This is an optimization exercise on Yosys and OpenROAD, whose aim is small area and a short achievable clock period, not a production implementation.
At most, simulation tests tie the RTL to the original design; equivalence was not proved.
Not every run is shown, and edits may drop behaviour that the tests do not exercise.
The RTL of runs 12 to 18 was laid out without a check of its function.

### flow/constraint.sdc
create_clock -name core_clock -period 11.0 [get_ports {clk}]
set_input_delay 2.2000 -clock core_clock [delete_from_list [all_inputs] [get_ports {clk}]]
set_output_delay 2.2000 -clock core_clock [all_outputs]
set_load 0.01 [all_outputs]
### flow/config.mk
export PLATFORM = sky130hd
export DESIGN_NAME = cpu
export DESIGN_NICKNAME = cpu
export VERILOG_FILES = /design/flow/design.v
export SDC_FILE = /design/flow/constraint.sdc
export NUM_CORES = 4
export LEC_CHECK = 0
export ABC_AREA = 1
export CAP_MARGIN = 20
export CORE_MARGIN = 2
export CORE_UTILIZATION = 40
export CTS_BUF_LIST = sky130_fd_sc_hd__clkbuf_8
export PLACE_DENSITY = 0.6
export SETUP_SLACK_MARGIN = 4
export SLEW_MARGIN = 20
### flow/run.sh
#!/bin/bash
# synth_recipe.tcl (not shown) runs the flow's synth.tcl, then flattens the netlist and writes it again
# the make line also repeats each setting of config.mk as NAME=value (left out here)
make -C /OpenROAD-flow-scripts/flow DESIGN_CONFIG=/design/flow/config.mk WORK_HOME=/design/flow/orfs CLKGATE_MAP_FILE= SYNTH_SCRIPT=/design/flow/synth_recipe.tcl finish
### flow/design.v
parameter
    SYNC  = 6'd0,
    IMM0  = 6'd1,
    PHA0  = 6'd2,
    PLA0  = 6'd3,
    ZPG0  = 6'd4,
    DATA  = 6'd5,
    ABS0  = 6'd6,
    ABS1  = 6'd7,
    BRA0  = 6'd8,
    JSR0  = 6'd9,
    JSR1  = 6'd10,
    JSR2  = 6'd11,
    RTS0  = 6'd12,
    RTS1  = 6'd13,
    RTS2  = 6'd14,
    JMP0  = 6'd15,
    JMP1  = 6'd16,
    IDX0  = 6'd17,
    IDX1  = 6'd18,
    IDX2  = 6'd19,
    BRK0  = 6'd20,
    BRK1  = 6'd21,
    BRK2  = 6'd22,
    BRK3  = 6'd23,
    RTI0  = 6'd24,
    IND0  = 6'd25,
    IND1  = 6'd26,
    ZPW0  = 6'd27,
    ABW0  = 6'd28,
    ABW1  = 6'd29,
    RMW0  = 6'd30,
    RMW1  = 6'd31,
    BRK4  = 6'd32,
    JMPW  = 6'd33,
    INDW  = 6'd34,
    ABSW  = 6'd35,
    ABWW  = 6'd36,
    JSRW  = 6'd37,
    JSRH  = 6'd38,
    JSRL  = 6'd39,
    JSR3  = 6'd40,
    JSR4  = 6'd41,
    RTSW  = 6'd42,
    IMMR  = 6'd43,
    ABSR  = 6'd44,
    ZPGR  = 6'd45,
    IDXR  = 6'd46,
    PHAR  = 6'd47,
    PHAS  = 6'd48,
    PLAR  = 6'd49;
parameter
    NOP   = 2'b00,
    LDA   = 2'b01,
    STA   = 2'b10,
    RMW   = 2'b11;
parameter
    DST__ = 2'b00,
    DST_X = 2'b01,
    DST_Y = 2'b10,
    DST_A = 2'b11;
parameter
    SRC__ = 2'b00,
    SRC_Z = 2'b00,
    SRC_X = 2'b01,
    SRC_Y = 2'b10,
    SRC_A = 2'b11;
parameter
    SEL_Z = 2'b00,
    SEL_X = 2'b01,
    SEL_Y = 2'b10,
    SEL_A = 2'b11;
parameter
    FLAG____ = 2'b00,
    FLAG_ADD = 2'b01,
    FLAG_CMP = 2'b10,
    FLAG_BIT = 2'b11;
parameter
    IZ = SEL_Z,
    IX = SEL_X,
    IY = SEL_Y;
parameter
    IDX___ = 2'b00,      
    IDX_X_ = 2'b01,      
    IDX__Y = 2'b10,      
    IDX_XY = 2'b11;      
parameter  
    ALU_____ = 9'b00_000_00_00,
    ALU_REG  = 9'b00_000_00_00,  
    ALU_INCA = 9'b00_000_00_01,  
    ALU_DECA = 9'b00_000_10_00,  
    ALU_LDA  = 9'b00_001_00_00,  
    ALU_INCM = 9'b00_001_00_01,  
    ALU_DECM = 9'b00_001_10_00,  
    ALU_ADC  = 9'b00_000_01_10,  
    ALU_CMP  = 9'b00_000_11_01,  
    ALU_SBC  = 9'b00_000_11_10,  
    ALU_ORA  = 9'b00_100_00_00,  
    ALU_AND  = 9'b00_101_00_00,  
    ALU_EOR  = 9'b00_110_00_00,  
    ALU_TSX  = 9'b00_111_00_00,  
    ALU_PLA  = 9'b01_000_00_00,  
    ALU_ASLA = 9'b10_000_00_00,  
    ALU_ROLA = 9'b10_000_00_11,  
    ALU_LSRA = 9'b11_000_00_00,  
    ALU_RORA = 9'b11_000_00_11,  
    ALU_ASLM = 9'b10_001_00_00,  
    ALU_ROLM = 9'b10_001_00_11,  
    ALU_LSRM = 9'b11_001_00_00,  
    ALU_RORM = 9'b11_001_00_11;  
parameter
    AB_ZPGX = 11'b00_1_00_100_11_0,   
    AB_ABSX = 11'b10_1_00_010_01_0,   
    AB_PUSH = 11'b01_0_00_000_00_0,   
    AB_PULL = 11'b01_0_00_000_00_1,   
    AB_HOLD = 11'b10_0_00_011_00_0,   
    AB_NEXT = 11'b10_0_00_011_00_1,   
    AB_INCR = 11'b10_1_00_011_00_1,   
    AB_OPER = 11'b00_0_01_001_00_0,   
    AB_FWRD = 11'b10_0_01_001_10_0,   
    AB_JMP1 = 11'b10_0_01_010_00_1,   
    AB_JMP0 = 11'b10_0_01_010_01_0,   
    AB_BACK = 11'b11_0_01_001_10_0,   
    AB_NMIV = 11'b01_0_10_000_00_0,   
    AB_IRQV = 11'b01_0_11_000_00_0;   
parameter
    WE___ = 2'b00,                   
    WE_1_ = 2'b01,                   
    WE_ST = 2'b10;                   
parameter
    DR___ = 1'b0,                    
    DR_DI = 1'b1;                    
parameter
    DO____ = 3'b000,
    DO_ALU = 3'b000,
    DO_PCL = 3'b001,
    DO_PCH = 3'b010,
    DO_PHP = 3'b011,
    DO_PC3 = 3'b100;
parameter
    S____  = 2'b00,
    S_INC  = 2'b01,
    S_DEC  = 2'b10;
parameter
    AB_16  = 2'b00,
    AB_24  = 2'b01,
    AB_32  = 2'b10,
    AB_48  = 2'b11;
parameter
    R_08  = 2'b00,
    R_16  = 2'b01,
    R_24  = 2'b10,
    R_32  = 2'b11;
module cpu( 
    input clk,                           
    input RST,                           
    output [23:0] AB,                    
    output sync,                         
    input [7:0] DI,                      
    output reg [7:0] DO,                 
    output WE,                           
    input IRQ,                           
    input NMI,                           
    input RDY,                           
    input debug );                       
 parameter
    SYNC  = 6'd0,
    IMM0  = 6'd1,
    PHA0  = 6'd2,
    PLA0  = 6'd3,
    ZPG0  = 6'd4,
    DATA  = 6'd5,
    ABS0  = 6'd6,
    ABS1  = 6'd7,
    BRA0  = 6'd8,
    JSR0  = 6'd9,
    JSR1  = 6'd10,
    JSR2  = 6'd11,
    RTS0  = 6'd12,
    RTS1  = 6'd13,
    RTS2  = 6'd14,
    JMP0  = 6'd15,
    JMP1  = 6'd16,
    IDX0  = 6'd17,
    IDX1  = 6'd18,
    IDX2  = 6'd19,
    BRK0  = 6'd20,
    BRK1  = 6'd21,
    BRK2  = 6'd22,
    BRK3  = 6'd23,
    RTI0  = 6'd24,
    IND0  = 6'd25,
    IND1  = 6'd26,
    ZPW0  = 6'd27,
    ABW0  = 6'd28,
    ABW1  = 6'd29,
    RMW0  = 6'd30,
    RMW1  = 6'd31,
    BRK4  = 6'd32,
    JMPW  = 6'd33,
    INDW  = 6'd34,
    ABSW  = 6'd35,
    ABWW  = 6'd36,
    JSRW  = 6'd37,
    JSRH  = 6'd38,
    JSRL  = 6'd39,
    JSR3  = 6'd40,
    JSR4  = 6'd41,
    RTSW  = 6'd42,
    IMMR  = 6'd43,
    ABSR  = 6'd44,
    ZPGR  = 6'd45,
    IDXR  = 6'd46,
    PHAR  = 6'd47,
    PHAS  = 6'd48,
    PLAR  = 6'd49;
parameter
    NOP   = 2'b00,
    LDA   = 2'b01,
    STA   = 2'b10,
    RMW   = 2'b11;
parameter
    DST__ = 2'b00,
    DST_X = 2'b01,
    DST_Y = 2'b10,
    DST_A = 2'b11;
parameter
    SRC__ = 2'b00,
    SRC_Z = 2'b00,
    SRC_X = 2'b01,
    SRC_Y = 2'b10,
    SRC_A = 2'b11;
parameter
    SEL_Z = 2'b00,
    SEL_X = 2'b01,
    SEL_Y = 2'b10,
    SEL_A = 2'b11;
parameter
    FLAG____ = 2'b00,
    FLAG_ADD = 2'b01,
    FLAG_CMP = 2'b10,
    FLAG_BIT = 2'b11;
parameter
    IZ = SEL_Z,
    IX = SEL_X,
    IY = SEL_Y;
parameter
    IDX___ = 2'b00,      
    IDX_X_ = 2'b01,      
    IDX__Y = 2'b10,      
    IDX_XY = 2'b11;      
parameter  
    ALU_____ = 9'b00_000_00_00,
    ALU_REG  = 9'b00_000_00_00,  
    ALU_INCA = 9'b00_000_00_01,  
    ALU_DECA = 9'b00_000_10_00,  
    ALU_LDA  = 9'b00_001_00_00,  
    ALU_INCM = 9'b00_001_00_01,  
    ALU_DECM = 9'b00_001_10_00,  
    ALU_ADC  = 9'b00_000_01_10,  
    ALU_CMP  = 9'b00_000_11_01,  
    ALU_SBC  = 9'b00_000_11_10,  
    ALU_ORA  = 9'b00_100_00_00,  
    ALU_AND  = 9'b00_101_00_00,  
    ALU_EOR  = 9'b00_110_00_00,  
    ALU_TSX  = 9'b00_111_00_00,  
    ALU_PLA  = 9'b01_000_00_00,  
    ALU_ASLA = 9'b10_000_00_00,  
    ALU_ROLA = 9'b10_000_00_11,  
    ALU_LSRA = 9'b11_000_00_00,  
    ALU_RORA = 9'b11_000_00_11,  
    ALU_ASLM = 9'b10_001_00_00,  
    ALU_ROLM = 9'b10_001_00_11,  
    ALU_LSRM = 9'b11_001_00_00,  
    ALU_RORM = 9'b11_001_00_11;  
parameter
    AB_ZPGX = 11'b00_1_00_100_11_0,   
    AB_ABSX = 11'b10_1_00_010_01_0,   
    AB_PUSH = 11'b01_0_00_000_00_0,   
    AB_PULL = 11'b01_0_00_000_00_1,   
    AB_HOLD = 11'b10_0_00_011_00_0,   
    AB_NEXT = 11'b10_0_00_011_00_1,   
    AB_INCR = 11'b10_1_00_011_00_1,   
    AB_OPER = 11'b00_0_01_001_00_0,   
    AB_FWRD = 11'b10_0_01_001_10_0,   
    AB_JMP1 = 11'b10_0_01_010_00_1,   
    AB_JMP0 = 11'b10_0_01_010_01_0,   
    AB_BACK = 11'b11_0_01_001_10_0,   
    AB_NMIV = 11'b01_0_10_000_00_0,   
    AB_IRQV = 11'b01_0_11_000_00_0;   
parameter
    WE___ = 2'b00,                   
    WE_1_ = 2'b01,                   
    WE_ST = 2'b10;                   
parameter
    DR___ = 1'b0,                    
    DR_DI = 1'b1;                    
parameter
    DO____ = 3'b000,
    DO_ALU = 3'b000,
    DO_PCL = 3'b001,
    DO_PCH = 3'b010,
    DO_PHP = 3'b011,
    DO_PC3 = 3'b100;
parameter
    S____  = 2'b00,
    S_INC  = 2'b01,
    S_DEC  = 2'b10;
parameter
    AB_16  = 2'b00,
    AB_24  = 2'b01,
    AB_32  = 2'b10,
    AB_48  = 2'b11;
parameter
    R_08  = 2'b00,
    R_16  = 2'b01,
    R_24  = 2'b10,
    R_32  = 2'b11;
function [24:0] dec;
    input [7:0] op;
    input p0;
    case( op )
         8'h6D: dec = { FLAG_ADD, LDA, SRC_A, DST_A, ALU_ADC , IZ, (p0) ? ABSW : ABS0 };  
         8'h7D: dec = { FLAG_ADD, LDA, SRC_A, DST_A, ALU_ADC , IX, (p0) ? ABSW : ABS0 };  
         8'h79: dec = { FLAG_ADD, LDA, SRC_A, DST_A, ALU_ADC , IY, (p0) ? ABSW : ABS0 };  
         8'h69: dec = { FLAG_ADD, LDA, SRC_A, DST_A, ALU_ADC , IZ, IMM0 };  
         8'h65: dec = { FLAG_ADD, LDA, SRC_A, DST_A, ALU_ADC , IZ, ZPG0 };  
         8'h72: dec = { FLAG_ADD, LDA, SRC_A, DST_A, ALU_ADC , IZ, IDX0 };  
         8'h61: dec = { FLAG_ADD, LDA, SRC_A, DST_A, ALU_ADC , IX, IDX0 };  
         8'h75: dec = { FLAG_ADD, LDA, SRC_A, DST_A, ALU_ADC , IX, ZPG0 };  
         8'h71: dec = { FLAG_ADD, LDA, SRC_A, DST_A, ALU_ADC , IY, IDX0 };  
         8'hED: dec = { FLAG_ADD, LDA, SRC_A, DST_A, ALU_SBC , IZ, (p0) ? ABSW : ABS0 };  
         8'hFD: dec = { FLAG_ADD, LDA, SRC_A, DST_A, ALU_SBC , IX, (p0) ? ABSW : ABS0 };  
         8'hF9: dec = { FLAG_ADD, LDA, SRC_A, DST_A, ALU_SBC , IY, (p0) ? ABSW : ABS0 };  
         8'hE9: dec = { FLAG_ADD, LDA, SRC_A, DST_A, ALU_SBC , IZ, IMM0 };  
         8'hE5: dec = { FLAG_ADD, LDA, SRC_A, DST_A, ALU_SBC , IZ, ZPG0 };  
         8'hF2: dec = { FLAG_ADD, LDA, SRC_A, DST_A, ALU_SBC , IZ, IDX0 };  
         8'hE1: dec = { FLAG_ADD, LDA, SRC_A, DST_A, ALU_SBC , IX, IDX0 };  
         8'hF5: dec = { FLAG_ADD, LDA, SRC_A, DST_A, ALU_SBC , IX, ZPG0 };  
         8'hF1: dec = { FLAG_ADD, LDA, SRC_A, DST_A, ALU_SBC , IY, IDX0 };  
         8'h2D: dec = { FLAG____, LDA, SRC_A, DST_A, ALU_AND , IZ, (p0) ? ABSW : ABS0 };  
         8'h3D: dec = { FLAG____, LDA, SRC_A, DST_A, ALU_AND , IX, (p0) ? ABSW : ABS0 };  
         8'h39: dec = { FLAG____, LDA, SRC_A, DST_A, ALU_AND , IY, (p0) ? ABSW : ABS0 };  
         8'h29: dec = { FLAG____, LDA, SRC_A, DST_A, ALU_AND , IZ, IMM0 };  
         8'h25: dec = { FLAG____, LDA, SRC_A, DST_A, ALU_AND , IZ, ZPG0 };  
         8'h32: dec = { FLAG____, LDA, SRC_A, DST_A, ALU_AND , IZ, IDX0 };  
         8'h21: dec = { FLAG____, LDA, SRC_A, DST_A, ALU_AND , IX, IDX0 };  
         8'h35: dec = { FLAG____, LDA, SRC_A, DST_A, ALU_AND , IX, ZPG0 };  
         8'h31: dec = { FLAG____, LDA, SRC_A, DST_A, ALU_AND , IY, IDX0 };  
         8'h0D: dec = { FLAG____, LDA, SRC_A, DST_A, ALU_ORA , IZ, (p0) ? ABSW : ABS0 };  
         8'h1D: dec = { FLAG____, LDA, SRC_A, DST_A, ALU_ORA , IX, (p0) ? ABSW : ABS0 };  
         8'h19: dec = { FLAG____, LDA, SRC_A, DST_A, ALU_ORA , IY, (p0) ? ABSW : ABS0 };  
         8'h09: dec = { FLAG____, LDA, SRC_A, DST_A, ALU_ORA , IZ, IMM0 };  
         8'h05: dec = { FLAG____, LDA, SRC_A, DST_A, ALU_ORA , IZ, ZPG0 };  
         8'h12: dec = { FLAG____, LDA, SRC_A, DST_A, ALU_ORA , IZ, IDX0 };  
         8'h01: dec = { FLAG____, LDA, SRC_A, DST_A, ALU_ORA , IX, IDX0 };  
         8'h15: dec = { FLAG____, LDA, SRC_A, DST_A, ALU_ORA , IX, ZPG0 };  
         8'h11: dec = { FLAG____, LDA, SRC_A, DST_A, ALU_ORA , IY, IDX0 };  
         8'hAD: dec = { FLAG____, LDA, SRC_A, DST_A, ALU_LDA , IZ, (p0) ? ABSW : ABS0 };  
         8'hBD: dec = { FLAG____, LDA, SRC_A, DST_A, ALU_LDA , IX, (p0) ? ABSW : ABS0 };  
         8'hB9: dec = { FLAG____, LDA, SRC_A, DST_A, ALU_LDA , IY, (p0) ? ABSW : ABS0 };  
         8'hA9: dec = { FLAG____, LDA, SRC_A, DST_A, ALU_LDA , IZ, IMM0 };  
         8'hA5: dec = { FLAG____, LDA, SRC_A, DST_A, ALU_LDA , IZ, ZPG0 };  
         8'hB2: dec = { FLAG____, LDA, SRC_A, DST_A, ALU_LDA , IZ, IDX0 };  
         8'hA1: dec = { FLAG____, LDA, SRC_A, DST_A, ALU_LDA , IX, IDX0 };  
         8'hB5: dec = { FLAG____, LDA, SRC_A, DST_A, ALU_LDA , IX, ZPG0 };  
         8'hB1: dec = { FLAG____, LDA, SRC_A, DST_A, ALU_LDA , IY, IDX0 };  
         8'hCD: dec = { FLAG_CMP, NOP, SRC_A, DST__, ALU_CMP , IZ, (p0) ? ABSW : ABS0 };  
         8'hDD: dec = { FLAG_CMP, NOP, SRC_A, DST__, ALU_CMP , IX, (p0) ? ABSW : ABS0 };  
         8'hD9: dec = { FLAG_CMP, NOP, SRC_A, DST__, ALU_CMP , IY, (p0) ? ABSW : ABS0 };  
         8'hC9: dec = { FLAG_CMP, NOP, SRC_A, DST__, ALU_CMP , IZ, IMM0 };  
         8'hC5: dec = { FLAG_CMP, NOP, SRC_A, DST__, ALU_CMP , IZ, ZPG0 };  
         8'hD2: dec = { FLAG_CMP, NOP, SRC_A, DST__, ALU_CMP , IZ, IDX0 };  
         8'hC1: dec = { FLAG_CMP, NOP, SRC_A, DST__, ALU_CMP , IX, IDX0 };  
         8'hD5: dec = { FLAG_CMP, NOP, SRC_A, DST__, ALU_CMP , IX, ZPG0 };  
         8'hD1: dec = { FLAG_CMP, NOP, SRC_A, DST__, ALU_CMP , IY, IDX0 };  
         8'h4D: dec = { FLAG____, LDA, SRC_A, DST_A, ALU_EOR , IZ, (p0) ? ABSW : ABS0 };  
         8'h5D: dec = { FLAG____, LDA, SRC_A, DST_A, ALU_EOR , IX, (p0) ? ABSW : ABS0 };  
         8'h59: dec = { FLAG____, LDA, SRC_A, DST_A, ALU_EOR , IY, (p0) ? ABSW : ABS0 };  
         8'h49: dec = { FLAG____, LDA, SRC_A, DST_A, ALU_EOR , IZ, IMM0 };  
         8'h45: dec = { FLAG____, LDA, SRC_A, DST_A, ALU_EOR , IZ, ZPG0 };  
         8'h52: dec = { FLAG____, LDA, SRC_A, DST_A, ALU_EOR , IZ, IDX0 };  
         8'h41: dec = { FLAG____, LDA, SRC_A, DST_A, ALU_EOR , IX, IDX0 };  
         8'h55: dec = { FLAG____, LDA, SRC_A, DST_A, ALU_EOR , IX, ZPG0 };  
         8'h51: dec = { FLAG____, LDA, SRC_A, DST_A, ALU_EOR , IY, IDX0 };  
         8'h8D: dec = { FLAG____, STA, SRC_A, DST__, ALU_REG , IZ, (p0) ? ABSW : ABS0 };  
         8'h9D: dec = { FLAG____, STA, SRC_A, DST__, ALU_REG , IX, (p0) ? ABSW : ABS0 };  
         8'h99: dec = { FLAG____, STA, SRC_A, DST__, ALU_REG , IY, (p0) ? ABSW : ABS0 };  
         8'h85: dec = { FLAG____, STA, SRC_A, DST__, ALU_REG , IZ, ZPG0 };  
         8'h92: dec = { FLAG____, STA, SRC_A, DST__, ALU_REG , IZ, IDX0 };  
         8'h81: dec = { FLAG____, STA, SRC_A, DST__, ALU_REG , IX, IDX0 };  
         8'h95: dec = { FLAG____, STA, SRC_A, DST__, ALU_REG , IX, ZPG0 };  
         8'h91: dec = { FLAG____, STA, SRC_A, DST__, ALU_REG , IY, IDX0 };  
         8'h0A: dec = { FLAG____, LDA, SRC_A, DST_A, ALU_ASLA, IZ, SYNC };  
         8'h4A: dec = { FLAG____, LDA, SRC_A, DST_A, ALU_LSRA, IZ, SYNC };  
         8'h2A: dec = { FLAG____, LDA, SRC_A, DST_A, ALU_ROLA, IZ, SYNC };  
         8'h6A: dec = { FLAG____, LDA, SRC_A, DST_A, ALU_RORA, IZ, SYNC };  
         8'h0E: dec = { FLAG____, RMW, SRC__, DST__, ALU_ASLM, IZ, (p0) ? ABWW : ABW0 };  
         8'h1E: dec = { FLAG____, RMW, SRC__, DST__, ALU_ASLM, IX, (p0) ? ABWW : ABW0 };  
         8'h06: dec = { FLAG____, RMW, SRC__, DST__, ALU_ASLM, IZ, ZPW0 };  
         8'h16: dec = { FLAG____, RMW, SRC__, DST__, ALU_ASLM, IX, ZPW0 };  
         8'h4E: dec = { FLAG____, RMW, SRC__, DST__, ALU_LSRM, IZ, (p0) ? ABWW : ABW0 };  
         8'h5E: dec = { FLAG____, RMW, SRC__, DST__, ALU_LSRM, IX, (p0) ? ABWW : ABW0 };  
         8'h46: dec = { FLAG____, RMW, SRC__, DST__, ALU_LSRM, IZ, ZPW0 };  
         8'h56: dec = { FLAG____, RMW, SRC__, DST__, ALU_LSRM, IX, ZPW0 };  
         8'h2E: dec = { FLAG____, RMW, SRC__, DST__, ALU_ROLM, IZ, (p0) ? ABWW : ABW0 };  
         8'h3E: dec = { FLAG____, RMW, SRC__, DST__, ALU_ROLM, IX, (p0) ? ABWW : ABW0 };  
         8'h26: dec = { FLAG____, RMW, SRC__, DST__, ALU_ROLM, IZ, ZPW0 };  
         8'h36: dec = { FLAG____, RMW, SRC__, DST__, ALU_ROLM, IX, ZPW0 };  
         8'h6E: dec = { FLAG____, RMW, SRC__, DST__, ALU_RORM, IZ, (p0) ? ABWW : ABW0 };  
         8'h7E: dec = { FLAG____, RMW, SRC__, DST__, ALU_RORM, IX, (p0) ? ABWW : ABW0 };  
         8'h66: dec = { FLAG____, RMW, SRC__, DST__, ALU_RORM, IZ, ZPW0 };  
         8'h76: dec = { FLAG____, RMW, SRC__, DST__, ALU_RORM, IX, ZPW0 };  
         8'h90: dec = { FLAG____, NOP, SRC__, DST__, ALU_____, IZ, BRA0 };  
         8'hB0: dec = { FLAG____, NOP, SRC__, DST__, ALU_____, IZ, BRA0 };  
         8'hF0: dec = { FLAG____, NOP, SRC__, DST__, ALU_____, IZ, BRA0 };  
         8'h30: dec = { FLAG____, NOP, SRC__, DST__, ALU_____, IZ, BRA0 };  
         8'hD0: dec = { FLAG____, NOP, SRC__, DST__, ALU_____, IZ, BRA0 };  
         8'h10: dec = { FLAG____, NOP, SRC__, DST__, ALU_____, IZ, BRA0 };  
         8'h80: dec = { FLAG____, NOP, SRC__, DST__, ALU_____, IZ, BRA0 };  
         8'h50: dec = { FLAG____, NOP, SRC__, DST__, ALU_____, IZ, BRA0 };  
         8'h70: dec = { FLAG____, NOP, SRC__, DST__, ALU_____, IZ, BRA0 };  
         8'h2C: dec = { FLAG_BIT, NOP, SRC_A, DST__, ALU_AND , IZ, (p0) ? ABSW : ABS0 };  
         8'h3C: dec = { FLAG_BIT, NOP, SRC_A, DST__, ALU_AND , IX, (p0) ? ABSW : ABS0 };  
         8'h89: dec = { FLAG_BIT, NOP, SRC_A, DST__, ALU_AND , IZ, IMM0 };  
         8'h24: dec = { FLAG_BIT, NOP, SRC_A, DST__, ALU_AND , IZ, ZPG0 };  
         8'h34: dec = { FLAG_BIT, NOP, SRC_A, DST__, ALU_AND , IX, ZPG0 };  
         8'h18: dec = { FLAG____, NOP, SRC__, DST__, ALU_____, IZ, SYNC };  
         8'hD8: dec = { FLAG____, NOP, SRC__, DST__, ALU_____, IZ, SYNC };  
         8'h58: dec = { FLAG____, NOP, SRC__, DST__, ALU_____, IZ, SYNC };  
         8'hB8: dec = { FLAG____, NOP, SRC__, DST__, ALU_____, IZ, SYNC };  
         8'h38: dec = { FLAG____, NOP, SRC__, DST__, ALU_____, IZ, SYNC };  
         8'hF8: dec = { FLAG____, NOP, SRC__, DST__, ALU_____, IZ, SYNC };  
         8'h78: dec = { FLAG____, NOP, SRC__, DST__, ALU_____, IZ, SYNC };  
         8'hEA: dec = { FLAG____, NOP, SRC__, DST__, ALU_____, IZ, SYNC };  
         8'hEC: dec = { FLAG_CMP, NOP, SRC_X, DST__, ALU_CMP , IZ, (p0) ? ABSW : ABS0 };  
         8'hE0: dec = { FLAG_CMP, NOP, SRC_X, DST__, ALU_CMP , IZ, IMM0 };  
         8'hE4: dec = { FLAG_CMP, NOP, SRC_X, DST__, ALU_CMP , IZ, ZPG0 };  
         8'hCC: dec = { FLAG_CMP, NOP, SRC_Y, DST__, ALU_CMP , IZ, (p0) ? ABSW : ABS0 };  
         8'hC0: dec = { FLAG_CMP, NOP, SRC_Y, DST__, ALU_CMP , IZ, IMM0 };  
         8'hC4: dec = { FLAG_CMP, NOP, SRC_Y, DST__, ALU_CMP , IZ, ZPG0 };  
         8'hCE: dec = { FLAG____, RMW, SRC__, DST__, ALU_DECM, IZ, (p0) ? ABWW : ABW0 };  
         8'hDE: dec = { FLAG____, RMW, SRC__, DST__, ALU_DECM, IX, (p0) ? ABWW : ABW0 };  
         8'hC6: dec = { FLAG____, RMW, SRC__, DST__, ALU_DECM, IZ, ZPW0 };  
         8'hD6: dec = { FLAG____, RMW, SRC__, DST__, ALU_DECM, IX, ZPW0 };  
         8'hEE: dec = { FLAG____, RMW, SRC__, DST__, ALU_INCM, IZ, (p0) ? ABWW : ABW0 };  
         8'hFE: dec = { FLAG____, RMW, SRC__, DST__, ALU_INCM, IX, (p0) ? ABWW : ABW0 };  
         8'hE6: dec = { FLAG____, RMW, SRC__, DST__, ALU_INCM, IZ, ZPW0 };  
         8'hF6: dec = { FLAG____, RMW, SRC__, DST__, ALU_INCM, IX, ZPW0 };  
         8'h3A: dec = { FLAG____, LDA, SRC_A, DST_A, ALU_DECA, IZ, SYNC };  
         8'hCA: dec = { FLAG____, LDA, SRC_X, DST_X, ALU_DECA, IZ, SYNC };  
         8'h88: dec = { FLAG____, LDA, SRC_Y, DST_Y, ALU_DECA, IZ, SYNC };  
         8'h1A: dec = { FLAG____, LDA, SRC_A, DST_A, ALU_INCA, IZ, SYNC };  
         8'hE8: dec = { FLAG____, LDA, SRC_X, DST_X, ALU_INCA, IZ, SYNC };  
         8'hC8: dec = { FLAG____, LDA, SRC_Y, DST_Y, ALU_INCA, IZ, SYNC };  
         8'hAA: dec = { FLAG____, LDA, SRC_A, DST_X, ALU_REG , IZ, SYNC };  
         8'hA8: dec = { FLAG____, LDA, SRC_A, DST_Y, ALU_REG , IZ, SYNC };  
         8'hBA: dec = { FLAG____, LDA, SRC__, DST_X, ALU_TSX , IZ, SYNC };  
         8'h8A: dec = { FLAG____, LDA, SRC_X, DST_A, ALU_REG , IZ, SYNC };  
         8'h9A: dec = { FLAG____, NOP, SRC_X, DST__, ALU_REG , IZ, SYNC };  
         8'h98: dec = { FLAG____, LDA, SRC_Y, DST_A, ALU_REG , IZ, SYNC };  
         8'h00: dec = { FLAG____, NOP, SRC__, DST__, ALU_____, IZ, BRK0 };  
         8'h4C: dec = { FLAG____, NOP, SRC__, DST__, ALU_____, IZ, (p0) ? JMPW : JMP0 };  
         8'h6C: dec = { FLAG____, NOP, SRC__, DST__, ALU_____, IZ, (p0) ? INDW : IND0 };  
         8'h7C: dec = { FLAG____, NOP, SRC__, DST__, ALU_____, IX, (p0) ? INDW : IND0 };  
         8'h20: dec = { FLAG____, NOP, SRC__, DST__, ALU_____, IZ, (p0) ? JSRW : JSR0 };  
         8'h40: dec = { FLAG____, NOP, SRC__, DST__, ALU_____, IZ, RTI0 };  
         8'h60: dec = { FLAG____, NOP, SRC__, DST__, ALU_____, IZ, RTS0 };  
         8'hAE: dec = { FLAG____, LDA, SRC__, DST_X, ALU_LDA , IZ, (p0) ? ABSW : ABS0 };  
         8'hBE: dec = { FLAG____, LDA, SRC__, DST_X, ALU_LDA , IY, (p0) ? ABSW : ABS0 };  
         8'hA2: dec = { FLAG____, LDA, SRC__, DST_X, ALU_LDA , IZ, IMM0 };  
         8'hA6: dec = { FLAG____, LDA, SRC__, DST_X, ALU_LDA , IZ, ZPG0 };  
         8'hB6: dec = { FLAG____, LDA, SRC__, DST_X, ALU_LDA , IY, ZPG0 };  
         8'hAC: dec = { FLAG____, LDA, SRC__, DST_Y, ALU_LDA , IZ, (p0) ? ABSW : ABS0 };  
         8'hBC: dec = { FLAG____, LDA, SRC__, DST_Y, ALU_LDA , IX, (p0) ? ABSW : ABS0 };  
         8'hA0: dec = { FLAG____, LDA, SRC__, DST_Y, ALU_LDA , IZ, IMM0 };  
         8'hA4: dec = { FLAG____, LDA, SRC__, DST_Y, ALU_LDA , IZ, ZPG0 };  
         8'hB4: dec = { FLAG____, LDA, SRC__, DST_Y, ALU_LDA , IX, ZPG0 };  
         8'h48: dec = { FLAG____, NOP, SRC_A, DST__, ALU_REG , IZ, PHA0 };  
         8'hDA: dec = { FLAG____, NOP, SRC_X, DST__, ALU_REG , IZ, PHA0 };  
         8'h5A: dec = { FLAG____, NOP, SRC_Y, DST__, ALU_REG , IZ, PHA0 };  
         8'h68: dec = { FLAG____, LDA, SRC__, DST_A, ALU_PLA , IZ, PLA0 };  
         8'hFA: dec = { FLAG____, LDA, SRC__, DST_X, ALU_PLA , IZ, PLA0 };  
         8'h7A: dec = { FLAG____, LDA, SRC__, DST_Y, ALU_PLA , IZ, PLA0 };  
         8'h08: dec = { FLAG____, NOP, SRC__, DST__, ALU_REG , IZ, PHA0 };  
         8'h28: dec = { FLAG____, NOP, SRC__, DST__, ALU_____, IZ, PLA0 };  
         8'h8E: dec = { FLAG____, STA, SRC_X, DST__, ALU_REG , IZ, (p0) ? ABSW : ABS0 };  
         8'h86: dec = { FLAG____, STA, SRC_X, DST__, ALU_REG , IZ, ZPG0 };  
         8'h96: dec = { FLAG____, STA, SRC_X, DST__, ALU_REG , IY, ZPG0 };  
         8'h8C: dec = { FLAG____, STA, SRC_Y, DST__, ALU_REG , IZ, (p0) ? ABSW : ABS0 };  
         8'h84: dec = { FLAG____, STA, SRC_Y, DST__, ALU_REG , IZ, ZPG0 };  
         8'h94: dec = { FLAG____, STA, SRC_Y, DST__, ALU_REG , IX, ZPG0 };  
         8'h9C: dec = { FLAG____, STA, SRC_Z, DST__, ALU_REG , IZ, (p0) ? ABSW : ABS0 };  
         8'h9E: dec = { FLAG____, STA, SRC_Z, DST__, ALU_REG , IX, (p0) ? ABSW : ABS0 };  
         8'h64: dec = { FLAG____, STA, SRC_Z, DST__, ALU_REG , IZ, ZPG0 };  
         8'h74: dec = { FLAG____, STA, SRC_Z, DST__, ALU_REG , IX, ZPG0 };  
         8'h0F: dec = { FLAG____, NOP, SRC__, DST__, ALU_____, IZ, SYNC };  
         8'h1F: dec = { FLAG____, NOP, SRC__, DST__, ALU_____, IZ, SYNC };  
         8'h4F: dec = { FLAG____, NOP, SRC__, DST__, ALU_____, IZ, SYNC };  
         8'h8F: dec = { FLAG____, NOP, SRC__, DST__, ALU_____, IZ, SYNC };  
         8'h5F: dec = { FLAG____, NOP, SRC__, DST__, ALU_____, IZ, SYNC };  
         8'h9F: dec = { FLAG____, NOP, SRC__, DST__, ALU_____, IZ, SYNC };  
         8'h1C: dec = { 21'b00_00_00_00_00_000000000_00, (p0) ? ABSW : ABS0 };  
         8'h14: dec = { 21'b00_00_00_00_00_000000000_00, ZPG0 };  
         8'h0C: dec = { 21'b00_00_00_00_00_000000000_00, (p0) ? ABSW : ABS0 };  
         8'h04: dec = { 21'b00_00_00_00_00_000000000_00, ZPG0 };  
       default: dec = { 19'b0, IZ, SYNC };
    endcase
endfunction
function [20:0] busop;
    input [5:0] st;
    input r;                             
    input c;                             
    input d7;                            
    case( st )
        ABSW:                    busop = { S____, IDX___, DO____, DR_DI, WE___, AB_OPER };
        ABS0:                    busop = { S____, IDX___, DO____, DR_DI, WE___, AB_OPER };
        ABS1:                    busop = { S____, IDX_XY, DO_ALU, DR___, WE_ST, AB_ABSX };
        ABSR:                    busop = { S____, IDX_XY, DO_ALU, DR_DI, WE_ST, AB_INCR };
        ABWW:                    busop = { S____, IDX___, DO____, DR_DI, WE___, AB_OPER };
        ABW0:                    busop = { S____, IDX___, DO____, DR_DI, WE___, AB_OPER };
        ABW1:                    busop = { S____, IDX_XY, DO____, DR___, WE___, AB_ABSX };
        BRA0: if( c & d7 ) busop = { S____, IDX___, DO____, DR___, WE___, AB_BACK };
             else if( c )    busop = { S____, IDX___, DO____, DR___, WE___, AB_FWRD };
             else               busop = { S____, IDX___, DO____, DR___, WE___, AB_OPER };
        BRK0:                    busop = { S_DEC, IDX___, DO_PCH, DR___, WE_1_, AB_PUSH };
        BRK1:                    busop = { S_DEC, IDX___, DO_PCL, DR___, WE_1_, AB_PUSH };
        BRK2:                    busop = { S_DEC, IDX___, DO_PHP, DR___, WE_1_, AB_IRQV };
        BRK3:                    busop = { S____, IDX___, DO____, DR_DI, WE___, AB_OPER };
        BRK4:                    busop = { S____, IDX___, DO____, DR___, WE___, AB_OPER };
        DATA:                    busop = { S____, IDX___, DO____, DR_DI, WE___, AB_OPER };
        IDX0:                    busop = { S____, IDX_X_, DO____, DR_DI, WE___, AB_ZPGX };
        IDX1:                    busop = { S____, IDX___, DO____, DR_DI, WE___, AB_NEXT };
        IDX2:                    busop = { S____, IDX__Y, DO_ALU, DR___, WE_ST, AB_ABSX };
        IDXR:                    busop = { S____, IDX__Y, DO_ALU, DR_DI, WE_ST, AB_INCR };
        IMM0:                    busop = { S____, IDX___, DO____, DR_DI, WE___, AB_OPER };
        IMMR:                    busop = { S____, IDX___, DO____, DR_DI, WE___, AB_OPER };
        INDW:                    busop = { S____, IDX___, DO____, DR_DI, WE___, AB_OPER };
        IND0:                    busop = { S____, IDX___, DO____, DR_DI, WE___, AB_OPER };
        IND1:                    busop = { S____, IDX_X_, DO____, DR___, WE___, AB_JMP0 };
        JMPW:                    busop = { S____, IDX___, DO____, DR_DI, WE___, AB_OPER };
        JMP0:                    busop = { S____, IDX___, DO____, DR_DI, WE___, AB_OPER };
        JMP1:                    busop = { S____, IDX___, DO____, DR___, WE___, AB_JMP0 };
        JSRW:                    busop = { S_DEC, IDX___, DO_PC3, DR_DI, WE_1_, AB_PUSH };
        JSRH:                    busop = { S_DEC, IDX___, DO_PCH, DR___, WE_1_, AB_PUSH };
        JSR3:                    busop = { S____, IDX___, DO____, DR___, WE___, AB_OPER };
        JSR4:                    busop = { S____, IDX___, DO____, DR___, WE___, AB_OPER };
        JSRL:                    busop = { S_DEC, IDX___, DO_PCL, DR_DI, WE_1_, AB_PUSH };
        JSR0:                    busop = { S_DEC, IDX___, DO_PCH, DR_DI, WE_1_, AB_PUSH };
        JSR1:                    busop = { S_DEC, IDX___, DO_PCL, DR___, WE_1_, AB_PUSH };
        JSR2:                    busop = { S____, IDX___, DO____, DR___, WE___, AB_OPER };
        PHA0:                    busop = { S_DEC, IDX___, DO_PHP, DR___, WE_1_, AB_PUSH };
        PHAR:                    busop = { S_DEC, IDX___, DO_PHP, DR___, WE_1_, AB_PUSH };
        PHAS:                    busop = { S____, IDX___, DO____, DR___, WE___, AB_OPER };
        PLA0:                    busop = { S_INC, IDX___, DO____, DR_DI, WE___, AB_PULL };
        PLAR:                    busop = { S_INC, IDX___, DO____, DR_DI, WE___, AB_PULL };
        RMW0:                    busop = { S____, IDX___, DO____, DR_DI, WE___, AB_OPER };
        RMW1:                    busop = { S____, IDX___, DO_ALU, DR___, WE_1_, AB_HOLD };
        RTI0:                    busop = { S_INC, IDX___, DO____, DR___, WE___, AB_PULL };
        RTS0:                    busop = { S_INC, IDX___, DO____, DR___, WE___, AB_PULL };
        RTS1:                    busop = { S_INC, IDX___, DO____, DR_DI, WE___, AB_PULL };
        RTSW:                    busop = { S_INC, IDX___, DO____, DR_DI, WE___, AB_PULL };
        RTS2: if( r )          busop = { S____, IDX___, DO____, DR___, WE___, AB_JMP0 };
             else               busop = { S____, IDX___, DO____, DR___, WE___, AB_JMP1 };
        SYNC:                    busop = { S____, IDX___, DO____, DR___, WE___, AB_OPER };
        ZPG0:                    busop = { S____, IDX_XY, DO_ALU, DR___, WE_ST, AB_ZPGX };
        ZPGR:                    busop = { S____, IDX_XY, DO_ALU, DR_DI, WE_ST, AB_INCR };
        ZPW0:                    busop = { S____, IDX_XY, DO____, DR___, WE___, AB_ZPGX };
       default:                 busop = { S____, IDX___, DO____, DR___, WE___, AB_OPER };           
    endcase
endfunction
function [8:0] padd8;                    
    input [7:0] a;
    input [7:0] b;
    input c;
    reg [8:0] G, P, Gn, Pn;
    integer i, l;
    begin
        G = { a & b, c };
        P = { a ^ b, 1'b0 };
        for( l = 1; l < 9; l = l * 2 ) begin
            Gn = G;
            Pn = P;
            for( i = l; i < 9; i = i + 1 ) begin
                Gn[i] = G[i] | (P[i] & G[i - l]);
                Pn[i] = P[i] & P[i - l];
            end
            G = Gn;
            P = Pn;
        end
        padd8 = { G[8], (a ^ b) ^ G[7:0] };
    end
endfunction
function [23:0] allones;                 
    input [23:0] x;
    reg [23:0] P, Pn;
    integer i, l;
    begin
        P = { x[22:0], 1'b1 };
        for( l = 1; l < 24; l = l * 2 ) begin
            Pn = P;
            for( i = l; i < 24; i = i + 1 )
                Pn[i] = P[i] & P[i - l];
            P = Pn;
        end
        allones = P;
    end
endfunction
reg [23:0] PC;                           
reg [23:0] ab_hold;                      
reg [7:0] D4;                            
reg [7:0] D3;                            
reg [7:0] DR;                            
wire [7:0] IR;                           
reg [7:0] OP;                            
reg [2:0] PREFIX;                        
reg ABWDTH;                              
reg [1:0] RWDTH;                         
reg [1:0] RBYTES;                        
reg N, V, D, I, Z, C;                    
wire [7:0] P = { N, V, 1'b1, 1'b1, D, I, Z, C };
reg [23:0] XR, YR, AR;                   
reg [15:0] S;                            
reg [5:0] state;
reg [5:0] next_state;
assign sync = (state == SYNC);
reg [8:0] DIHOLD;
always @(posedge clk)
    case( state )
        PLA0: DIHOLD <= {1'b1, DI[7:0]};
        PHA0: DIHOLD <= {1'b1, DI[7:0]};
        RMW1: DIHOLD <= {1'b1, DI[7:0]};
     default: DIHOLD <= {1'b0, DI[7:0]};
    endcase
assign IR = DIHOLD[8] ? DIHOLD[7:0] : DI[7:0];
wire [7:0] OP_next = sync ? IR : OP;
always @(posedge clk)
    OP <= OP_next;
wire [24:0] op_dec = dec( OP, PREFIX[0] );      
wire [18:0] control = op_dec[24:6];
wire [1:0] ins_type = control[18:17];
wire adc_sbc = (ins_type == FLAG_ADD);
wire cmp     = (ins_type == FLAG_CMP);
wire bit_isn = (ins_type == FLAG_BIT);
wire store = control[16];
wire load = control[15];
wire [1:0] reg_dst = control[12:11];
reg [8:0] alu_op;                        
wire shift = alu_op[8];
wire clc = (OP == 8'h18);
wire sec = (OP == 8'h38);
wire cld = (OP == 8'hD8);
wire sed = (OP == 8'hF8);
wire cli = (OP == 8'h58);
wire sei = (OP == 8'h78);
wire rti = (OP == 8'h40);
wire clv = (OP == 8'hB8);
wire php = (OP == 8'h08) || (OP == 8'h00);
wire plp = (OP == 8'h28);
wire txs = (OP == 8'h9A);
wire variation = (OP == 8'h0F);
reg cond;
always @*
    casez( OP[7:4] )
        4'b000?: cond = ~N;
        4'b001?: cond =  N;
        4'b010?: cond = ~V;
        4'b011?: cond =  V;
        4'b1000: cond =  1;
        4'b1001: cond = ~C;
        4'b101?: cond =  C;
        4'b110?: cond = ~Z;
        4'b111?: cond =  Z;
    endcase
wire [20:0] bus_op = busop( state, rti, cond, DI[7] );
wire [10:0] ab_op = bus_op[10:0];
wire [1:0] we_op = bus_op[12:11];
wire dr_di = bus_op[13];
wire [2:0] do_op = bus_op[16:14];
wire pull = bus_op[19];
wire push = bus_op[20];
wire [24:0] ir_dec = dec( IR, PREFIX[0] );
wire [5:0] init_state = ir_dec[5:0];
always @* begin
    next_state = state;
    if( RST )
        next_state = BRK4;
    else case( state )
        SYNC:  next_state = init_state;
        ABSW:  next_state = ABS0;
        ABS0:  next_state = ABS1;
        ABS1:  if (RBYTES == 0) next_state = DATA;
               else next_state = ABSR;
        ABSR:  if (RBYTES == 0) next_state = DATA;
        ABWW:  next_state = ABWW;
        ABW0:  next_state = ABW1;
        ABW1:  next_state = RMW0;
        BRA0:  next_state = SYNC;
        BRK0:  next_state = BRK1;
        BRK1:  next_state = BRK2;
        BRK2:  next_state = BRK3;
        BRK3:  next_state = JMP0;
        BRK4:  next_state = BRK3;
        DATA:  next_state = SYNC;
        IDX0:  next_state = IDX1;
        IDX1:  next_state = IDX2;
        IDX2:  if (RBYTES == 0) next_state = DATA;
               else next_state = IDXR;
        IDXR:  if (RBYTES == 0) next_state = DATA;
        IMM0:  if (RBYTES == 0) next_state = SYNC;
               else next_state = IMMR;
        IMMR:  if (RBYTES == 0) next_state = SYNC;
        INDW:  next_state = IND0;
        IND0:  next_state = IND1;
        IND1:  next_state = (ABWDTH == 1'b0) ? JMP0 : JMPW;
        JMPW:  next_state = JMP0;
        JMP0:  next_state = JMP1;
        JMP1:  next_state = SYNC;
        JSRW:  next_state = JSRH;
        JSRH:  next_state = JSR3;
        JSR3:  next_state = JSRL;
        JSRL:  next_state = JSR4;
        JSR4:  next_state = JMP1;
        JSR0:  next_state = JSR1;
        JSR1:  next_state = JSR2;
        JSR2:  next_state = JMP1;
        PHA0:  if (RBYTES == 0) next_state = SYNC;
               else next_state = PHAR;
        PHAR:  if (RBYTES == 0) next_state = PHAS;
        PHAS:  next_state = SYNC;
        PLA0:  if (RBYTES == 0) next_state = SYNC;
               else next_state = PLAR;
        PLAR:  if (RBYTES == 0) next_state = SYNC;
        RMW0:  next_state = RMW1;
        RMW1:  next_state = SYNC;
        RTI0:  next_state = RTS0;
        RTS0:  next_state = (ABWDTH == 1'b0) ? RTS1 : RTSW;
        RTSW:  next_state = RTS1;
        RTS1:  next_state = RTS2;
        RTS2:  next_state = SYNC;
        ZPG0:  if (RBYTES == 0) next_state = DATA;
               else next_state = ZPGR;
        ZPGR:  if (RBYTES == 0) next_state = DATA;
        ZPW0:  next_state = RMW0;
        default:  next_state = SYNC;
    endcase
end
reg count;
always @*
    case( state )
        ABS1, ABSR, IDX2, IDXR, IMM0, IMMR, PHA0, PHAR, PLA0, PLAR, ZPG0, ZPGR:
            count = 1'b1;
        default:
            count = 1'b0;
    endcase
always @(posedge clk)
    state <= next_state;
always @(posedge clk)
    if( RST ) begin
        ABWDTH <= 1'b1;
        RWDTH <= R_08;
        RBYTES <= R_08;
        PREFIX <= { R_08, 1'b1 };
    end
    else begin
        if( sync ) begin
            ABWDTH <= PREFIX[0];
            RWDTH <= PREFIX[2:1];
            RBYTES <= PREFIX[2:1];
            if (IR[3:0] == 4'hF)
                PREFIX <= { IR[7:6], IR[4] };
            else if (IR == 8'h40) begin
                ABWDTH <= 1'b1;
                RWDTH <= R_08;
                PREFIX <= { R_08, 1'b1 };
            end
            else
                PREFIX <= { R_08, 1'b0 };
        end
        if( count && RBYTES != 0 )
            RBYTES <= RBYTES - 1'b1;
    end
wire [24:0] nop_dec = dec( OP_next, PREFIX[0] );
wire [20:0] nbus_op = busop( next_state, OP_next == 8'h40, 1'b0, 1'b0 );
wire nABWDTH = RST ? 1'b1 : (sync ? ((IR == 8'h40) ? 1'b1 : PREFIX[0]) : ABWDTH);
wire [1:0] nidx = nop_dec[7:6] & nbus_op[18:17];
reg bs_S, bs_PC, bs_D24, bs_D16, bs_H;   
reg [1:0] ab_x;                          
reg [1:0] ab_h;                          
reg ab_ci;
reg ab_bra;                              
reg ix_X, ix_Y;                          
reg src_X, src_Y, src_A;                 
always @(posedge clk) begin
    bs_S   <= ~nbus_op[5] & (nbus_op[4:3] == 2'b00);
    bs_PC  <= ~nbus_op[5] & (nbus_op[4:3] == 2'b01);
    bs_D24 <= ~nbus_op[5] & (nbus_op[4:3] == 2'b10) & nABWDTH;
    bs_D16 <= ~nbus_op[5] & (nbus_op[4:3] == 2'b10) & ~nABWDTH;
    bs_H   <= ~nbus_op[5] & (nbus_op[4:3] == 2'b11);
    ab_x   <= nbus_op[2:1];
    ab_h   <= nbus_op[10:9];
    ab_ci  <= nbus_op[0];
    ab_bra <= (next_state == BRA0);
    ix_X   <= (nidx == SEL_X);
    ix_Y   <= (nidx == SEL_Y);
    src_X  <= (nop_dec[20:19] == SEL_X);
    src_Y  <= (nop_dec[20:19] == SEL_Y);
    src_A  <= (nop_dec[20:19] == SEL_A);
    alu_op <= nop_dec[16:8];
end
wire [23:0] R = ({24{src_X}} & XR) | ({24{src_Y}} & YR) | ({24{src_A}} & AR);
wire [8:0] XY = ({9{ix_X}} & XR[8:0]) | ({9{ix_Y}} & YR[8:0]);
reg [23:0] R_IN;
reg [23:0] MEM;
reg [23:0] alu_ai;
reg [23:0] alu_bi;
reg alu_ci;
reg alu_si;
reg [23:0] alu_out;
reg alu_C, alu_N, alu_V;
wire alu_Z = (alu_out == 24'h000000);
always @* begin
    case( RWDTH )
        R_08: R_IN = { 16'h0000, R[7:0] };
        R_16: R_IN = { 8'h00, R[15:0] };
        default: R_IN = R;
    endcase
    case( RWDTH )
        R_24: MEM = { DR, D3, D4 };
        R_16: MEM = { 8'h00, DR, D3 };
        default: MEM = { 8'h00, 8'h00, DR };
    endcase
    casez( alu_op[6:4] )
        3'b0?0: alu_ai = R_IN;
        3'b0?1: alu_ai = MEM;
        3'b100: alu_ai = R_IN | MEM;
        3'b101: alu_ai = R_IN & MEM;
        3'b110: alu_ai = R_IN ^ MEM;
        3'b111: alu_ai = { 8'h00, S };
    endcase
    case( alu_op[3:2] )
        2'b00: alu_bi = 24'h000000;
        2'b01: alu_bi = MEM;
        2'b10: alu_bi = 24'hffffff;
        2'b11: alu_bi = ~MEM;
    endcase
    case( alu_op[1:0] )
        2'b01: alu_ci = 1'b1;
        2'b10: alu_ci = C;
        default: alu_ci = 1'b0;
    endcase
    {alu_C, alu_out} = alu_ai + alu_bi + alu_ci;
    alu_si = C & alu_op[0];
    if( alu_op[8] )
        if( alu_op[7] )
            {alu_out, alu_C} = {alu_si, alu_out};
        else
            {alu_C, alu_out} = {alu_out, alu_si};
    else if( alu_op[7] )
        alu_out = { 16'h0000, DI };
    alu_N = (RWDTH == R_24) ? alu_out[23] : (RWDTH == R_16) ? alu_out[15] : alu_out[7];
    alu_V = (RWDTH == R_24) ? (alu_ai[23] ^ alu_bi[23] ^ alu_C ^ alu_N) :
            (RWDTH == R_16) ? (alu_ai[15] ^ alu_bi[15] ^ alu_C ^ alu_N) :
                              (alu_ai[7]  ^ alu_bi[7]  ^ alu_C ^ alu_N);
end
wire reg_we = load & ~store & sync;
always @(posedge clk)
    if( reg_we && reg_dst == SEL_X )
        XR <= alu_out;
always @(posedge clk)
    if( reg_we && reg_dst == SEL_Y )
        YR <= alu_out;
always @(posedge clk)
    if( reg_we && reg_dst == SEL_A )
        AR <= alu_out;
    else if( variation )                 
        AR <= {16'h6502, R_16, AB_24, 4'h0};
reg [15:0] s_run;
integer si;
always @* begin
    s_run[0] = 1'b1;
    for( si = 1; si < 16; si = si + 1 )
        s_run[si] = s_run[si - 1] & (S[si - 1] ^ push);
end
always @(posedge clk)
    if( txs )              S <= R[15:0];
    else if( push | pull ) S <= S ^ s_run;
wire [23:0] base = ({24{bs_S}} & { 8'h00, S })
                 | ({24{bs_PC}} & PC)
                 | ({24{bs_D24}} & { DI, DR, D3 })
                 | ({24{bs_D16}} & { 8'h00, DI, DR })
                 | ({24{bs_H}} & ab_hold);
wire [1:0] x_op = ab_bra ? { cond, 1'b0 } : ab_x;
wire [1:0] h_op = ab_bra ? { cond, cond & DI[7] } : ab_h;
wire [7:0] abl_a = (x_op == 2'b11) ? XY[7:0] : base[7:0];
wire [7:0] abl_b = ((x_op == 2'b01) ? XY[7:0] : 8'h00) | (x_op[1] ? DI : 8'h00);
wire [8:0] abl_sum = padd8( abl_a, abl_b, ab_ci );
wire abl_co = abl_sum[8] ^ (x_op[0] & XY[8]);
wire [15:0] abh_base = base[23:8];
wire abh_down = (h_op == 2'b11);
wire [23:0] abh_run = allones( { 8'h00, abh_base ^ {16{abh_down}} } );
wire abh_flip = h_op[0] ^ (h_op[1] & abl_co);
wire [15:0] abh = abh_base ^ ({16{abh_flip}} & abh_run[15:0]);
assign AB = { abh, abl_sum[7:0] };
always @(posedge clk)
    if( ab_op[8] )
        ab_hold <= AB;
always @(posedge clk)
    if( RST )
        PC <= 24'hfffffa;
    else case( ab_op[7:6] )
        2'b01: PC <= AB + 1'b1;
        2'b10: PC <= 24'hfffff7;
        2'b11: PC <= 24'hfffffd;
      default:;
    endcase
assign WE = we_op[0] | (we_op[1] & store);
always @(posedge clk)
    if( dr_di ) begin
        D4 <= D3;
        D3 <= DR;
        DR <= DI;
    end
function [7:0] bytesel;
    input [23:0] x;
    input [1:0] w;
    input [1:0] n;
    if( w == R_08 ) bytesel = x[7:0];
    else if( w == R_16 ) bytesel = (n == 2'd1) ? x[7:0] : x[15:8];
    else bytesel = (n == 2'd2) ? x[7:0] : (n == 2'd1) ? x[15:8] : x[23:16];
endfunction
reg [8:0] rmw_in;
always @*
    case( RWDTH )
        R_16: rmw_in = { DR[0], D3 };
        R_24: rmw_in = { D3[0], D4 };
        default: rmw_in = { 1'b0, DR };
    endcase
wire [7:0] rmw_inc = rmw_in[7:0] + 8'h01;
wire [7:0] rmw_dec = rmw_in[7:0] - 8'h01;
reg [7:0] rmw_lo;                        
reg [7:0] rmw_hi;                        
always @*
    case( OP[7:5] )
        3'b000:  begin rmw_lo = { rmw_in[6:0], 1'b0 }; rmw_hi = 8'h00; end      
        3'b001:  begin rmw_lo = { rmw_in[6:0], C };    rmw_hi = 8'h00; end      
        3'b010:  begin rmw_lo = rmw_in[8:1];           rmw_hi = 8'h00; end      
        3'b011:  begin rmw_lo = rmw_in[8:1];           rmw_hi = { C, 7'h00 }; end   
        3'b110:  begin rmw_lo = rmw_dec;               rmw_hi = (DR == 8'h00) ? 8'hff : 8'h00; end   
        default: begin rmw_lo = rmw_inc;               rmw_hi = 8'h00; end      
    endcase
wire [7:0] do_reg = bytesel( R, RWDTH, RBYTES );
wire [7:0] do_rmw = (RWDTH == R_32) ? rmw_hi : rmw_lo;
always @*
    case( do_op )
        DO_PCL: DO = PC[7:0];
        DO_PCH: DO = PC[15:8];
        DO_PC3: DO = PC[23:16];
        DO_PHP: DO = php ? P : do_reg;
        default: DO = (state == RMW1) ? do_rmw : do_reg;
    endcase
always @(posedge clk)
    case( state )
        RTS0: if( rti )                         N <= DI[7];
        SYNC: if( plp )                         N <= DI[7];
              else if( bit_isn )                N <= DI[7];
              else if( load | cmp )             N <= alu_N;
     default:;
    endcase
always @(posedge clk)
    case( state )
        RTS0: if( rti )                         V <= DI[6];
        SYNC: if( plp )                         V <= DI[6];
              else if( clv )                    V <= 0;
              else if( bit_isn )                V <= DI[6];
              else if( adc_sbc )                V <= alu_V;
     default:;
    endcase
always @(posedge clk)
    case( state )
        RTS0: if( rti )                         D <= DI[3];
        SYNC: if( plp )                         D <= DI[3];
              else if( cld )                    D <= 0;
              else if( sed )                    D <= 1;
     default:;
    endcase
always @(posedge clk)
    case( state )
        BRK4:                                   I <= 1;
        RTS0: if( rti )                         I <= DI[2];
        SYNC: if( plp )                         I <= DI[2]; 
              else if( cli )                    I <= 0;
              else if( sei )                    I <= 1;
     default:;
    endcase
always @(posedge clk)
    case( state )
        RTS0: if( rti )                         Z <= DI[1];
        SYNC: if( plp )                         Z <= DI[1]; 
              else if( load | cmp | bit_isn )   Z <= alu_Z;
     default:;
    endcase
always @(posedge clk)
    case( state )
        RTS0: if( rti )                         C <= DI[0];
        SYNC: if( plp )                         C <= DI[0];
              else if( clc )                    C <= 0;
              else if( sec )                    C <= 1;
              else if( cmp | shift | adc_sbc )  C <= alu_C;
     default:;
    endcase
endmodule
==> summary.json, run 1 <==
{
  "yosys": {
    "post_synth_mux_area_share": 0.000978,
    "yosys_cell_types": 79,
    "async_reset_ff_frac": 0,
    "synth_top_cells_by_area": "sky130_fd_sc_hd__edfxtp_1 21%, sky130_fd_sc_hd__nand2_1 15%, sky130_fd_sc_hd__dfxtp_1 7.8%, sky130_fd_sc_hd__inv_1 7.4%, sky130_fd_sc_hd__nor2_1 6.4%",
    "synth_edf_count": 142,
    "synth-compound-area-share": 0.183,
    "post_synth.cell_area_avg_um2": 6.60,
    "synthesis.nets": 3212,
    "yosysSeqAreaShare": 0.287,
    "yosys.cell_count.top_type": "sky130_fd_sc_hd__nand2_1",
    "largest_area_contributor_in_the_synthesized_netlist": "sky130_fd_sc_hd__edfxtp_1",
    "largest_family_of_logic_cells_by_synthesized_area": "simple AND/OR/NAND/NOR gates",
    "synth-xor-area-share": 0.0205,
    "ys_warn_count": 1
  },
  "sta": {
    "timing.final.setup_violations": 0,
    "final.setup.worst_slack_ns": 4.13,
    "report.final.hold_viol_count": 0,
    "post_layout_minimum_cycle_time_ns": 6.87,
    "setup_repair_after_global_routing_missed_its_margin": "true",
    "count_of_final_max_slew_check_failures": 0,
    "achievable-frequency_mhz": 146,
    "worst_pin_slew_ns": 1.07
  },
  "floorplan": {
    "core_area_um2": 50400,
    "num_rows": 82,
    "ios": 48
  },
  "setup_path": {
    "worstPathRequired_ns": 8.80,
    "setup.worst_path.end_class": "output pin",
    "critical_path.max_fanout": 5,
    "rrSetupSlack_ns": 4.61,
    "critical_path.startpoint_type": "primary input",
    "reg2reg_depth": 30,
    "worstSetupEndpoint": "AB[16]"
  },
  "grt": {
    "gr-usage-met3": 0.0604,
    "maximum_number_of_pins_on_one_net_before_global_route_repair": 34,
    "grt_antenna_before_repair": 2,
    "grt.overflow.total": 0,
    "grt.met1_usage": 0.404,
    "grt.busiest_layer": "met2"
  },
  "drt": {
    "post_drt_via_cell_ratio": 5.83,
    "route.top_layer_used": "met4",
    "wl_per_cell_um": 21.0,
    "drc_errors": 0,
    "iteration_0_drc_markers": 2617,
    "met2_length_mm": 35.8
  },
  "run_status": {
    "run_status": "timing/DRC/antenna clean"
  },
  "place": {
    "portBuffers": 43,
    "place_worst_setup_slack_ns": 2.66
  },
  "worst_hold_path": {
    "hold_path_class": "flop to flop",
    "holdPathEnd": "PREFIX[2]",
    "timing.hold.worst.start": "PREFIX[2]",
    "min_path_cells": 2
  },
  "layout": {
    "fillerInstances": 5292,
    "drive_above_1_share": 0.111,
    "flow.area_growth_from_synthesis_pct": 13.6
  },
  "clocking": {
    "cts_made_buffers": 45,
    "insertion_delay_of_the_later_clocked_pin_in_the_worst_skew_pair_ns": 0.65,
    "numClockSinks": 222
  }
}
run 1: critical path, stage by stage:
cell and delay [ns]:
sky130_fd_sc_hd__buf_2 0.25, sky130_fd_sc_hd__inv_4 0.10, sky130_fd_sc_hd__o21ai_1 0.19, sky130_fd_sc_hd__ha_1 0.30, sky130_fd_sc_hd__nand2_2 0.09, sky130_fd_sc_hd__inv_1 0.05
sky130_fd_sc_hd__nand2_1 0.06, sky130_fd_sc_hd__nand3_2 0.08, sky130_fd_sc_hd__nand2_2 0.08, sky130_fd_sc_hd__nand3_1 0.06, sky130_fd_sc_hd__nand2_1 0.07, sky130_fd_sc_hd__nand2_2 0.09
sky130_fd_sc_hd__nand3_2 0.09, sky130_fd_sc_hd__nand2_4 0.08, sky130_fd_sc_hd__nand2_8 0.10, sky130_fd_sc_hd__nand3_4 0.10, sky130_fd_sc_hd__nor2_8 0.14, sky130_fd_sc_hd__buf_6 0.12
sky130_fd_sc_hd__buf_4 0.11, sky130_fd_sc_hd__nand2_2 0.06, sky130_fd_sc_hd__nand2_2 0.07, sky130_fd_sc_hd__nand2_2 0.07, sky130_fd_sc_hd__buf_6 0.12
run 1: stage by stage:
stage / cell area, um2 / hold WS, ns / util / instances
floorplan: 20500 / 0.445 / - / 3099
global placement: 21500 / 0.455 / 0.427 / 3752
detailed placement: 21500 / 0.457 / 0.427 / 3752
CTS: 23100 / 0.466 / 0.459 / 3881
global route: 23300 / 0.488 / 0.462 / 3890
finish: 23300 / 0.463 / 0.462 / 3890
run 1: sequential cells by signal (all words and copies together), names as in the netlist, 2 cells and up:
register	count
YR	24
ab_h	2
D3	8
RWDTH	2
OP	8
DR	8
alu_op	9
RBYTES	2
AR	24
DIHOLD	9
ab_hold	24
state	6
XR	24
S	16
PC	24
PREFIX	3
ab_x	2
D4	8
run 1: layout make-up:
class,count,area share
antenna,1,0.000108
clock buffer,46,0.0272
clock inverter,38,0.0169
inverter,446,0.0736
multi-input combinational,2343,0.549
sequential,222,0.253
tap,672,0.0362
timing repair buffer,122,0.0443
Figure 1. Gate families picked out (run 1).
Drawn at 2 px/um.
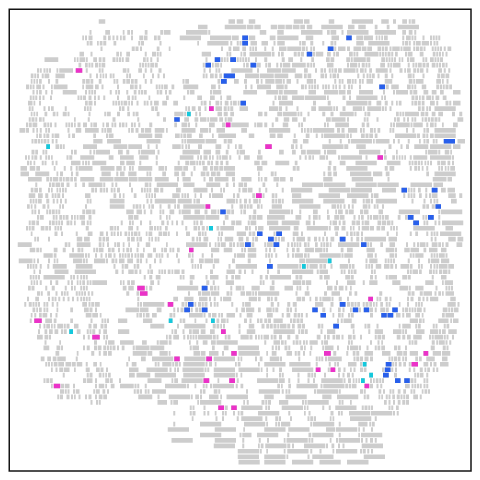
Key: cyan = and/or cells [cells 11, most used or2_2]; magenta = non-inverting ao/oa cells [cells 29, most used a22o_1]; blue = xor and xnor cells [cells 48, most used xor2_1]
Final Non-Filler Cells: 3890
commonest non-fill, non-tap cell in the layout: sky130_fd_sc_hd__nand2_1
proportion of cell area occupied by multi-input gates: 0.549

Figure 2. Clock network drawn from the DEF (run 1).
Drawn at 2 px/um.
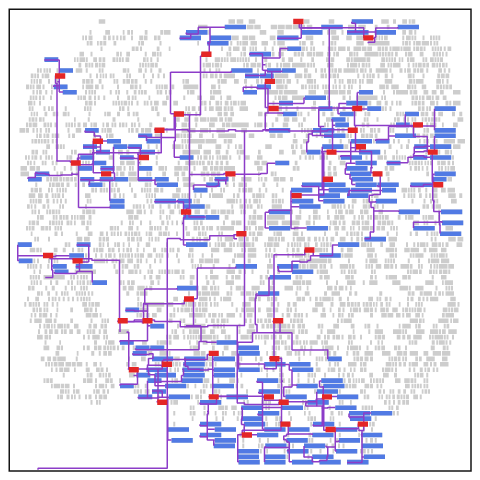
Key: blue = flip-flops [count 222]; purple = clock wires [length 3880 um]; red = clock-net drivers [count 45]
There are 46 routed clock nets.

Figure 3. Routing view (run 1).
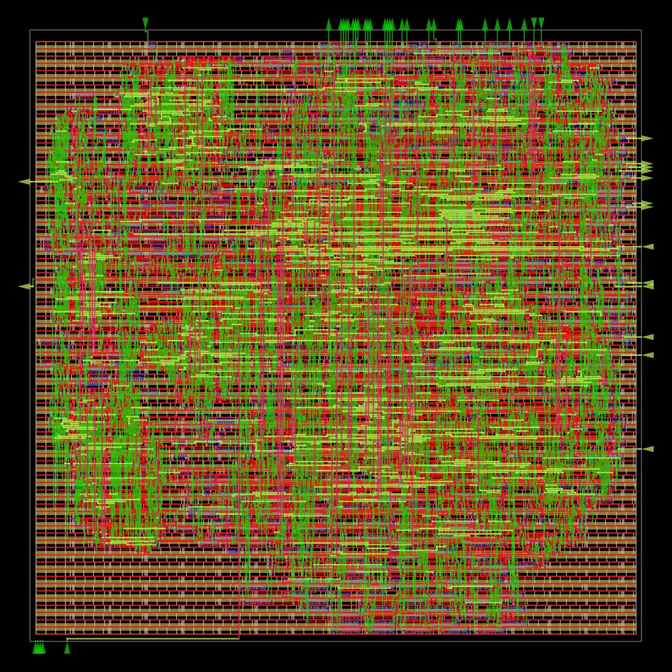
global router's overall resource usage: 0.301
vias after detailed routing: 22700
wire length the detailed router placed on met1: 34.5 mm
Total Routed Length: 81.9 mm

Figure 4. Clock nets (run 1).
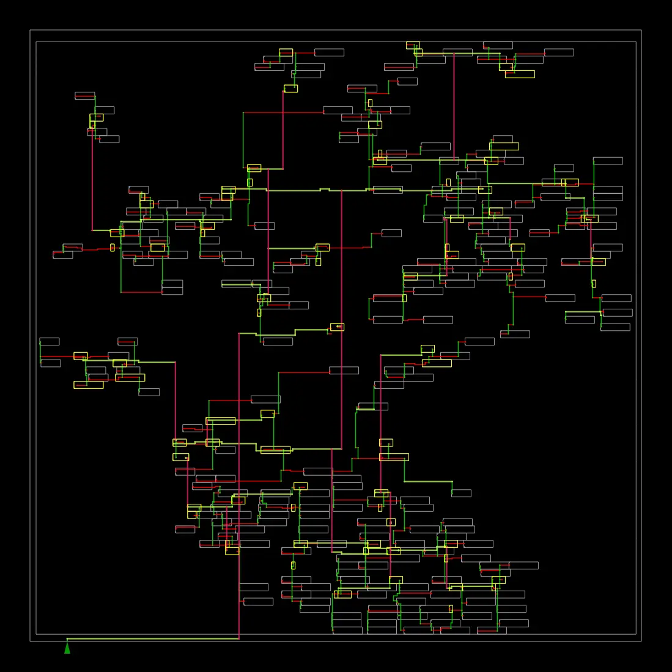

==> inputs of run 2 (changes only) <==
--- a/flow/config.mk
+++ b/flow/config.mk
@@ -5,7 +5,7 @@
 export SDC_FILE = /design/flow/constraint.sdc
 export NUM_CORES = 4
 export LEC_CHECK = 0
-export ABC_AREA = 1
+export ABC_AREA = 0
 export CAP_MARGIN = 20
 export CORE_MARGIN = 2
 export CORE_UTILIZATION = 40
Figure 5. Clock nets (run 2).
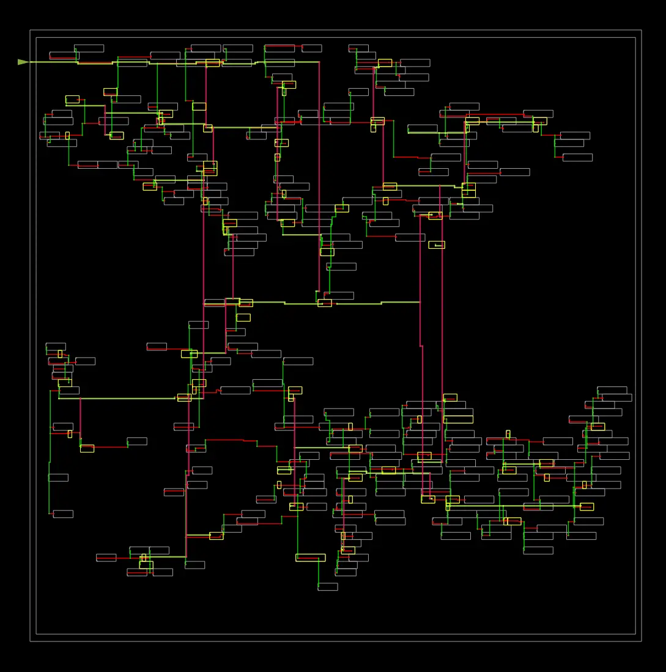
clock sink total: 222
number of buffers inserted during clock tree synthesis: 43
Clock Skew: 0.0253 ns
Layout clock buffers: 48

==> run 2 against run 1 <==
  * Critical path depth decreased by 7
  * Via count decreased by 11%
  * Clock skew decreased by 0.020 ns
  * Still clean
  * First-iteration DRC count fell by 15%
  * Critical endpoint is now AB[23]
  * Critical path type unchanged
  * Worst hold slack improved by 0.060 ns
  * Non-clock buffer count is 46 higher
  * Design area is 0.57% lower
  * Synthesized area fell by 1.4%
  * Maximum frequency is 3.4% lower
  * Count of clock-buffer cells in the layout up 2
==> summary.json, run 2 <==
{
  "run_status": {
    "run_status": "timing/DRC/antenna clean"
  },
  "place": {
    "placed_cells": 3066,
    "detailed_place.area_um2": 21200,
    "place_worst_setup_slack_ns": 2.29
  },
  "yosys": {
    "ys_warn_count": 1,
    "yosys.cell_count.top_type": "sky130_fd_sc_hd__nand2_1",
    "largest_area_contributor_in_the_synthesized_netlist": "sky130_fd_sc_hd__edfxtp_1",
    "post_synth.cell_area_avg_um2": 8.23,
    "synthesis.nets": 2565
  },
  "sta": {
    "timing.final.setup_violations": 0,
    "achievable-frequency_mhz": 141,
    "final.setup.worst_slack_ns": 3.89,
    "hold_ws_ns": 0.523,
    "worst_pin_slew_ns": 1.11,
    "setup_repair_after_global_routing_missed_its_margin": "true"
  },
  "drt": {
    "vias": 20100,
    "iteration_0_drc_markers": 2218,
    "post_drt_via_cell_ratio": 6.25,
    "drc_errors": 0,
    "wl_per_cell_um": 23.5
  },
  "floorplan": {
    "ios": 48,
    "core_area_um2": 50000
  },
  "setup_path": {
    "critPathTopFamily": "compound AO/OA/AOI/OAI gates",
    "worstPathRequired_ns": 8.80,
    "rrSetupSlack_ns": 4.37,
    "crit_slowest_cell": "sky130_fd_sc_hd__ha_1",
    "max_stage_delay_ns": 0.33,
    "critPathMostFrequentCell": "sky130_fd_sc_hd__buf_6",
    "critical_path_buf_inv_count": 4,
    "setup.worst_path.end_class": "output pin",
    "reg2reg_depth": 20,
    "critical_path.max_fanout": 6
  },
  "layout": {
    "stdcell_count": 3213,
    "flow.area_growth_from_synthesis_pct": 14.6,
    "final_core_utilization": 0.463,
    "drive_above_1_share": 0.151
  },
  "worst_hold_path": {
    "timing.hold.worst.start": "PREFIX[1]",
    "hold_path_class": "flop to flop",
    "holdPathEnd": "RWDTH[0]",
    "min_path_cells": 2
  },
  "grt": {
    "grt_antenna_before_repair": 0,
    "maximum_number_of_pins_on_one_net_before_global_route_repair": 56
  }
}
Figure 6. Clock network drawn from the DEF (run 2).
Drawn at 2 px/um.
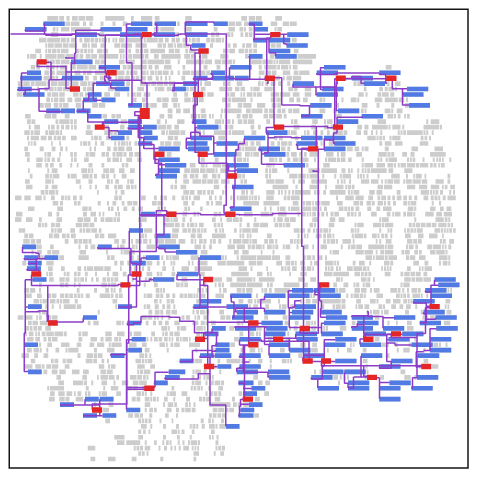
insertion delay of the later-clocked pin in the worst-skew pair: 0.63 ns

[run 2: cell types whose count changed after synthesis, moves of 31 or more]
cell | previous run | this run
sky130_fd_sc_hd__nand2b_1 | 0 | 39
sky130_fd_sc_hd__nand4_1 | 45 | 14
sky130_fd_sc_hd__nand3_1 | 228 | 53
sky130_fd_sc_hd__a222oi_1 | 0 | 42
sky130_fd_sc_hd__or3_1 | 1 | 32
sky130_fd_sc_hd__a22oi_1 | 11 | 71
sky130_fd_sc_hd__nand2_1 | 814 | 290
sky130_fd_sc_hd__clkbuf_1 | 55 | 104
sky130_fd_sc_hd__xnor2_1 | 16 | 93
sky130_fd_sc_hd__nor2b_1 | 0 | 48
sky130_fd_sc_hd__nor2_1 | 347 | 202
sky130_fd_sc_hd__mux2i_1 | 2 | 42
sky130_fd_sc_hd__inv_1 | 401 | 117
[run 2: worst max path at each step]
stage	slack, ns	cells past startpoint	endpoint	start
floorplan	4.05	14	AB[23]	DI[7]
global placement	2.38	14	AB[23]	DI[6]
detailed placement	2.29	14	AB[23]	DI[6]
CTS	3.92	16	AB[23]	DI[2]
global route	3.82	16	AB[20]	DI[6]
finish	3.89	16	AB[23]	DI[6]
[run 2: routing by layer]
metal / share of wire / GRT usage / up-vias
met5: 0 / 0 / -
met1: 0.41 / 0.362 / 9697
met3: 0.084 / 0.0543 / 177
met2: 0.46 / 0.451 / 948
met4: 0.048 / 0.118 / 0
li1: - / - / 9267
[run 2: kinds of logic (layout without fill, tap and decap cells)]
logic type	after synthesis	after routing	share of synthesized area
and+or+nand+nor	898	898	0.221
AOI/OAI and AO/OA	742	742	0.255
buffers and inverters	282	370	0.0575
DFF	222	222	0.291
xor gates and xnor gates	121	121	0.0540
adders and majority gates	99	99	0.0629
muxes	88	88	0.0586
other	0	1	0
[run 2: area by class of cell]
| type | count | area [um2] |
|---|---|---|
| Clock buffer | 48 | 661 |
| Sequential cell | 222 | 5880 |
| Timing Repair Buffer | 168 | 1410 |
| Antenna cell | 1 | 2.50 |
| Inverter | 123 | 462 |
| Tap cell | 672 | 841 |
| Clock inverter | 31 | 206 |
| Multi-Input combinational cell | 1948 | 13700 |
| Fill cell | 4898 | 26800 |
Figure 7. Wires at chosen ports, followed through buffers (run 2).
Drawn at 2 px/um.
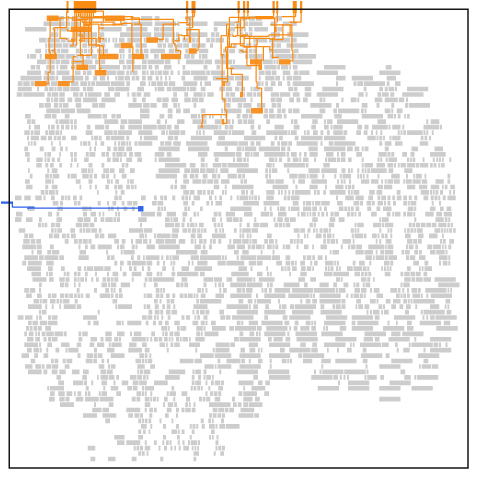

==> inputs of run 3 (changes only) <==
--- a/flow/config.mk
+++ b/flow/config.mk
@@ -5,11 +5,11 @@
 export SDC_FILE = /design/flow/constraint.sdc
 export NUM_CORES = 4
 export LEC_CHECK = 0
-export ABC_AREA = 0
+export ABC_AREA = 1
 export CAP_MARGIN = 20
 export CORE_MARGIN = 2
 export CORE_UTILIZATION = 40
 export CTS_BUF_LIST = sky130_fd_sc_hd__clkbuf_8
-export PLACE_DENSITY = 0.6
+export PLACE_DENSITY = 0.7
 export SETUP_SLACK_MARGIN = 4
 export SLEW_MARGIN = 20
Figure 8. Wires at chosen ports, followed through buffers (run 3).
Drawn at 2 px/um.
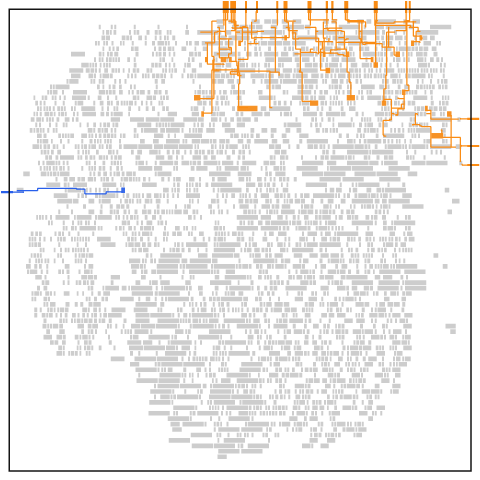
Key: orange = AB [bits 24, direction output, edge 21 north, 3 east, end cells 24, buffers 24, wire 1330 um]; blue = WE [bits 1, direction output, edge west, end cells 1, buffers 1, wire 64.0 um]

Figure 9. Clock network drawn from the DEF (run 3).
Drawn at 2 px/um.
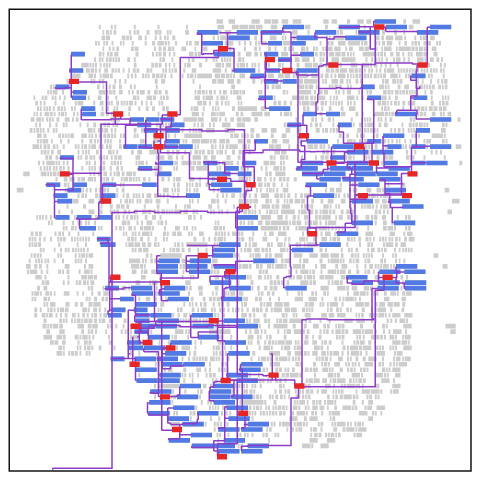
Key: blue = flip-flops [count 222]; purple = clock wires [length 3840 um]; red = clock-net drivers [count 41]
Position of the flops: spread over the die.
Clock Skew: 0.0543 ns
insertion delay of the later-clocked pin in the worst-skew pair: 0.65 ns

==> run 3 against run 2 <==
  * Wire length up 1.4%
  * Via count up 11%
  * Non-clock buffer count down 72
  * Die area up 1.4%
  * Design area down 1.1%
  * Count of clock-buffer cells in the layout down 3
  * Synthesized area up 1.4%
  * First-iteration DRC count up 29%
==> summary.json, run 3 <==
{
  "layout": {
    "drive_above_1_share": 0.103,
    "flow.area_growth_from_synthesis_pct": 11.7,
    "stdcell_count": 3854,
    "final_common_cell": "sky130_fd_sc_hd__nand2_1",
    "fillerInstances": 5246
  },
  "yosys": {
    "post_synth.cell_area_avg_um2": 6.60,
    "synth-compound-area-share": 0.183,
    "synth_edf_count": 142,
    "ys_warn_count": 1,
    "post_synth_mux_area_share": 0.000978,
    "largest_area_contributor_in_the_synthesized_netlist": "sky130_fd_sc_hd__edfxtp_1",
    "synth-xor-area-share": 0.0205,
    "async_reset_ff_frac": 0,
    "synth-simple-area-share": 0.342,
    "yosysSeqAreaShare": 0.287,
    "yosys_cell_types": 79,
    "synthesis.nets": 3212,
    "largest_family_of_logic_cells_by_synthesized_area": "simple AND/OR/NAND/NOR gates"
  },
  "sta": {
    "post_layout_minimum_cycle_time_ns": 6.98,
    "setup_repair_after_global_routing_missed_its_margin": "true",
    "worst_pin_slew_ns": 1.13,
    "report.final.hold_viol_count": 0,
    "timing.final.setup_violations": 0,
    "achievable-frequency_mhz": 143,
    "count_of_final_max_slew_check_failures": 0
  },
  "place": {
    "portBuffers": 43,
    "placed_cells": 3743
  },
  "setup_path": {
    "critPathTopFamily": "simple AND/OR/NAND/NOR gates",
    "worstPathRequired_ns": 8.80,
    "setup.worst_path.end_class": "output pin",
    "critical_path.max_fanout": 7,
    "max_stage_delay_ns": 0.42,
    "crit_slowest_cell": "sky130_fd_sc_hd__ha_1",
    "crit_path_cell_trace": "buf_4 -> inv_2 -> o21ai_1 -> ha_1 -> nand2_1 -> nor2_2 -> nand3_2 -> nand4_1 -> nand2_2 -> nand3_2 -> nand2_4 -> nand2_8 -> nand2_4 -> nor2_4 -> nand2_4 -> nor2_4 -> nand2_1 -> nand2_2 -> clkdlybuf4s15_1",
    "critical_path.startpoint_type": "primary input"
  },
  "drt": {
    "postRouteWirelength_mm": 76.7,
    "iteration_0_drc_markers": 2851,
    "wl_per_cell_um": 19.9,
    "vias": 22400,
    "drc_errors": 0,
    "post_drt_via_cell_ratio": 5.80
  },
  "grt": {
    "grt.overflow.total": 0,
    "grtUsageTotal": 0.280,
    "grt_antenna_before_repair": 1,
    "maximum_number_of_pins_on_one_net_before_global_route_repair": 34
  },
  "floorplan": {
    "core_area_um2": 50400,
    "num_rows": 82
  },
  "clocking": {
    "cts_made_buffers": 41
  },
  "worst_hold_path": {
    "hold_path_class": "flop to flop"
  },
  "run_status": {
    "run_status": "timing/DRC/antenna clean"
  }
}
run 3: changes by cell type after synthesis, sizes merged, moves of 40 or more:
cell / change
a222oi: -42
inv: +309
nand3: +186
mux2i: -40
nor2: +181
xnor2: -79
a22oi: -60
nand2: +548
clkbuf: -48
o21ai: +52
nor2b: -48
run 3: worst paths after layout:
| path | start | end | slack, ns | cells after the start |
|---|---|---|---|---|
| min reg2reg | PREFIX[1] | PREFIX[1] | 0.47 | 2 |
| min | PREFIX[1] | PREFIX[1] | 0.47 | 2 |
| max | DI[7] | AB[16] | 4.02 | 19 |
| max reg2reg | alu_op[3] | Z | 4.71 | 25 |
run 3: per-stage QoR:
step	cell area [um2]	util	hold slack (ns)	worst slack, ns
2_1_floorplan	20500	-	0.445	4.53
3_3_place_gp	21400	0.425	0.454	2.67
3_5_place_dp	21400	0.425	0.456	2.68
4_1_cts	22600	0.448	0.465	3.90
5_1_grt	22900	0.454	0.509	3.90
6_report	22900	0.454	0.471	4.02
run 3: timing repair:
| action | in CTS | in global routing |
|---|---|---|
| endpoints found under the setup margin | 28 | 22 |
| pin swaps | 12 | 25 |
| gates resized for setup | 104 | 64 |
| gates cloned | 2 | 0 |
| buffers inserted | 15 | 19 |
run 3: per-layer routing:
layer / track usage / share of wire
met5: 0 / 0
met3: 0.0456 / 0.10
met2: 0.439 / 0.44
met1: 0.381 / 0.41
met4: 0.116 / 0.045
run 3: kinds of logic after synthesis:
| group | Yosys count |
|---|---|
| multiplexers | 2 |
| flip-flops | 222 |
| AND/OR/NAND/NOR | 1596 |
| XOR/XNOR | 48 |
| buffers and inverters | 536 |
| AO/OA/AOI/OAI | 596 |
| adder cells (fa/ha/maj) | 99 |
run 3: layout make-up:
type	instances	area [um2]	area share
Inverter	446	1710	0.0746
Timing Repair Buffer	96	803	0.0351
Tap cell	672	841	0.0368
Multi-Input combinational cell	2343	12700	0.557
Clock inverter	29	282	0.0123
Clock buffer	45	619	0.0271
Antenna cell	1	2.50	0.000109
Sequential cell	222	5870	0.257
Figure 10. Clock nets (run 3).
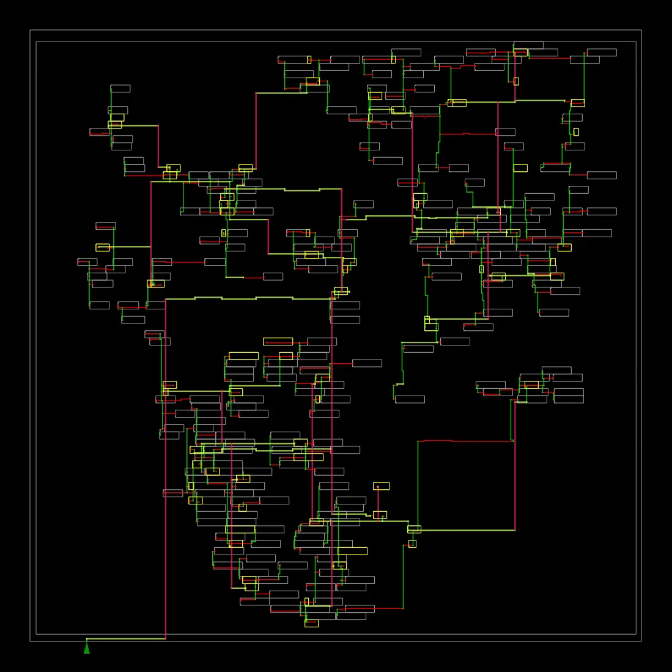

==> inputs of run 4 (changes only) <==
--- a/flow/config.mk
+++ b/flow/config.mk
@@ -10,6 +10,8 @@
 export CORE_MARGIN = 2
 export CORE_UTILIZATION = 40
 export CTS_BUF_LIST = sky130_fd_sc_hd__clkbuf_8
-export PLACE_DENSITY = 0.7
+export CTS_CLUSTER_DIAMETER = 70
+export CTS_CLUSTER_SIZE = 16
+export PLACE_DENSITY = 0.6
 export SETUP_SLACK_MARGIN = 4
 export SLEW_MARGIN = 20
Figure 11. Clock nets (run 4).
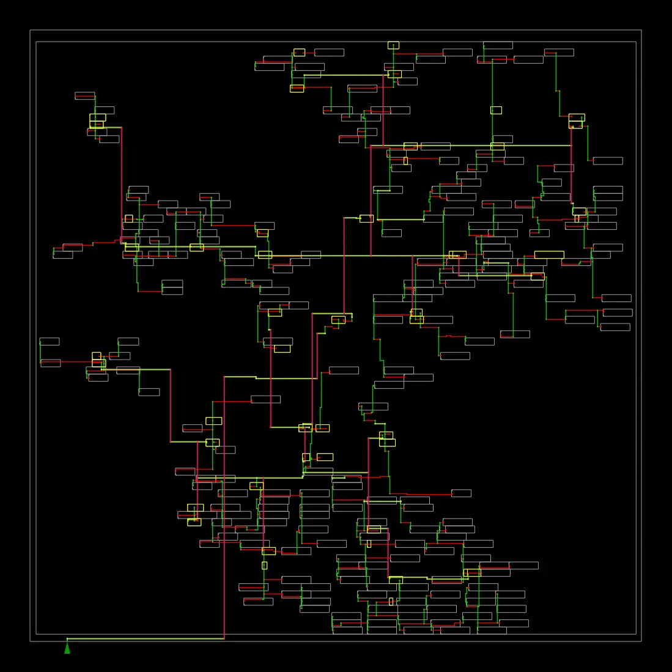
Clock Skew: 0.0714 ns
insertion delay of the later-clocked pin in the worst-skew pair: 0.66 ns
final sequential cell count: 222

Figure 12. Gate families picked out (run 4).
Drawn at 2 px/um.
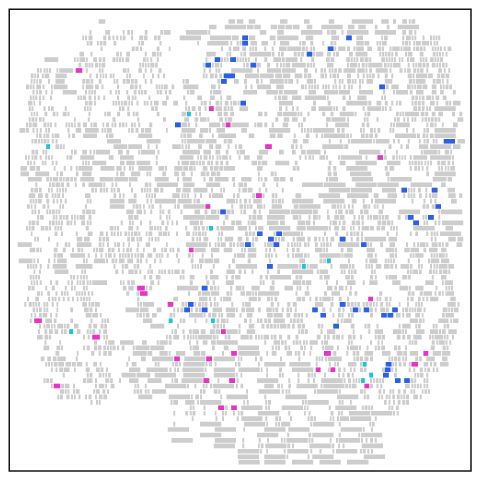
Key: blue = xor and xnor cells [cells 48, most used xor2_1]; magenta = non-inverting ao/oa cells [cells 29, most used a22o_1]; cyan = and/or cells [cells 11, most used or2_2]
proportion of cell area occupied by multi-input gates: 0.559
Final Non-Filler Cells: 3856

==> run 4 against run 3 <==
  * Utilization is essentially flat
  * Wire length is 6.7% higher
  * Global-route usage up 1.9 points
  * Register-to-register slack worse by 0.18 ns
  * First-iteration DRC count down 8.5%
  * Clock skew is 0.017 ns higher
  * Setup slack gained 0.096 ns
  * Non-clock buffer count up 26
  * Critical endpoint unchanged
==> summary.json, run 4 <==
{
  "run": {
    "max_cap_violations": 0
  },
  "layout": {
    "drive_above_1_share": 0.107,
    "finish.instance_area_um2": 22900,
    "flow.area_growth_from_synthesis_pct": 11.7,
    "final_core_utilization": 0.454
  },
  "clocking": {
    "cts_made_buffers": 27,
    "numClockSinks": 222
  },
  "sta": {
    "timing.final.setup_violations": 0,
    "report.final.hold_viol_count": 0,
    "count_of_final_max_slew_check_failures": 0,
    "achievable-frequency_mhz": 145,
    "final.setup.worst_slack_ns": 4.11,
    "hold_ws_ns": 0.470,
    "worst_pin_slew_ns": 1.05,
    "setup_repair_after_global_routing_missed_its_margin": "false",
    "post_layout_minimum_cycle_time_ns": 6.89
  },
  "yosys": {
    "synth_fa_ha_area_frac": 0.0620,
    "async_reset_ff_frac": 0,
    "ys_warn_count": 1,
    "postSynthRegisterBits": 222,
    "yosysSeqAreaShare": 0.287,
    "synth_edf_count": 142,
    "yosys.cell_count.top_type": "sky130_fd_sc_hd__nand2_1",
    "postSynth.topFlopCell": "sky130_fd_sc_hd__edfxtp_1",
    "synth_top_cells_by_area": "sky130_fd_sc_hd__edfxtp_1 21%, sky130_fd_sc_hd__nand2_1 15%, sky130_fd_sc_hd__dfxtp_1 7.8%, sky130_fd_sc_hd__inv_1 7.4%, sky130_fd_sc_hd__nor2_1 6.4%",
    "post_synth_mux_area_share": 0.000978,
    "yosys_cell_types": 79,
    "largest_area_contributor_in_the_synthesized_netlist": "sky130_fd_sc_hd__edfxtp_1",
    "synth-simple-area-share": 0.342,
    "post_synth.cell_area_avg_um2": 6.60,
    "synth-xor-area-share": 0.0205,
    "largest_family_of_logic_cells_by_synthesized_area": "simple AND/OR/NAND/NOR gates",
    "synth-compound-area-share": 0.183
  },
  "setup_path": {
    "worstReg2RegStart": "RWDTH[1]",
    "critical_path.startpoint_type": "primary input",
    "worst-endpoint-arrival_ns": 4.69,
    "crit_start": "DI[3]",
    "critical_path.max_fanout": 5,
    "setup.worst_path.end_class": "output pin",
    "worstPathRequired_ns": 8.80
  },
  "place": {
    "portBuffers": 43,
    "detailed_place.area_um2": 21500,
    "placed_cells": 3752
  },
  "drt": {
    "postRouteWirelength_mm": 81.8,
    "drc_errors": 0,
    "vias": 22600,
    "first_pass_iters": 7,
    "post_drt_via_cell_ratio": 5.86,
    "iteration_0_drc_markers": 2609
  },
  "worst_hold_path": {
    "timing.hold.worst.start": "PREFIX[2]",
    "hold_path_class": "flop to flop"
  },
  "floorplan": {
    "core_area_um2": 50400,
    "num_rows": 82,
    "ios": 48
  },
  "run_status": {
    "run_status": "timing/DRC/antenna clean"
  },
  "grt": {
    "maximum_number_of_pins_on_one_net_before_global_route_repair": 34,
    "grtUsageTotal": 0.299,
    "grt.overflow.total": 0,
    "grt_antenna_before_repair": 2
  }
}
==> run 4: cell counts after synthesis <==
Identical to the previous run, type by type.
==> run 4: final cells by class <==
class | count | area [um2]
inverter | 446 | 1710
multi-input combinational | 2343 | 12800
fill | 5327 | 27500
timing repair buffer | 122 | 1020
clock inverter | 23 | 251
clock buffer | 27 | 372
antenna | 1 | 2.50
tap | 672 | 841
sequential | 222 | 5880
==> run 4: critical path: stages <==
cell and delay (ns):
sky130_fd_sc_hd__buf_2 0.26, sky130_fd_sc_hd__inv_4 0.09, sky130_fd_sc_hd__o21ai_1 0.19, sky130_fd_sc_hd__ha_1 0.29
sky130_fd_sc_hd__nand2_2 0.09, sky130_fd_sc_hd__inv_1 0.05, sky130_fd_sc_hd__nand2_1 0.06, sky130_fd_sc_hd__nand3_2 0.08
sky130_fd_sc_hd__nand2_2 0.08, sky130_fd_sc_hd__nand3_1 0.06, sky130_fd_sc_hd__nand2_1 0.07, sky130_fd_sc_hd__nand2_2 0.09
sky130_fd_sc_hd__nand3_2 0.10, sky130_fd_sc_hd__nand2_4 0.08, sky130_fd_sc_hd__nand2_8 0.10, sky130_fd_sc_hd__nand3_4 0.11
sky130_fd_sc_hd__nor2_8 0.14, sky130_fd_sc_hd__buf_6 0.12, sky130_fd_sc_hd__buf_4 0.11, sky130_fd_sc_hd__nand2_2 0.06
sky130_fd_sc_hd__nand2_2 0.07, sky130_fd_sc_hd__nand2_2 0.07, sky130_fd_sc_hd__buf_6 0.12
==> run 4: what timing repair did <==
action                                  CTS  global route
endpoints found under the setup margin   28            22
resized for setup                       131            31
gates cloned                              2             0
buffers inserted                         43             8
pin swaps                                32            15
==> run 4: path summary, 6_finish.rpt <==
check	slack (ns)	endpoint	cells after the start
min reg2reg	0.47	PREFIX[2]	2
min	0.47	PREFIX[2]	2
max	4.11	AB[16]	23
max reg2reg	4.53	Z	30
==> run 4: logic make-up after synthesis <==
group                      Yosys count
DFF                                222
AOI/OAI and AO/OA                  596
xor gates and xnor gates            48
and+or+nand+nor                   1596
muxes                                2
adders and majority gates           99
buffers and inverters              536
==> run 4: per-layer routing <==
layer | vias up | global-route usage | part of all wire
li1 | 10500 | - | -
met2 | 1158 | 0.468 | 0.44
met1 | 10700 | 0.406 | 0.42
met4 | 0 | 0.123 | 0.047
met3 | 218 | 0.0517 | 0.097
met5 | - | 0 | 0
Figure 13. Clock network drawn from the DEF (run 4).
Drawn at 2 px/um.
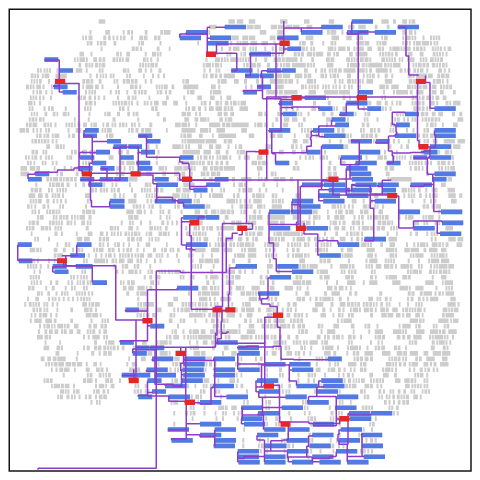

==> inputs of run 5 (changes only) <==
--- a/flow/config.mk
+++ b/flow/config.mk
@@ -10,8 +10,8 @@
 export CORE_MARGIN = 2
 export CORE_UTILIZATION = 40
 export CTS_BUF_LIST = sky130_fd_sc_hd__clkbuf_8
-export CTS_CLUSTER_DIAMETER = 70
-export CTS_CLUSTER_SIZE = 16
+export CTS_CLUSTER_DIAMETER = 60
+export CTS_CLUSTER_SIZE = 14
 export PLACE_DENSITY = 0.6
 export SETUP_SLACK_MARGIN = 4
 export SLEW_MARGIN = 20
Figure 14. Clock network drawn from the DEF (run 5).
Drawn at 2 px/um.
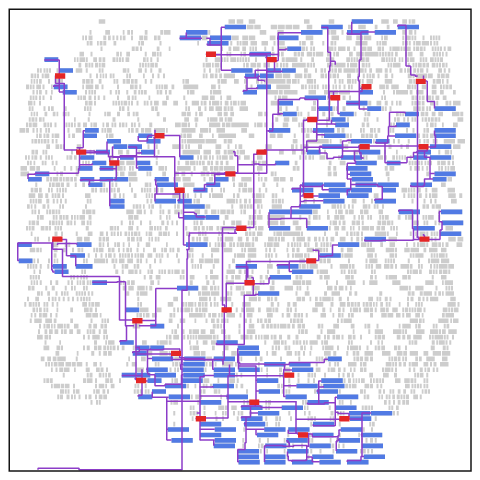
Key: red = clock-net drivers [count 30]; blue = flip-flops [count 222]; purple = clock wires [length 3500 um]
There are 31 routed clock nets. Position of the flops: spread over the die.

Figure 15. Clock nets (run 5).
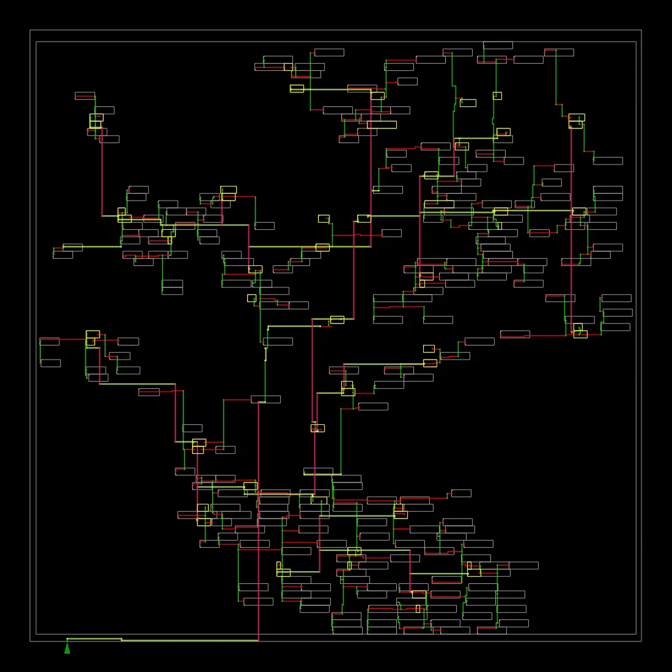
insertion delay of the later-clocked pin in the worst-skew pair: 0.67 ns
Layout clock buffers: 30
Clock Skew: 0.0614 ns
number of buffers inserted during clock tree synthesis: 30

==> run 5 against run 4 <==
  * Die area unchanged
  * Sequential cell count unchanged
  * Maximum frequency up 0.24%
  * Setup slack better by 0.016 ns
  * Synthesized area unchanged
  * Critical path type unchanged
==> summary.json, run 5 <==
{
  "place": {
    "portBuffers": 43,
    "detailed_place.area_um2": 21500,
    "placed_cells": 3752,
    "place_worst_setup_slack_ns": 2.66
  },
  "drt": {
    "post_drt_via_cell_ratio": 5.86,
    "wl_per_cell_um": 21.1,
    "postRouteWirelength_mm": 81.3,
    "drc_errors": 0,
    "first_pass_iters": 7
  },
  "grt": {
    "grt.overflow.total": 0,
    "grtUsageTotal": 0.296,
    "maximum_number_of_pins_on_one_net_before_global_route_repair": 34,
    "grt_antenna_before_repair": 2
  },
  "layout": {
    "drive_above_1_share": 0.108,
    "stdcell_count": 3859,
    "flow.area_growth_from_synthesis_pct": 12.1,
    "final_core_utilization": 0.455
  },
  "setup_path": {
    "worstPathRequired_ns": 8.80,
    "critPathMostFrequentCell": "sky130_fd_sc_hd__nand2_2",
    "critical_path_buf_inv_count": 6,
    "worst-endpoint-arrival_ns": 4.67,
    "crit_path_cell_trace": "dlygate4sd2_1 -> buf_8 -> inv_4 -> o22ai_2 -> ha_1 -> nand2_1 -> nor2_2 -> nand3_2 -> nand4_1 -> nand2_2 -> nand3_2 -> nand2_4 -> nand2_8 -> nand3_4 -> nor2_8 -> buf_6 -> buf_4 -> nand2_2 -> nand2_2 -> nand2_2 -> buf_6",
    "critical_path.max_fanout": 5,
    "critical_path.startpoint_type": "primary input",
    "setup.worst_path.end_class": "output pin",
    "critPathTopFamily": "simple AND/OR/NAND/NOR gates",
    "crit_slowest_cell": "sky130_fd_sc_hd__ha_1",
    "max_stage_delay_ns": 0.30
  },
  "sta": {
    "worst_pin_slew_ns": 1.06,
    "post_layout_minimum_cycle_time_ns": 6.87,
    "hold_ws_ns": 0.467,
    "setup_repair_after_global_routing_missed_its_margin": "true",
    "final.setup.worst_slack_ns": 4.13,
    "report.final.hold_viol_count": 0,
    "count_of_final_max_slew_check_failures": 0
  },
  "yosys": {
    "post_synth.cell_area_avg_um2": 6.60,
    "yosys_cell_types": 79,
    "yosys.cell_count.top_type": "sky130_fd_sc_hd__nand2_1",
    "synth_top_cells_by_area": "sky130_fd_sc_hd__edfxtp_1 21%, sky130_fd_sc_hd__nand2_1 15%, sky130_fd_sc_hd__dfxtp_1 7.8%, sky130_fd_sc_hd__inv_1 7.4%, sky130_fd_sc_hd__nor2_1 6.4%",
    "postSynthRegisterBits": 222,
    "synthesis.nets": 3212,
    "yosysSeqAreaShare": 0.287,
    "synthesis.area_um2": 20500,
    "postSynth.topFlopCell": "sky130_fd_sc_hd__edfxtp_1",
    "ys_warn_count": 1,
    "async_reset_ff_frac": 0,
    "synth_edf_count": 142,
    "largest_area_contributor_in_the_synthesized_netlist": "sky130_fd_sc_hd__edfxtp_1"
  },
  "floorplan": {
    "ios": 48,
    "core_area_um2": 50400
  },
  "run_status": {
    "run_status": "timing/DRC/antenna clean"
  },
  "run": {
    "max_cap_violations": 0
  },
  "worst_hold_path": {
    "hold_path_class": "flop to flop"
  }
}
==> run 5: cell count changes in the layout (fill, tap and decap cells not counted), moves of 2 or more <==
cell                       before  now
sky130_fd_sc_hd__inv_6          1    5
sky130_fd_sc_hd__buf_2          7    5
sky130_fd_sc_hd__clkbuf_8      27   30
sky130_fd_sc_hd__inv_12         3    0
sky130_fd_sc_hd__buf_4         70   67
sky130_fd_sc_hd__nand2_4        7    9
==> run 5: path summary, 6_finish.rpt <==
| check | end | cells after the start | start | slack, ns |
|---|---|---|---|---|
| worst min-delay path | PREFIX[2] | 2 | PREFIX[2] | 0.47 |
| worst min register to register | PREFIX[2] | 2 | PREFIX[2] | 0.47 |
| worst max-delay path | AB[16] | 21 | DI[0] | 4.13 |
| worst max register to register | Z | 29 | RWDTH[1] | 4.67 |
==> run 5: worst min-delay path, cell delays in order (launching register included) <==
cell and delay (ns):
sky130_fd_sc_hd__dfxtp_1 0.32, sky130_fd_sc_hd__nand2_1 0.06, sky130_fd_sc_hd__a21oi_1 0.05
==> run 5: cell families after synthesis <==
family	after synthesis	share of synthesized area
flip-flops	222	0.287
adder cells (fa/ha/maj)	99	0.0620
multiplexers	2	0.000978
AND/OR/NAND/NOR	1596	0.342
AO/OA/AOI/OAI	596	0.183
buffers and inverters	536	0.105
XOR/XNOR	48	0.0205
==> run 5: timing repair <==
action | 4_1_cts | 5_1_grt
pin swaps | 30 | 16
endpoints found under the setup margin | 29 | 21
gates resized for setup | 132 | 39
buffers inserted | 42 | 6
cloned | 2 | 0
endpoints found under the hold margin | 0 | 0
==> run 5: area by class of cell <==
type / instances / area, um2 / share of cell area
Antenna cell: 1 / 2.50 / 0.000109
Timing Repair Buffer: 119 / 1000 / 0.0438
Multi-Input combinational cell: 2343 / 12800 / 0.558
Sequential cell: 222 / 5880 / 0.256
Clock buffer: 30 / 413 / 0.0180
Inverter: 446 / 1710 / 0.0746
Clock inverter: 26 / 280 / 0.0122
Tap cell: 672 / 841 / 0.0367
==> run 5: per-layer routing <==
metal | GRT usage | part of all wire
met3 | 0.0465 | 0.093
met2 | 0.466 | 0.44
met5 | 0 | 0
met1 | 0.403 | 0.42
met4 | 0.123 | 0.046
Figure 16. Routing view (run 5).
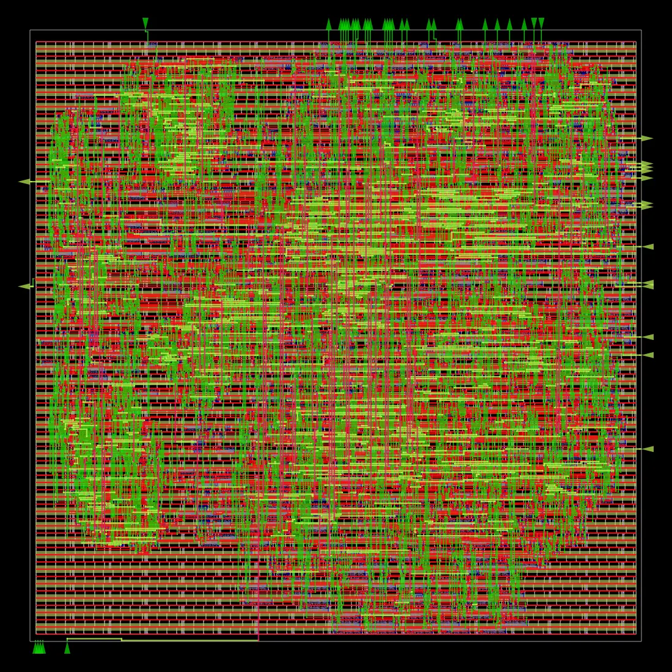

==> inputs of run 6 (changes only) <==
--- a/flow/config.mk
+++ b/flow/config.mk
@@ -15,3 +15,4 @@
 export PLACE_DENSITY = 0.6
 export SETUP_SLACK_MARGIN = 4
 export SLEW_MARGIN = 20
+export TNS_END_PERCENT = 0
Figure 17. Routing view (run 6).
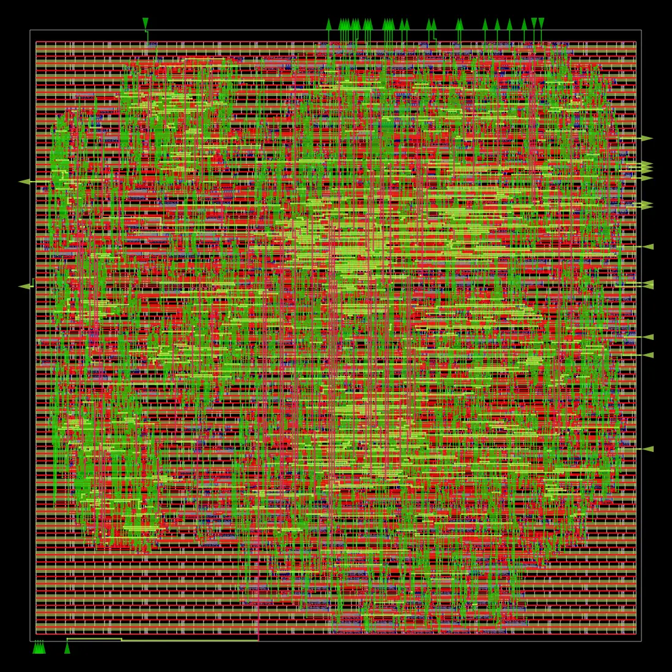
final routed wire length divided by cell count: 21.0 um
highest routing layer actually used: met4
met3 WL post-DR: 7.44 mm

Figure 18. Clock network drawn from the DEF (run 6).
Drawn at 2 px/um.
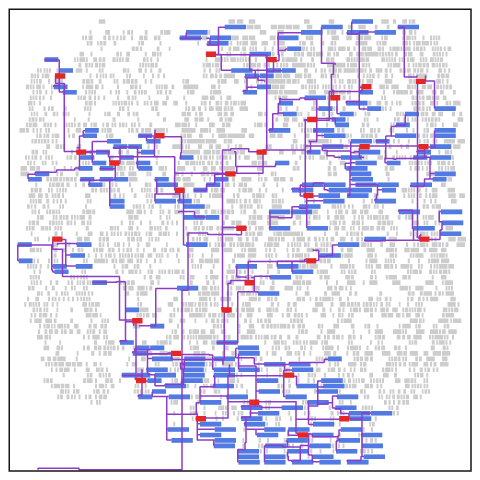
Key: red = clock-net drivers [count 30]; purple = clock wires [length 3490 um]; blue = flip-flops [count 222]
There are 31 routed clock nets.

==> run 6 against run 5 <==
  * Still clean
  * Global-route usage stayed put
  * Synthesized area did not move
  * Worst hold slack better by 0.0016 ns
  * Count of clock-buffer cells in the layout is the same
  * Largest cell class unchanged
==> summary.json, run 6 <==
{
  "setup_path": {
    "worstReg2RegStart": "RWDTH[1]",
    "crit_path_cell_trace": "dlygate4sd2_1 -> buf_6 -> clkinvlp_4 -> o21ai_2 -> ha_4 -> nand2_2 -> inv_1 -> nand2_2 -> nand3_2 -> nand2_2 -> nand3_1 -> nand2_1 -> nand2_2 -> nand3_2 -> nand2_4 -> nand2_8 -> nand3_4 -> nor2_8 -> buf_6 -> buf_4 -> nand2_2 -> nand2_2 -> nand2_2 -> buf_6",
    "worst-endpoint-arrival_ns": 4.74,
    "crit_slowest_cell": "sky130_fd_sc_hd__ha_4",
    "critical_path.max_fanout": 5,
    "reg2reg_depth": 29,
    "worstReg2RegEnd": "Z",
    "max_stage_delay_ns": 0.23,
    "critical_path.startpoint_type": "primary input",
    "setup.worst_path.end_class": "output pin"
  },
  "clocking": {
    "numClockSinks": 222,
    "cts_made_buffers": 30,
    "insertion_delay_of_the_later_clocked_pin_in_the_worst_skew_pair_ns": 0.68
  },
  "sta": {
    "post_layout_minimum_cycle_time_ns": 6.94,
    "report.final.hold_viol_count": 0,
    "worst_pin_slew_ns": 1.07,
    "count_of_final_max_slew_check_failures": 0,
    "timing.final.setup_violations": 0,
    "hold_ws_ns": 0.469,
    "achievable-frequency_mhz": 144,
    "worst_clock_skew_ns": 0.0633,
    "setup_repair_after_global_routing_missed_its_margin": "true",
    "final.setup.worst_slack_ns": 4.06
  },
  "yosys": {
    "synth_top_cells_by_area": "sky130_fd_sc_hd__edfxtp_1 21%, sky130_fd_sc_hd__nand2_1 15%, sky130_fd_sc_hd__dfxtp_1 7.8%, sky130_fd_sc_hd__inv_1 7.4%, sky130_fd_sc_hd__nor2_1 6.4%",
    "async_reset_ff_frac": 0,
    "postSynth.topFlopCell": "sky130_fd_sc_hd__edfxtp_1",
    "synthesis.nets": 3212,
    "ys_warn_count": 1,
    "yosysSeqAreaShare": 0.287,
    "largest_area_contributor_in_the_synthesized_netlist": "sky130_fd_sc_hd__edfxtp_1",
    "yosys_cell_types": 79,
    "synthesis.area_um2": 20500,
    "post_synth.cell_area_avg_um2": 6.60,
    "postSynthRegisterBits": 222,
    "synth_edf_count": 142,
    "yosys.cell_count.top_type": "sky130_fd_sc_hd__nand2_1"
  },
  "worst_hold_path": {
    "timing.hold.worst.start": "PREFIX[2]",
    "holdPathEnd": "PREFIX[2]",
    "hold_path_class": "flop to flop"
  },
  "drt": {
    "postRouteWirelength_mm": 81.1,
    "post_drt_via_cell_ratio": 5.84,
    "first_pass_iters": 6,
    "vias": 22500,
    "iteration_0_drc_markers": 2578
  },
  "grt": {
    "maximum_number_of_pins_on_one_net_before_global_route_repair": 34,
    "grt_antenna_before_repair": 2,
    "grtUsageTotal": 0.296,
    "grt.overflow.total": 0
  },
  "layout": {
    "stdcell_count": 3859,
    "drive_above_1_share": 0.106,
    "finish.instance_area_um2": 22900
  },
  "floorplan": {
    "num_rows": 82,
    "core_area_um2": 50400,
    "ios": 48
  },
  "place": {
    "place_worst_setup_slack_ns": 2.66,
    "portBuffers": 43,
    "placed_cells": 3752,
    "detailed_place.area_um2": 21500
  },
  "run_status": {
    "run_status": "timing/DRC/antenna clean"
  }
}
==> run 6: cell counts after synthesis <==
No cell type changed its count.
==> run 6: stage by stage <==
step / utilization
floorplan: -
global placement: 0.427
detailed placement: 0.427
CTS: 0.451
global route: 0.454
finish: 0.454
==> run 6: worst max-delay path: cells and delay by family <==
family                     cells  cell delay, ns
and+or+nand+nor               15            1.26
buffers and inverters          7            0.87
adders and majority gates      1            0.23
AOI/OAI and AO/OA              1            0.19
==> run 6: cells by family (layout without fill, tap and decap cells) <==
kind of cell | count (synthesis) | count (layout) | share of synthesized area
mux | 2 | 2 | 0.000978
xor+xnor | 48 | 48 | 0.0205
other cells | 0 | 1 | 0
buf+inv | 536 | 621 | 0.105
compound gates | 596 | 596 | 0.183
fa+ha+maj | 99 | 99 | 0.0620
simple gates | 1596 | 1598 | 0.342
flops | 222 | 222 | 0.287
==> run 6: worst max path at each step <==
| stage | cells after the start | endpoint | start |
|---|---|---|---|
| after floorplan | 22 | AB[17] | DI[3] |
| after global placement | 22 | AB[17] | DI[3] |
| after detailed placement | 23 | AB[17] | DI[3] |
| after CTS | 23 | AB[16] | DI[3] |
| after global routing | 24 | AB[16] | DI[2] |
| final | 24 | AB[16] | DI[2] |
==> run 6: layer usage <==
metal / part of all wire / track usage / wire length [um] / vias up
met2: 0.44 / 0.467 / 35600 / 1152
li1: - / - / - / 10500
met3: 0.092 / 0.0432 / 7440 / 213
met4: 0.048 / 0.120 / 3880 / 0
met1: 0.42 / 0.406 / 34100 / 10600
met5: 0 / 0 / 0 / -
==> run 6: cell type report <==
type	count	area (um2)
fillers	5327	27500
multi-input cells	2343	12700
flip-flops and latches	222	5880
inverters	446	1700
repair buffers	119	1000
well taps	672	841
clock buffers	30	413
clock inverters	26	280
diodes	1	2.50
==> run 6: timing repair <==
| item | in CTS | in global routing |
|---|---|---|
| setup buffers | 42 | 6 |
| gates resized for setup | 115 | 33 |
| hold endpoints to repair | 0 | 0 |
| setup endpoints to repair | 29 | 26 |
| pin swaps | 27 | 23 |
| cloned | 2 | 0 |
Figure 19. Wires at chosen ports, followed through buffers (run 6).
Drawn at 2 px/um.
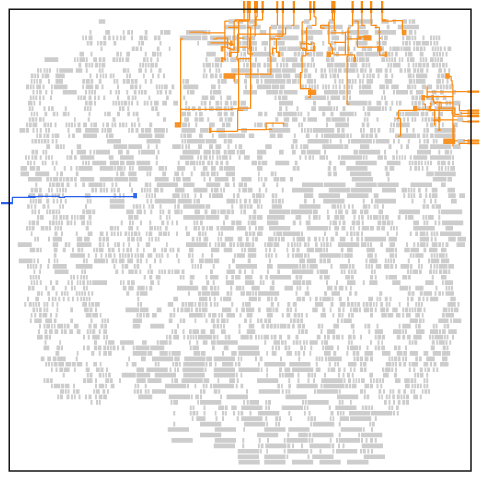

==> inputs of run 7 (changes only) <==
--- a/flow/config.mk
+++ b/flow/config.mk
@@ -12,7 +12,7 @@
 export CTS_BUF_LIST = sky130_fd_sc_hd__clkbuf_8
 export CTS_CLUSTER_DIAMETER = 60
 export CTS_CLUSTER_SIZE = 14
+export GPL_ROUTABILITY_DRIVEN = 0
 export PLACE_DENSITY = 0.6
 export SETUP_SLACK_MARGIN = 4
 export SLEW_MARGIN = 20
-export TNS_END_PERCENT = 0
Figure 20. Wires at chosen ports, followed through buffers (run 7).
Drawn at 2 px/um.
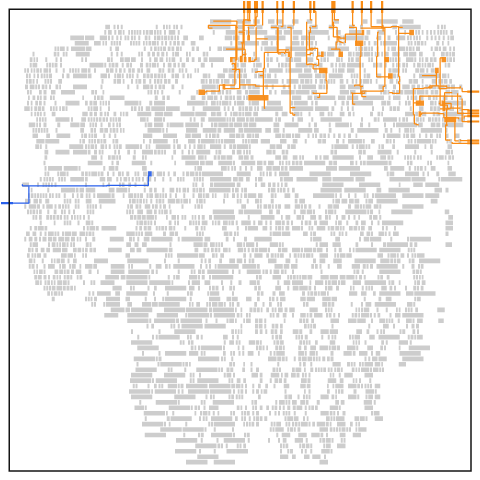
Key: blue = WE [bits 1, direction output, edge west, end cells 1, buffers 1, wire 86.8 um]; orange = AB [bits 24, direction output, edge 17 north, 7 east, end cells 24, buffers 24, wire 1150 um]
number of input and output port buffers inserted: 43
number of top-level design ports: 48

Figure 21. Routed metal per tile (run 7).
Drawn at 1.5 px/um. 23 x 23 tiles, from dark purple (low) to yellow (high), scaled to the fullest tile. Values are wire area over tile area, all layers added.
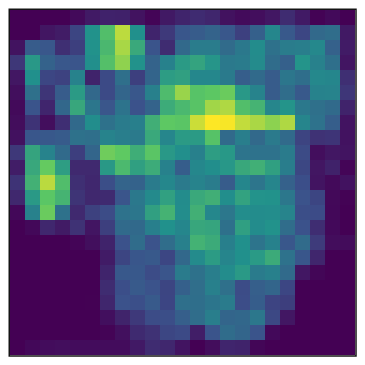
The emptiest ninth of the die: south-west. The fullest tile reaches 0.87. The mean over all tiles is 0.25. The densest ninth of the die: center.

==> run 7 against run 6 <==
  * Non-clock buffer count up 11
  * Sequential cell count unchanged
  * Register-to-register slack better by 0.58 ns
  * Utilization up 0.41 points
  * Largest cell class unchanged
  * Maximum frequency up 1.0%
  * Synthesized cell count unchanged
  * Highest routed layer is now met5
  * Critical endpoint is now AB[23]
==> summary.json, run 7 <==
{
  "drt": {
    "wire_length_the_detailed_router_placed_on_met1_mm": 32.2,
    "first_pass_iters": 9,
    "route.top_layer_used": "met5",
    "iteration_0_drc_markers": 2661,
    "dr_wl_met3_mm": 7.87,
    "drc_errors": 0,
    "met2_length_mm": 33.0,
    "postRouteWirelength_mm": 77.3,
    "post_drt_via_cell_ratio": 5.90,
    "final_antenna_net_count": 0,
    "wl_per_cell_um": 20.0,
    "vias": 22800
  },
  "sta": {
    "post_layout_minimum_cycle_time_ns": 6.87,
    "worst_pin_slew_ns": 0.994,
    "report.final.hold_viol_count": 0,
    "achievable-frequency_mhz": 145,
    "timing.final.setup_violations": 0,
    "worst_clock_skew_ns": 0.0493,
    "setup_total_negative_slack_ns": 0,
    "count_of_final_max_slew_check_failures": 0,
    "setup_repair_after_global_routing_missed_its_margin": "false",
    "post-route-period-util": 0.625,
    "worst_max_slew_margin_expressed_relative_to_the_limit": 0.333
  },
  "yosys": {
    "synth_top_cells_by_area": "sky130_fd_sc_hd__edfxtp_1 21%, sky130_fd_sc_hd__nand2_1 15%, sky130_fd_sc_hd__dfxtp_1 7.8%, sky130_fd_sc_hd__inv_1 7.4%, sky130_fd_sc_hd__nor2_1 6.4%",
    "async_reset_ff_frac": 0,
    "postSynth.topFlopCell": "sky130_fd_sc_hd__edfxtp_1",
    "synth.cells.most_frequent": "814 x sky130_fd_sc_hd__nand2_1, 401 x sky130_fd_sc_hd__inv_1, 347 x sky130_fd_sc_hd__nor2_1, 228 x sky130_fd_sc_hd__nand3_1, 178 x sky130_fd_sc_hd__o21ai_0",
    "post_synth.cell_area_avg_um2": 6.60,
    "largest_area_contributor_in_the_synthesized_netlist": "sky130_fd_sc_hd__edfxtp_1",
    "yosys_cell_types": 79,
    "synth_edf_count": 142,
    "yosys.cell_count.top_type": "sky130_fd_sc_hd__nand2_1",
    "synthesis.area_um2": 20500,
    "yosysSeqAreaShare": 0.287,
    "post_synth_inst_count": 3099,
    "postSynthRegisterBits": 222,
    "synth_top_cell_area_share": 0.208,
    "ys_warn_count": 1,
    "synthesis.nets": 3212
  },
  "layout": {
    "drive_above_1_share": 0.112,
    "fillerInstances": 5233,
    "stdcell_count": 3866,
    "footprint_of_the_multi_input_gates_um2": 12900,
    "seq_area_um2": 5880,
    "final_common_cell": "sky130_fd_sc_hd__nand2_1",
    "layout_common_cells": "794 x sky130_fd_sc_hd__nand2_1, 396 x sky130_fd_sc_hd__inv_1, 343 x sky130_fd_sc_hd__nor2_1",
    "flow.area_growth_from_synthesis_pct": 12.7,
    "layout.nets": 3283
  },
  "run_status": {
    "run_status": "timing/DRC/antenna clean"
  },
  "setup_path": {
    "max_stage_delay_ns": 0.24,
    "critical_path.max_fanout": 4,
    "rrSetupSlack_ns": 4.91,
    "worstReg2RegEnd": "Z",
    "reg2reg_depth": 26,
    "timing.setup.critical_path_class": "primary input to output pin",
    "worstSetupEndpoint": "AB[23]",
    "critical_path.startpoint_type": "primary input",
    "worstReg2RegStart": "alu_op[3]",
    "setup.worst_path.end_class": "output pin",
    "worst-endpoint-arrival_ns": 4.67,
    "crit_slowest_cell": "sky130_fd_sc_hd__ha_4",
    "crit_start": "DI[6]",
    "worstPathRequired_ns": 8.80,
    "crit_path_cell_trace": "clkdlybuf4s15_1 -> buf_6 -> clkinvlp_4 -> o21ai_4 -> ha_4 -> nand2_4 -> a21oi_1 -> nor2_2 -> nand4_1 -> nand2_4 -> nand3_4 -> nand2_8 -> nand2_8 -> buf_12 -> buf_4 -> buf_4 -> nand4_1 -> xnor2_2 -> buf_2"
  },
  "floorplan": {
    "core_area_um2": 50400,
    "num_rows": 82,
    "dieArea_um2": 53000,
    "dieWidth_um": 230,
    "initial_utilization": 0.406,
    "die_h_um": 230
  },
  "place": {
    "placed_cells": 3749,
    "detailed_place_hpwl_mm": 58.6
  },
  "grt": {
    "groute.layer.met2.usage": 0.429,
    "grt.overflow.total": 0,
    "grt_antenna_before_repair": 2,
    "gr-usage-met3": 0.0510,
    "maximum_number_of_pins_on_one_net_before_global_route_repair": 34,
    "grt.busiest_layer": "met2",
    "grt_pass1_wl_mm": 117,
    "grt_pass1_vias": 20700,
    "grt.met1_usage": 0.379,
    "grtUsageTotal": 0.280
  },
  "clocking": {
    "hold_buffers": 0,
    "worst_setup_hold_path_clk_slew_ns": 0.07,
    "htree_levels": 1,
    "cts.root.buffer_cell": "sky130_fd_sc_hd__clkbuf_8",
    "tritoncts_clock_tree": "built",
    "insertion_delay_of_the_later_clocked_pin_in_the_worst_skew_pair_ns": 0.66,
    "cts.path.max_buffers": 3,
    "numClockSinks": 222,
    "cts_made_buffers": 28
  },
  "run": {
    "max_cap_violations": 0
  },
  "worst_hold_path": {
    "hold_path_class": "flop to flop"
  }
}
run 7: cell counts after synthesis:
No cell type changed its count.
run 7: worst min path at each step:
stage                    from        end  slack, ns  depth (start not counted)
floorplan           PREFIX[1]  PREFIX[1]       0.45                          2
global placement    PREFIX[1]  PREFIX[1]       0.46                          2
detailed placement  PREFIX[2]  PREFIX[2]       0.46                          2
CTS                 PREFIX[1]  PREFIX[1]       0.47                          2
global route        PREFIX[1]  PREFIX[1]       0.49                          2
finish              PREFIX[1]  PREFIX[1]       0.47                          2
run 7: cell type report:
class | count | area share
clock buffer | 28 | 0.0167
inverter | 446 | 0.0744
sequential | 222 | 0.255
antenna | 2 | 0.000217
multi-input combinational | 2342 | 0.559
clock inverter | 24 | 0.0125
timing repair buffer | 130 | 0.0464
tap | 672 | 0.0364
run 7: timing repair:
action,in CTS,in global routing
buffers inserted,39,23
gates cloned,1,0
pin swaps,31,33
gates resized for setup,121,68
endpoints found under the setup margin,27,23
run 7: logic make-up (layout without fill, tap and decap cells):
logic type | Yosys count | in the layout | share of synthesized area
other cells | 0 | 2 | 0
mux | 2 | 2 | 0.000978
simple gates | 1596 | 1597 | 0.342
xor+xnor | 48 | 48 | 0.0205
fa+ha+maj | 99 | 99 | 0.0620
flops | 222 | 222 | 0.287
buf+inv | 536 | 628 | 0.105
compound gates | 596 | 596 | 0.183
run 7: stage by stage:
stage | worst slack, ns | hold slack (ns) | utilization | instance area (um2)
finish | 4.13 | 0.467 | 0.458 | 23100
global route | 3.96 | 0.493 | 0.458 | 23100
CTS | 3.87 | 0.469 | 0.451 | 22700
detailed placement | 2.77 | 0.456 | 0.426 | 21500
global placement | 2.80 | 0.456 | 0.426 | 21500
floorplan | 4.53 | 0.445 | - | 20500
run 7: critical path, delay by kind of cell:
kind | cells | cell delay, ns
buffers and inverters | 7 | 0.97
AND/OR/NAND/NOR | 8 | 0.88
AO/OA/AOI/OAI | 2 | 0.24
adder cells (fa/ha/maj) | 1 | 0.24
XOR/XNOR | 1 | 0.13
Figure 22. Gate families picked out (run 7).
Drawn at 2 px/um.
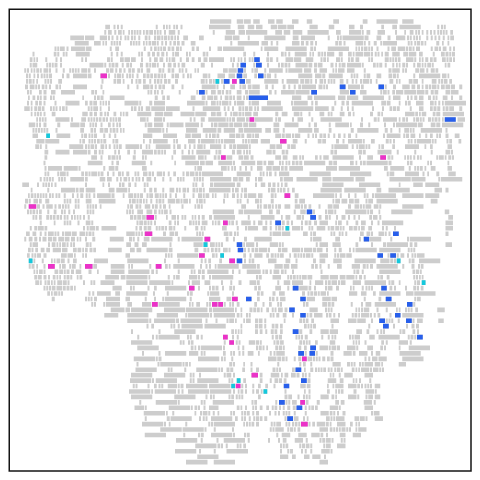

==> inputs of run 8 (changes only) <==
--- a/flow/config.mk
+++ b/flow/config.mk
@@ -6,13 +6,13 @@
 export NUM_CORES = 4
 export LEC_CHECK = 0
 export ABC_AREA = 1
+export ABC_CLOCK_PERIOD_IN_PS = 8500
 export CAP_MARGIN = 20
 export CORE_MARGIN = 2
 export CORE_UTILIZATION = 40
 export CTS_BUF_LIST = sky130_fd_sc_hd__clkbuf_8
 export CTS_CLUSTER_DIAMETER = 60
 export CTS_CLUSTER_SIZE = 14
-export GPL_ROUTABILITY_DRIVEN = 0
 export PLACE_DENSITY = 0.6
 export SETUP_SLACK_MARGIN = 4
 export SLEW_MARGIN = 20
Figure 23. Gate families picked out (run 8).
Drawn at 2 px/um.
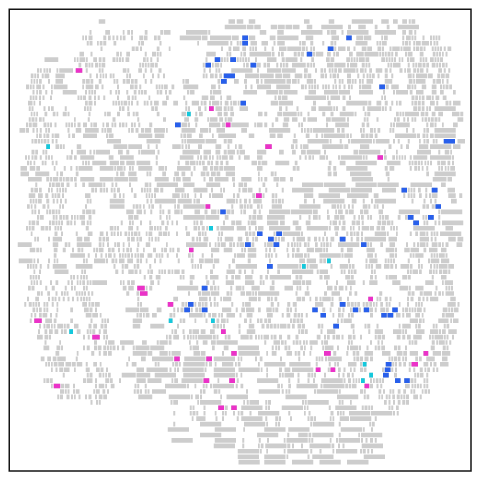
Key: blue = xor and xnor cells [cells 48, most used xor2_1]; magenta = non-inverting ao/oa cells [cells 29, most used a22o_1]; cyan = and/or cells [cells 11, most used or2_2]
proportion of cell area occupied by multi-input gates: 0.558
Final Non-Filler Cells: 3859

Figure 24. Routed metal per tile (run 8).
Drawn at 1.5 px/um. 23 x 23 tiles, from dark purple (low) to yellow (high), scaled to the fullest tile. Values are wire area over tile area, all layers added.
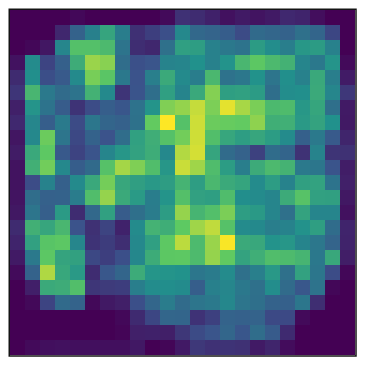
The densest ninth of the die: center. The mean over all tiles is 0.26. 10% of the tiles are nearly empty.

==> run 8 against run 7 <==
  * Design area down 0.57%
  * Cell count down 0.18%
  * Count of clock-buffer cells in the layout up 2
  * Worst hold slack about the same
  * Sequential share of layout area up 0.15 points
  * Register-to-register slack worse by 0.24 ns
==> summary.json, run 8 <==
{
  "run_status": {
    "run_status": "timing/DRC/antenna clean"
  },
  "clocking": {
    "tritoncts_clock_tree": "built",
    "worst_setup_hold_path_clk_slew_ns": 0.08,
    "cts_made_buffers": 30,
    "insertion_delay_of_the_later_clocked_pin_in_the_worst_skew_pair_ns": 0.67,
    "cts.root.buffer_cell": "sky130_fd_sc_hd__clkbuf_8",
    "numClockSinks": 222,
    "htree_levels": 1,
    "cts.path.max_buffers": 3
  },
  "drt": {
    "drc_errors": 0,
    "postRouteWirelength_mm": 81.3,
    "first_pass_iters": 7,
    "vias": 22600,
    "wl_per_cell_um": 21.1,
    "final_antenna_net_count": 0,
    "post_drt_via_cell_ratio": 5.86,
    "iteration_0_drc_markers": 2613
  },
  "grt": {
    "grt_antenna_before_repair": 2,
    "grt_pass1_vias": 20700,
    "maximum_number_of_pins_on_one_net_before_global_route_repair": 34,
    "grt_pass1_wl_mm": 122,
    "grt.overflow.total": 0,
    "grtUsageTotal": 0.296
  },
  "floorplan": {
    "dieWidth_um": 230,
    "ios": 48,
    "die_h_um": 230,
    "dieArea_um2": 53000,
    "initial_utilization": 0.406,
    "num_rows": 82,
    "core_area_um2": 50400
  },
  "sta": {
    "setup_repair_after_global_routing_missed_its_margin": "true",
    "worst_pin_slew_ns": 1.06,
    "report.final.hold_viol_count": 0,
    "timing.final.setup_violations": 0,
    "final.setup.worst_slack_ns": 4.13,
    "hold_ws_ns": 0.467,
    "worst_max_slew_margin_expressed_relative_to_the_limit": 0.291,
    "achievable-frequency_mhz": 146,
    "post-route-period-util": 0.625,
    "worst_clock_skew_ns": 0.0614,
    "count_of_final_max_slew_check_failures": 0,
    "post_layout_minimum_cycle_time_ns": 6.87,
    "setup_total_negative_slack_ns": 0
  },
  "yosys": {
    "post_synth_inst_count": 3099,
    "largest_area_contributor_in_the_synthesized_netlist": "sky130_fd_sc_hd__edfxtp_1",
    "synthesis.area_um2": 20500,
    "ys_warn_count": 1,
    "async_reset_ff_frac": 0,
    "yosys_cell_types": 79,
    "synth_edf_count": 142,
    "synthesis.nets": 3212,
    "synth_top_cell_area_share": 0.208,
    "post_synth.cell_area_avg_um2": 6.60,
    "postSynth.topFlopCell": "sky130_fd_sc_hd__edfxtp_1",
    "synth_top_cells_by_area": "sky130_fd_sc_hd__edfxtp_1 21%, sky130_fd_sc_hd__nand2_1 15%, sky130_fd_sc_hd__dfxtp_1 7.8%, sky130_fd_sc_hd__inv_1 7.4%, sky130_fd_sc_hd__nor2_1 6.4%",
    "yosys.cell_count.top_type": "sky130_fd_sc_hd__nand2_1",
    "synth.cells.most_frequent": "814 x sky130_fd_sc_hd__nand2_1, 401 x sky130_fd_sc_hd__inv_1, 347 x sky130_fd_sc_hd__nor2_1, 228 x sky130_fd_sc_hd__nand3_1, 178 x sky130_fd_sc_hd__o21ai_0",
    "postSynthRegisterBits": 222,
    "yosysSeqAreaShare": 0.287
  },
  "layout": {
    "flow.area_growth_from_synthesis_pct": 12.1,
    "drive_above_1_share": 0.108,
    "final_common_cell": "sky130_fd_sc_hd__nand2_1",
    "layout.nets": 3275,
    "layout_common_cells": "800 x sky130_fd_sc_hd__nand2_1, 393 x sky130_fd_sc_hd__inv_1, 340 x sky130_fd_sc_hd__nor2_1",
    "fillerInstances": 5320
  },
  "place": {
    "portBuffers": 43,
    "placed_cells": 3752,
    "place_worst_setup_slack_ns": 2.66,
    "detailed_place_hpwl_mm": 62.2,
    "finalWeightedCongestion": 0.981
  },
  "setup_path": {
    "crit_path_cell_trace": "dlygate4sd2_1 -> buf_8 -> inv_4 -> o22ai_2 -> ha_1 -> nand2_1 -> nor2_2 -> nand3_2 -> nand4_1 -> nand2_2 -> nand3_2 -> nand2_4 -> nand2_8 -> nand3_4 -> nor2_8 -> buf_6 -> buf_4 -> nand2_2 -> nand2_2 -> nand2_2 -> buf_6",
    "rrSetupSlack_ns": 4.67,
    "setup.worst_path.end_class": "output pin",
    "timing.setup.critical_path_class": "primary input to output pin",
    "critPathMostFrequentCell": "sky130_fd_sc_hd__nand2_2",
    "max_stage_delay_ns": 0.30,
    "crit_slowest_cell": "sky130_fd_sc_hd__ha_1",
    "critical_path.max_fanout": 5,
    "worstPathRequired_ns": 8.80,
    "worst-endpoint-arrival_ns": 4.67,
    "critical_path.startpoint_type": "primary input"
  },
  "run": {
    "max_cap_violations": 0
  },
  "worst_hold_path": {
    "hold_path_class": "flop to flop"
  }
}
==> run 8: cell counts after synthesis <==
No cell type changed its count.
==> run 8: cell families after synthesis <==
family,after synthesis,share of synthesized area
AND/OR/NAND/NOR,1596,0.342
AO/OA/AOI/OAI,596,0.183
buffers and inverters,536,0.105
flip-flops,222,0.287
adder cells (fa/ha/maj),99,0.0620
XOR/XNOR,48,0.0205
multiplexers,2,0.000978
==> run 8: final timing paths <==
kind,from,to,cells after the start
min reg2reg,PREFIX[2],PREFIX[2],2
max,DI[0],AB[16],21
max reg2reg,RWDTH[1],Z,29
min,PREFIX[2],PREFIX[2],2
==> run 8: what timing repair did <==
action	in CTS	in global routing
pin swaps	30	16
gates cloned	2	0
setup endpoints to repair	29	21
resized for setup	132	39
hold endpoints to repair	0	0
setup buffers	42	6
hold buffers	0	0
==> run 8: through the flow <==
step,instance area [um2],utilization
after floorplan,20500,-
after global placement,21500,0.427
after detailed placement,21500,0.427
after CTS,22800,0.452
after global routing,22900,0.455
final,22900,0.455
==> run 8: area by class of cell <==
cell class,instances,area [um2],area share
timing repair buffer,119,1000,0.0438
inverter,446,1710,0.0746
clock inverter,26,280,0.0122
sequential,222,5880,0.256
clock buffer,30,413,0.0180
tap,672,841,0.0367
multi-input combinational,2343,12800,0.558
antenna,1,2.50,0.000109
==> run 8: layer usage <==
| layer | wire length (um) | share of wire | vias up | global-route usage |
|---|---|---|---|---|
| met5 | 0 | 0 | - | 0 |
| met4 | 3740 | 0.046 | 0 | 0.123 |
| met3 | 7530 | 0.093 | 209 | 0.0465 |
| met2 | 35900 | 0.44 | 1179 | 0.466 |
| met1 | 34100 | 0.42 | 10700 | 0.403 |
| li1 | - | - | 10600 | - |
==> run 8: critical path: cells and delay by family <==
| kind | cells | cell delay, ns |
|---|---|---|
| adders and majority gates | 1 | 0.30 |
| and+or+nand+nor | 13 | 1.25 |
| AOI/OAI and AO/OA | 1 | 0.08 |
| buffers and inverters | 6 | 0.82 |
==> inputs of run 9 (changes only) <==
--- a/flow/config.mk
+++ b/flow/config.mk
@@ -6,7 +6,7 @@
 export NUM_CORES = 4
 export LEC_CHECK = 0
 export ABC_AREA = 1
-export ABC_CLOCK_PERIOD_IN_PS = 8500
+export ABC_CLOCK_PERIOD_IN_PS = 6000
 export CAP_MARGIN = 20
 export CORE_MARGIN = 2
 export CORE_UTILIZATION = 40
Figure 25. Wires at chosen ports, followed through buffers (run 9).
Drawn at 2 px/um.
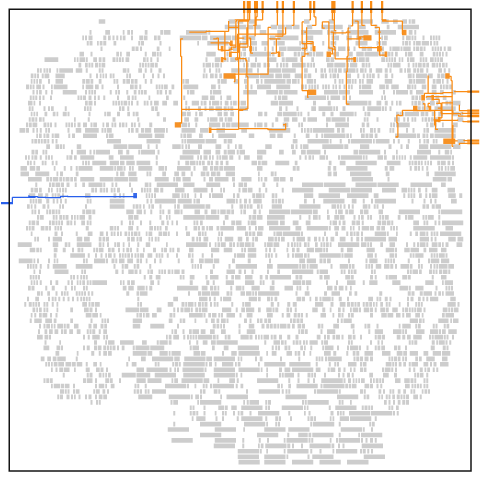
Key: orange = AB [bits 24, direction output, edge 17 north, 7 east, end cells 24, buffers 24, wire 1120 um]; blue = WE [bits 1, direction output, edge west, end cells 1, buffers 1, wire 70.9 um]

==> run 9 against run 8 <==
  * Still clean on timing, DRC and antenna
  * Clock skew unchanged
  * Via count unchanged
  * Die area unchanged
  * Count of clock-buffer cells in the layout unchanged
  * Setup slack unchanged
  * Critical path depth unchanged
  * Synthesized area unchanged
  * Design area unchanged
  * Sequential cell count unchanged
  * Largest cell class unchanged
==> summary.json, run 9 <==
{
  "floorplan": {
    "dieArea_um2": 53000,
    "ios": 48,
    "dieWidth_um": 230,
    "initial_utilization": 0.406,
    "num_rows": 82
  },
  "yosys": {
    "yosys.cell_count.top_type": "sky130_fd_sc_hd__nand2_1",
    "postSynth.topFlopCell": "sky130_fd_sc_hd__edfxtp_1",
    "post_synth_inst_count": 3099,
    "synth_edf_count": 142,
    "synth_top_cell_area_share": 0.208,
    "post_synth.cell_area_avg_um2": 6.60,
    "largest_area_contributor_in_the_synthesized_netlist": "sky130_fd_sc_hd__edfxtp_1",
    "yosys_cell_types": 79,
    "yosysSeqAreaShare": 0.287
  },
  "setup_path": {
    "max_stage_delay_ns": 0.30,
    "reg2reg_depth": 29,
    "critPathTopFamily": "simple AND/OR/NAND/NOR gates",
    "critical_path_buf_inv_count": 6,
    "worst-endpoint-arrival_ns": 4.67,
    "critical_path.startpoint_type": "primary input",
    "worstPathRequired_ns": 8.80,
    "worstReg2RegStart": "RWDTH[1]",
    "rrSetupSlack_ns": 4.67,
    "setup.worst_path.end_class": "output pin"
  },
  "layout": {
    "fillerInstances": 5320,
    "layout.nets": 3275,
    "drive_above_1_share": 0.108
  },
  "sta": {
    "setup_repair_after_global_routing_missed_its_margin": "true",
    "count_of_final_max_slew_check_failures": 0,
    "achievable-frequency_mhz": 146,
    "final.setup.worst_slack_ns": 4.13,
    "timing.final.setup_violations": 0,
    "setup_total_negative_slack_ns": 0,
    "worst_clock_skew_ns": 0.0614
  },
  "place": {
    "place_worst_setup_slack_ns": 2.66,
    "detailed_place_hpwl_mm": 62.2,
    "finalWeightedCongestion": 0.981,
    "portBuffers": 43
  },
  "drt": {
    "drc_errors": 0,
    "wl_per_cell_um": 21.1,
    "post_drt_via_cell_ratio": 5.86,
    "iteration_0_drc_markers": 2613,
    "final_antenna_net_count": 0,
    "postRouteWirelength_mm": 81.3,
    "route.top_layer_used": "met4"
  },
  "grt": {
    "grt_antenna_before_repair": 2,
    "grt_pass1_wl_mm": 122,
    "grt.overflow.total": 0,
    "maximum_number_of_pins_on_one_net_before_global_route_repair": 34
  },
  "clocking": {
    "tritoncts_clock_tree": "built",
    "worst_setup_hold_path_clk_slew_ns": 0.08,
    "htree_levels": 1,
    "numClockSinks": 222,
    "insertion_delay_of_the_later_clocked_pin_in_the_worst_skew_pair_ns": 0.67,
    "cts.root.buffer_cell": "sky130_fd_sc_hd__clkbuf_8",
    "cts_made_buffers": 30
  },
  "worst_hold_path": {
    "timing.hold.worst.start": "PREFIX[2]"
  },
  "run_status": {
    "run_status": "timing/DRC/antenna clean"
  },
  "run": {
    "max_cap_violations": 0
  }
}
run 9: cell counts after synthesis:
Identical to the previous run, type by type.
run 9: cells by family after synthesis:
family / synth area share
AND/OR/NAND/NOR: 0.342
adder cells (fa/ha/maj): 0.0620
AO/OA/AOI/OAI: 0.183
multiplexers: 0.000978
XOR/XNOR: 0.0205
flip-flops: 0.287
buffers and inverters: 0.105
run 9: tightest hold or removal path, stage by stage, from the launching register on:
cell and delay (ns):
sky130_fd_sc_hd__dfxtp_1 0.32, sky130_fd_sc_hd__nand2_1 0.06, sky130_fd_sc_hd__a21oi_1 0.05
run 9: timing repair:
item / 4_1_cts / 5_1_grt
hold buffers: 0 / 0
buffers inserted: 42 / 6
setup endpoints to repair: 29 / 21
resized for setup: 132 / 39
pin swaps: 30 / 16
gates cloned: 2 / 0
run 9: layout make-up:
| cell class | instances | area [um2] | area share |
|---|---|---|---|
| clock inverters | 26 | 280 | 0.0122 |
| flip-flops and latches | 222 | 5880 | 0.256 |
| multi-input cells | 2343 | 12800 | 0.558 |
| diodes | 1 | 2.50 | 0.000109 |
| inverters | 446 | 1710 | 0.0746 |
| clock buffers | 30 | 413 | 0.0180 |
| well taps | 672 | 841 | 0.0367 |
| repair buffers | 119 | 1000 | 0.0438 |
run 9: worst max path at each step:
stage                   from     end  slack [ns]  cells after the start
floorplan              DI[3]  AB[17]        4.53                     22
global placement       DI[3]  AB[17]        2.68                     22
detailed placement     DI[3]  AB[17]        2.66                     23
CTS                 RWDTH[1]   DO[7]        4.04                     22
global route           DI[7]  AB[23]        3.96                     16
finish                 DI[0]  AB[16]        4.13                     21
run 9: per-stage QoR:
step	std cells	instance area (um2)	utilization
6_report	3859	22900	0.455
5_1_grt	3859	22900	0.455
4_1_cts	3852	22800	0.452
3_5_place_dp	3752	21500	0.427
3_3_place_gp	3752	21500	0.427
2_1_floorplan	3099	20500	-
run 9: layer usage:
metal / up-vias / GRT usage
met5: - / 0
met4: 0 / 0.123
met3: 209 / 0.0465
met2: 1179 / 0.466
met1: 10700 / 0.403
li1: 10600 / -
==> inputs of run 10 (changes only) <==
--- a/flow/config.mk
+++ b/flow/config.mk
@@ -6,7 +6,6 @@
 export NUM_CORES = 4
 export LEC_CHECK = 0
 export ABC_AREA = 1
-export ABC_CLOCK_PERIOD_IN_PS = 6000
 export CAP_MARGIN = 20
 export CORE_MARGIN = 2
 export CORE_UTILIZATION = 40
@@ -14,5 +13,5 @@
 export CTS_CLUSTER_DIAMETER = 60
 export CTS_CLUSTER_SIZE = 14
 export PLACE_DENSITY = 0.6
-export SETUP_SLACK_MARGIN = 4
+export SETUP_SLACK_MARGIN = 3.8
 export SLEW_MARGIN = 20
Figure 26. Clock nets (run 10).
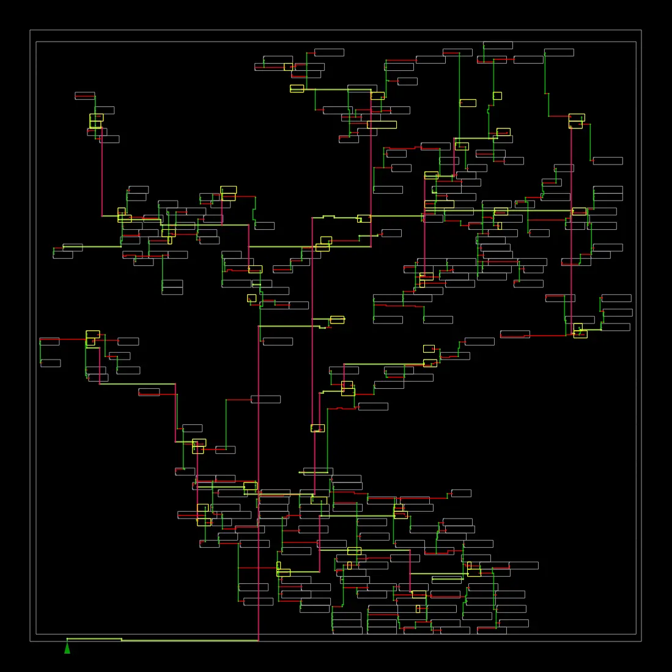
Clock Skew: 0.0579 ns

Figure 27. Routed metal per tile (run 10).
Drawn at 1.5 px/um. 23 x 23 tiles, from dark purple (low) to yellow (high), scaled to the fullest tile. Values are wire area over tile area, all layers added.
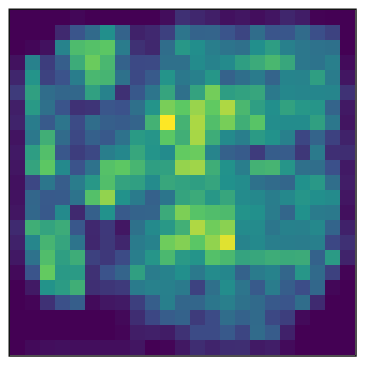
global router's overall resource usage: 0.294
final routed wire length divided by cell count: 21.0 um
vias after detailed routing: 22600

==> run 10 against run 9 <==
  * Still clean
  * Setup slack got worse by 0.18 ns
  * Critical path depth increased by 3
  * Synthesized cell count unchanged
  * Maximum frequency decreased by 2.5%
  * Via count about the same
  * Clock skew decreased by 0.0036 ns
  * Register-to-register slack got worse by 0.05 ns
  * First-iteration DRC count decreased by 2.2%
==> summary.json, run 10 <==
{
  "setup_path": {
    "reg2reg_depth": 30,
    "crit_start": "DI[3]",
    "worstSetupEndpoint": "AB[20]",
    "max_stage_delay_ns": 0.31,
    "critical_path_buf_inv_count": 7,
    "crit_path_cell_trace": "buf_2 -> inv_4 -> o21ai_0 -> ha_1 -> nand2_1 -> inv_1 -> nand2_1 -> nand3_2 -> nand2_2 -> nand3_1 -> nand2_1 -> nand2_2 -> nand3_2 -> nand2_4 -> nand2_8 -> nand3_4 -> nor2_8 -> buf_4 -> buf_4 -> nand3_1 -> nand2_1 -> nand2_2 -> inv_4 -> buf_6",
    "setup.worst_path.end_class": "output pin",
    "critical_path.startpoint_type": "primary input",
    "critPathTopFamily": "simple AND/OR/NAND/NOR gates",
    "worst-endpoint-arrival_ns": 4.85,
    "critPathMostFrequentCell": "sky130_fd_sc_hd__nand2_1"
  },
  "yosys": {
    "synthesis.nets": 3212,
    "async_reset_ff_frac": 0,
    "synth_top_cells_by_area": "sky130_fd_sc_hd__edfxtp_1 21%, sky130_fd_sc_hd__nand2_1 15%, sky130_fd_sc_hd__dfxtp_1 7.8%, sky130_fd_sc_hd__inv_1 7.4%, sky130_fd_sc_hd__nor2_1 6.4%",
    "largest_area_contributor_in_the_synthesized_netlist": "sky130_fd_sc_hd__edfxtp_1",
    "synth.cells.most_frequent": "814 x sky130_fd_sc_hd__nand2_1, 401 x sky130_fd_sc_hd__inv_1, 347 x sky130_fd_sc_hd__nor2_1, 228 x sky130_fd_sc_hd__nand3_1, 178 x sky130_fd_sc_hd__o21ai_0",
    "yosys_cell_types": 79,
    "synth_top_cell_area_share": 0.208,
    "postSynthRegisterBits": 222,
    "yosys.cell_count.top_type": "sky130_fd_sc_hd__nand2_1",
    "ys_warn_count": 1
  },
  "sta": {
    "count_of_final_max_slew_check_failures": 0,
    "post_layout_minimum_cycle_time_ns": 7.05,
    "report.final.hold_viol_count": 0,
    "setup_total_negative_slack_ns": 0,
    "timing.final.setup_violations": 0,
    "worst_pin_slew_ns": 1.06,
    "achievable-frequency_mhz": 142
  },
  "clocking": {
    "htree_levels": 1,
    "tritoncts_clock_tree": "built",
    "cts.path.max_buffers": 3,
    "cts_made_buffers": 30
  },
  "layout": {
    "layout_common_cells": "804 x sky130_fd_sc_hd__nand2_1, 394 x sky130_fd_sc_hd__inv_1, 342 x sky130_fd_sc_hd__nor2_1",
    "flow.area_growth_from_synthesis_pct": 11.8,
    "final_core_utilization": 0.454,
    "final_common_cell": "sky130_fd_sc_hd__nand2_1"
  },
  "floorplan": {
    "dieWidth_um": 230,
    "core_area_um2": 50400
  },
  "grt": {
    "maximum_number_of_pins_on_one_net_before_global_route_repair": 34,
    "grt.overflow.total": 0,
    "grt_pass1_vias": 20500
  },
  "worst_hold_path": {
    "hold_path_class": "flop to flop"
  },
  "run_status": {
    "run_status": "timing/DRC/antenna clean"
  },
  "place": {
    "portBuffers": 43,
    "placed_cells": 3752
  },
  "drt": {
    "post_drt_via_cell_ratio": 5.86,
    "met2_length_mm": 36.0,
    "route.top_layer_used": "met4"
  }
}
## run 10: layout make-up
cell class / count / area, um2 / area share
Clock buffer: 30 / 413 / 0.0181
Clock inverter: 26 / 280 / 0.0123
Tap cell: 672 / 841 / 0.0368
Multi-Input combinational cell: 2343 / 12800 / 0.558
Antenna cell: 1 / 2.50 / 0.000109
Inverter: 446 / 1710 / 0.0746
Sequential cell: 222 / 5880 / 0.257
Timing Repair Buffer: 119 / 1000 / 0.0437
## run 10: timing repair
item,CTS,global route
gates cloned,1,1
buffers inserted,34,14
pin swaps,16,28
gates resized for setup,85,53
endpoints found under the setup margin,26,24
endpoints found under the hold margin,0,0
## run 10: worst min path at each step
stage	start	endpoint	slack [ns]	cells past startpoint
global route	PREFIX[2]	PREFIX[2]	0.49	2
floorplan	PREFIX[1]	PREFIX[1]	0.45	2
global placement	PREFIX[1]	PREFIX[1]	0.46	2
finish	PREFIX[2]	PREFIX[2]	0.47	2
CTS	PREFIX[2]	PREFIX[2]	0.47	2
detailed placement	PREFIX[2]	PREFIX[2]	0.46	2
## run 10: metal layers
| layer | track usage | vias to the layer above |
|---|---|---|
| li1 | - | 10600 |
| met1 | 0.403 | 10700 |
| met2 | 0.466 | 1102 |
| met3 | 0.0413 | 208 |
| met4 | 0.114 | 0 |
| met5 | 0 | - |
## run 10: kinds of logic (layout without fill, tap and decap cells)
family                     count (synthesis)  in the layout  share of synthesized area
xor gates and xnor gates                  48             48                     0.0205
other                                      0              1                          0
and+or+nand+nor                         1596           1598                      0.342
DFF                                      222            222                      0.287
muxes                                      2              2                   0.000978
adders and majority gates                 99             99                     0.0620
AOI/OAI and AO/OA                        596            596                      0.183
buffers and inverters                    536            621                      0.105
## run 10: stage by stage
step                      setup WS, ns  area (um2)  hold slack, ns
after floorplan                   4.53       20500           0.445
after global placement            2.68       21500           0.455
after detailed placement          2.66       21500           0.457
after CTS                         3.63       22600           0.471
after global routing              3.80       22900           0.494
final                             3.95       22900           0.468
Figure 28. Routing view (run 10).
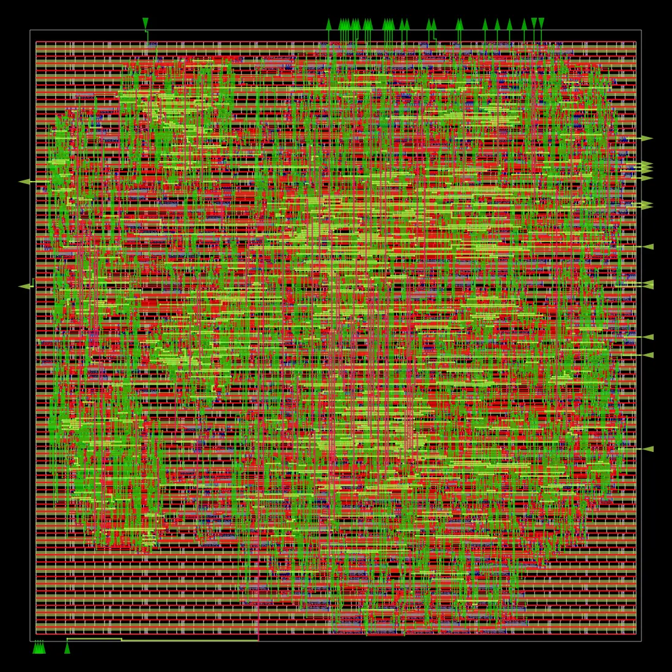

==> inputs of run 11 (changes only) <==
--- a/flow/config.mk
+++ b/flow/config.mk
@@ -13,5 +13,5 @@
 export CTS_CLUSTER_DIAMETER = 60
 export CTS_CLUSTER_SIZE = 14
 export PLACE_DENSITY = 0.6
-export SETUP_SLACK_MARGIN = 3.8
+export SETUP_SLACK_MARGIN = 4.3
 export SLEW_MARGIN = 20
Figure 29. Routing view (run 11).
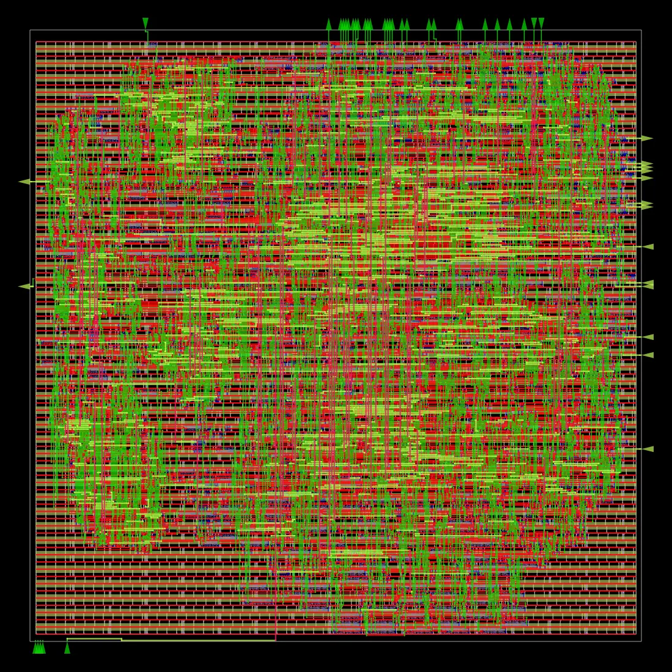
vias after detailed routing: 22800
wire length the detailed router placed on met1: 34.6 mm
global router's overall resource usage: 0.296

==> run 11 against run 10 <==
  * Maximum frequency up 4.0%
  * Global-route usage up 0.28 points
  * Sequential share of layout area down 0.52 points
  * Die area unchanged
  * Register-to-register slack better by 0.16 ns
  * Design area up 2.1%
  * Worst hold slack worse by 0.00094 ns
  * Critical path type unchanged
  * Critical endpoint is now AB[16]
==> summary.json, run 11 <==
{
  "run_status": {
    "run_status": "timing/DRC/antenna clean"
  },
  "drt": {
    "wl_per_cell_um": 21.0,
    "post_drt_via_cell_ratio": 5.86,
    "final_antenna_net_count": 0,
    "drc_errors": 0,
    "iteration_0_drc_markers": 2637,
    "first_pass_iters": 6,
    "postRouteWirelength_mm": 81.8
  },
  "clocking": {
    "hold_buffers": 0,
    "cts.root.buffer_cell": "sky130_fd_sc_hd__clkbuf_8",
    "tritoncts_clock_tree": "built",
    "numClockSinks": 222,
    "cts_made_buffers": 30,
    "htree_levels": 1,
    "cts.path.max_buffers": 3,
    "worst_setup_hold_path_clk_slew_ns": 0.08,
    "insertion_delay_of_the_later_clocked_pin_in_the_worst_skew_pair_ns": 0.67
  },
  "floorplan": {
    "die_h_um": 230,
    "ios": 48,
    "dieArea_um2": 53000,
    "num_rows": 82,
    "core_area_um2": 50400,
    "initial_utilization": 0.406,
    "dieWidth_um": 230
  },
  "setup_path": {
    "crit_slowest_cell": "sky130_fd_sc_hd__ha_1",
    "setup.worst_path.end_class": "output pin",
    "critPathTopFamily": "simple AND/OR/NAND/NOR gates",
    "crit_path_cell_trace": "buf_6 -> inv_6 -> o21ai_1 -> ha_1 -> nand2_4 -> inv_2 -> nand2_2 -> nand3_2 -> nand2_2 -> nand4_1 -> nand2_4 -> nand3_4 -> nand2_8 -> nand3_4 -> nor2_8 -> buf_6 -> buf_6 -> nand2_4 -> nand2_2 -> nand2_2 -> buf_6",
    "critical_path_buf_inv_count": 6,
    "critical_path.startpoint_type": "primary input",
    "critical_path.max_fanout": 5,
    "worst-endpoint-arrival_ns": 4.58,
    "worstPathRequired_ns": 8.80,
    "max_stage_delay_ns": 0.31,
    "timing.setup.critical_path_class": "primary input to output pin"
  },
  "sta": {
    "achievable-frequency_mhz": 148,
    "worst_max_slew_margin_expressed_relative_to_the_limit": 0.277,
    "hold_ws_ns": 0.467,
    "post-route-period-util": 0.616,
    "setup_total_negative_slack_ns": 0,
    "report.final.hold_viol_count": 0,
    "final.setup.worst_slack_ns": 4.22,
    "count_of_final_max_slew_check_failures": 0,
    "post_layout_minimum_cycle_time_ns": 6.78,
    "setup_repair_after_global_routing_missed_its_margin": "true",
    "worst_pin_slew_ns": 1.08,
    "worst_clock_skew_ns": 0.0598,
    "timing.final.setup_violations": 0
  },
  "yosys": {
    "synthesis.nets": 3212,
    "yosys.cell_count.top_type": "sky130_fd_sc_hd__nand2_1",
    "yosys_cell_types": 79,
    "postSynthRegisterBits": 222,
    "yosysSeqAreaShare": 0.287,
    "synth_top_cells_by_area": "sky130_fd_sc_hd__edfxtp_1 21%, sky130_fd_sc_hd__nand2_1 15%, sky130_fd_sc_hd__dfxtp_1 7.8%, sky130_fd_sc_hd__inv_1 7.4%, sky130_fd_sc_hd__nor2_1 6.4%",
    "synth_top_cell_area_share": 0.208,
    "post_synth.cell_area_avg_um2": 6.60,
    "post_synth_inst_count": 3099,
    "synthesis.area_um2": 20500,
    "synth_edf_count": 142,
    "largest_area_contributor_in_the_synthesized_netlist": "sky130_fd_sc_hd__edfxtp_1",
    "ys_warn_count": 1,
    "postSynth.topFlopCell": "sky130_fd_sc_hd__edfxtp_1",
    "synth.cells.most_frequent": "814 x sky130_fd_sc_hd__nand2_1, 401 x sky130_fd_sc_hd__inv_1, 347 x sky130_fd_sc_hd__nor2_1, 228 x sky130_fd_sc_hd__nand3_1, 178 x sky130_fd_sc_hd__o21ai_0",
    "async_reset_ff_frac": 0
  },
  "layout": {
    "final_core_utilization": 0.463,
    "layout_common_cells": "789 x sky130_fd_sc_hd__nand2_1, 393 x sky130_fd_sc_hd__inv_1, 341 x sky130_fd_sc_hd__nor2_1",
    "flow.area_growth_from_synthesis_pct": 14.1,
    "finish.instance_area_um2": 23300,
    "drive_above_1_share": 0.127,
    "layout.nets": 3304,
    "final_common_cell": "sky130_fd_sc_hd__nand2_1",
    "fillerInstances": 5293
  },
  "place": {
    "place_worst_setup_slack_ns": 2.66,
    "placed_cells": 3752,
    "finalWeightedCongestion": 0.981,
    "portBuffers": 43,
    "detailed_place_hpwl_mm": 62.2,
    "detailed_place.area_um2": 21500
  },
  "run": {
    "max_cap_violations": 0
  },
  "worst_hold_path": {
    "hold_path_class": "flop to flop"
  },
  "grt": {
    "grt_pass1_wl_mm": 123,
    "maximum_number_of_pins_on_one_net_before_global_route_repair": 34,
    "grt_pass1_vias": 20700,
    "grt.overflow.total": 0,
    "grt_antenna_before_repair": 2
  }
}
Figure 30. Gate families picked out (run 11).
Drawn at 2 px/um.
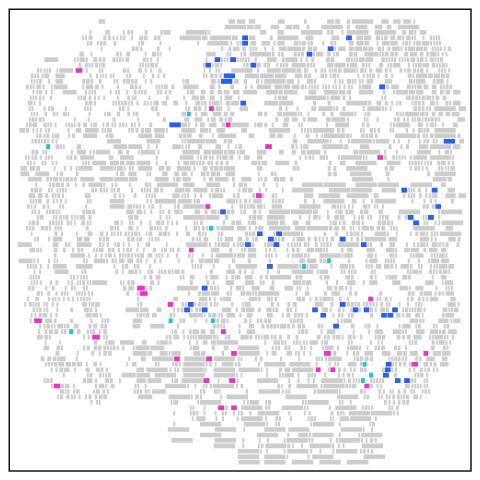
Key: blue = xor and xnor cells [cells 48, most used xor2_1]; magenta = non-inverting ao/oa cells [cells 29, most used a22o_1]; cyan = and/or cells [cells 11, most used or2_2]
Final Non-Filler Cells: 3888
proportion of cell area occupied by multi-input gates: 0.555

[run 11: cell count changes in the layout (fill, tap and decap cells not counted), moves of 7 or more]
cell                            before  now
sky130_fd_sc_hd__buf_6               6   23
sky130_fd_sc_hd__dlygate4sd2_1       9    2
sky130_fd_sc_hd__nand2_2            27   36
sky130_fd_sc_hd__buf_4              71   92
sky130_fd_sc_hd__nand2_1           804  789
sky130_fd_sc_hd__nand3_1           225  218
[run 11: metal layers]
metal	GRT usage	routed length (um)	vias to the layer above
li1	-	-	10600
met1	0.403	34600	10800
met2	0.468	36000	1189
met3	0.0459	7340	219
met4	0.121	3890	0
met5	0	0	-
[run 11: final timing paths]
kind | from | endpoint | slack [ns] | cells after the start
worst max-delay path | DI[3] | AB[16] | 4.22 | 21
worst min-delay path | PREFIX[2] | PREFIX[2] | 0.47 | 2
worst max register to register | RWDTH[1] | Z | 4.78 | 30
worst min register to register | PREFIX[2] | PREFIX[2] | 0.47 | 2
[run 11: kinds of logic after synthesis]
| family | after synthesis | share of synthesized area |
|---|---|---|
| simple gates | 1596 | 0.342 |
| compound gates | 596 | 0.183 |
| buf+inv | 536 | 0.105 |
| flops | 222 | 0.287 |
| fa+ha+maj | 99 | 0.0620 |
| xor+xnor | 48 | 0.0205 |
| mux | 2 | 0.000978 |
[run 11: worst reg2reg max path, delay by kind of cell (launching register included)]
kind,cells,cell delay (ns)
buffers and inverters,3,0.45
DFF,1,0.41
and+or+nand+nor,18,2.26
adders and majority gates,3,1.12
AOI/OAI and AO/OA,6,1.86
[run 11: repair_timing]
| item | in CTS | in global routing |
|---|---|---|
| buffers inserted | 51 | 26 |
| cloned | 2 | 0 |
| resized for setup | 194 | 69 |
| pin swaps | 42 | 27 |
| setup endpoints to repair | 33 | 26 |
[run 11: final cells by class]
class                           instances  area [um2]  area share
Sequential cell                       222        5880       0.252
Antenna cell                            1        2.50    0.000107
Clock inverter                         26         280      0.0120
Inverter                              446        1720      0.0738
Multi-Input combinational cell       2343       13000       0.555
Clock buffer                           30         413      0.0177
Tap cell                              672         841      0.0360
Timing Repair Buffer                  148        1260      0.0538
Figure 31. Clock nets (run 11).
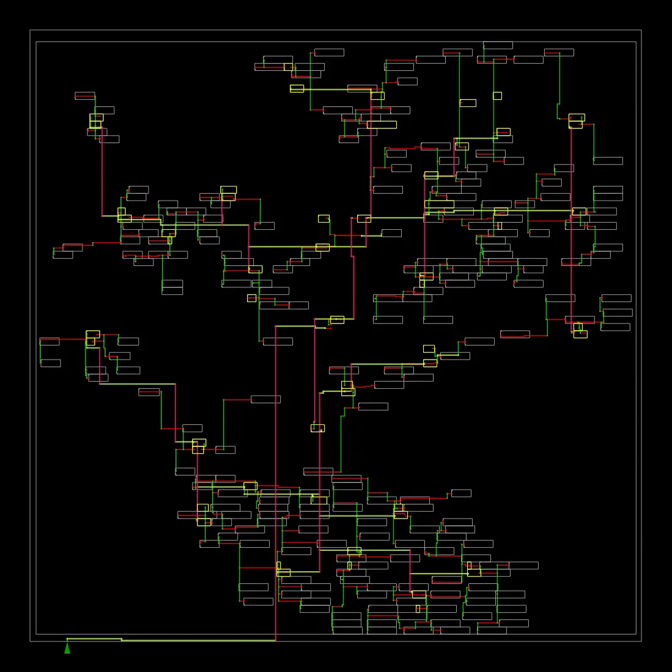

==> inputs of run 12 (changes only) <==
--- a/flow/design.v
+++ b/flow/design.v
@@ -577,7 +577,7 @@
     integer i, l;
     begin
         G = { a & b, c };
-        P = { a ^ b, 1'b0 };
+        P = { a | b, 1'b0 };             
         for( l = 1; l < 9; l = l * 2 ) begin
             Gn = G;
             Pn = P;
@@ -895,11 +895,10 @@
 wire [7:0] abl_a = (x_op == 2'b11) ? XY[7:0] : base[7:0];
 wire [7:0] abl_b = ((x_op == 2'b01) ? XY[7:0] : 8'h00) | (x_op[1] ? DI : 8'h00);
 wire [8:0] abl_sum = padd8( abl_a, abl_b, ab_ci );
-wire abl_co = abl_sum[8] ^ (x_op[0] & XY[8]);
 wire [15:0] abh_base = base[23:8];
 wire abh_down = (h_op == 2'b11);
 wire [23:0] abh_run = allones( { 8'h00, abh_base ^ {16{abh_down}} } );
-wire abh_flip = h_op[0] ^ (h_op[1] & abl_co);
+wire abh_flip = (h_op[0] ^ (h_op[1] & x_op[0] & XY[8])) ^ (h_op[1] & abl_sum[8]);    
 wire [15:0] abh = abh_base ^ ({16{abh_flip}} & abh_run[15:0]);
 assign AB = { abh, abl_sum[7:0] };
 always @(posedge clk)
--- a/flow/config.mk
+++ b/flow/config.mk
@@ -10,8 +10,6 @@
 export CORE_MARGIN = 2
 export CORE_UTILIZATION = 40
 export CTS_BUF_LIST = sky130_fd_sc_hd__clkbuf_8
-export CTS_CLUSTER_DIAMETER = 60
-export CTS_CLUSTER_SIZE = 14
 export PLACE_DENSITY = 0.6
-export SETUP_SLACK_MARGIN = 4.3
+export SETUP_SLACK_MARGIN = 4
 export SLEW_MARGIN = 20
Figure 32. Clock nets (run 12).
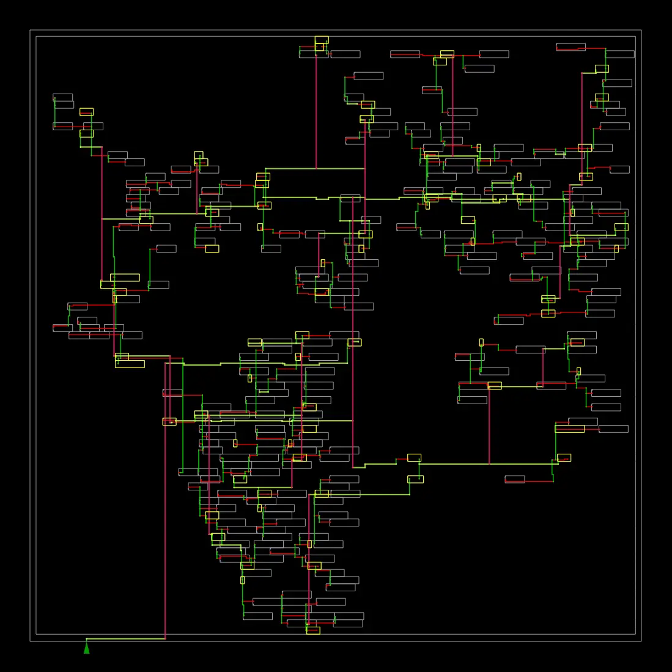
Clock Skew: 0.0292 ns
number of buffers inserted during clock tree synthesis: 43

Figure 33. Routed metal per tile (run 12).
Drawn at 1.5 px/um. 23 x 23 tiles, from dark purple (low) to yellow (high), scaled to the fullest tile. Values are wire area over tile area, all layers added.
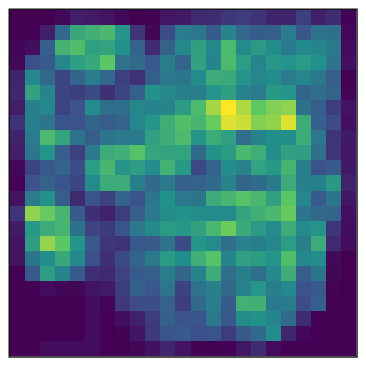
final routed wire length divided by cell count: 20.9 um
global router's overall resource usage: 0.297

==> run 12 against run 11 <==
  * Maximum frequency shrank 3.6%
  * First-iteration DRC count is 9.6% higher
  * Via count grew 0.12%
  * Design area shrank 1.2%
  * Critical path depth decreased by 2
  * Clock skew shrank 0.031 ns
  * Largest cell class unchanged
  * Highest routed layer unchanged
==> summary.json, run 12 <==
{
  "run_status": {
    "run_status": "timing/DRC/antenna clean"
  },
  "sta": {
    "achievable-frequency_mhz": 142,
    "worst_max_slew_margin_expressed_relative_to_the_limit": 0.270,
    "post-route-period-util": 0.639,
    "timing.final.setup_violations": 0,
    "setup_total_negative_slack_ns": 0,
    "report.final.hold_viol_count": 0,
    "hold_ws_ns": 0.451,
    "final.setup.worst_slack_ns": 3.97,
    "setup_repair_after_global_routing_missed_its_margin": "true",
    "count_of_final_max_slew_check_failures": 0,
    "worst_pin_slew_ns": 1.09,
    "post_layout_minimum_cycle_time_ns": 7.03
  },
  "setup_path": {
    "timing.setup.critical_path_class": "primary input to output pin",
    "crit_start": "DI[7]",
    "reg2reg_depth": 31,
    "worstPathRequired_ns": 8.80,
    "critical_path.max_fanout": 5,
    "critical_path.startpoint_type": "primary input",
    "setup.worst_path.end_class": "output pin",
    "worst-endpoint-arrival_ns": 4.83,
    "rrSetupSlack_ns": 4.69,
    "worstReg2RegStart": "RWDTH[1]",
    "worstReg2RegEnd": "Z"
  },
  "yosys": {
    "synth-compound-area-share": 0.181,
    "postSynth.topFlopCell": "sky130_fd_sc_hd__edfxtp_1",
    "yosysSeqAreaShare": 0.285,
    "post_synth_inst_count": 3151,
    "synth-xor-area-share": 0.0191,
    "synthesis.nets": 3272,
    "ys_warn_count": 1,
    "synth_top_cell_area_share": 0.207,
    "postSynthRegisterBits": 222,
    "synth_fa_ha_area_frac": 0.0665,
    "largest_area_contributor_in_the_synthesized_netlist": "sky130_fd_sc_hd__edfxtp_1",
    "yosys.cell_count.top_type": "sky130_fd_sc_hd__nand2_1",
    "post_synth_mux_area_share": 0,
    "synth-simple-area-share": 0.343,
    "async_reset_ff_frac": 0,
    "synth_top_cells_by_area": "sky130_fd_sc_hd__edfxtp_1 21%, sky130_fd_sc_hd__nand2_1 14%, sky130_fd_sc_hd__inv_1 8.0%, sky130_fd_sc_hd__dfxtp_1 7.8%, sky130_fd_sc_hd__ha_1 6.3%",
    "post_synth.cell_area_avg_um2": 6.53,
    "largest_family_of_logic_cells_by_synthesized_area": "simple AND/OR/NAND/NOR gates",
    "yosys_cell_types": 66,
    "synthesis.area_um2": 20600,
    "synth_edf_count": 142,
    "synth.cells.most_frequent": "779 x sky130_fd_sc_hd__nand2_1, 437 x sky130_fd_sc_hd__inv_1, 341 x sky130_fd_sc_hd__nor2_1, 256 x sky130_fd_sc_hd__nand3_1, 210 x sky130_fd_sc_hd__o21ai_0"
  },
  "grt": {
    "maximum_number_of_pins_on_one_net_before_global_route_repair": 35,
    "grt_pass1_wl_mm": 123,
    "grt_pass1_vias": 20900,
    "grt_antenna_before_repair": 1,
    "grt.overflow.total": 0
  },
  "clocking": {
    "worst_setup_hold_path_clk_slew_ns": 0.06,
    "tritoncts_clock_tree": "built",
    "htree_levels": 2,
    "numClockSinks": 222,
    "cts.root.buffer_cell": "sky130_fd_sc_hd__clkbuf_8",
    "hold_buffers": 0,
    "insertion_delay_of_the_later_clocked_pin_in_the_worst_skew_pair_ns": 0.63,
    "cts.path.max_buffers": 3
  },
  "layout": {
    "stdcell_count": 3917,
    "fillerInstances": 5427,
    "layout_common_cells": "771 x sky130_fd_sc_hd__nand2_1, 438 x sky130_fd_sc_hd__inv_1, 336 x sky130_fd_sc_hd__nor2_1",
    "drive_above_1_share": 0.101,
    "flow.area_growth_from_synthesis_pct": 12.1,
    "finish.instance_area_um2": 23100,
    "layout.nets": 3323,
    "final_core_utilization": 0.452,
    "final_common_cell": "sky130_fd_sc_hd__nand2_1"
  },
  "drt": {
    "final_antenna_net_count": 0,
    "drc_errors": 0,
    "postRouteWirelength_mm": 81.7,
    "vias": 22800,
    "iteration_0_drc_markers": 2891,
    "post_drt_via_cell_ratio": 5.82,
    "first_pass_iters": 7
  },
  "place": {
    "portBuffers": 43,
    "detailed_place.area_um2": 21700,
    "placed_cells": 3805,
    "place_worst_setup_slack_ns": 2.39,
    "finalWeightedCongestion": 1.00,
    "detailed_place_hpwl_mm": 63.1
  },
  "floorplan": {
    "dieWidth_um": 231,
    "die_h_um": 231,
    "core_area_um2": 51100,
    "ios": 48,
    "dieArea_um2": 53300,
    "num_rows": 83,
    "initial_utilization": 0.403
  },
  "worst_hold_path": {
    "hold_path_class": "flop to flop",
    "timing.hold.worst.start": "D3[7]",
    "holdPathEnd": "D4[7]",
    "min_path_cells": 0
  },
  "run": {
    "max_cap_violations": 0
  }
}
-- run 12: cells by family after synthesis --
family,count (synthesis)
flip-flops,222
XOR/XNOR,44
adder cells (fa/ha/maj),107
AO/OA/AOI/OAI,612
AND/OR/NAND/NOR,1603
buffers and inverters,563
-- run 12: how the worst max path moves through the flow --
| stage | to | slack (ns) | cells past startpoint |
|---|---|---|---|
| after detailed placement | AB[17] | 2.39 | 19 |
| after global routing | AB[23] | 3.79 | 28 |
| after floorplan | AB[17] | 4.54 | 18 |
| after global placement | AB[17] | 2.43 | 19 |
| final | AB[23] | 3.97 | 19 |
| after CTS | AB[17] | 3.77 | 19 |
-- run 12: routing by layer --
metal	part of all wire	track usage	vias to the layer above
met5	0	0	-
li1	-	-	10700
met4	0.041	0.114	0
met1	0.43	0.424	10700
met2	0.42	0.444	1242
met3	0.10	0.0516	180
-- run 12: final cells by class --
class                      count  area, um2  share of cell area
multi-input combinational   2366      12800               0.554
sequential                   222       5880               0.255
inverter                     472       1790              0.0778
tap                          680        851              0.0369
timing repair buffer          96        822              0.0356
clock buffer                  53        729              0.0316
clock inverter                25        199             0.00862
timing repair inverter         1       5.00            0.000217
antenna                        2       5.00            0.000217
-- run 12: critical path, cell delays in order --
cell and delay [ns]:
sky130_fd_sc_hd__buf_6 0.14, sky130_fd_sc_hd__clkinvlp_4 0.16, sky130_fd_sc_hd__o22ai_4 0.21, sky130_fd_sc_hd__inv_1 0.07, sky130_fd_sc_hd__ha_1 0.22, sky130_fd_sc_hd__nor2_2 0.13
sky130_fd_sc_hd__nand2_1 0.08, sky130_fd_sc_hd__nor3_2 0.23, sky130_fd_sc_hd__nor2_1 0.09, sky130_fd_sc_hd__a21oi_2 0.16, sky130_fd_sc_hd__nand3_2 0.12, sky130_fd_sc_hd__nand2_4 0.11
sky130_fd_sc_hd__nor2_8 0.05, sky130_fd_sc_hd__nand2_2 0.10, sky130_fd_sc_hd__nor2_4 0.05, sky130_fd_sc_hd__nand4_1 0.10, sky130_fd_sc_hd__xor2_1 0.23, sky130_fd_sc_hd__inv_1 0.08
sky130_fd_sc_hd__dlygate4sd2_1 0.29
-- run 12: what timing repair did --
item | 4_1_cts | 5_1_grt
cloned | 1 | 0
endpoints found under the setup margin | 30 | 23
pin swaps | 4 | 14
buffers inserted | 8 | 23
resized for setup | 95 | 53
Figure 34. Wires at chosen ports, followed through buffers (run 12).
Drawn at 2 px/um.
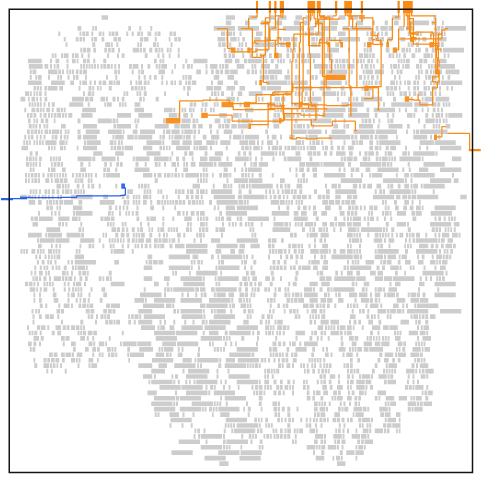

==> inputs of run 13 (changes only) <==
--- a/flow/design.v
+++ b/flow/design.v
@@ -577,7 +577,7 @@
     integer i, l;
     begin
         G = { a & b, c };
-        P = { a | b, 1'b0 };             
+        P = { a ^ b, 1'b0 };
         for( l = 1; l < 9; l = l * 2 ) begin
             Gn = G;
             Pn = P;
@@ -895,10 +895,11 @@
 wire [7:0] abl_a = (x_op == 2'b11) ? XY[7:0] : base[7:0];
 wire [7:0] abl_b = ((x_op == 2'b01) ? XY[7:0] : 8'h00) | (x_op[1] ? DI : 8'h00);
 wire [8:0] abl_sum = padd8( abl_a, abl_b, ab_ci );
+wire abl_co = abl_sum[8] ^ (x_op[0] & XY[8]);
 wire [15:0] abh_base = base[23:8];
 wire abh_down = (h_op == 2'b11);
 wire [23:0] abh_run = allones( { 8'h00, abh_base ^ {16{abh_down}} } );
-wire abh_flip = (h_op[0] ^ (h_op[1] & x_op[0] & XY[8])) ^ (h_op[1] & abl_sum[8]);    
+wire abh_flip = h_op[0] ^ (h_op[1] & abl_co);
 wire [15:0] abh = abh_base ^ ({16{abh_flip}} & abh_run[15:0]);
 assign AB = { abh, abl_sum[7:0] };
 always @(posedge clk)
@@ -935,8 +936,10 @@
         R_24: rmw_in = { D3[0], D4 };
         default: rmw_in = { 1'b0, DR };
     endcase
-wire [7:0] rmw_inc = rmw_in[7:0] + 8'h01;
-wire [7:0] rmw_dec = rmw_in[7:0] - 8'h01;
+wire [23:0] rmw_ones = allones( { 16'h0000, rmw_in[7:0] } );
+wire [23:0] rmw_zeros = allones( { 16'h0000, ~rmw_in[7:0] } );
+wire [7:0] rmw_inc = rmw_in[7:0] ^ rmw_ones[7:0];
+wire [7:0] rmw_dec = rmw_in[7:0] ^ rmw_zeros[7:0];
 reg [7:0] rmw_lo;                        
 reg [7:0] rmw_hi;                        
 always @*
Figure 35. Wires at chosen ports, followed through buffers (run 13).
Drawn at 2 px/um.
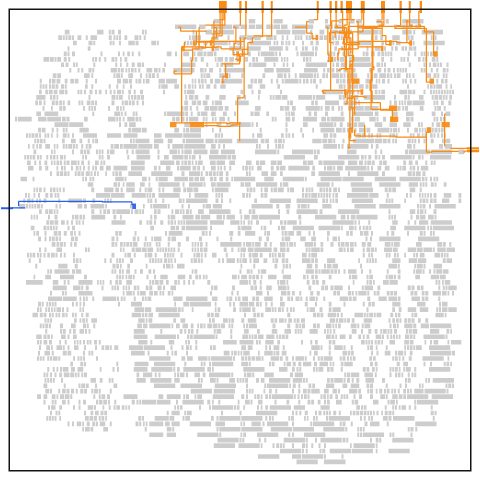
Key: blue = WE [bits 1, direction output, edge west, end cells 1, buffers 1, wire 68.5 um]; orange = AB [bits 24, direction output, edge 22 north, 2 east, end cells 24, buffers 24, wire 1490 um]

Figure 36. Routed metal per tile (run 13).
Drawn at 1.5 px/um. 23 x 23 tiles, from dark purple (low) to yellow (high), scaled to the fullest tile. Values are wire area over tile area, all layers added.
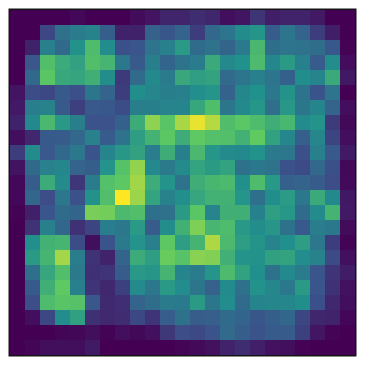
28% of the tiles are over half the peak. 8.9% of the tiles are nearly empty. The densest ninth of the die: center. The fullest tile reaches 0.71.
vias after detailed routing: 23000
final routed wire length divided by cell count: 21.1 um
Total Routed Length: 82.6 mm

==> run 13 against run 12 <==
  * Sequential cell count is the same
  * Synthesized cell count grew 0.29%
  * First-iteration DRC count shrank 13%
  * Die area shrank 0.71%
==> summary.json, run 13 <==
{
  "run_status": {
    "run_status": "timing/DRC/antenna clean"
  },
  "grt": {
    "grtUsageTotal": 0.302,
    "grt_pass1_vias": 20900,
    "maximum_number_of_pins_on_one_net_before_global_route_repair": 39
  },
  "layout": {
    "final_common_cell": "sky130_fd_sc_hd__nand2_1",
    "layout_common_cells": "772 x sky130_fd_sc_hd__nand2_1, 406 x sky130_fd_sc_hd__inv_1, 346 x sky130_fd_sc_hd__nor2_1",
    "drive_above_1_share": 0.105,
    "layout.nets": 3320
  },
  "yosys": {
    "ys_warn_count": 1,
    "yosys_cell_types": 67,
    "post_synth.cell_area_avg_um2": 6.47,
    "async_reset_ff_frac": 0,
    "synthesis.nets": 3266,
    "postSynth.topFlopCell": "sky130_fd_sc_hd__edfxtp_1",
    "synthesis.area_um2": 20400,
    "post_synth_inst_count": 3160,
    "synth_edf_count": 142,
    "synth_top_cells_by_area": "sky130_fd_sc_hd__edfxtp_1 21%, sky130_fd_sc_hd__nand2_1 15%, sky130_fd_sc_hd__dfxtp_1 7.8%, sky130_fd_sc_hd__inv_1 7.6%, sky130_fd_sc_hd__nand3_1 6.6%",
    "yosysSeqAreaShare": 0.287,
    "synth_top_cell_area_share": 0.209,
    "largest_area_contributor_in_the_synthesized_netlist": "sky130_fd_sc_hd__edfxtp_1"
  },
  "setup_path": {
    "rrSetupSlack_ns": 4.38,
    "crit_slowest_cell": "sky130_fd_sc_hd__ha_4",
    "critical_path_buf_inv_count": 5,
    "timing.setup.critical_path_class": "primary input to output pin",
    "critical_path.max_fanout": 5,
    "critPathTopFamily": "simple AND/OR/NAND/NOR gates",
    "max_stage_delay_ns": 0.25,
    "worst-endpoint-arrival_ns": 4.72,
    "critPathMostFrequentCell": "sky130_fd_sc_hd__nand2_2",
    "setup.worst_path.end_class": "output pin",
    "crit_path_cell_trace": "clkbuf_2 -> buf_6 -> clkinvlp_4 -> o21ai_4 -> ha_4 -> a21oi_4 -> nand2_2 -> nand2_2 -> nand4_1 -> nand2_2 -> nand3_2 -> nand2_2 -> nand2_4 -> nor2_4 -> nand3_4 -> nor2_4 -> nand4_1 -> nand2_2 -> inv_2 -> buf_6"
  },
  "sta": {
    "report.final.hold_viol_count": 0,
    "setup_repair_after_global_routing_missed_its_margin": "false",
    "worst_max_slew_margin_expressed_relative_to_the_limit": 0.177,
    "worst_pin_slew_ns": 1.22,
    "count_of_final_max_slew_check_failures": 0,
    "post-route-period-util": 0.629,
    "timing.final.setup_violations": 0,
    "worst_clock_skew_ns": 0.0751
  },
  "clocking": {
    "cts.root.buffer_cell": "sky130_fd_sc_hd__clkbuf_8",
    "tritoncts_clock_tree": "built",
    "insertion_delay_of_the_later_clocked_pin_in_the_worst_skew_pair_ns": 0.67,
    "cts_made_buffers": 43,
    "htree_levels": 2,
    "numClockSinks": 222
  },
  "floorplan": {
    "initial_utilization": 0.407,
    "ios": 48,
    "dieArea_um2": 52900,
    "die_h_um": 230,
    "dieWidth_um": 230,
    "num_rows": 82
  },
  "drt": {
    "final_antenna_net_count": 0,
    "iteration_0_drc_markers": 2520,
    "post_drt_via_cell_ratio": 5.86
  },
  "run": {
    "max_cap_violations": 0
  },
  "worst_hold_path": {
    "hold_path_class": "flop to flop"
  },
  "place": {
    "detailed_place_hpwl_mm": 62.5,
    "finalWeightedCongestion": 0.974
  }
}
run 13: changes by cell type after synthesis, sizes merged, moves of 9 or more:
cell / previous run / this run
inv: 464 / 444
a21oi: 125 / 151
clkbuf: 62 / 71
ha: 103 / 89
o22ai: 59 / 45
o211ai: 28 / 37
nand4: 50 / 61
nand3: 266 / 280
run 13: final timing paths:
path	endpoint	depth (start not counted)	startpoint
worst max-delay path	AB[18]	20	DI[3]
worst max register to register	V	30	RWDTH[1]
worst min-delay path	PREFIX[1]	2	PREFIX[1]
worst min register to register	PREFIX[1]	2	PREFIX[1]
run 13: cell type report:
type,count,area [um2]
Sequential cell,222,5870
Tap cell,672,841
Antenna cell,1,2.50
Multi-Input combinational cell,2383,12800
Clock buffer,44,606
Inverter,455,1740
Clock inverter,33,363
Fill cell,5301,27200
Timing Repair Buffer,108,895
Timing Repair inverter,1,5.00
run 13: cells by family after synthesis:
kind of cell             count (synthesis)  synth area share
AND/OR/NAND/NOR                       1616             0.343
AO/OA/AOI/OAI                          626             0.186
buffers and inverters                  555             0.105
flip-flops                             222             0.287
adder cells (fa/ha/maj)                 92            0.0574
XOR/XNOR                                45            0.0193
multiplexers                             4           0.00196
run 13: routing by layer:
metal  global-route usage  vias to the layer above  wire [um]
met4                0.112                        0       3150
li1                     -                    10800          -
met1                0.413                    10900      35300
met5                    0                        -          0
met2                0.483                     1151      37200
met3               0.0430                      157       6950
run 13: worst min-delay path, cell delays in order, from the launching register on:
cell	delay, ns
sky130_fd_sc_hd__dfxtp_1	0.32
sky130_fd_sc_hd__nand2_1	0.07
sky130_fd_sc_hd__a21oi_1	0.06
run 13: metrics by stage:
stage	util	instances	setup slack, ns	area (um2)
after floorplan	-	3160	4.52	20400
after global placement	0.428	3805	2.68	21500
after detailed placement	0.428	3805	2.64	21500
after CTS	0.456	3909	3.99	22900
after global routing	0.460	3919	3.96	23100
final	0.460	3919	4.08	23100
run 13: what timing repair did:
item / CTS / global route
setup buffers: 26 / 9
endpoints found under the setup margin: 27 / 25
resized for setup: 121 / 59
pin swaps: 34 / 25
hold buffers: 0 / 0
cloned: 1 / 0
Figure 37. Clock nets (run 13).
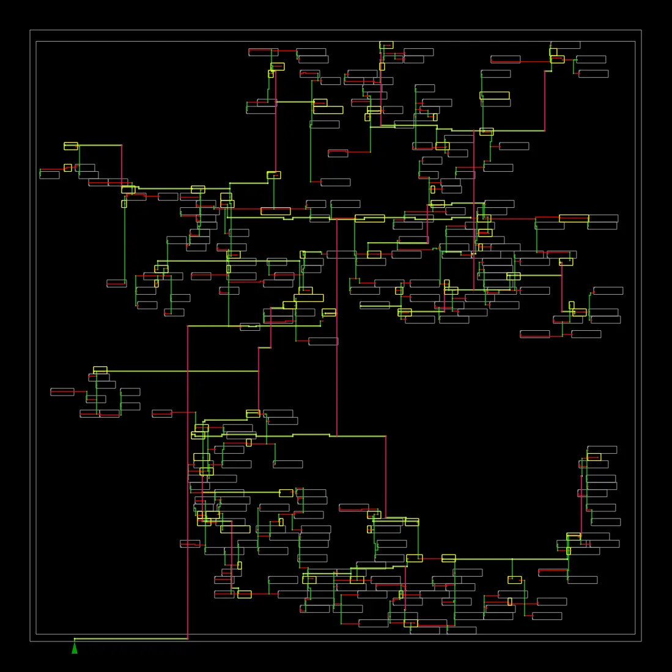

==> inputs of run 14 (changes only) <==
--- a/flow/design.v
+++ b/flow/design.v
@@ -659,19 +659,15 @@
 wire plp = (OP == 8'h28);
 wire txs = (OP == 8'h9A);
 wire variation = (OP == 8'h0F);
-reg cond;
-always @*
-    casez( OP[7:4] )
-        4'b000?: cond = ~N;
-        4'b001?: cond =  N;
-        4'b010?: cond = ~V;
-        4'b011?: cond =  V;
-        4'b1000: cond =  1;
-        4'b1001: cond = ~C;
-        4'b101?: cond =  C;
-        4'b110?: cond = ~Z;
-        4'b111?: cond =  Z;
-    endcase
+reg bc_N, bc_V, bc_C, bc_Z, bc_inv;
+always @(posedge clk) begin
+    bc_N   <= (OP_next[7:6] == 2'b00);
+    bc_V   <= (OP_next[7:6] == 2'b01);
+    bc_C   <= (OP_next[7:5] == 3'b101) | (OP_next[7:4] == 4'b1001);
+    bc_Z   <= (OP_next[7:6] == 2'b11);
+    bc_inv <= ~OP_next[5];
+end
+wire cond = bc_inv ^ ((bc_N & N) | (bc_V & V) | (bc_C & C) | (bc_Z & Z));
 wire [20:0] bus_op = busop( state, rti, cond, DI[7] );
 wire [10:0] ab_op = bus_op[10:0];
 wire [1:0] we_op = bus_op[12:11];
@@ -936,10 +932,8 @@
         R_24: rmw_in = { D3[0], D4 };
         default: rmw_in = { 1'b0, DR };
     endcase
-wire [23:0] rmw_ones = allones( { 16'h0000, rmw_in[7:0] } );
-wire [23:0] rmw_zeros = allones( { 16'h0000, ~rmw_in[7:0] } );
-wire [7:0] rmw_inc = rmw_in[7:0] ^ rmw_ones[7:0];
-wire [7:0] rmw_dec = rmw_in[7:0] ^ rmw_zeros[7:0];
+wire [7:0] rmw_inc = rmw_in[7:0] + 8'h01;
+wire [7:0] rmw_dec = rmw_in[7:0] - 8'h01;
 reg [7:0] rmw_lo;                        
 reg [7:0] rmw_hi;                        
 always @*
Figure 38. Clock nets (run 14).
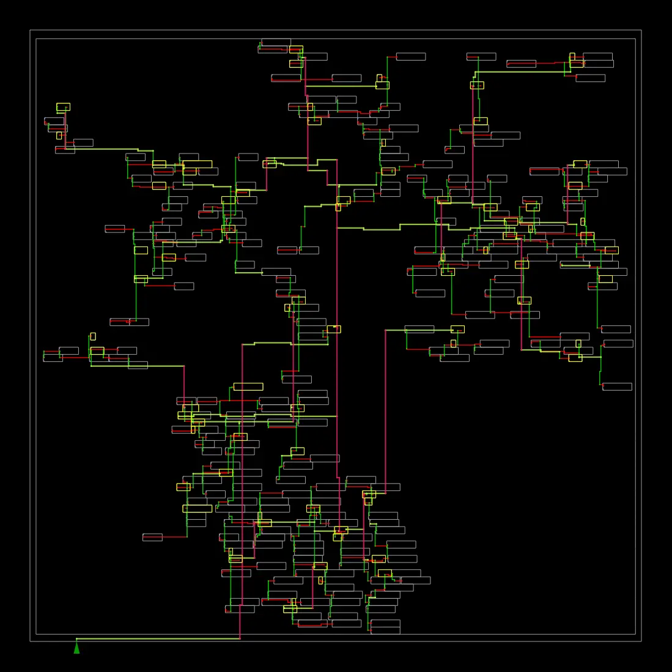
insertion delay of the later-clocked pin in the worst-skew pair: 0.64 ns
clock sink total: 227

Figure 39. Routed metal per tile (run 14).
Drawn at 1.5 px/um. 23 x 23 tiles, from dark purple (low) to yellow (high), scaled to the fullest tile. Values are wire area over tile area, all layers added.
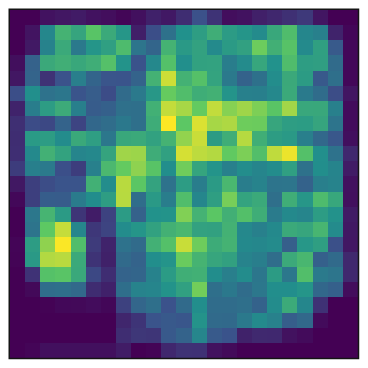
The mean over all tiles is 0.26. The fullest tile reaches 0.66. 38% of the tiles are over half the peak.

==> run 14 against run 13 <==
  * Still clean on timing, DRC and antenna
  * Design area up 3.0%
  * Die area up 1.5%
  * Register-to-register slack better by 0.19 ns
==> summary.json, run 14 <==
{
  "setup_path": {
    "worstPathRequired_ns": 8.80,
    "setup.worst_path.end_class": "output pin",
    "crit_start": "DI[6]",
    "worstReg2RegStart": "RWDTH[1]",
    "critical_path.startpoint_type": "primary input",
    "worstSetupEndpoint": "AB[9]",
    "worst-endpoint-arrival_ns": 4.73,
    "timing.setup.critical_path_class": "primary input to output pin",
    "worstReg2RegEnd": "Z",
    "reg2reg_depth": 26,
    "rrSetupSlack_ns": 4.57
  },
  "drt": {
    "vias": 23400,
    "drc_errors": 0,
    "iteration_0_drc_markers": 2800,
    "wl_per_cell_um": 21.1,
    "dr_wl_met3_mm": 7.78,
    "first_pass_iters": 6,
    "final_antenna_net_count": 0,
    "postRouteWirelength_mm": 84.3,
    "post_drt_via_cell_ratio": 5.85,
    "route.top_layer_used": "met5",
    "met2_length_mm": 36.5
  },
  "yosys": {
    "postSynth.topFlopCell": "sky130_fd_sc_hd__edfxtp_1",
    "synth-xor-area-share": 0.0213,
    "largest_area_contributor_in_the_synthesized_netlist": "sky130_fd_sc_hd__edfxtp_1",
    "synth_top_cells_by_area": "sky130_fd_sc_hd__edfxtp_1 21%, sky130_fd_sc_hd__nand2_1 16%, sky130_fd_sc_hd__dfxtp_1 8.2%, sky130_fd_sc_hd__inv_1 7.6%, sky130_fd_sc_hd__nand3_1 6.4%",
    "synthesis.area_um2": 20800,
    "yosys_cell_types": 69,
    "synth_edf_count": 142,
    "synth.cells.most_frequent": "877 x sky130_fd_sc_hd__nand2_1, 422 x sky130_fd_sc_hd__inv_1, 354 x sky130_fd_sc_hd__nor2_1, 266 x sky130_fd_sc_hd__nand3_1, 192 x sky130_fd_sc_hd__o21ai_0",
    "yosysSeqAreaShare": 0.287,
    "largest_family_of_logic_cells_by_synthesized_area": "simple AND/OR/NAND/NOR gates",
    "synthesis.nets": 3316,
    "post_synth_mux_area_share": 0,
    "postSynthRegisterBits": 227,
    "ys_warn_count": 1,
    "synth-simple-area-share": 0.356,
    "synth_top_cell_area_share": 0.205,
    "yosys.cell_count.top_type": "sky130_fd_sc_hd__nand2_1",
    "async_reset_ff_frac": 0,
    "synth_fa_ha_area_frac": 0.0611,
    "synth-compound-area-share": 0.172,
    "post_synth.cell_area_avg_um2": 6.48,
    "post_synth_inst_count": 3203
  },
  "floorplan": {
    "die_h_um": 232,
    "initial_utilization": 0.405,
    "dieWidth_um": 232,
    "ios": 48,
    "dieArea_um2": 53700,
    "num_rows": 83,
    "core_area_um2": 51300
  },
  "place": {
    "portBuffers": 43,
    "detailed_place.area_um2": 21800,
    "place_worst_setup_slack_ns": 2.51,
    "placed_cells": 3855,
    "finalWeightedCongestion": 1.01,
    "detailed_place_hpwl_mm": 63.2
  },
  "clocking": {
    "cts.root.buffer_cell": "sky130_fd_sc_hd__clkbuf_8",
    "cts.path.max_buffers": 3,
    "hold_buffers": 0,
    "cts.repair_timing.setup_buffer_count": 45,
    "cts_made_buffers": 44,
    "worst_setup_hold_path_clk_slew_ns": 0.05,
    "post_cts.resized_instances": 122,
    "tritoncts_clock_tree": "built",
    "htree_levels": 2
  },
  "sta": {
    "worst_clock_skew_ns": 0.0447,
    "worst_pin_slew_ns": 1.18,
    "count_of_final_max_slew_check_failures": 0,
    "report.final.hold_viol_count": 0,
    "setup_repair_after_global_routing_missed_its_margin": "true",
    "post-route-period-util": 0.630,
    "worst_max_slew_margin_expressed_relative_to_the_limit": 0.210,
    "achievable-frequency_mhz": 144,
    "hold_ws_ns": 0.482,
    "timing.final.setup_violations": 0,
    "post_layout_minimum_cycle_time_ns": 6.93,
    "final.setup.worst_slack_ns": 4.07,
    "setup_total_negative_slack_ns": 0
  },
  "grt": {
    "grt_pass1_vias": 21200,
    "grt_pass1_wl_mm": 126,
    "grtUsageTotal": 0.305,
    "grt_antenna_before_repair": 3
  },
  "worst_hold_path": {
    "hold_path_class": "flop to flop"
  },
  "run_status": {
    "run_status": "timing/DRC/antenna clean"
  },
  "run": {
    "max_cap_violations": 0
  },
  "layout": {
    "final_common_cell": "sky130_fd_sc_hd__nand2_1",
    "flow.area_growth_from_synthesis_pct": 14.7,
    "layout.nets": 3396,
    "layout_common_cells": "854 x sky130_fd_sc_hd__nand2_1, 418 x sky130_fd_sc_hd__inv_1, 347 x sky130_fd_sc_hd__nor2_1",
    "drive_above_1_share": 0.113,
    "finish.instance_area_um2": 23800,
    "stdcell_count": 3997,
    "final_core_utilization": 0.464
  }
}
## run 14: changes by cell type after synthesis, moves of 8 or more
cell,delta
sky130_fd_sc_hd__a211oi_1,-8
sky130_fd_sc_hd__a21oi_1,-35
sky130_fd_sc_hd__a31oi_1,+8
sky130_fd_sc_hd__nand2_1,+84
sky130_fd_sc_hd__nand3b_1,+10
sky130_fd_sc_hd__nand4_1,-16
sky130_fd_sc_hd__o21ai_0,-17
## run 14: worst min path at each step
stage / from / end / slack (ns) / cells after the start
finish: PREFIX[2] / PREFIX[2] / 0.48 / 2
CTS: PREFIX[2] / PREFIX[2] / 0.48 / 2
floorplan: PC[10] / PC[10] / 0.45 / 2
global placement: PC[10] / PC[10] / 0.47 / 2
global route: PC[10] / PC[10] / 0.50 / 2
detailed placement: PREFIX[2] / PREFIX[2] / 0.47 / 2
## run 14: routing by layer
layer,vias to the layer above,global-route usage
li1,10900,-
met5,-,0
met4,2,0.114
met1,11100,0.431
met2,1190,0.465
met3,202,0.0500
## run 14: worst max-delay path, cell delays in order
cell,delay [ns]
sky130_fd_sc_hd__clkdlybuf4s15_1,0.18
sky130_fd_sc_hd__buf_8,0.15
sky130_fd_sc_hd__inv_8,0.06
sky130_fd_sc_hd__o22ai_4,0.07
sky130_fd_sc_hd__ha_4,0.32
sky130_fd_sc_hd__nand2_4,0.06
sky130_fd_sc_hd__nor2_4,0.14
sky130_fd_sc_hd__nand3_2,0.12
sky130_fd_sc_hd__nand3_2,0.10
sky130_fd_sc_hd__nand2_2,0.06
sky130_fd_sc_hd__nand2_4,0.07
sky130_fd_sc_hd__nand2_2,0.05
sky130_fd_sc_hd__nand2_2,0.09
sky130_fd_sc_hd__nand2_4,0.09
sky130_fd_sc_hd__buf_4,0.16
sky130_fd_sc_hd__buf_4,0.16
sky130_fd_sc_hd__nor2_2,0.13
sky130_fd_sc_hd__xor2_2,0.21
sky130_fd_sc_hd__dlygate4sd2_1,0.30
## run 14: final cells by class
type,instances,area [um2]
sequential,227,5970
timing repair buffer,128,1080
fill,5410,27500
antenna,1,2.50
clock inverter,25,205
timing repair inverter,1,5.00
multi-input combinational,2427,13200
inverter,454,1750
clock buffer,54,743
tap,680,851
Figure 40. Gate families picked out (run 14).
Drawn at 2 px/um.
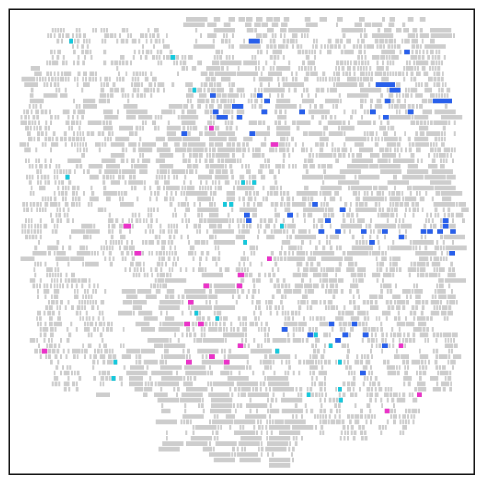

==> inputs of run 15 (changes only) <==
--- a/flow/design.v
+++ b/flow/design.v
@@ -659,15 +659,19 @@
 wire plp = (OP == 8'h28);
 wire txs = (OP == 8'h9A);
 wire variation = (OP == 8'h0F);
-reg bc_N, bc_V, bc_C, bc_Z, bc_inv;
-always @(posedge clk) begin
-    bc_N   <= (OP_next[7:6] == 2'b00);
-    bc_V   <= (OP_next[7:6] == 2'b01);
-    bc_C   <= (OP_next[7:5] == 3'b101) | (OP_next[7:4] == 4'b1001);
-    bc_Z   <= (OP_next[7:6] == 2'b11);
-    bc_inv <= ~OP_next[5];
-end
-wire cond = bc_inv ^ ((bc_N & N) | (bc_V & V) | (bc_C & C) | (bc_Z & Z));
+reg cond;
+always @*
+    casez( OP[7:4] )
+        4'b000?: cond = ~N;
+        4'b001?: cond =  N;
+        4'b010?: cond = ~V;
+        4'b011?: cond =  V;
+        4'b1000: cond =  1;
+        4'b1001: cond = ~C;
+        4'b101?: cond =  C;
+        4'b110?: cond = ~Z;
+        4'b111?: cond =  Z;
+    endcase
 wire [20:0] bus_op = busop( state, rti, cond, DI[7] );
 wire [10:0] ab_op = bus_op[10:0];
 wire [1:0] we_op = bus_op[12:11];
@@ -888,9 +892,10 @@
                  | ({24{bs_H}} & ab_hold);
 wire [1:0] x_op = ab_bra ? { cond, 1'b0 } : ab_x;
 wire [1:0] h_op = ab_bra ? { cond, cond & DI[7] } : ab_h;
-wire [7:0] abl_a = (x_op == 2'b11) ? XY[7:0] : base[7:0];
-wire [7:0] abl_b = ((x_op == 2'b01) ? XY[7:0] : 8'h00) | (x_op[1] ? DI : 8'h00);
-wire [8:0] abl_sum = padd8( abl_a, abl_b, ab_ci );
+wire [7:0] abl_a = x_op[0] ? XY[7:0] : base[7:0];
+wire [8:0] abl_di = padd8( abl_a, DI, ab_ci );                              
+wire [8:0] abl_reg = base[7:0] + (x_op[0] ? XY[7:0] : 8'h00) + ab_ci;       
+wire [8:0] abl_sum = x_op[1] ? abl_di : abl_reg;
 wire abl_co = abl_sum[8] ^ (x_op[0] & XY[8]);
 wire [15:0] abh_base = base[23:8];
 wire abh_down = (h_op == 2'b11);
--- a/flow/config.mk
+++ b/flow/config.mk
@@ -10,6 +10,8 @@
 export CORE_MARGIN = 2
 export CORE_UTILIZATION = 40
 export CTS_BUF_LIST = sky130_fd_sc_hd__clkbuf_8
+export CTS_CLUSTER_DIAMETER = 60
+export CTS_CLUSTER_SIZE = 14
 export PLACE_DENSITY = 0.6
 export SETUP_SLACK_MARGIN = 4
 export SLEW_MARGIN = 20
Figure 41. Gate families picked out (run 15).
Drawn at 2 px/um.
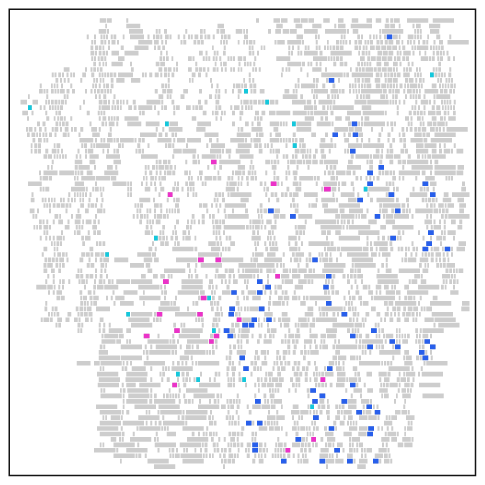
Final Non-Filler Cells: 3938
proportion of cell area occupied by multi-input gates: 0.564

Figure 42. Clock nets (run 15).
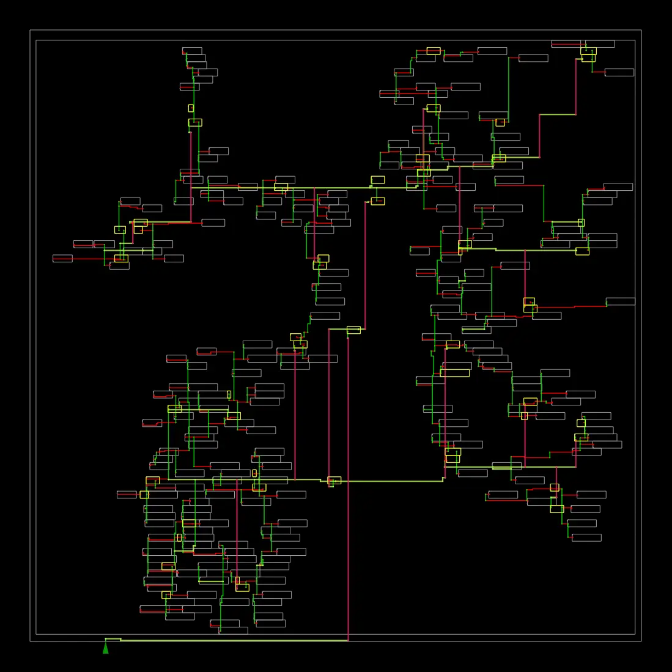
Layout clock buffers: 31
clock sink total: 222
Clock Skew: 0.0266 ns

==> run 15 against run 14 <==
  * Still clean on timing, DRC and antenna
  * Sequential cell count shrank 5
  * Maximum frequency grew 0.29%
  * Non-clock buffer count grew 1
  * First-iteration DRC count shrank 0.75%
==> summary.json, run 15 <==
{
  "sta": {
    "timing.final.setup_violations": 0,
    "report.final.hold_viol_count": 0,
    "setup_repair_after_global_routing_missed_its_margin": "true",
    "worst_max_slew_margin_expressed_relative_to_the_limit": 0.297,
    "count_of_final_max_slew_check_failures": 0,
    "worst_pin_slew_ns": 1.05,
    "setup_total_negative_slack_ns": 0,
    "post-route-period-util": 0.628,
    "post_layout_minimum_cycle_time_ns": 6.91,
    "final.setup.worst_slack_ns": 4.09,
    "achievable-frequency_mhz": 145
  },
  "drt": {
    "first_pass_iters": 9,
    "postRouteWirelength_mm": 81.9,
    "final_antenna_net_count": 0,
    "vias": 22900,
    "iteration_0_drc_markers": 2779,
    "drc_errors": 0,
    "wl_per_cell_um": 20.8,
    "post_drt_via_cell_ratio": 5.83
  },
  "floorplan": {
    "num_rows": 83,
    "die_h_um": 232,
    "dieArea_um2": 54000,
    "core_area_um2": 51400,
    "ios": 48,
    "initial_utilization": 0.406,
    "dieWidth_um": 232
  },
  "yosys": {
    "yosys_cell_types": 75,
    "post_synth.cell_area_avg_um2": 6.57,
    "yosys.cell_count.top_type": "sky130_fd_sc_hd__nand2_1",
    "postSynthRegisterBits": 222,
    "ys_warn_count": 1,
    "synth.cells.most_frequent": "826 x sky130_fd_sc_hd__nand2_1, 425 x sky130_fd_sc_hd__inv_1, 346 x sky130_fd_sc_hd__nor2_1, 248 x sky130_fd_sc_hd__nand3_1, 168 x sky130_fd_sc_hd__o21ai_0",
    "synth_top_cell_area_share": 0.204,
    "largest_area_contributor_in_the_synthesized_netlist": "sky130_fd_sc_hd__edfxtp_1",
    "postSynth.topFlopCell": "sky130_fd_sc_hd__edfxtp_1",
    "async_reset_ff_frac": 0,
    "post_synth_inst_count": 3175,
    "synthesis.area_um2": 20900,
    "synth_top_cells_by_area": "sky130_fd_sc_hd__edfxtp_1 20%, sky130_fd_sc_hd__nand2_1 15%, sky130_fd_sc_hd__dfxtp_1 7.7%, sky130_fd_sc_hd__inv_1 7.6%, sky130_fd_sc_hd__nor2_1 6.2%",
    "synthesis.nets": 3297,
    "yosysSeqAreaShare": 0.281,
    "synth_edf_count": 142
  },
  "grt": {
    "grt.busiest_layer": "met2",
    "grt.met1_usage": 0.418,
    "grt_pass1_vias": 21100,
    "maximum_number_of_pins_on_one_net_before_global_route_repair": 38,
    "groute.layer.met2.usage": 0.464,
    "grt_antenna_before_repair": 2,
    "gr-usage-met3": 0.0320,
    "grtUsageTotal": 0.297,
    "grt_pass1_wl_mm": 124,
    "grt.overflow.total": 0
  },
  "setup_path": {
    "timing.setup.critical_path_class": "flop to output pin",
    "worstPathRequired_ns": 8.80,
    "critical_path_buf_inv_count": 6,
    "worstReg2RegEnd": "PC[22]",
    "worstSetupEndpoint": "DO[7]",
    "crit_slowest_cell": "sky130_fd_sc_hd__o21ai_1",
    "critPathTopFamily": "compound AO/OA/AOI/OAI gates",
    "critical_path_cell_count": 20,
    "critPathMostFrequentCell": "sky130_fd_sc_hd__inv_1",
    "critical_path.max_fanout": 10,
    "rrSetupSlack_ns": 4.35,
    "worstReg2RegStart": "bs_PC",
    "critical_path.startpoint_type": "flop",
    "worst-endpoint-arrival_ns": 4.71,
    "setup.worst_path.end_class": "output pin",
    "crit_path_cell_trace": "inv_1 -> ha_4 -> buf_4 -> o21ai_1 -> inv_1 -> ha_1 -> inv_1 -> o21ai_1 -> inv_1 -> nor2_1 -> nor2_1 -> o21bai_1 -> a21oi_1 -> o21ai_0 -> nand4_1 -> o21ai_0 -> nand2_1 -> nand3_1 -> nand2_1 -> clkdlybuf4s50_1",
    "reg2reg_depth": 45,
    "max_stage_delay_ns": 0.63
  },
  "worst_hold_path": {
    "hold_path_class": "flop to flop",
    "min_path_cells": 0,
    "timing.hold.worst.start": "D3[6]",
    "holdPathEnd": "D4[6]"
  },
  "clocking": {
    "cts.path.max_buffers": 3,
    "worst_setup_hold_path_clk_slew_ns": 0.09,
    "htree_levels": 1,
    "cts_made_buffers": 28,
    "tritoncts_clock_tree": "built",
    "insertion_delay_of_the_later_clocked_pin_in_the_worst_skew_pair_ns": 0.64,
    "cts.root.buffer_cell": "sky130_fd_sc_hd__clkbuf_8"
  },
  "place": {
    "placed_cells": 3826,
    "finalWeightedCongestion": 0.952,
    "place_worst_setup_slack_ns": 2.85,
    "detailed_place_hpwl_mm": 63.0,
    "portBuffers": 43,
    "detailed_place.area_um2": 21900
  },
  "layout": {
    "finish.instance_area_um2": 23300,
    "seq_area_um2": 5880,
    "final_common_cell": "sky130_fd_sc_hd__nand2_1",
    "fillerInstances": 5356,
    "layout.nets": 3357,
    "flow.area_growth_from_synthesis_pct": 11.7,
    "drive_above_1_share": 0.104,
    "footprint_of_the_multi_input_gates_um2": 13100,
    "layout_common_cells": "810 x sky130_fd_sc_hd__nand2_1, 416 x sky130_fd_sc_hd__inv_1, 342 x sky130_fd_sc_hd__nor2_1"
  },
  "run": {
    "max_cap_violations": 0
  },
  "run_status": {
    "run_status": "timing/DRC/antenna clean"
  }
}
run 15: changes by cell type after synthesis, moves of 7 or more:
cell | previous run | this run
sky130_fd_sc_hd__nor2_1 | 354 | 346
sky130_fd_sc_hd__a31oi_1 | 25 | 16
sky130_fd_sc_hd__nand3_1 | 266 | 248
sky130_fd_sc_hd__a211oi_1 | 2 | 10
sky130_fd_sc_hd__nor3_1 | 36 | 47
sky130_fd_sc_hd__o211ai_1 | 43 | 31
sky130_fd_sc_hd__nand3_2 | 15 | 7
sky130_fd_sc_hd__nand2_1 | 877 | 826
sky130_fd_sc_hd__xor2_1 | 38 | 64
sky130_fd_sc_hd__o21ai_0 | 192 | 168
sky130_fd_sc_hd__a21oi_1 | 115 | 134
sky130_fd_sc_hd__ha_1 | 95 | 102
run 15: metrics by stage:
stage / hold slack (ns) / utilization
3_3_place_gp: 0.471 / 0.426
5_1_grt: 0.504 / 0.453
6_report: 0.493 / 0.453
4_1_cts: 0.494 / 0.449
3_5_place_dp: 0.477 / 0.426
2_1_floorplan: 0.450 / -
run 15: what timing repair did:
item	in CTS	in global routing
hold buffers	0	0
setup endpoints to repair	33	26
pin swaps	14	15
setup buffers	42	16
gates resized for setup	116	51
cloned	0	1
run 15: kinds of logic (layout without fill, tap and decap cells):
logic type,count (synthesis),after routing,synth area share
fa+ha+maj,108,108,0.0669
other cells,0,1,0
buf+inv,559,640,0.106
compound gates,574,574,0.173
flops,222,222,0.281
simple gates,1637,1638,0.341
xor+xnor,75,75,0.0315
run 15: cell type report:
class,count,share of cell area
Antenna cell,1,0.000107
Inverter,459,0.0748
Clock buffer,31,0.0183
Timing Repair Buffer,129,0.0454
Tap cell,680,0.0365
Multi-Input combinational cell,2395,0.564
Sequential cell,222,0.252
Clock inverter,21,0.00843
run 15: routing by layer:
layer	part of all wire	vias up
li1	-	10800
met1	0.44	10900
met2	0.44	1134
met3	0.079	184
met4	0.042	0
met5	0	-
Figure 43. Clock network drawn from the DEF (run 15).
Drawn at 2 px/um.
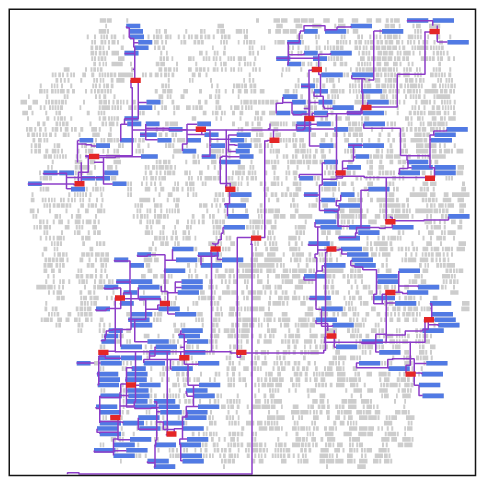

==> inputs of run 16 (changes only) <==
--- a/flow/design.v
+++ b/flow/design.v
@@ -672,13 +672,13 @@
         4'b110?: cond = ~Z;
         4'b111?: cond =  Z;
     endcase
-wire [20:0] bus_op = busop( state, rti, cond, DI[7] );
-wire [10:0] ab_op = bus_op[10:0];
-wire [1:0] we_op = bus_op[12:11];
-wire dr_di = bus_op[13];
-wire [2:0] do_op = bus_op[16:14];
-wire pull = bus_op[19];
-wire push = bus_op[20];
+reg [1:0] we_op;                         
+reg dr_di;
+reg [2:0] do_op;
+reg pull, push;
+reg hold_ld;                             
+reg [1:0] pc_op;                         
+reg rmw1;                                
 wire [24:0] ir_dec = dec( IR, PREFIX[0] );
 wire [5:0] init_state = ir_dec[5:0];
 always @* begin
@@ -800,6 +800,14 @@
     ab_x   <= nbus_op[2:1];
     ab_h   <= nbus_op[10:9];
     ab_ci  <= nbus_op[0];
+    hold_ld <= nbus_op[8];
+    pc_op  <= nbus_op[7:6];
+    we_op  <= nbus_op[12:11];
+    dr_di  <= nbus_op[13];
+    do_op  <= nbus_op[16:14];
+    pull   <= nbus_op[19];
+    push   <= nbus_op[20];
+    rmw1   <= (next_state == RMW1);
     ab_bra <= (next_state == BRA0);
     ix_X   <= (nidx == SEL_X);
     ix_Y   <= (nidx == SEL_Y);
@@ -892,10 +900,9 @@
                  | ({24{bs_H}} & ab_hold);
 wire [1:0] x_op = ab_bra ? { cond, 1'b0 } : ab_x;
 wire [1:0] h_op = ab_bra ? { cond, cond & DI[7] } : ab_h;
-wire [7:0] abl_a = x_op[0] ? XY[7:0] : base[7:0];
-wire [8:0] abl_di = padd8( abl_a, DI, ab_ci );                              
-wire [8:0] abl_reg = base[7:0] + (x_op[0] ? XY[7:0] : 8'h00) + ab_ci;       
-wire [8:0] abl_sum = x_op[1] ? abl_di : abl_reg;
+wire [7:0] abl_a = (x_op == 2'b11) ? XY[7:0] : base[7:0];
+wire [7:0] abl_b = ((x_op == 2'b01) ? XY[7:0] : 8'h00) | (x_op[1] ? DI : 8'h00);
+wire [8:0] abl_sum = padd8( abl_a, abl_b, ab_ci );
 wire abl_co = abl_sum[8] ^ (x_op[0] & XY[8]);
 wire [15:0] abh_base = base[23:8];
 wire abh_down = (h_op == 2'b11);
@@ -904,12 +911,12 @@
 wire [15:0] abh = abh_base ^ ({16{abh_flip}} & abh_run[15:0]);
 assign AB = { abh, abl_sum[7:0] };
 always @(posedge clk)
-    if( ab_op[8] )
+    if( hold_ld )
         ab_hold <= AB;
 always @(posedge clk)
     if( RST )
         PC <= 24'hfffffa;
-    else case( ab_op[7:6] )
+    else case( pc_op )
         2'b01: PC <= AB + 1'b1;
         2'b10: PC <= 24'hfffff7;
         2'b11: PC <= 24'hfffffd;
@@ -958,7 +965,7 @@
         DO_PCH: DO = PC[15:8];
         DO_PC3: DO = PC[23:16];
         DO_PHP: DO = php ? P : do_reg;
-        default: DO = (state == RMW1) ? do_rmw : do_reg;
+        default: DO = rmw1 ? do_rmw : do_reg;
     endcase
 always @(posedge clk)
     case( state )
Figure 44. Clock network drawn from the DEF (run 16).
Drawn at 2 px/um.
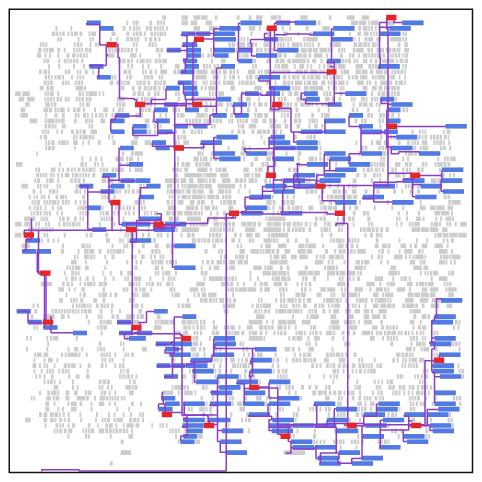
insertion delay of the later-clocked pin in the worst-skew pair: 0.68 ns
Clock Skew: 0.0526 ns

==> run 16 against run 15 <==
  * Still clean on timing, DRC and antenna
  * First-iteration DRC count is 8.7% lower
  * Synthesized area is 1.3% lower
  * Die area is 1.3% lower
  * Sequential cell count is 12 higher
  * Sequential share of layout area is 1.2 points higher
  * Global-route usage hardly changed
  * Design area is 0.71% lower
  * Cell count is 0.99% lower
  * Worst hold slack worse by 0.011 ns
  * Highest routed layer unchanged
==> summary.json, run 16 <==
{
  "floorplan": {
    "core_area_um2": 51100,
    "dieArea_um2": 53300,
    "die_h_um": 231,
    "initial_utilization": 0.403,
    "dieWidth_um": 231,
    "ios": 48,
    "num_rows": 83
  },
  "drt": {
    "post_drt_via_cell_ratio": 5.82,
    "vias": 22700,
    "drc_errors": 0,
    "iteration_0_drc_markers": 2536,
    "final_antenna_net_count": 0,
    "wl_per_cell_um": 21.0,
    "first_pass_iters": 6,
    "postRouteWirelength_mm": 81.9
  },
  "layout": {
    "drive_above_1_share": 0.102,
    "final_common_cell": "sky130_fd_sc_hd__nand2_1",
    "layout.nets": 3306,
    "finish.instance_area_um2": 23100,
    "flow.area_growth_from_synthesis_pct": 12.4,
    "layout_common_cells": "818 x sky130_fd_sc_hd__nand2_1, 420 x sky130_fd_sc_hd__inv_1, 323 x sky130_fd_sc_hd__nor2_1",
    "fillerInstances": 5352
  },
  "clocking": {
    "tritoncts_clock_tree": "built",
    "htree_levels": 1,
    "cts_made_buffers": 30,
    "worst_setup_hold_path_clk_slew_ns": 0.09,
    "cts.root.buffer_cell": "sky130_fd_sc_hd__clkbuf_8",
    "cts.path.max_buffers": 3,
    "numClockSinks": 234
  },
  "sta": {
    "timing.final.setup_violations": 0,
    "setup_total_negative_slack_ns": 0,
    "post-route-period-util": 0.642,
    "hold_ws_ns": 0.482,
    "report.final.hold_viol_count": 0,
    "worst_max_slew_margin_expressed_relative_to_the_limit": 0.248,
    "post_layout_minimum_cycle_time_ns": 7.06,
    "count_of_final_max_slew_check_failures": 0,
    "achievable-frequency_mhz": 142,
    "worst_pin_slew_ns": 1.13,
    "setup_repair_after_global_routing_missed_its_margin": "true"
  },
  "setup_path": {
    "crit_slowest_cell": "sky130_fd_sc_hd__ha_4",
    "critical_path.startpoint_type": "primary input",
    "worstPathRequired_ns": 8.80,
    "max_stage_delay_ns": 0.24,
    "timing.setup.critical_path_class": "primary input to output pin",
    "critical_path_buf_inv_count": 6,
    "critical_path.max_fanout": 5,
    "critPathTopFamily": "simple AND/OR/NAND/NOR gates",
    "crit_path_cell_trace": "buf_6 -> buf_6 -> clkinvlp_4 -> o21ai_2 -> ha_4 -> a21oi_2 -> a21boi_2 -> nand4_1 -> nand2_4 -> nand3_2 -> nand2_2 -> nand2_4 -> nor2_4 -> nand2_4 -> nor2_8 -> buf_4 -> nand3_2 -> nand2_2 -> clkinv_4 -> buf_6",
    "worst-endpoint-arrival_ns": 4.86,
    "setup.worst_path.end_class": "output pin"
  },
  "yosys": {
    "synthesis.area_um2": 20600,
    "synth.cells.most_frequent": "837 x sky130_fd_sc_hd__nand2_1, 434 x sky130_fd_sc_hd__inv_1, 328 x sky130_fd_sc_hd__nor2_1, 243 x sky130_fd_sc_hd__nand3_1, 170 x sky130_fd_sc_hd__o21ai_0",
    "synthesis.nets": 3251,
    "yosysSeqAreaShare": 0.297,
    "post_synth_inst_count": 3138,
    "postSynthRegisterBits": 234,
    "synth_top_cell_area_share": 0.207,
    "synth_edf_count": 142,
    "async_reset_ff_frac": 0,
    "synth_top_cells_by_area": "sky130_fd_sc_hd__edfxtp_1 21%, sky130_fd_sc_hd__nand2_1 15%, sky130_fd_sc_hd__dfxtp_1 8.9%, sky130_fd_sc_hd__inv_1 7.9%, sky130_fd_sc_hd__nor2_1 6.0%",
    "yosys_cell_types": 72,
    "yosys.cell_count.top_type": "sky130_fd_sc_hd__nand2_1",
    "postSynth.topFlopCell": "sky130_fd_sc_hd__edfxtp_1",
    "ys_warn_count": 1,
    "largest_area_contributor_in_the_synthesized_netlist": "sky130_fd_sc_hd__edfxtp_1",
    "post_synth.cell_area_avg_um2": 6.56
  },
  "grt": {
    "groute.layer.met2.usage": 0.476,
    "grt.overflow.total": 0,
    "gr-usage-met3": 0.0466,
    "grt.busiest_layer": "met2",
    "grt_pass1_vias": 20900,
    "grtUsageTotal": 0.297,
    "grt_antenna_before_repair": 3,
    "grt_pass1_wl_mm": 123,
    "maximum_number_of_pins_on_one_net_before_global_route_repair": 39,
    "grt.met1_usage": 0.405
  },
  "run_status": {
    "run_status": "timing/DRC/antenna clean"
  },
  "run": {
    "max_cap_violations": 0
  },
  "place": {
    "finalWeightedCongestion": 1.02,
    "detailed_place.area_um2": 21700,
    "portBuffers": 43,
    "detailed_place_hpwl_mm": 62.5
  },
  "worst_hold_path": {
    "hold_path_class": "flop to flop"
  }
}
Figure 45. Wires at chosen ports, followed through buffers (run 16).
Drawn at 2 px/um.
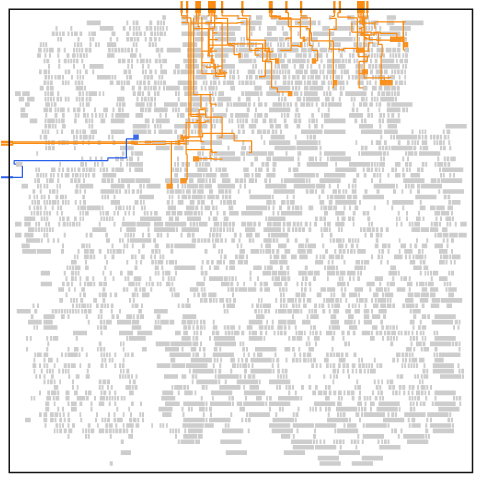
Key: orange = AB [bits 24, direction output, edge 22 north, 2 west, end cells 24, buffers 24, wire 1620 um]; blue = WE [bits 1, direction output, edge west, end cells 1, buffers 1, wire 84.7 um]

## run 16: layout make-up
cell class | count | area [um2] | area share
multi-input cells | 2359 | 12800 | 0.553
flip-flops and latches | 234 | 6120 | 0.264
inverters | 457 | 1740 | 0.0753
repair buffers | 110 | 930 | 0.0402
well taps | 680 | 851 | 0.0368
clock buffers | 31 | 427 | 0.0184
clock inverters | 25 | 278 | 0.0120
repair inverters | 1 | 5.00 | 0.000216
diodes | 2 | 5.00 | 0.000216
## run 16: routing by layer
| metal | share of wire | vias up |
|---|---|---|
| met5 | 0 | - |
| met4 | 0.040 | 0 |
| met3 | 0.081 | 195 |
| met2 | 0.45 | 1079 |
| met1 | 0.43 | 10800 |
| li1 | - | 10600 |
## run 16: final timing paths
| kind | endpoint | depth (start not counted) | from | slack, ns |
|---|---|---|---|---|
| hold / removal | PC[9] | 2 | PC[9] | 0.48 |
| setup reg to reg | Z | 32 | RWDTH[0] | 4.48 |
| hold reg to reg | PC[9] | 2 | PC[9] | 0.48 |
| setup / recovery | AB[18] | 20 | DI[7] | 3.94 |
## run 16: repair_timing
item | in CTS | in global routing
hold buffers | 0 | 0
setup buffers | 25 | 22
resized for setup | 127 | 83
gates cloned | 3 | 0
endpoints found under the setup margin | 29 | 24
pin swaps | 39 | 39
## run 16: cell families after synthesis
| logic type | after synthesis | synth area share |
|---|---|---|
| simple gates | 1618 | 0.340 |
| flops | 234 | 0.297 |
| xor+xnor | 55 | 0.0234 |
| fa+ha+maj | 99 | 0.0616 |
| compound gates | 585 | 0.176 |
| buf+inv | 547 | 0.102 |
## run 16: through the flow
stage,instances,util,setup slack [ns]
2_1_floorplan,3138,-,4.50
3_3_place_gp,3791,0.424,2.55
3_5_place_dp,3791,0.424,2.47
4_1_cts,3875,0.446,3.94
5_1_grt,3898,0.453,3.79
6_report,3899,0.453,3.94
Figure 46. Routing view (run 16).
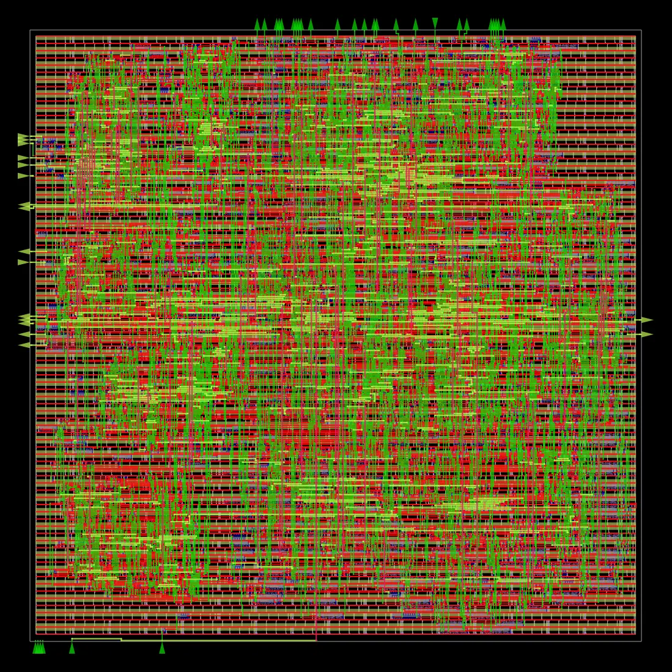

==> inputs of run 17 (changes only) <==
--- a/flow/design.v
+++ b/flow/design.v
@@ -151,6 +151,130 @@
     R_16  = 2'b01,
     R_24  = 2'b10,
     R_32  = 2'b11;
+module ab(
+    input bs_S,                      
+    input bs_PC,                     
+    input bs_D24,                    
+    input bs_D16,                    
+    input bs_H,                      
+    input [1:0] ab_x,                
+    input [1:0] ab_h,                
+    input ab_ci,                     
+    input ab_bra,                    
+    input cond,                      
+    input [15:0] S,
+    input [23:0] PC,
+    input [23:0] ab_hold,
+    input [7:0] DI,
+    input [7:0] DR,
+    input [7:0] D3,
+    input [8:0] XY,                  
+    output [23:0] AB,
+    output [23:0] AB_inc );
+function [23:0] allones;                 
+    input [23:0] x;
+    reg [23:0] P, Pn;
+    integer i, l;
+    begin
+        P = { x[22:0], 1'b1 };
+        for( l = 1; l < 24; l = l * 2 ) begin
+            Pn = P;
+            for( i = l; i < 24; i = i + 1 )
+                Pn[i] = P[i] & P[i - l];
+            P = Pn;
+        end
+        allones = P;
+    end
+endfunction
+wire [23:0] rbase = ({24{bs_S}} & { 8'h00, S })
+                  | ({24{bs_PC}} & PC)
+                  | ({24{bs_H}} & ab_hold);
+wire [7:0] base_lo = rbase[7:0] | ({8{bs_D24}} & D3) | ({8{bs_D16}} & DR);
+wire bs_D = bs_D24 | bs_D16;
+wire [1:0] x_op = ab_bra ? { cond, 1'b0 } : ab_x;
+wire [7:0] abl_a = (x_op == 2'b11) ? XY[7:0] : base_lo;
+wire [7:0] abl_b = ((x_op == 2'b01) ? XY[7:0] : 8'h00) | (x_op[1] ? DI : 8'h00);
+wire [7:0] abl_sum;
+wire abl_co;
+ab_add8 ab_add8(
+    .a(abl_a),
+    .b(abl_b),
+    .ci(ab_ci),
+    .x(x_op[0] & XY[8]),
+    .s(abl_sum),
+    .co(abl_co) );
+wire [15:0] abh_base = rbase[23:8];
+wire [23:0] abh_ones = allones( { 8'h00, abh_base } );
+wire [23:0] abh_zeros = allones( { 8'h00, ~abh_base } );
+wire [15:0] abh_p1 = abh_base ^ abh_ones[15:0];
+wire [15:0] abh_m1 = abh_base ^ abh_zeros[15:0];
+reg [15:0] abh_c0, abh_c1;               
+always @*
+    case( ab_h )
+        2'b01: begin abh_c0 = abh_p1; abh_c1 = abh_p1; end
+        2'b10: begin abh_c0 = abh_base; abh_c1 = abh_p1; end
+        2'b11: begin abh_c0 = abh_m1; abh_c1 = abh_base; end
+      default: begin abh_c0 = abh_base; abh_c1 = abh_base; end
+    endcase
+wire [15:0] abh_bc0 = DI[7] ? abh_m1 : abh_base;
+wire [15:0] abh_bc1 = DI[7] ? abh_base : abh_p1;
+wire bra_taken = ab_bra & cond;
+wire [7:0] di_inc = DI ^ allones( { 16'h0000, DI } );
+wire di_ones = (DI == 8'hff);
+wire dr_ones = (DR == 8'hff);
+wire [15:0] abh_d0 = bs_D24 ? { DI, DR } : { 8'h00, DI };
+wire [15:0] abh_d1 = bs_D24 ? (dr_ones ? { di_inc, 8'h00 } : { DI, DR + 8'h01 }) : { 7'h00, di_ones, di_inc };
+wire [15:0] abh_s1 = bs_D ? abh_d1 : bra_taken ? abh_bc1 : abh_c1;
+wire [15:0] abh_s0 = bs_D ? abh_d0 : bra_taken ? abh_bc0 : abh_c0;
+wire [15:0] abh;
+ab_sel16 ab_sel16(
+    .s(abl_co),
+    .a(abh_s1),
+    .b(abh_s0),
+    .y(abh) );
+assign AB = { abh, abl_sum };
+assign AB_inc = AB ^ allones( AB );
+endmodule
+module ab_add8(
+    input [7:0] a,
+    input [7:0] b,
+    input ci,
+    input x,
+    output [7:0] s,
+    output co );
+function [8:0] padd8;                    
+    input [7:0] a;
+    input [7:0] b;
+    input c;
+    reg [8:0] G, P, Gn, Pn;
+    integer i, l;
+    begin
+        G = { a & b, c };
+        P = { a ^ b, 1'b0 };
+        for( l = 1; l < 9; l = l * 2 ) begin
+            Gn = G;
+            Pn = P;
+            for( i = l; i < 9; i = i + 1 ) begin
+                Gn[i] = G[i] | (P[i] & G[i - l]);
+                Pn[i] = P[i] & P[i - l];
+            end
+            G = Gn;
+            P = Pn;
+        end
+        padd8 = { G[8], (a ^ b) ^ G[7:0] };
+    end
+endfunction
+wire [8:0] sum = padd8( a, b, ci );
+assign s = sum[7:0];
+assign co = sum[8] ^ x;
+endmodule
+module ab_sel16(
+    input s,
+    input [15:0] a,
+    input [15:0] b,
+    output [15:0] y );
+assign y = s ? a : b;
+endmodule
 module cpu( 
     input clk,                           
     input RST,                           
@@ -569,43 +693,6 @@
        default:                 busop = { S____, IDX___, DO____, DR___, WE___, AB_OPER };           
     endcase
 endfunction
-function [8:0] padd8;                    
-    input [7:0] a;
-    input [7:0] b;
-    input c;
-    reg [8:0] G, P, Gn, Pn;
-    integer i, l;
-    begin
-        G = { a & b, c };
-        P = { a ^ b, 1'b0 };
-        for( l = 1; l < 9; l = l * 2 ) begin
-            Gn = G;
-            Pn = P;
-            for( i = l; i < 9; i = i + 1 ) begin
-                Gn[i] = G[i] | (P[i] & G[i - l]);
-                Pn[i] = P[i] & P[i - l];
-            end
-            G = Gn;
-            P = Pn;
-        end
-        padd8 = { G[8], (a ^ b) ^ G[7:0] };
-    end
-endfunction
-function [23:0] allones;                 
-    input [23:0] x;
-    reg [23:0] P, Pn;
-    integer i, l;
-    begin
-        P = { x[22:0], 1'b1 };
-        for( l = 1; l < 24; l = l * 2 ) begin
-            Pn = P;
-            for( i = l; i < 24; i = i + 1 )
-                Pn[i] = P[i] & P[i - l];
-            P = Pn;
-        end
-        allones = P;
-    end
-endfunction
 reg [23:0] PC;                           
 reg [23:0] ab_hold;                      
 reg [7:0] D4;                            
@@ -645,7 +732,7 @@
 wire store = control[16];
 wire load = control[15];
 wire [1:0] reg_dst = control[12:11];
-reg [8:0] alu_op;                        
+wire [8:0] alu_op = control[10:2];
 wire shift = alu_op[8];
 wire clc = (OP == 8'h18);
 wire sec = (OP == 8'h38);
@@ -659,26 +746,22 @@
 wire plp = (OP == 8'h28);
 wire txs = (OP == 8'h9A);
 wire variation = (OP == 8'h0F);
-reg cond;
-always @*
-    casez( OP[7:4] )
-        4'b000?: cond = ~N;
-        4'b001?: cond =  N;
-        4'b010?: cond = ~V;
-        4'b011?: cond =  V;
-        4'b1000: cond =  1;
-        4'b1001: cond = ~C;
-        4'b101?: cond =  C;
-        4'b110?: cond = ~Z;
-        4'b111?: cond =  Z;
-    endcase
-reg [1:0] we_op;                         
-reg dr_di;
-reg [2:0] do_op;
-reg pull, push;
-reg hold_ld;                             
-reg [1:0] pc_op;                         
-reg rmw1;                                
+reg bc_N, bc_V, bc_C, bc_Z, bc_inv;
+always @(posedge clk) begin
+    bc_N   <= (OP_next[7:6] == 2'b00);
+    bc_V   <= (OP_next[7:6] == 2'b01);
+    bc_C   <= (OP_next[7:5] == 3'b101) | (OP_next[7:4] == 4'b1001);
+    bc_Z   <= (OP_next[7:6] == 2'b11);
+    bc_inv <= ~OP_next[5];
+end
+wire cond = bc_inv ^ ((bc_N & N) | (bc_V & V) | (bc_C & C) | (bc_Z & Z));
+wire [20:0] bus_op = busop( state, rti, cond, DI[7] );
+wire [10:0] ab_op = bus_op[10:0];
+wire [1:0] we_op = bus_op[12:11];
+wire dr_di = bus_op[13];
+wire [2:0] do_op = bus_op[16:14];
+wire pull = bus_op[19];
+wire push = bus_op[20];
 wire [24:0] ir_dec = dec( IR, PREFIX[0] );
 wire [5:0] init_state = ir_dec[5:0];
 always @* begin
@@ -800,21 +883,12 @@
     ab_x   <= nbus_op[2:1];
     ab_h   <= nbus_op[10:9];
     ab_ci  <= nbus_op[0];
-    hold_ld <= nbus_op[8];
-    pc_op  <= nbus_op[7:6];
-    we_op  <= nbus_op[12:11];
-    dr_di  <= nbus_op[13];
-    do_op  <= nbus_op[16:14];
-    pull   <= nbus_op[19];
-    push   <= nbus_op[20];
-    rmw1   <= (next_state == RMW1);
     ab_bra <= (next_state == BRA0);
     ix_X   <= (nidx == SEL_X);
     ix_Y   <= (nidx == SEL_Y);
     src_X  <= (nop_dec[20:19] == SEL_X);
     src_Y  <= (nop_dec[20:19] == SEL_Y);
     src_A  <= (nop_dec[20:19] == SEL_A);
-    alu_op <= nop_dec[16:8];
 end
 wire [23:0] R = ({24{src_X}} & XR) | ({24{src_Y}} & YR) | ({24{src_A}} & AR);
 wire [8:0] XY = ({9{ix_X}} & XR[8:0]) | ({9{ix_Y}} & YR[8:0]);
@@ -883,41 +957,39 @@
         AR <= alu_out;
     else if( variation )                 
         AR <= {16'h6502, R_16, AB_24, 4'h0};
-reg [15:0] s_run;
-integer si;
-always @* begin
-    s_run[0] = 1'b1;
-    for( si = 1; si < 16; si = si + 1 )
-        s_run[si] = s_run[si - 1] & (S[si - 1] ^ push);
-end
 always @(posedge clk)
-    if( txs )              S <= R[15:0];
-    else if( push | pull ) S <= S ^ s_run;
-wire [23:0] base = ({24{bs_S}} & { 8'h00, S })
-                 | ({24{bs_PC}} & PC)
-                 | ({24{bs_D24}} & { DI, DR, D3 })
-                 | ({24{bs_D16}} & { 8'h00, DI, DR })
-                 | ({24{bs_H}} & ab_hold);
-wire [1:0] x_op = ab_bra ? { cond, 1'b0 } : ab_x;
-wire [1:0] h_op = ab_bra ? { cond, cond & DI[7] } : ab_h;
-wire [7:0] abl_a = (x_op == 2'b11) ? XY[7:0] : base[7:0];
-wire [7:0] abl_b = ((x_op == 2'b01) ? XY[7:0] : 8'h00) | (x_op[1] ? DI : 8'h00);
-wire [8:0] abl_sum = padd8( abl_a, abl_b, ab_ci );
-wire abl_co = abl_sum[8] ^ (x_op[0] & XY[8]);
-wire [15:0] abh_base = base[23:8];
-wire abh_down = (h_op == 2'b11);
-wire [23:0] abh_run = allones( { 8'h00, abh_base ^ {16{abh_down}} } );
-wire abh_flip = h_op[0] ^ (h_op[1] & abl_co);
-wire [15:0] abh = abh_base ^ ({16{abh_flip}} & abh_run[15:0]);
-assign AB = { abh, abl_sum[7:0] };
+    if( txs )       S <= R[15:0];
+    else if( push ) S <= S - 1'b1;
+    else if( pull ) S <= S + 1'b1;
+wire [23:0] AB_inc;                      
+ab ab(
+    .bs_S(bs_S),
+    .bs_PC(bs_PC),
+    .bs_D24(bs_D24),
+    .bs_D16(bs_D16),
+    .bs_H(bs_H),
+    .ab_x(ab_x),
+    .ab_h(ab_h),
+    .ab_ci(ab_ci),
+    .ab_bra(ab_bra),
+    .cond(cond),
+    .S(S),
+    .PC(PC),
+    .ab_hold(ab_hold),
+    .DI(DI),
+    .DR(DR),
+    .D3(D3),
+    .XY(XY),
+    .AB(AB),
+    .AB_inc(AB_inc) );
 always @(posedge clk)
-    if( hold_ld )
+    if( ab_op[8] )
         ab_hold <= AB;
 always @(posedge clk)
     if( RST )
         PC <= 24'hfffffa;
-    else case( pc_op )
-        2'b01: PC <= AB + 1'b1;
+    else case( ab_op[7:6] )
+        2'b01: PC <= AB_inc;
         2'b10: PC <= 24'hfffff7;
         2'b11: PC <= 24'hfffffd;
       default:;
@@ -944,19 +1016,20 @@
         R_24: rmw_in = { D3[0], D4 };
         default: rmw_in = { 1'b0, DR };
     endcase
-wire [7:0] rmw_inc = rmw_in[7:0] + 8'h01;
-wire [7:0] rmw_dec = rmw_in[7:0] - 8'h01;
+wire rmw_si = C & alu_op[0];
+wire [7:0] rmw_sum = rmw_in[7:0] + ((alu_op[3:2] == 2'b10) ? 8'hff : 8'h00) + (alu_op[1:0] == 2'b01);
 reg [7:0] rmw_lo;                        
 reg [7:0] rmw_hi;                        
-always @*
-    case( OP[7:5] )
-        3'b000:  begin rmw_lo = { rmw_in[6:0], 1'b0 }; rmw_hi = 8'h00; end      
-        3'b001:  begin rmw_lo = { rmw_in[6:0], C };    rmw_hi = 8'h00; end      
-        3'b010:  begin rmw_lo = rmw_in[8:1];           rmw_hi = 8'h00; end      
-        3'b011:  begin rmw_lo = rmw_in[8:1];           rmw_hi = { C, 7'h00 }; end   
-        3'b110:  begin rmw_lo = rmw_dec;               rmw_hi = (DR == 8'h00) ? 8'hff : 8'h00; end   
-        default: begin rmw_lo = rmw_inc;               rmw_hi = 8'h00; end      
-    endcase
+always @* begin
+    if( alu_op[8] ) begin
+        rmw_lo = alu_op[7] ? rmw_in[8:1] : { rmw_in[6:0], rmw_si };
+        rmw_hi = alu_op[7] ? { rmw_si, 7'h00 } : 8'h00;
+    end
+    else begin
+        rmw_lo = rmw_sum;
+        rmw_hi = ((alu_op[3:2] == 2'b10) && (alu_op[1:0] != 2'b01) && (DR == 8'h00)) ? 8'hff : 8'h00;
+    end
+end
 wire [7:0] do_reg = bytesel( R, RWDTH, RBYTES );
 wire [7:0] do_rmw = (RWDTH == R_32) ? rmw_hi : rmw_lo;
 always @*
@@ -965,7 +1038,7 @@
         DO_PCH: DO = PC[15:8];
         DO_PC3: DO = PC[23:16];
         DO_PHP: DO = php ? P : do_reg;
-        default: DO = rmw1 ? do_rmw : do_reg;
+        default: DO = (state == RMW1) ? do_rmw : do_reg;
     endcase
 always @(posedge clk)
     case( state )
==> flow/config.mk (replaced) <==
export PLATFORM = sky130hd
export DESIGN_NAME = cpu
export DESIGN_NICKNAME = cpu
export VERILOG_FILES = /design/flow/design.v
export SDC_FILE = /design/flow/constraint.sdc
export NUM_CORES = 4
export LEC_CHECK = 0
export CAP_MARGIN = 20
export CORE_MARGIN = 2
export CORE_UTILIZATION = 40
export PLACE_DENSITY = 0.6
export SETUP_SLACK_MARGIN = 4
export SLEW_MARGIN = 20
export SYNTH_HIERARCHICAL = 1
Figure 47. Routing view (run 17).
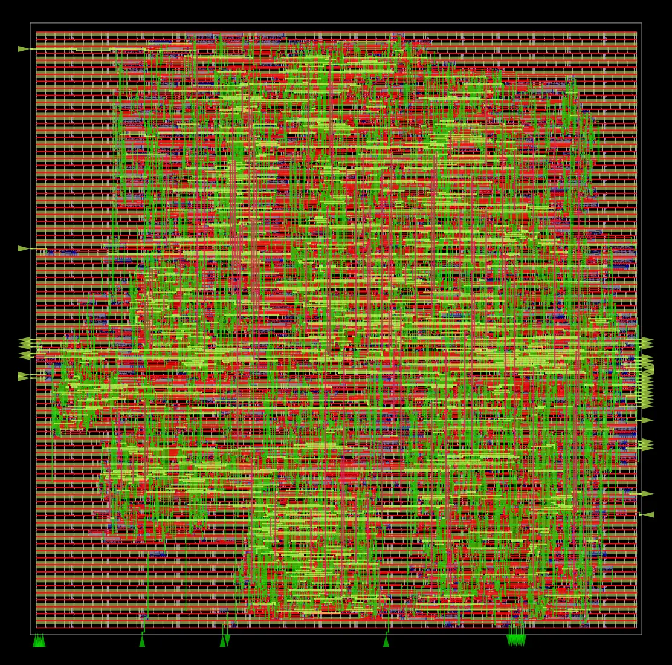
sum of met2 wire segment lengths after detailed routing: 36.4 mm
final routed wire length divided by cell count: 24.9 um
Total Routed Length: 86.5 mm
vias after detailed routing: 23100

Figure 48. Clock network drawn from the DEF (run 17).
Drawn at 2 px/um.
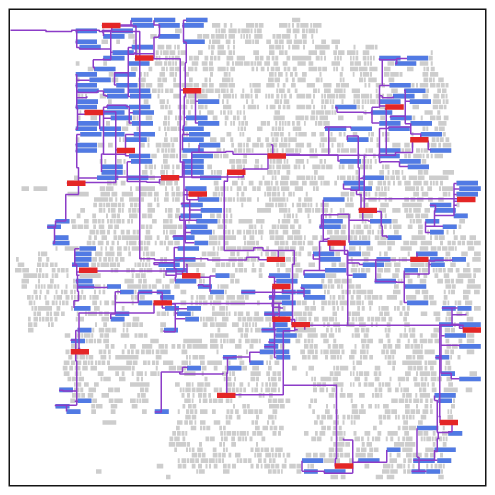
Key: blue = flip-flops [count 218]; purple = clock wires [length 3630 um]; red = clock-net drivers [count 28]
There are 29 routed clock nets. Position of the flops: spread over the die.

==> run 17 against run 16 <==
  * Setup slack lost 0.061 ns
  * First-iteration DRC count is 28% higher
  * Die area rose by 5.9%
  * Critical endpoint is now AB[14]
  * Synthesized area is 6.0% higher
  * Critical path type unchanged
  * Still clean
  * Highest routed layer unchanged
  * Worst hold slack improved by 0.0043 ns
  * Global-route usage decreased by 0.21 points
  * Non-clock buffer count increased by 76
  * Largest cell class unchanged
==> summary.json, run 17 <==
{
  "sta": {
    "count_of_final_max_slew_check_failures": 0,
    "timing.final.setup_violations": 0,
    "post-route-period-util": 0.647,
    "achievable-frequency_mhz": 140,
    "report.final.hold_viol_count": 0,
    "final.setup.worst_slack_ns": 3.88,
    "worst_pin_slew_ns": 1.21
  },
  "layout": {
    "drive_above_1_share": 0.132,
    "layout.nets": 2886,
    "stdcell_count": 3470,
    "layout_common_cells": "297 x sky130_fd_sc_hd__nand2_1, 237 x sky130_fd_sc_hd__nor2_1, 146 x sky130_fd_sc_hd__a21oi_1",
    "final_common_cell": "sky130_fd_sc_hd__nand2_1"
  },
  "place": {
    "detailed_place.area_um2": 22800,
    "portBuffers": 43,
    "place_worst_setup_slack_ns": 2.56
  },
  "setup_path": {
    "critPathMostFrequentCell": "sky130_fd_sc_hd__buf_6",
    "timing.setup.critical_path_class": "primary input to output pin",
    "max_stage_delay_ns": 0.42,
    "critical_path_buf_inv_count": 7,
    "worst-endpoint-arrival_ns": 4.92,
    "setup.worst_path.end_class": "output pin",
    "crit_slowest_cell": "sky130_fd_sc_hd__a2111oi_4"
  },
  "yosys": {
    "synthesis.nets": 2872,
    "post_synth_inst_count": 2737,
    "postSynth.topFlopCell": "sky130_fd_sc_hd__edfxtp_1",
    "largest_area_contributor_in_the_synthesized_netlist": "sky130_fd_sc_hd__edfxtp_1",
    "post_synth.cell_area_avg_um2": 7.97,
    "yosys.cell_count.top_type": "sky130_fd_sc_hd__nand2_1",
    "async_reset_ff_frac": 0,
    "synth_top_cells_by_area": "sky130_fd_sc_hd__edfxtp_1 20%, sky130_fd_sc_hd__dfxtp_1 7.0%, sky130_fd_sc_hd__ha_1 6.6%, sky130_fd_sc_hd__nand2_1 5.1%, sky130_fd_sc_hd__nor2_1 4.1%"
  },
  "floorplan": {
    "dieArea_um2": 56400,
    "die_h_um": 238,
    "num_rows": 85,
    "dieWidth_um": 238,
    "core_area_um2": 53900
  },
  "run_status": {
    "run_status": "timing/DRC/antenna clean"
  },
  "grt": {
    "maximum_number_of_pins_on_one_net_before_global_route_repair": 54,
    "grt.overflow.total": 0
  },
  "clocking": {
    "tritoncts_clock_tree": "built",
    "numClockSinks": 218
  },
  "drt": {
    "first_pass_iters": 6,
    "final_antenna_net_count": 0
  },
  "run": {
    "max_cap_violations": 0
  }
}
run 17: cell types whose count changed after synthesis, moves of 65 or more:
| cell | delta |
|---|---|
| sky130_fd_sc_hd__nand3_1 | -144 |
| sky130_fd_sc_hd__xnor2_1 | +73 |
| sky130_fd_sc_hd__nand2_1 | -539 |
| sky130_fd_sc_hd__a222oi_1 | +65 |
| sky130_fd_sc_hd__nor2_1 | -91 |
| sky130_fd_sc_hd__inv_1 | -304 |
run 17: per-layer routing:
layer	routed length (um)	part of all wire	vias to the layer above	global-route usage
met5	0	0	-	0
met4	3750	0.043	0	0.124
met3	10000	0.12	213	0.0622
met2	36400	0.42	1432	0.435
met1	36400	0.42	11100	0.416
li1	-	-	10400	-
run 17: path summary, 6_finish.rpt:
path,start,to,slack [ns],cells after the start
min,PREFIX[1],PREFIX[1],0.49,2
max reg2reg,OP[4],V,4.21,24
min reg2reg,PREFIX[1],PREFIX[1],0.49,2
max,DI[0],AB[14],3.88,16
run 17: kinds of logic (layout without fill, tap and decap cells):
family | count (synthesis) | after routing | synth area share
other cells | 0 | 1 | 0
fa+ha+maj | 121 | 121 | 0.0714
compound gates | 890 | 890 | 0.294
simple gates | 990 | 990 | 0.225
mux | 53 | 53 | 0.0275
flops | 218 | 218 | 0.265
buf+inv | 337 | 373 | 0.0658
xor+xnor | 128 | 128 | 0.0514
run 17: layout make-up:
type,instances,area (um2),share of cell area
repair buffers,186,1780,0.0715
diodes,1,2.50,0.000101
multi-input cells,2182,14900,0.600
clock buffers,32,747,0.0300
flip-flops and latches,218,5820,0.234
well taps,696,871,0.0350
clock inverters,20,215,0.00865
inverters,135,518,0.0208
run 17: timing repair:
action / CTS / global route
gates cloned: 5 / 1
endpoints found under the hold margin: 0 / 0
pin swaps: 22 / 14
endpoints found under the setup margin: 35 / 27
setup buffers: 43 / 20
gates resized for setup: 196 / 36
run 17: through the flow:
stage | hold WS [ns]
3_3_place_gp | 0.468
5_1_grt | 0.517
3_5_place_dp | 0.477
6_report | 0.486
2_1_floorplan | 0.450
4_1_cts | 0.487
Figure 49. Gate families picked out (run 17).
Drawn at 2 px/um.
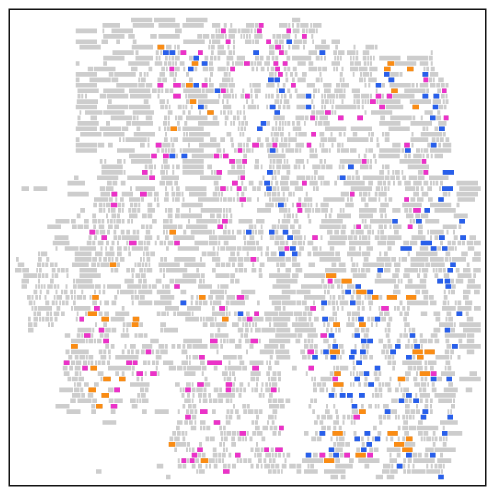

==> inputs of run 18 (changes only) <==
--- a/flow/design.v
+++ b/flow/design.v
@@ -173,16 +173,16 @@
     output [23:0] AB_inc );
 function [23:0] allones;                 
     input [23:0] x;
-    reg [23:0] P, Pn;
-    integer i, l;
+    reg [23:0] P;
+    integer i, d;
     begin
         P = { x[22:0], 1'b1 };
-        for( l = 1; l < 24; l = l * 2 ) begin
-            Pn = P;
-            for( i = l; i < 24; i = i + 1 )
-                Pn[i] = P[i] & P[i - l];
-            P = Pn;
-        end
+        for( d = 1; d < 24; d = d * 2 )
+            for( i = 2 * d - 1; i < 24; i = i + 2 * d )
+                P[i] = P[i] & P[i - d];
+        for( d = 8; d >= 1; d = d / 2 )
+            for( i = 3 * d - 1; i < 24; i = i + 2 * d )
+                P[i] = P[i] & P[i - d];
         allones = P;
     end
 endfunction
@@ -192,17 +192,17 @@
 wire [7:0] base_lo = rbase[7:0] | ({8{bs_D24}} & D3) | ({8{bs_D16}} & DR);
 wire bs_D = bs_D24 | bs_D16;
 wire [1:0] x_op = ab_bra ? { cond, 1'b0 } : ab_x;
-wire [7:0] abl_a = (x_op == 2'b11) ? XY[7:0] : base_lo;
-wire [7:0] abl_b = ((x_op == 2'b01) ? XY[7:0] : 8'h00) | (x_op[1] ? DI : 8'h00);
-wire [7:0] abl_sum;
-wire abl_co;
+wire [7:0] abl_a = x_op[0] ? XY[7:0] : base_lo;
+wire [7:0] abl_di;                       
+wire abl_di_co;
 ab_add8 ab_add8(
     .a(abl_a),
-    .b(abl_b),
+    .b(DI),
     .ci(ab_ci),
-    .x(x_op[0] & XY[8]),
-    .s(abl_sum),
-    .co(abl_co) );
+    .s(abl_di),
+    .co(abl_di_co) );
+wire [8:0] abl_reg = base_lo + (x_op[0] ? XY[7:0] : 8'h00) + ab_ci;
+wire [7:0] abl_sum = x_op[1] ? abl_di : abl_reg[7:0];
 wire [15:0] abh_base = rbase[23:8];
 wire [23:0] abh_ones = allones( { 8'h00, abh_base } );
 wire [23:0] abh_zeros = allones( { 8'h00, ~abh_base } );
@@ -224,13 +224,21 @@
 wire dr_ones = (DR == 8'hff);
 wire [15:0] abh_d0 = bs_D24 ? { DI, DR } : { 8'h00, DI };
 wire [15:0] abh_d1 = bs_D24 ? (dr_ones ? { di_inc, 8'h00 } : { DI, DR + 8'h01 }) : { 7'h00, di_ones, di_inc };
-wire [15:0] abh_s1 = bs_D ? abh_d1 : bra_taken ? abh_bc1 : abh_c1;
-wire [15:0] abh_s0 = bs_D ? abh_d0 : bra_taken ? abh_bc0 : abh_c0;
+wire [15:0] abh_s1 = bra_taken ? abh_bc1 : abh_c1;
+wire [15:0] abh_s0 = bra_taken ? abh_bc0 : abh_c0;
+wire abl_swap = x_op[0] & XY[8];
+wire abl_reg_co = abl_reg[8] ^ abl_swap;
+wire [15:0] abh_t1 = abl_swap ? abh_s0 : abh_s1;
+wire [15:0] abh_t0 = abl_swap ? abh_s1 : abh_s0;
+wire [15:0] abh_r = abl_reg_co ? abh_s1 : abh_s0;
+wire [15:0] abh_d = abl_reg_co ? abh_d1 : abh_d0;
+wire [15:0] abh_u1 = bs_D ? abh_d : x_op[1] ? abh_t1 : abh_r;
+wire [15:0] abh_u0 = bs_D ? abh_d : x_op[1] ? abh_t0 : abh_r;
 wire [15:0] abh;
 ab_sel16 ab_sel16(
-    .s(abl_co),
-    .a(abh_s1),
-    .b(abh_s0),
+    .s(abl_di_co),
+    .a(abh_u1),
+    .b(abh_u0),
     .y(abh) );
 assign AB = { abh, abl_sum };
 assign AB_inc = AB ^ allones( AB );
@@ -239,7 +247,6 @@
     input [7:0] a,
     input [7:0] b,
     input ci,
-    input x,
     output [7:0] s,
     output co );
 function [8:0] padd8;                    
@@ -250,7 +257,7 @@
     integer i, l;
     begin
         G = { a & b, c };
-        P = { a ^ b, 1'b0 };
+        P = { a | b, 1'b0 };
         for( l = 1; l < 9; l = l * 2 ) begin
             Gn = G;
             Pn = P;
@@ -266,7 +273,7 @@
 endfunction
 wire [8:0] sum = padd8( a, b, ci );
 assign s = sum[7:0];
-assign co = sum[8] ^ x;
+assign co = sum[8];
 endmodule
 module ab_sel16(
     input s,
@@ -957,10 +964,16 @@
         AR <= alu_out;
     else if( variation )                 
         AR <= {16'h6502, R_16, AB_24, 4'h0};
+reg [15:0] s_run;
+integer si;
+always @* begin
+    s_run[0] = 1'b1;
+    for( si = 1; si < 16; si = si + 1 )
+        s_run[si] = s_run[si - 1] & (S[si - 1] ^ push);
+end
 always @(posedge clk)
-    if( txs )       S <= R[15:0];
-    else if( push ) S <= S - 1'b1;
-    else if( pull ) S <= S + 1'b1;
+    if( txs )              S <= R[15:0];
+    else if( push | pull ) S <= S ^ s_run;
 wire [23:0] AB_inc;                      
 ab ab(
     .bs_S(bs_S),
@@ -1016,20 +1029,19 @@
         R_24: rmw_in = { D3[0], D4 };
         default: rmw_in = { 1'b0, DR };
     endcase
-wire rmw_si = C & alu_op[0];
-wire [7:0] rmw_sum = rmw_in[7:0] + ((alu_op[3:2] == 2'b10) ? 8'hff : 8'h00) + (alu_op[1:0] == 2'b01);
+wire [7:0] rmw_inc = rmw_in[7:0] + 8'h01;
+wire [7:0] rmw_dec = rmw_in[7:0] - 8'h01;
 reg [7:0] rmw_lo;                        
 reg [7:0] rmw_hi;                        
-always @* begin
-    if( alu_op[8] ) begin
-        rmw_lo = alu_op[7] ? rmw_in[8:1] : { rmw_in[6:0], rmw_si };
-        rmw_hi = alu_op[7] ? { rmw_si, 7'h00 } : 8'h00;
-    end
-    else begin
-        rmw_lo = rmw_sum;
-        rmw_hi = ((alu_op[3:2] == 2'b10) && (alu_op[1:0] != 2'b01) && (DR == 8'h00)) ? 8'hff : 8'h00;
-    end
-end
+always @*
+    case( OP[7:5] )
+        3'b000:  begin rmw_lo = { rmw_in[6:0], 1'b0 }; rmw_hi = 8'h00; end      
+        3'b001:  begin rmw_lo = { rmw_in[6:0], C };    rmw_hi = 8'h00; end      
+        3'b010:  begin rmw_lo = rmw_in[8:1];           rmw_hi = 8'h00; end      
+        3'b011:  begin rmw_lo = rmw_in[8:1];           rmw_hi = { C, 7'h00 }; end   
+        3'b110:  begin rmw_lo = rmw_dec;               rmw_hi = (DR == 8'h00) ? 8'hff : 8'h00; end   
+        default: begin rmw_lo = rmw_inc;               rmw_hi = 8'h00; end      
+    endcase
 wire [7:0] do_reg = bytesel( R, RWDTH, RBYTES );
 wire [7:0] do_rmw = (RWDTH == R_32) ? rmw_hi : rmw_lo;
 always @*
--- a/flow/config.mk
+++ b/flow/config.mk
@@ -5,10 +5,11 @@
 export SDC_FILE = /design/flow/constraint.sdc
 export NUM_CORES = 4
 export LEC_CHECK = 0
+export ABC_AREA = 1
 export CAP_MARGIN = 20
 export CORE_MARGIN = 2
 export CORE_UTILIZATION = 40
+export CTS_BUF_LIST = sky130_fd_sc_hd__clkbuf_8
 export PLACE_DENSITY = 0.6
 export SETUP_SLACK_MARGIN = 4
 export SLEW_MARGIN = 20
-export SYNTH_HIERARCHICAL = 1
Figure 50. Gate families picked out (run 18).
Drawn at 2 px/um.
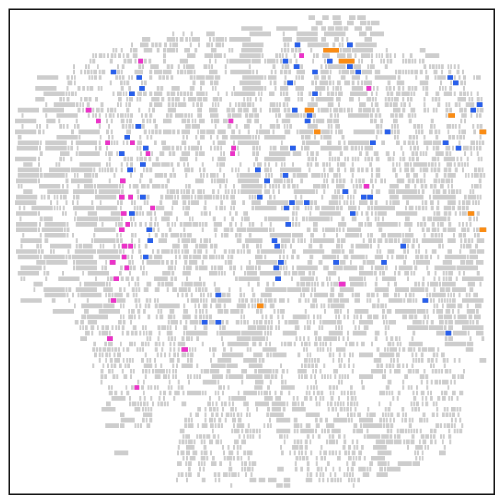
Key: orange = mux cells [cells 9, most used mux2i_1]; magenta = non-inverting ao/oa cells [cells 30, most used o21a_1]; blue = xor and xnor cells [cells 62, most used xor2_1]

Figure 51. Routing view (run 18).
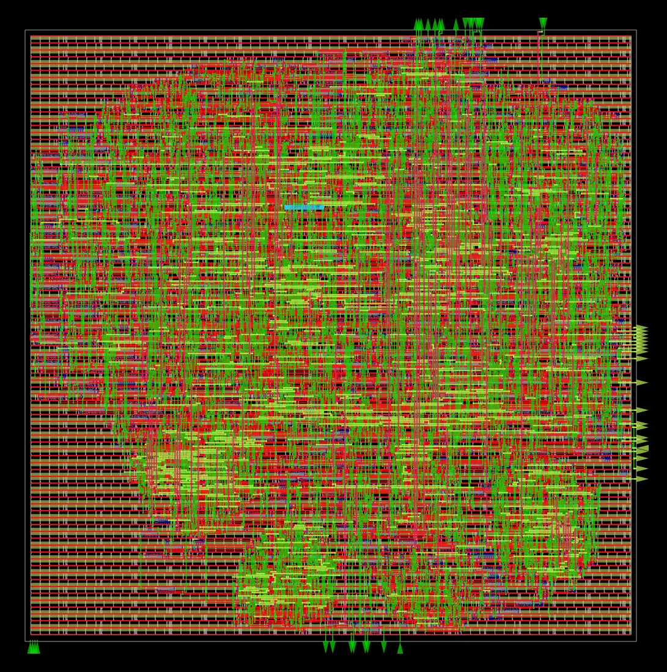
met3 WL post-DR: 7.13 mm
sum of met2 wire segment lengths after detailed routing: 40.0 mm

==> run 18 against run 17 <==
  * Non-clock buffer count is 40 lower
  * Synthesized area increased by 3.7%
  * Still clean on timing, DRC and antenna
  * Largest cell class unchanged
  * Design area up 3.2%
  * Maximum frequency is 2.2% higher
==> summary.json, run 18 <==
{
  "run_status": {
    "run_status": "timing/DRC/antenna clean"
  },
  "floorplan": {
    "dieWidth_um": 242,
    "num_rows": 87,
    "initial_utilization": 0.403
  },
  "clocking": {
    "htree_levels": 2,
    "numClockSinks": 218,
    "worst_setup_hold_path_clk_slew_ns": 0.05,
    "cts.path.max_buffers": 3,
    "insertion_delay_of_the_later_clocked_pin_in_the_worst_skew_pair_ns": 0.65,
    "cts.root.buffer_cell": "sky130_fd_sc_hd__clkbuf_8",
    "cts_made_buffers": 42,
    "hold_buffers": 0
  },
  "yosys": {
    "synthesis.nets": 3694,
    "synth_fa_ha_area_frac": 0.0833,
    "synth-xor-area-share": 0.0240,
    "postSynth.topFlopCell": "sky130_fd_sc_hd__edfxtp_1",
    "largest_family_of_logic_cells_by_synthesized_area": "simple AND/OR/NAND/NOR gates",
    "yosys_cell_types": 76,
    "postSynthRegisterBits": 218,
    "yosysSeqAreaShare": 0.256,
    "largest_area_contributor_in_the_synthesized_netlist": "sky130_fd_sc_hd__edfxtp_1",
    "async_reset_ff_frac": 0,
    "ys_warn_count": 3,
    "yosys.cell_count.top_type": "sky130_fd_sc_hd__nand2_1",
    "synth-compound-area-share": 0.190,
    "synth-simple-area-share": 0.344
  },
  "sta": {
    "post_layout_minimum_cycle_time_ns": 6.97,
    "worst_max_slew_margin_expressed_relative_to_the_limit": 0.379,
    "worst_pin_slew_ns": 0.922,
    "achievable-frequency_mhz": 144,
    "final.setup.worst_slack_ns": 4.03,
    "count_of_final_max_slew_check_failures": 0,
    "hold_ws_ns": 0.464,
    "setup_total_negative_slack_ns": 0,
    "post-route-period-util": 0.633,
    "report.final.hold_viol_count": 0
  },
  "setup_path": {
    "worst-endpoint-arrival_ns": 4.77,
    "setup.worst_path.end_class": "output pin",
    "crit_start": "DI[1]",
    "critical_path.max_fanout": 5,
    "worstReg2RegStart": "OP[5]"
  },
  "layout": {
    "final_common_cell": "sky130_fd_sc_hd__nand2_1",
    "stdcell_count": 4402,
    "layout.nets": 3774,
    "flow.area_growth_from_synthesis_pct": 13.5,
    "drive_above_1_share": 0.117,
    "final_core_utilization": 0.457
  },
  "worst_hold_path": {
    "hold_path_class": "flop to flop"
  },
  "drt": {
    "post_drt_via_cell_ratio": 5.69,
    "iteration_0_drc_markers": 2583,
    "first_pass_iters": 6,
    "final_antenna_net_count": 0
  },
  "place": {
    "finalWeightedCongestion": 0.985,
    "portBuffers": 43
  },
  "run": {
    "max_cap_violations": 0
  },
  "grt": {
    "maximum_number_of_pins_on_one_net_before_global_route_repair": 45,
    "grtUsageTotal": 0.298
  }
}
-- run 18: cell count changes in the layout (fill, tap and decap cells not counted), sizes merged, moves of 31 or more --
cell / change
nand3: +161
o21ai: +137
and3: -32
a222oi: -65
buf: -48
xnor2: -68
o22ai: -32
a22oi: -57
a31oi: -52
nand2b: -42
nor2b: -31
inv: +330
nand2: +730
nor2: +138
-- run 18: path summary, 6_finish.rpt --
kind,to,slack [ns],depth (start not counted)
setup reg to reg,Z,4.44,33
setup / recovery,AB[2],4.03,10
hold / removal,D4[1],0.46,0
hold reg to reg,D4[1],0.46,0
-- run 18: logic make-up after synthesis --
logic type,Yosys count
compound gates,703
xor+xnor,62
fa+ha+maj,147
buf+inv,573
flops,218
mux,9
simple gates,1821
-- run 18: layout make-up --
cell class | instances | area (um2) | area share
Antenna cell | 1 | 2.50 | 0.0000975
Clock buffer | 47 | 647 | 0.0252
Clock inverter | 29 | 229 | 0.00892
Inverter | 463 | 1790 | 0.0699
Multi-Input combinational cell | 2742 | 15000 | 0.583
Sequential cell | 218 | 5790 | 0.226
Tap cell | 756 | 946 | 0.0368
Timing Repair Buffer | 146 | 1300 | 0.0507
-- run 18: layer usage --
| metal | wire (um) | track usage |
|---|---|---|
| met5 | 13 | 0 |
| met4 | 4890 | 0.144 |
| met3 | 7130 | 0.0352 |
| met2 | 40000 | 0.476 |
| met1 | 37800 | 0.399 |
-- run 18: timing repair --
item                       in CTS  in global routing
setup buffers                  32                 36
pin swaps                      17                 22
setup endpoints to repair      59                 34
resized for setup             128                 79
cloned                          1                  0
hold endpoints to repair        0                  0
-- run 18: critical path: stages --
cell                              delay [ns]
sky130_fd_sc_hd__clkdlybuf4s50_1        0.48
sky130_fd_sc_hd__buf_6                  0.15
sky130_fd_sc_hd__clkinvlp_4             0.16
sky130_fd_sc_hd__ha_2                   0.22
sky130_fd_sc_hd__nor2_1                 0.15
sky130_fd_sc_hd__nand2_1                0.07
sky130_fd_sc_hd__nand2_1                0.12
sky130_fd_sc_hd__xnor2_1                0.08
sky130_fd_sc_hd__mux2i_2                0.48
sky130_fd_sc_hd__clkdlybuf4s50_1        0.65

## Gallery

Clock nets.
panel A
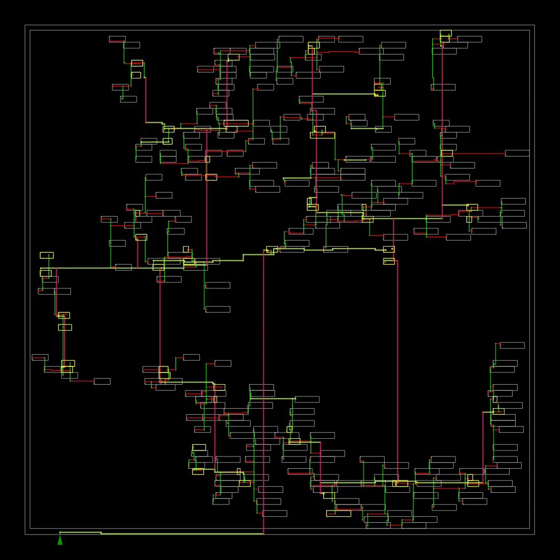
panel B
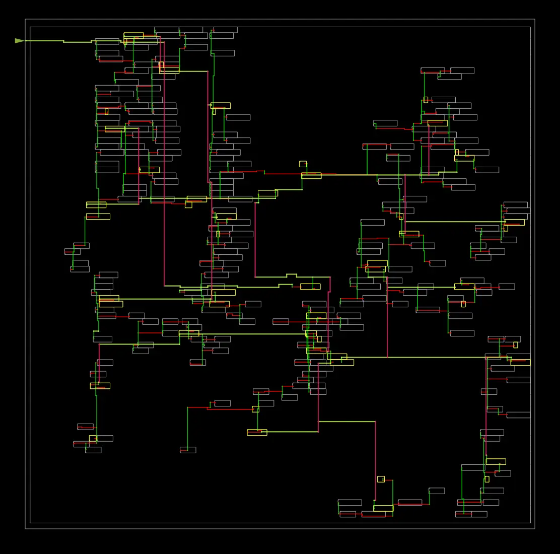
panel C
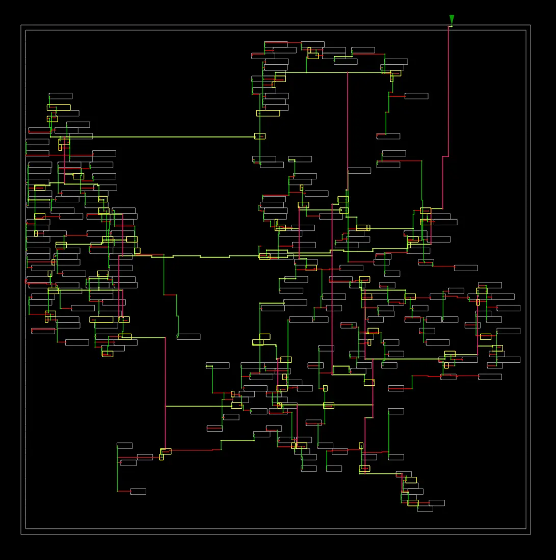
panel D
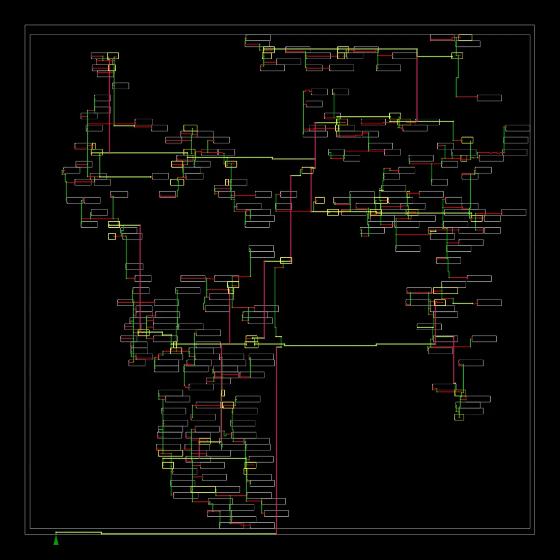
panel E
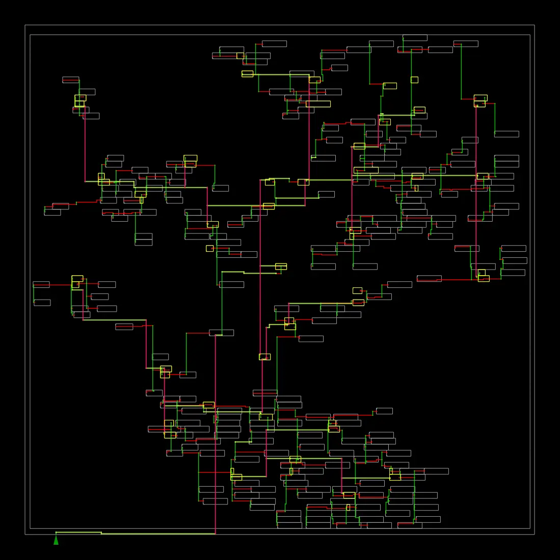
The one with the most clock buffers is panel C.
Panel E comes from run 6.
Panel B comes from run 17.
Panel C comes from run 18.
Panel A comes from run 16.
Panel D comes from run 7.


## Gallery

Gate families picked out.
Drawn at 2 px/um.
(a)
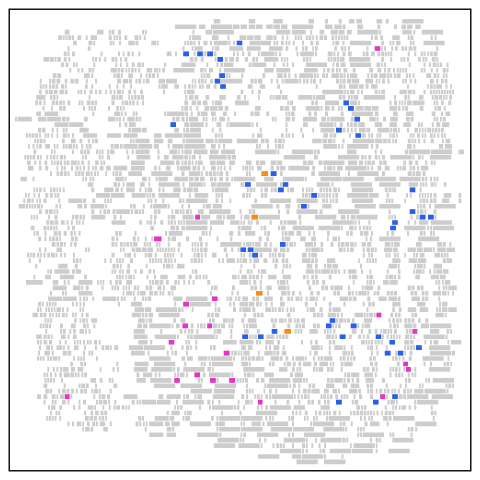
(b)
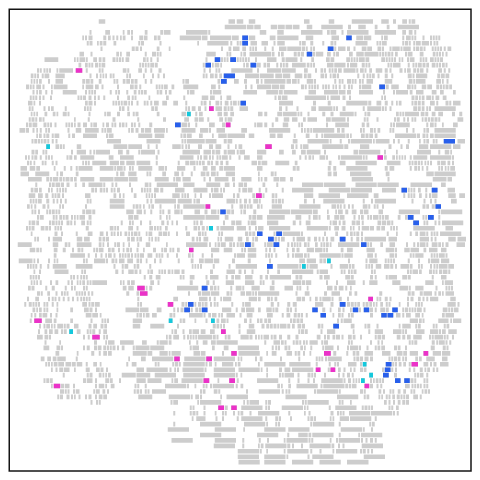
(c)
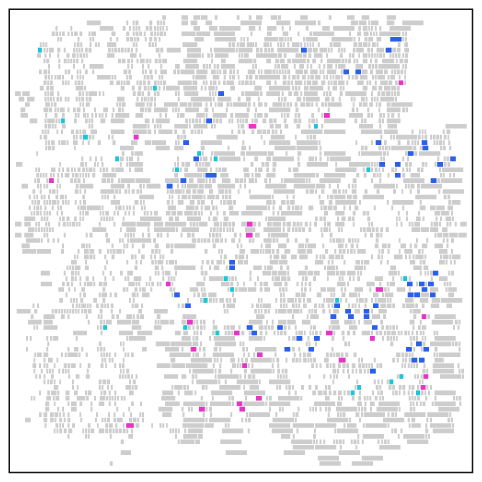
(d)
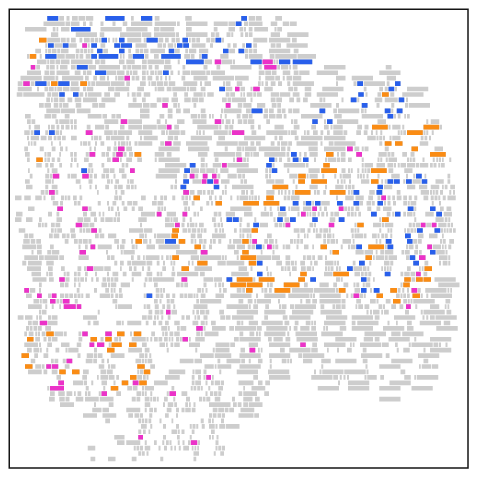
(e)
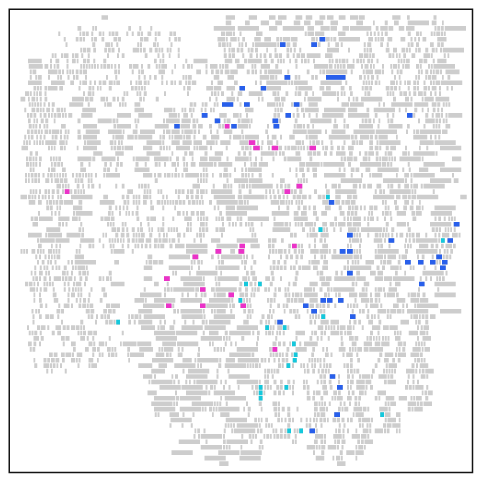
run 6 -> (b)
run 12 -> (e)
run 16 -> (c)
run 2 -> (d)
run 13 -> (a)
The one with the fewest cells is (d).

## separate check: timing with driven ports
In the flow no input, the clock included, has a driving cell. The finished layouts below were timed again as built, in two steps. Step 1 sets driving cells, clkbuf_16 on the clock port and buf_2 on the other inputs (assumed; they add their load-dependent delay and slew). Step 2 adds t to the input delays and takes it off the output delays; t is the mean of the earliest and latest rising clock arrival at the registers after step 1. Input paths then give back, and output paths get back, about the clock's delay inside the block. Three values: ideal, step 1, step 2; two values: the first two.
| run | t (ns) | setup WS [ns] | worst register clock-pin slew, ns | worst slew at a driven data input, ns |
|---|---|---|---|---|
| run 1 | 0.677 | 4.128 / 4.106 / 4.106 | 0.08 / 0.08 | 0.04 |
| run 2 | 0.667 | 3.887 / 3.863 / 3.863 | 0.07 / 0.07 | 0.05 |
| run 3 | 0.682 | 4.015 / 3.987 / 3.987 | 0.08 / 0.08 | 0.04 |
| run 4 | 0.681 | 4.111 / 4.089 / 4.089 | 0.12 / 0.12 | 0.04 |
| run 5 | 0.696 | 4.127 / 4.107 / 4.107 | 0.10 / 0.10 | 0.04 |
| run 6 | 0.700 | 4.056 / 4.030 / 4.030 | 0.09 / 0.09 | 0.04 |
| run 7 | 0.686 | 4.126 / 4.097 / 4.097 | 0.10 / 0.10 | 0.03 |
| run 8 | 0.696 | 4.127 / 4.107 / 4.107 | 0.10 / 0.10 | 0.04 |
| run 9 | 0.696 | 4.127 / 4.107 / 4.107 | 0.10 / 0.10 | 0.04 |
| run 10 | 0.699 | 3.951 / 3.930 / 3.930 | 0.09 / 0.09 | 0.04 |
| run 11 | 0.697 | 4.221 / 4.183 / 4.183 | 0.10 / 0.10 | 0.04 |
| run 12 | 0.667 | 3.969 / 3.927 / 3.927 | 0.06 / 0.06 | 0.04 |
| run 13 | 0.688 | 4.082 / 4.059 / 4.059 | 0.07 / 0.07 | 0.03 |
| run 14 | 0.668 | 4.070 / 4.048 / 4.048 | 0.07 / 0.07 | 0.04 |
| run 15 | 0.676 | 4.089 / 4.039 / 3.567 | 0.10 / 0.10 | 0.04 |
| run 16 | 0.701 | 3.941 / 3.901 / 3.901 | 0.10 / 0.10 | 0.04 |
| run 17 | 0.672 | 3.879 / 3.840 / 3.840 | 0.07 / 0.07 | 0.05 |
| run 18 | 0.675 | 4.032 / 4.006 / 4.006 | 0.07 / 0.07 | 0.08 |
After both steps setup and hold are still met in every run listed. For run 15, which loses most, drivers alone change the setup slack by -0.050 ns; drivers and shift together by -0.522 ns.
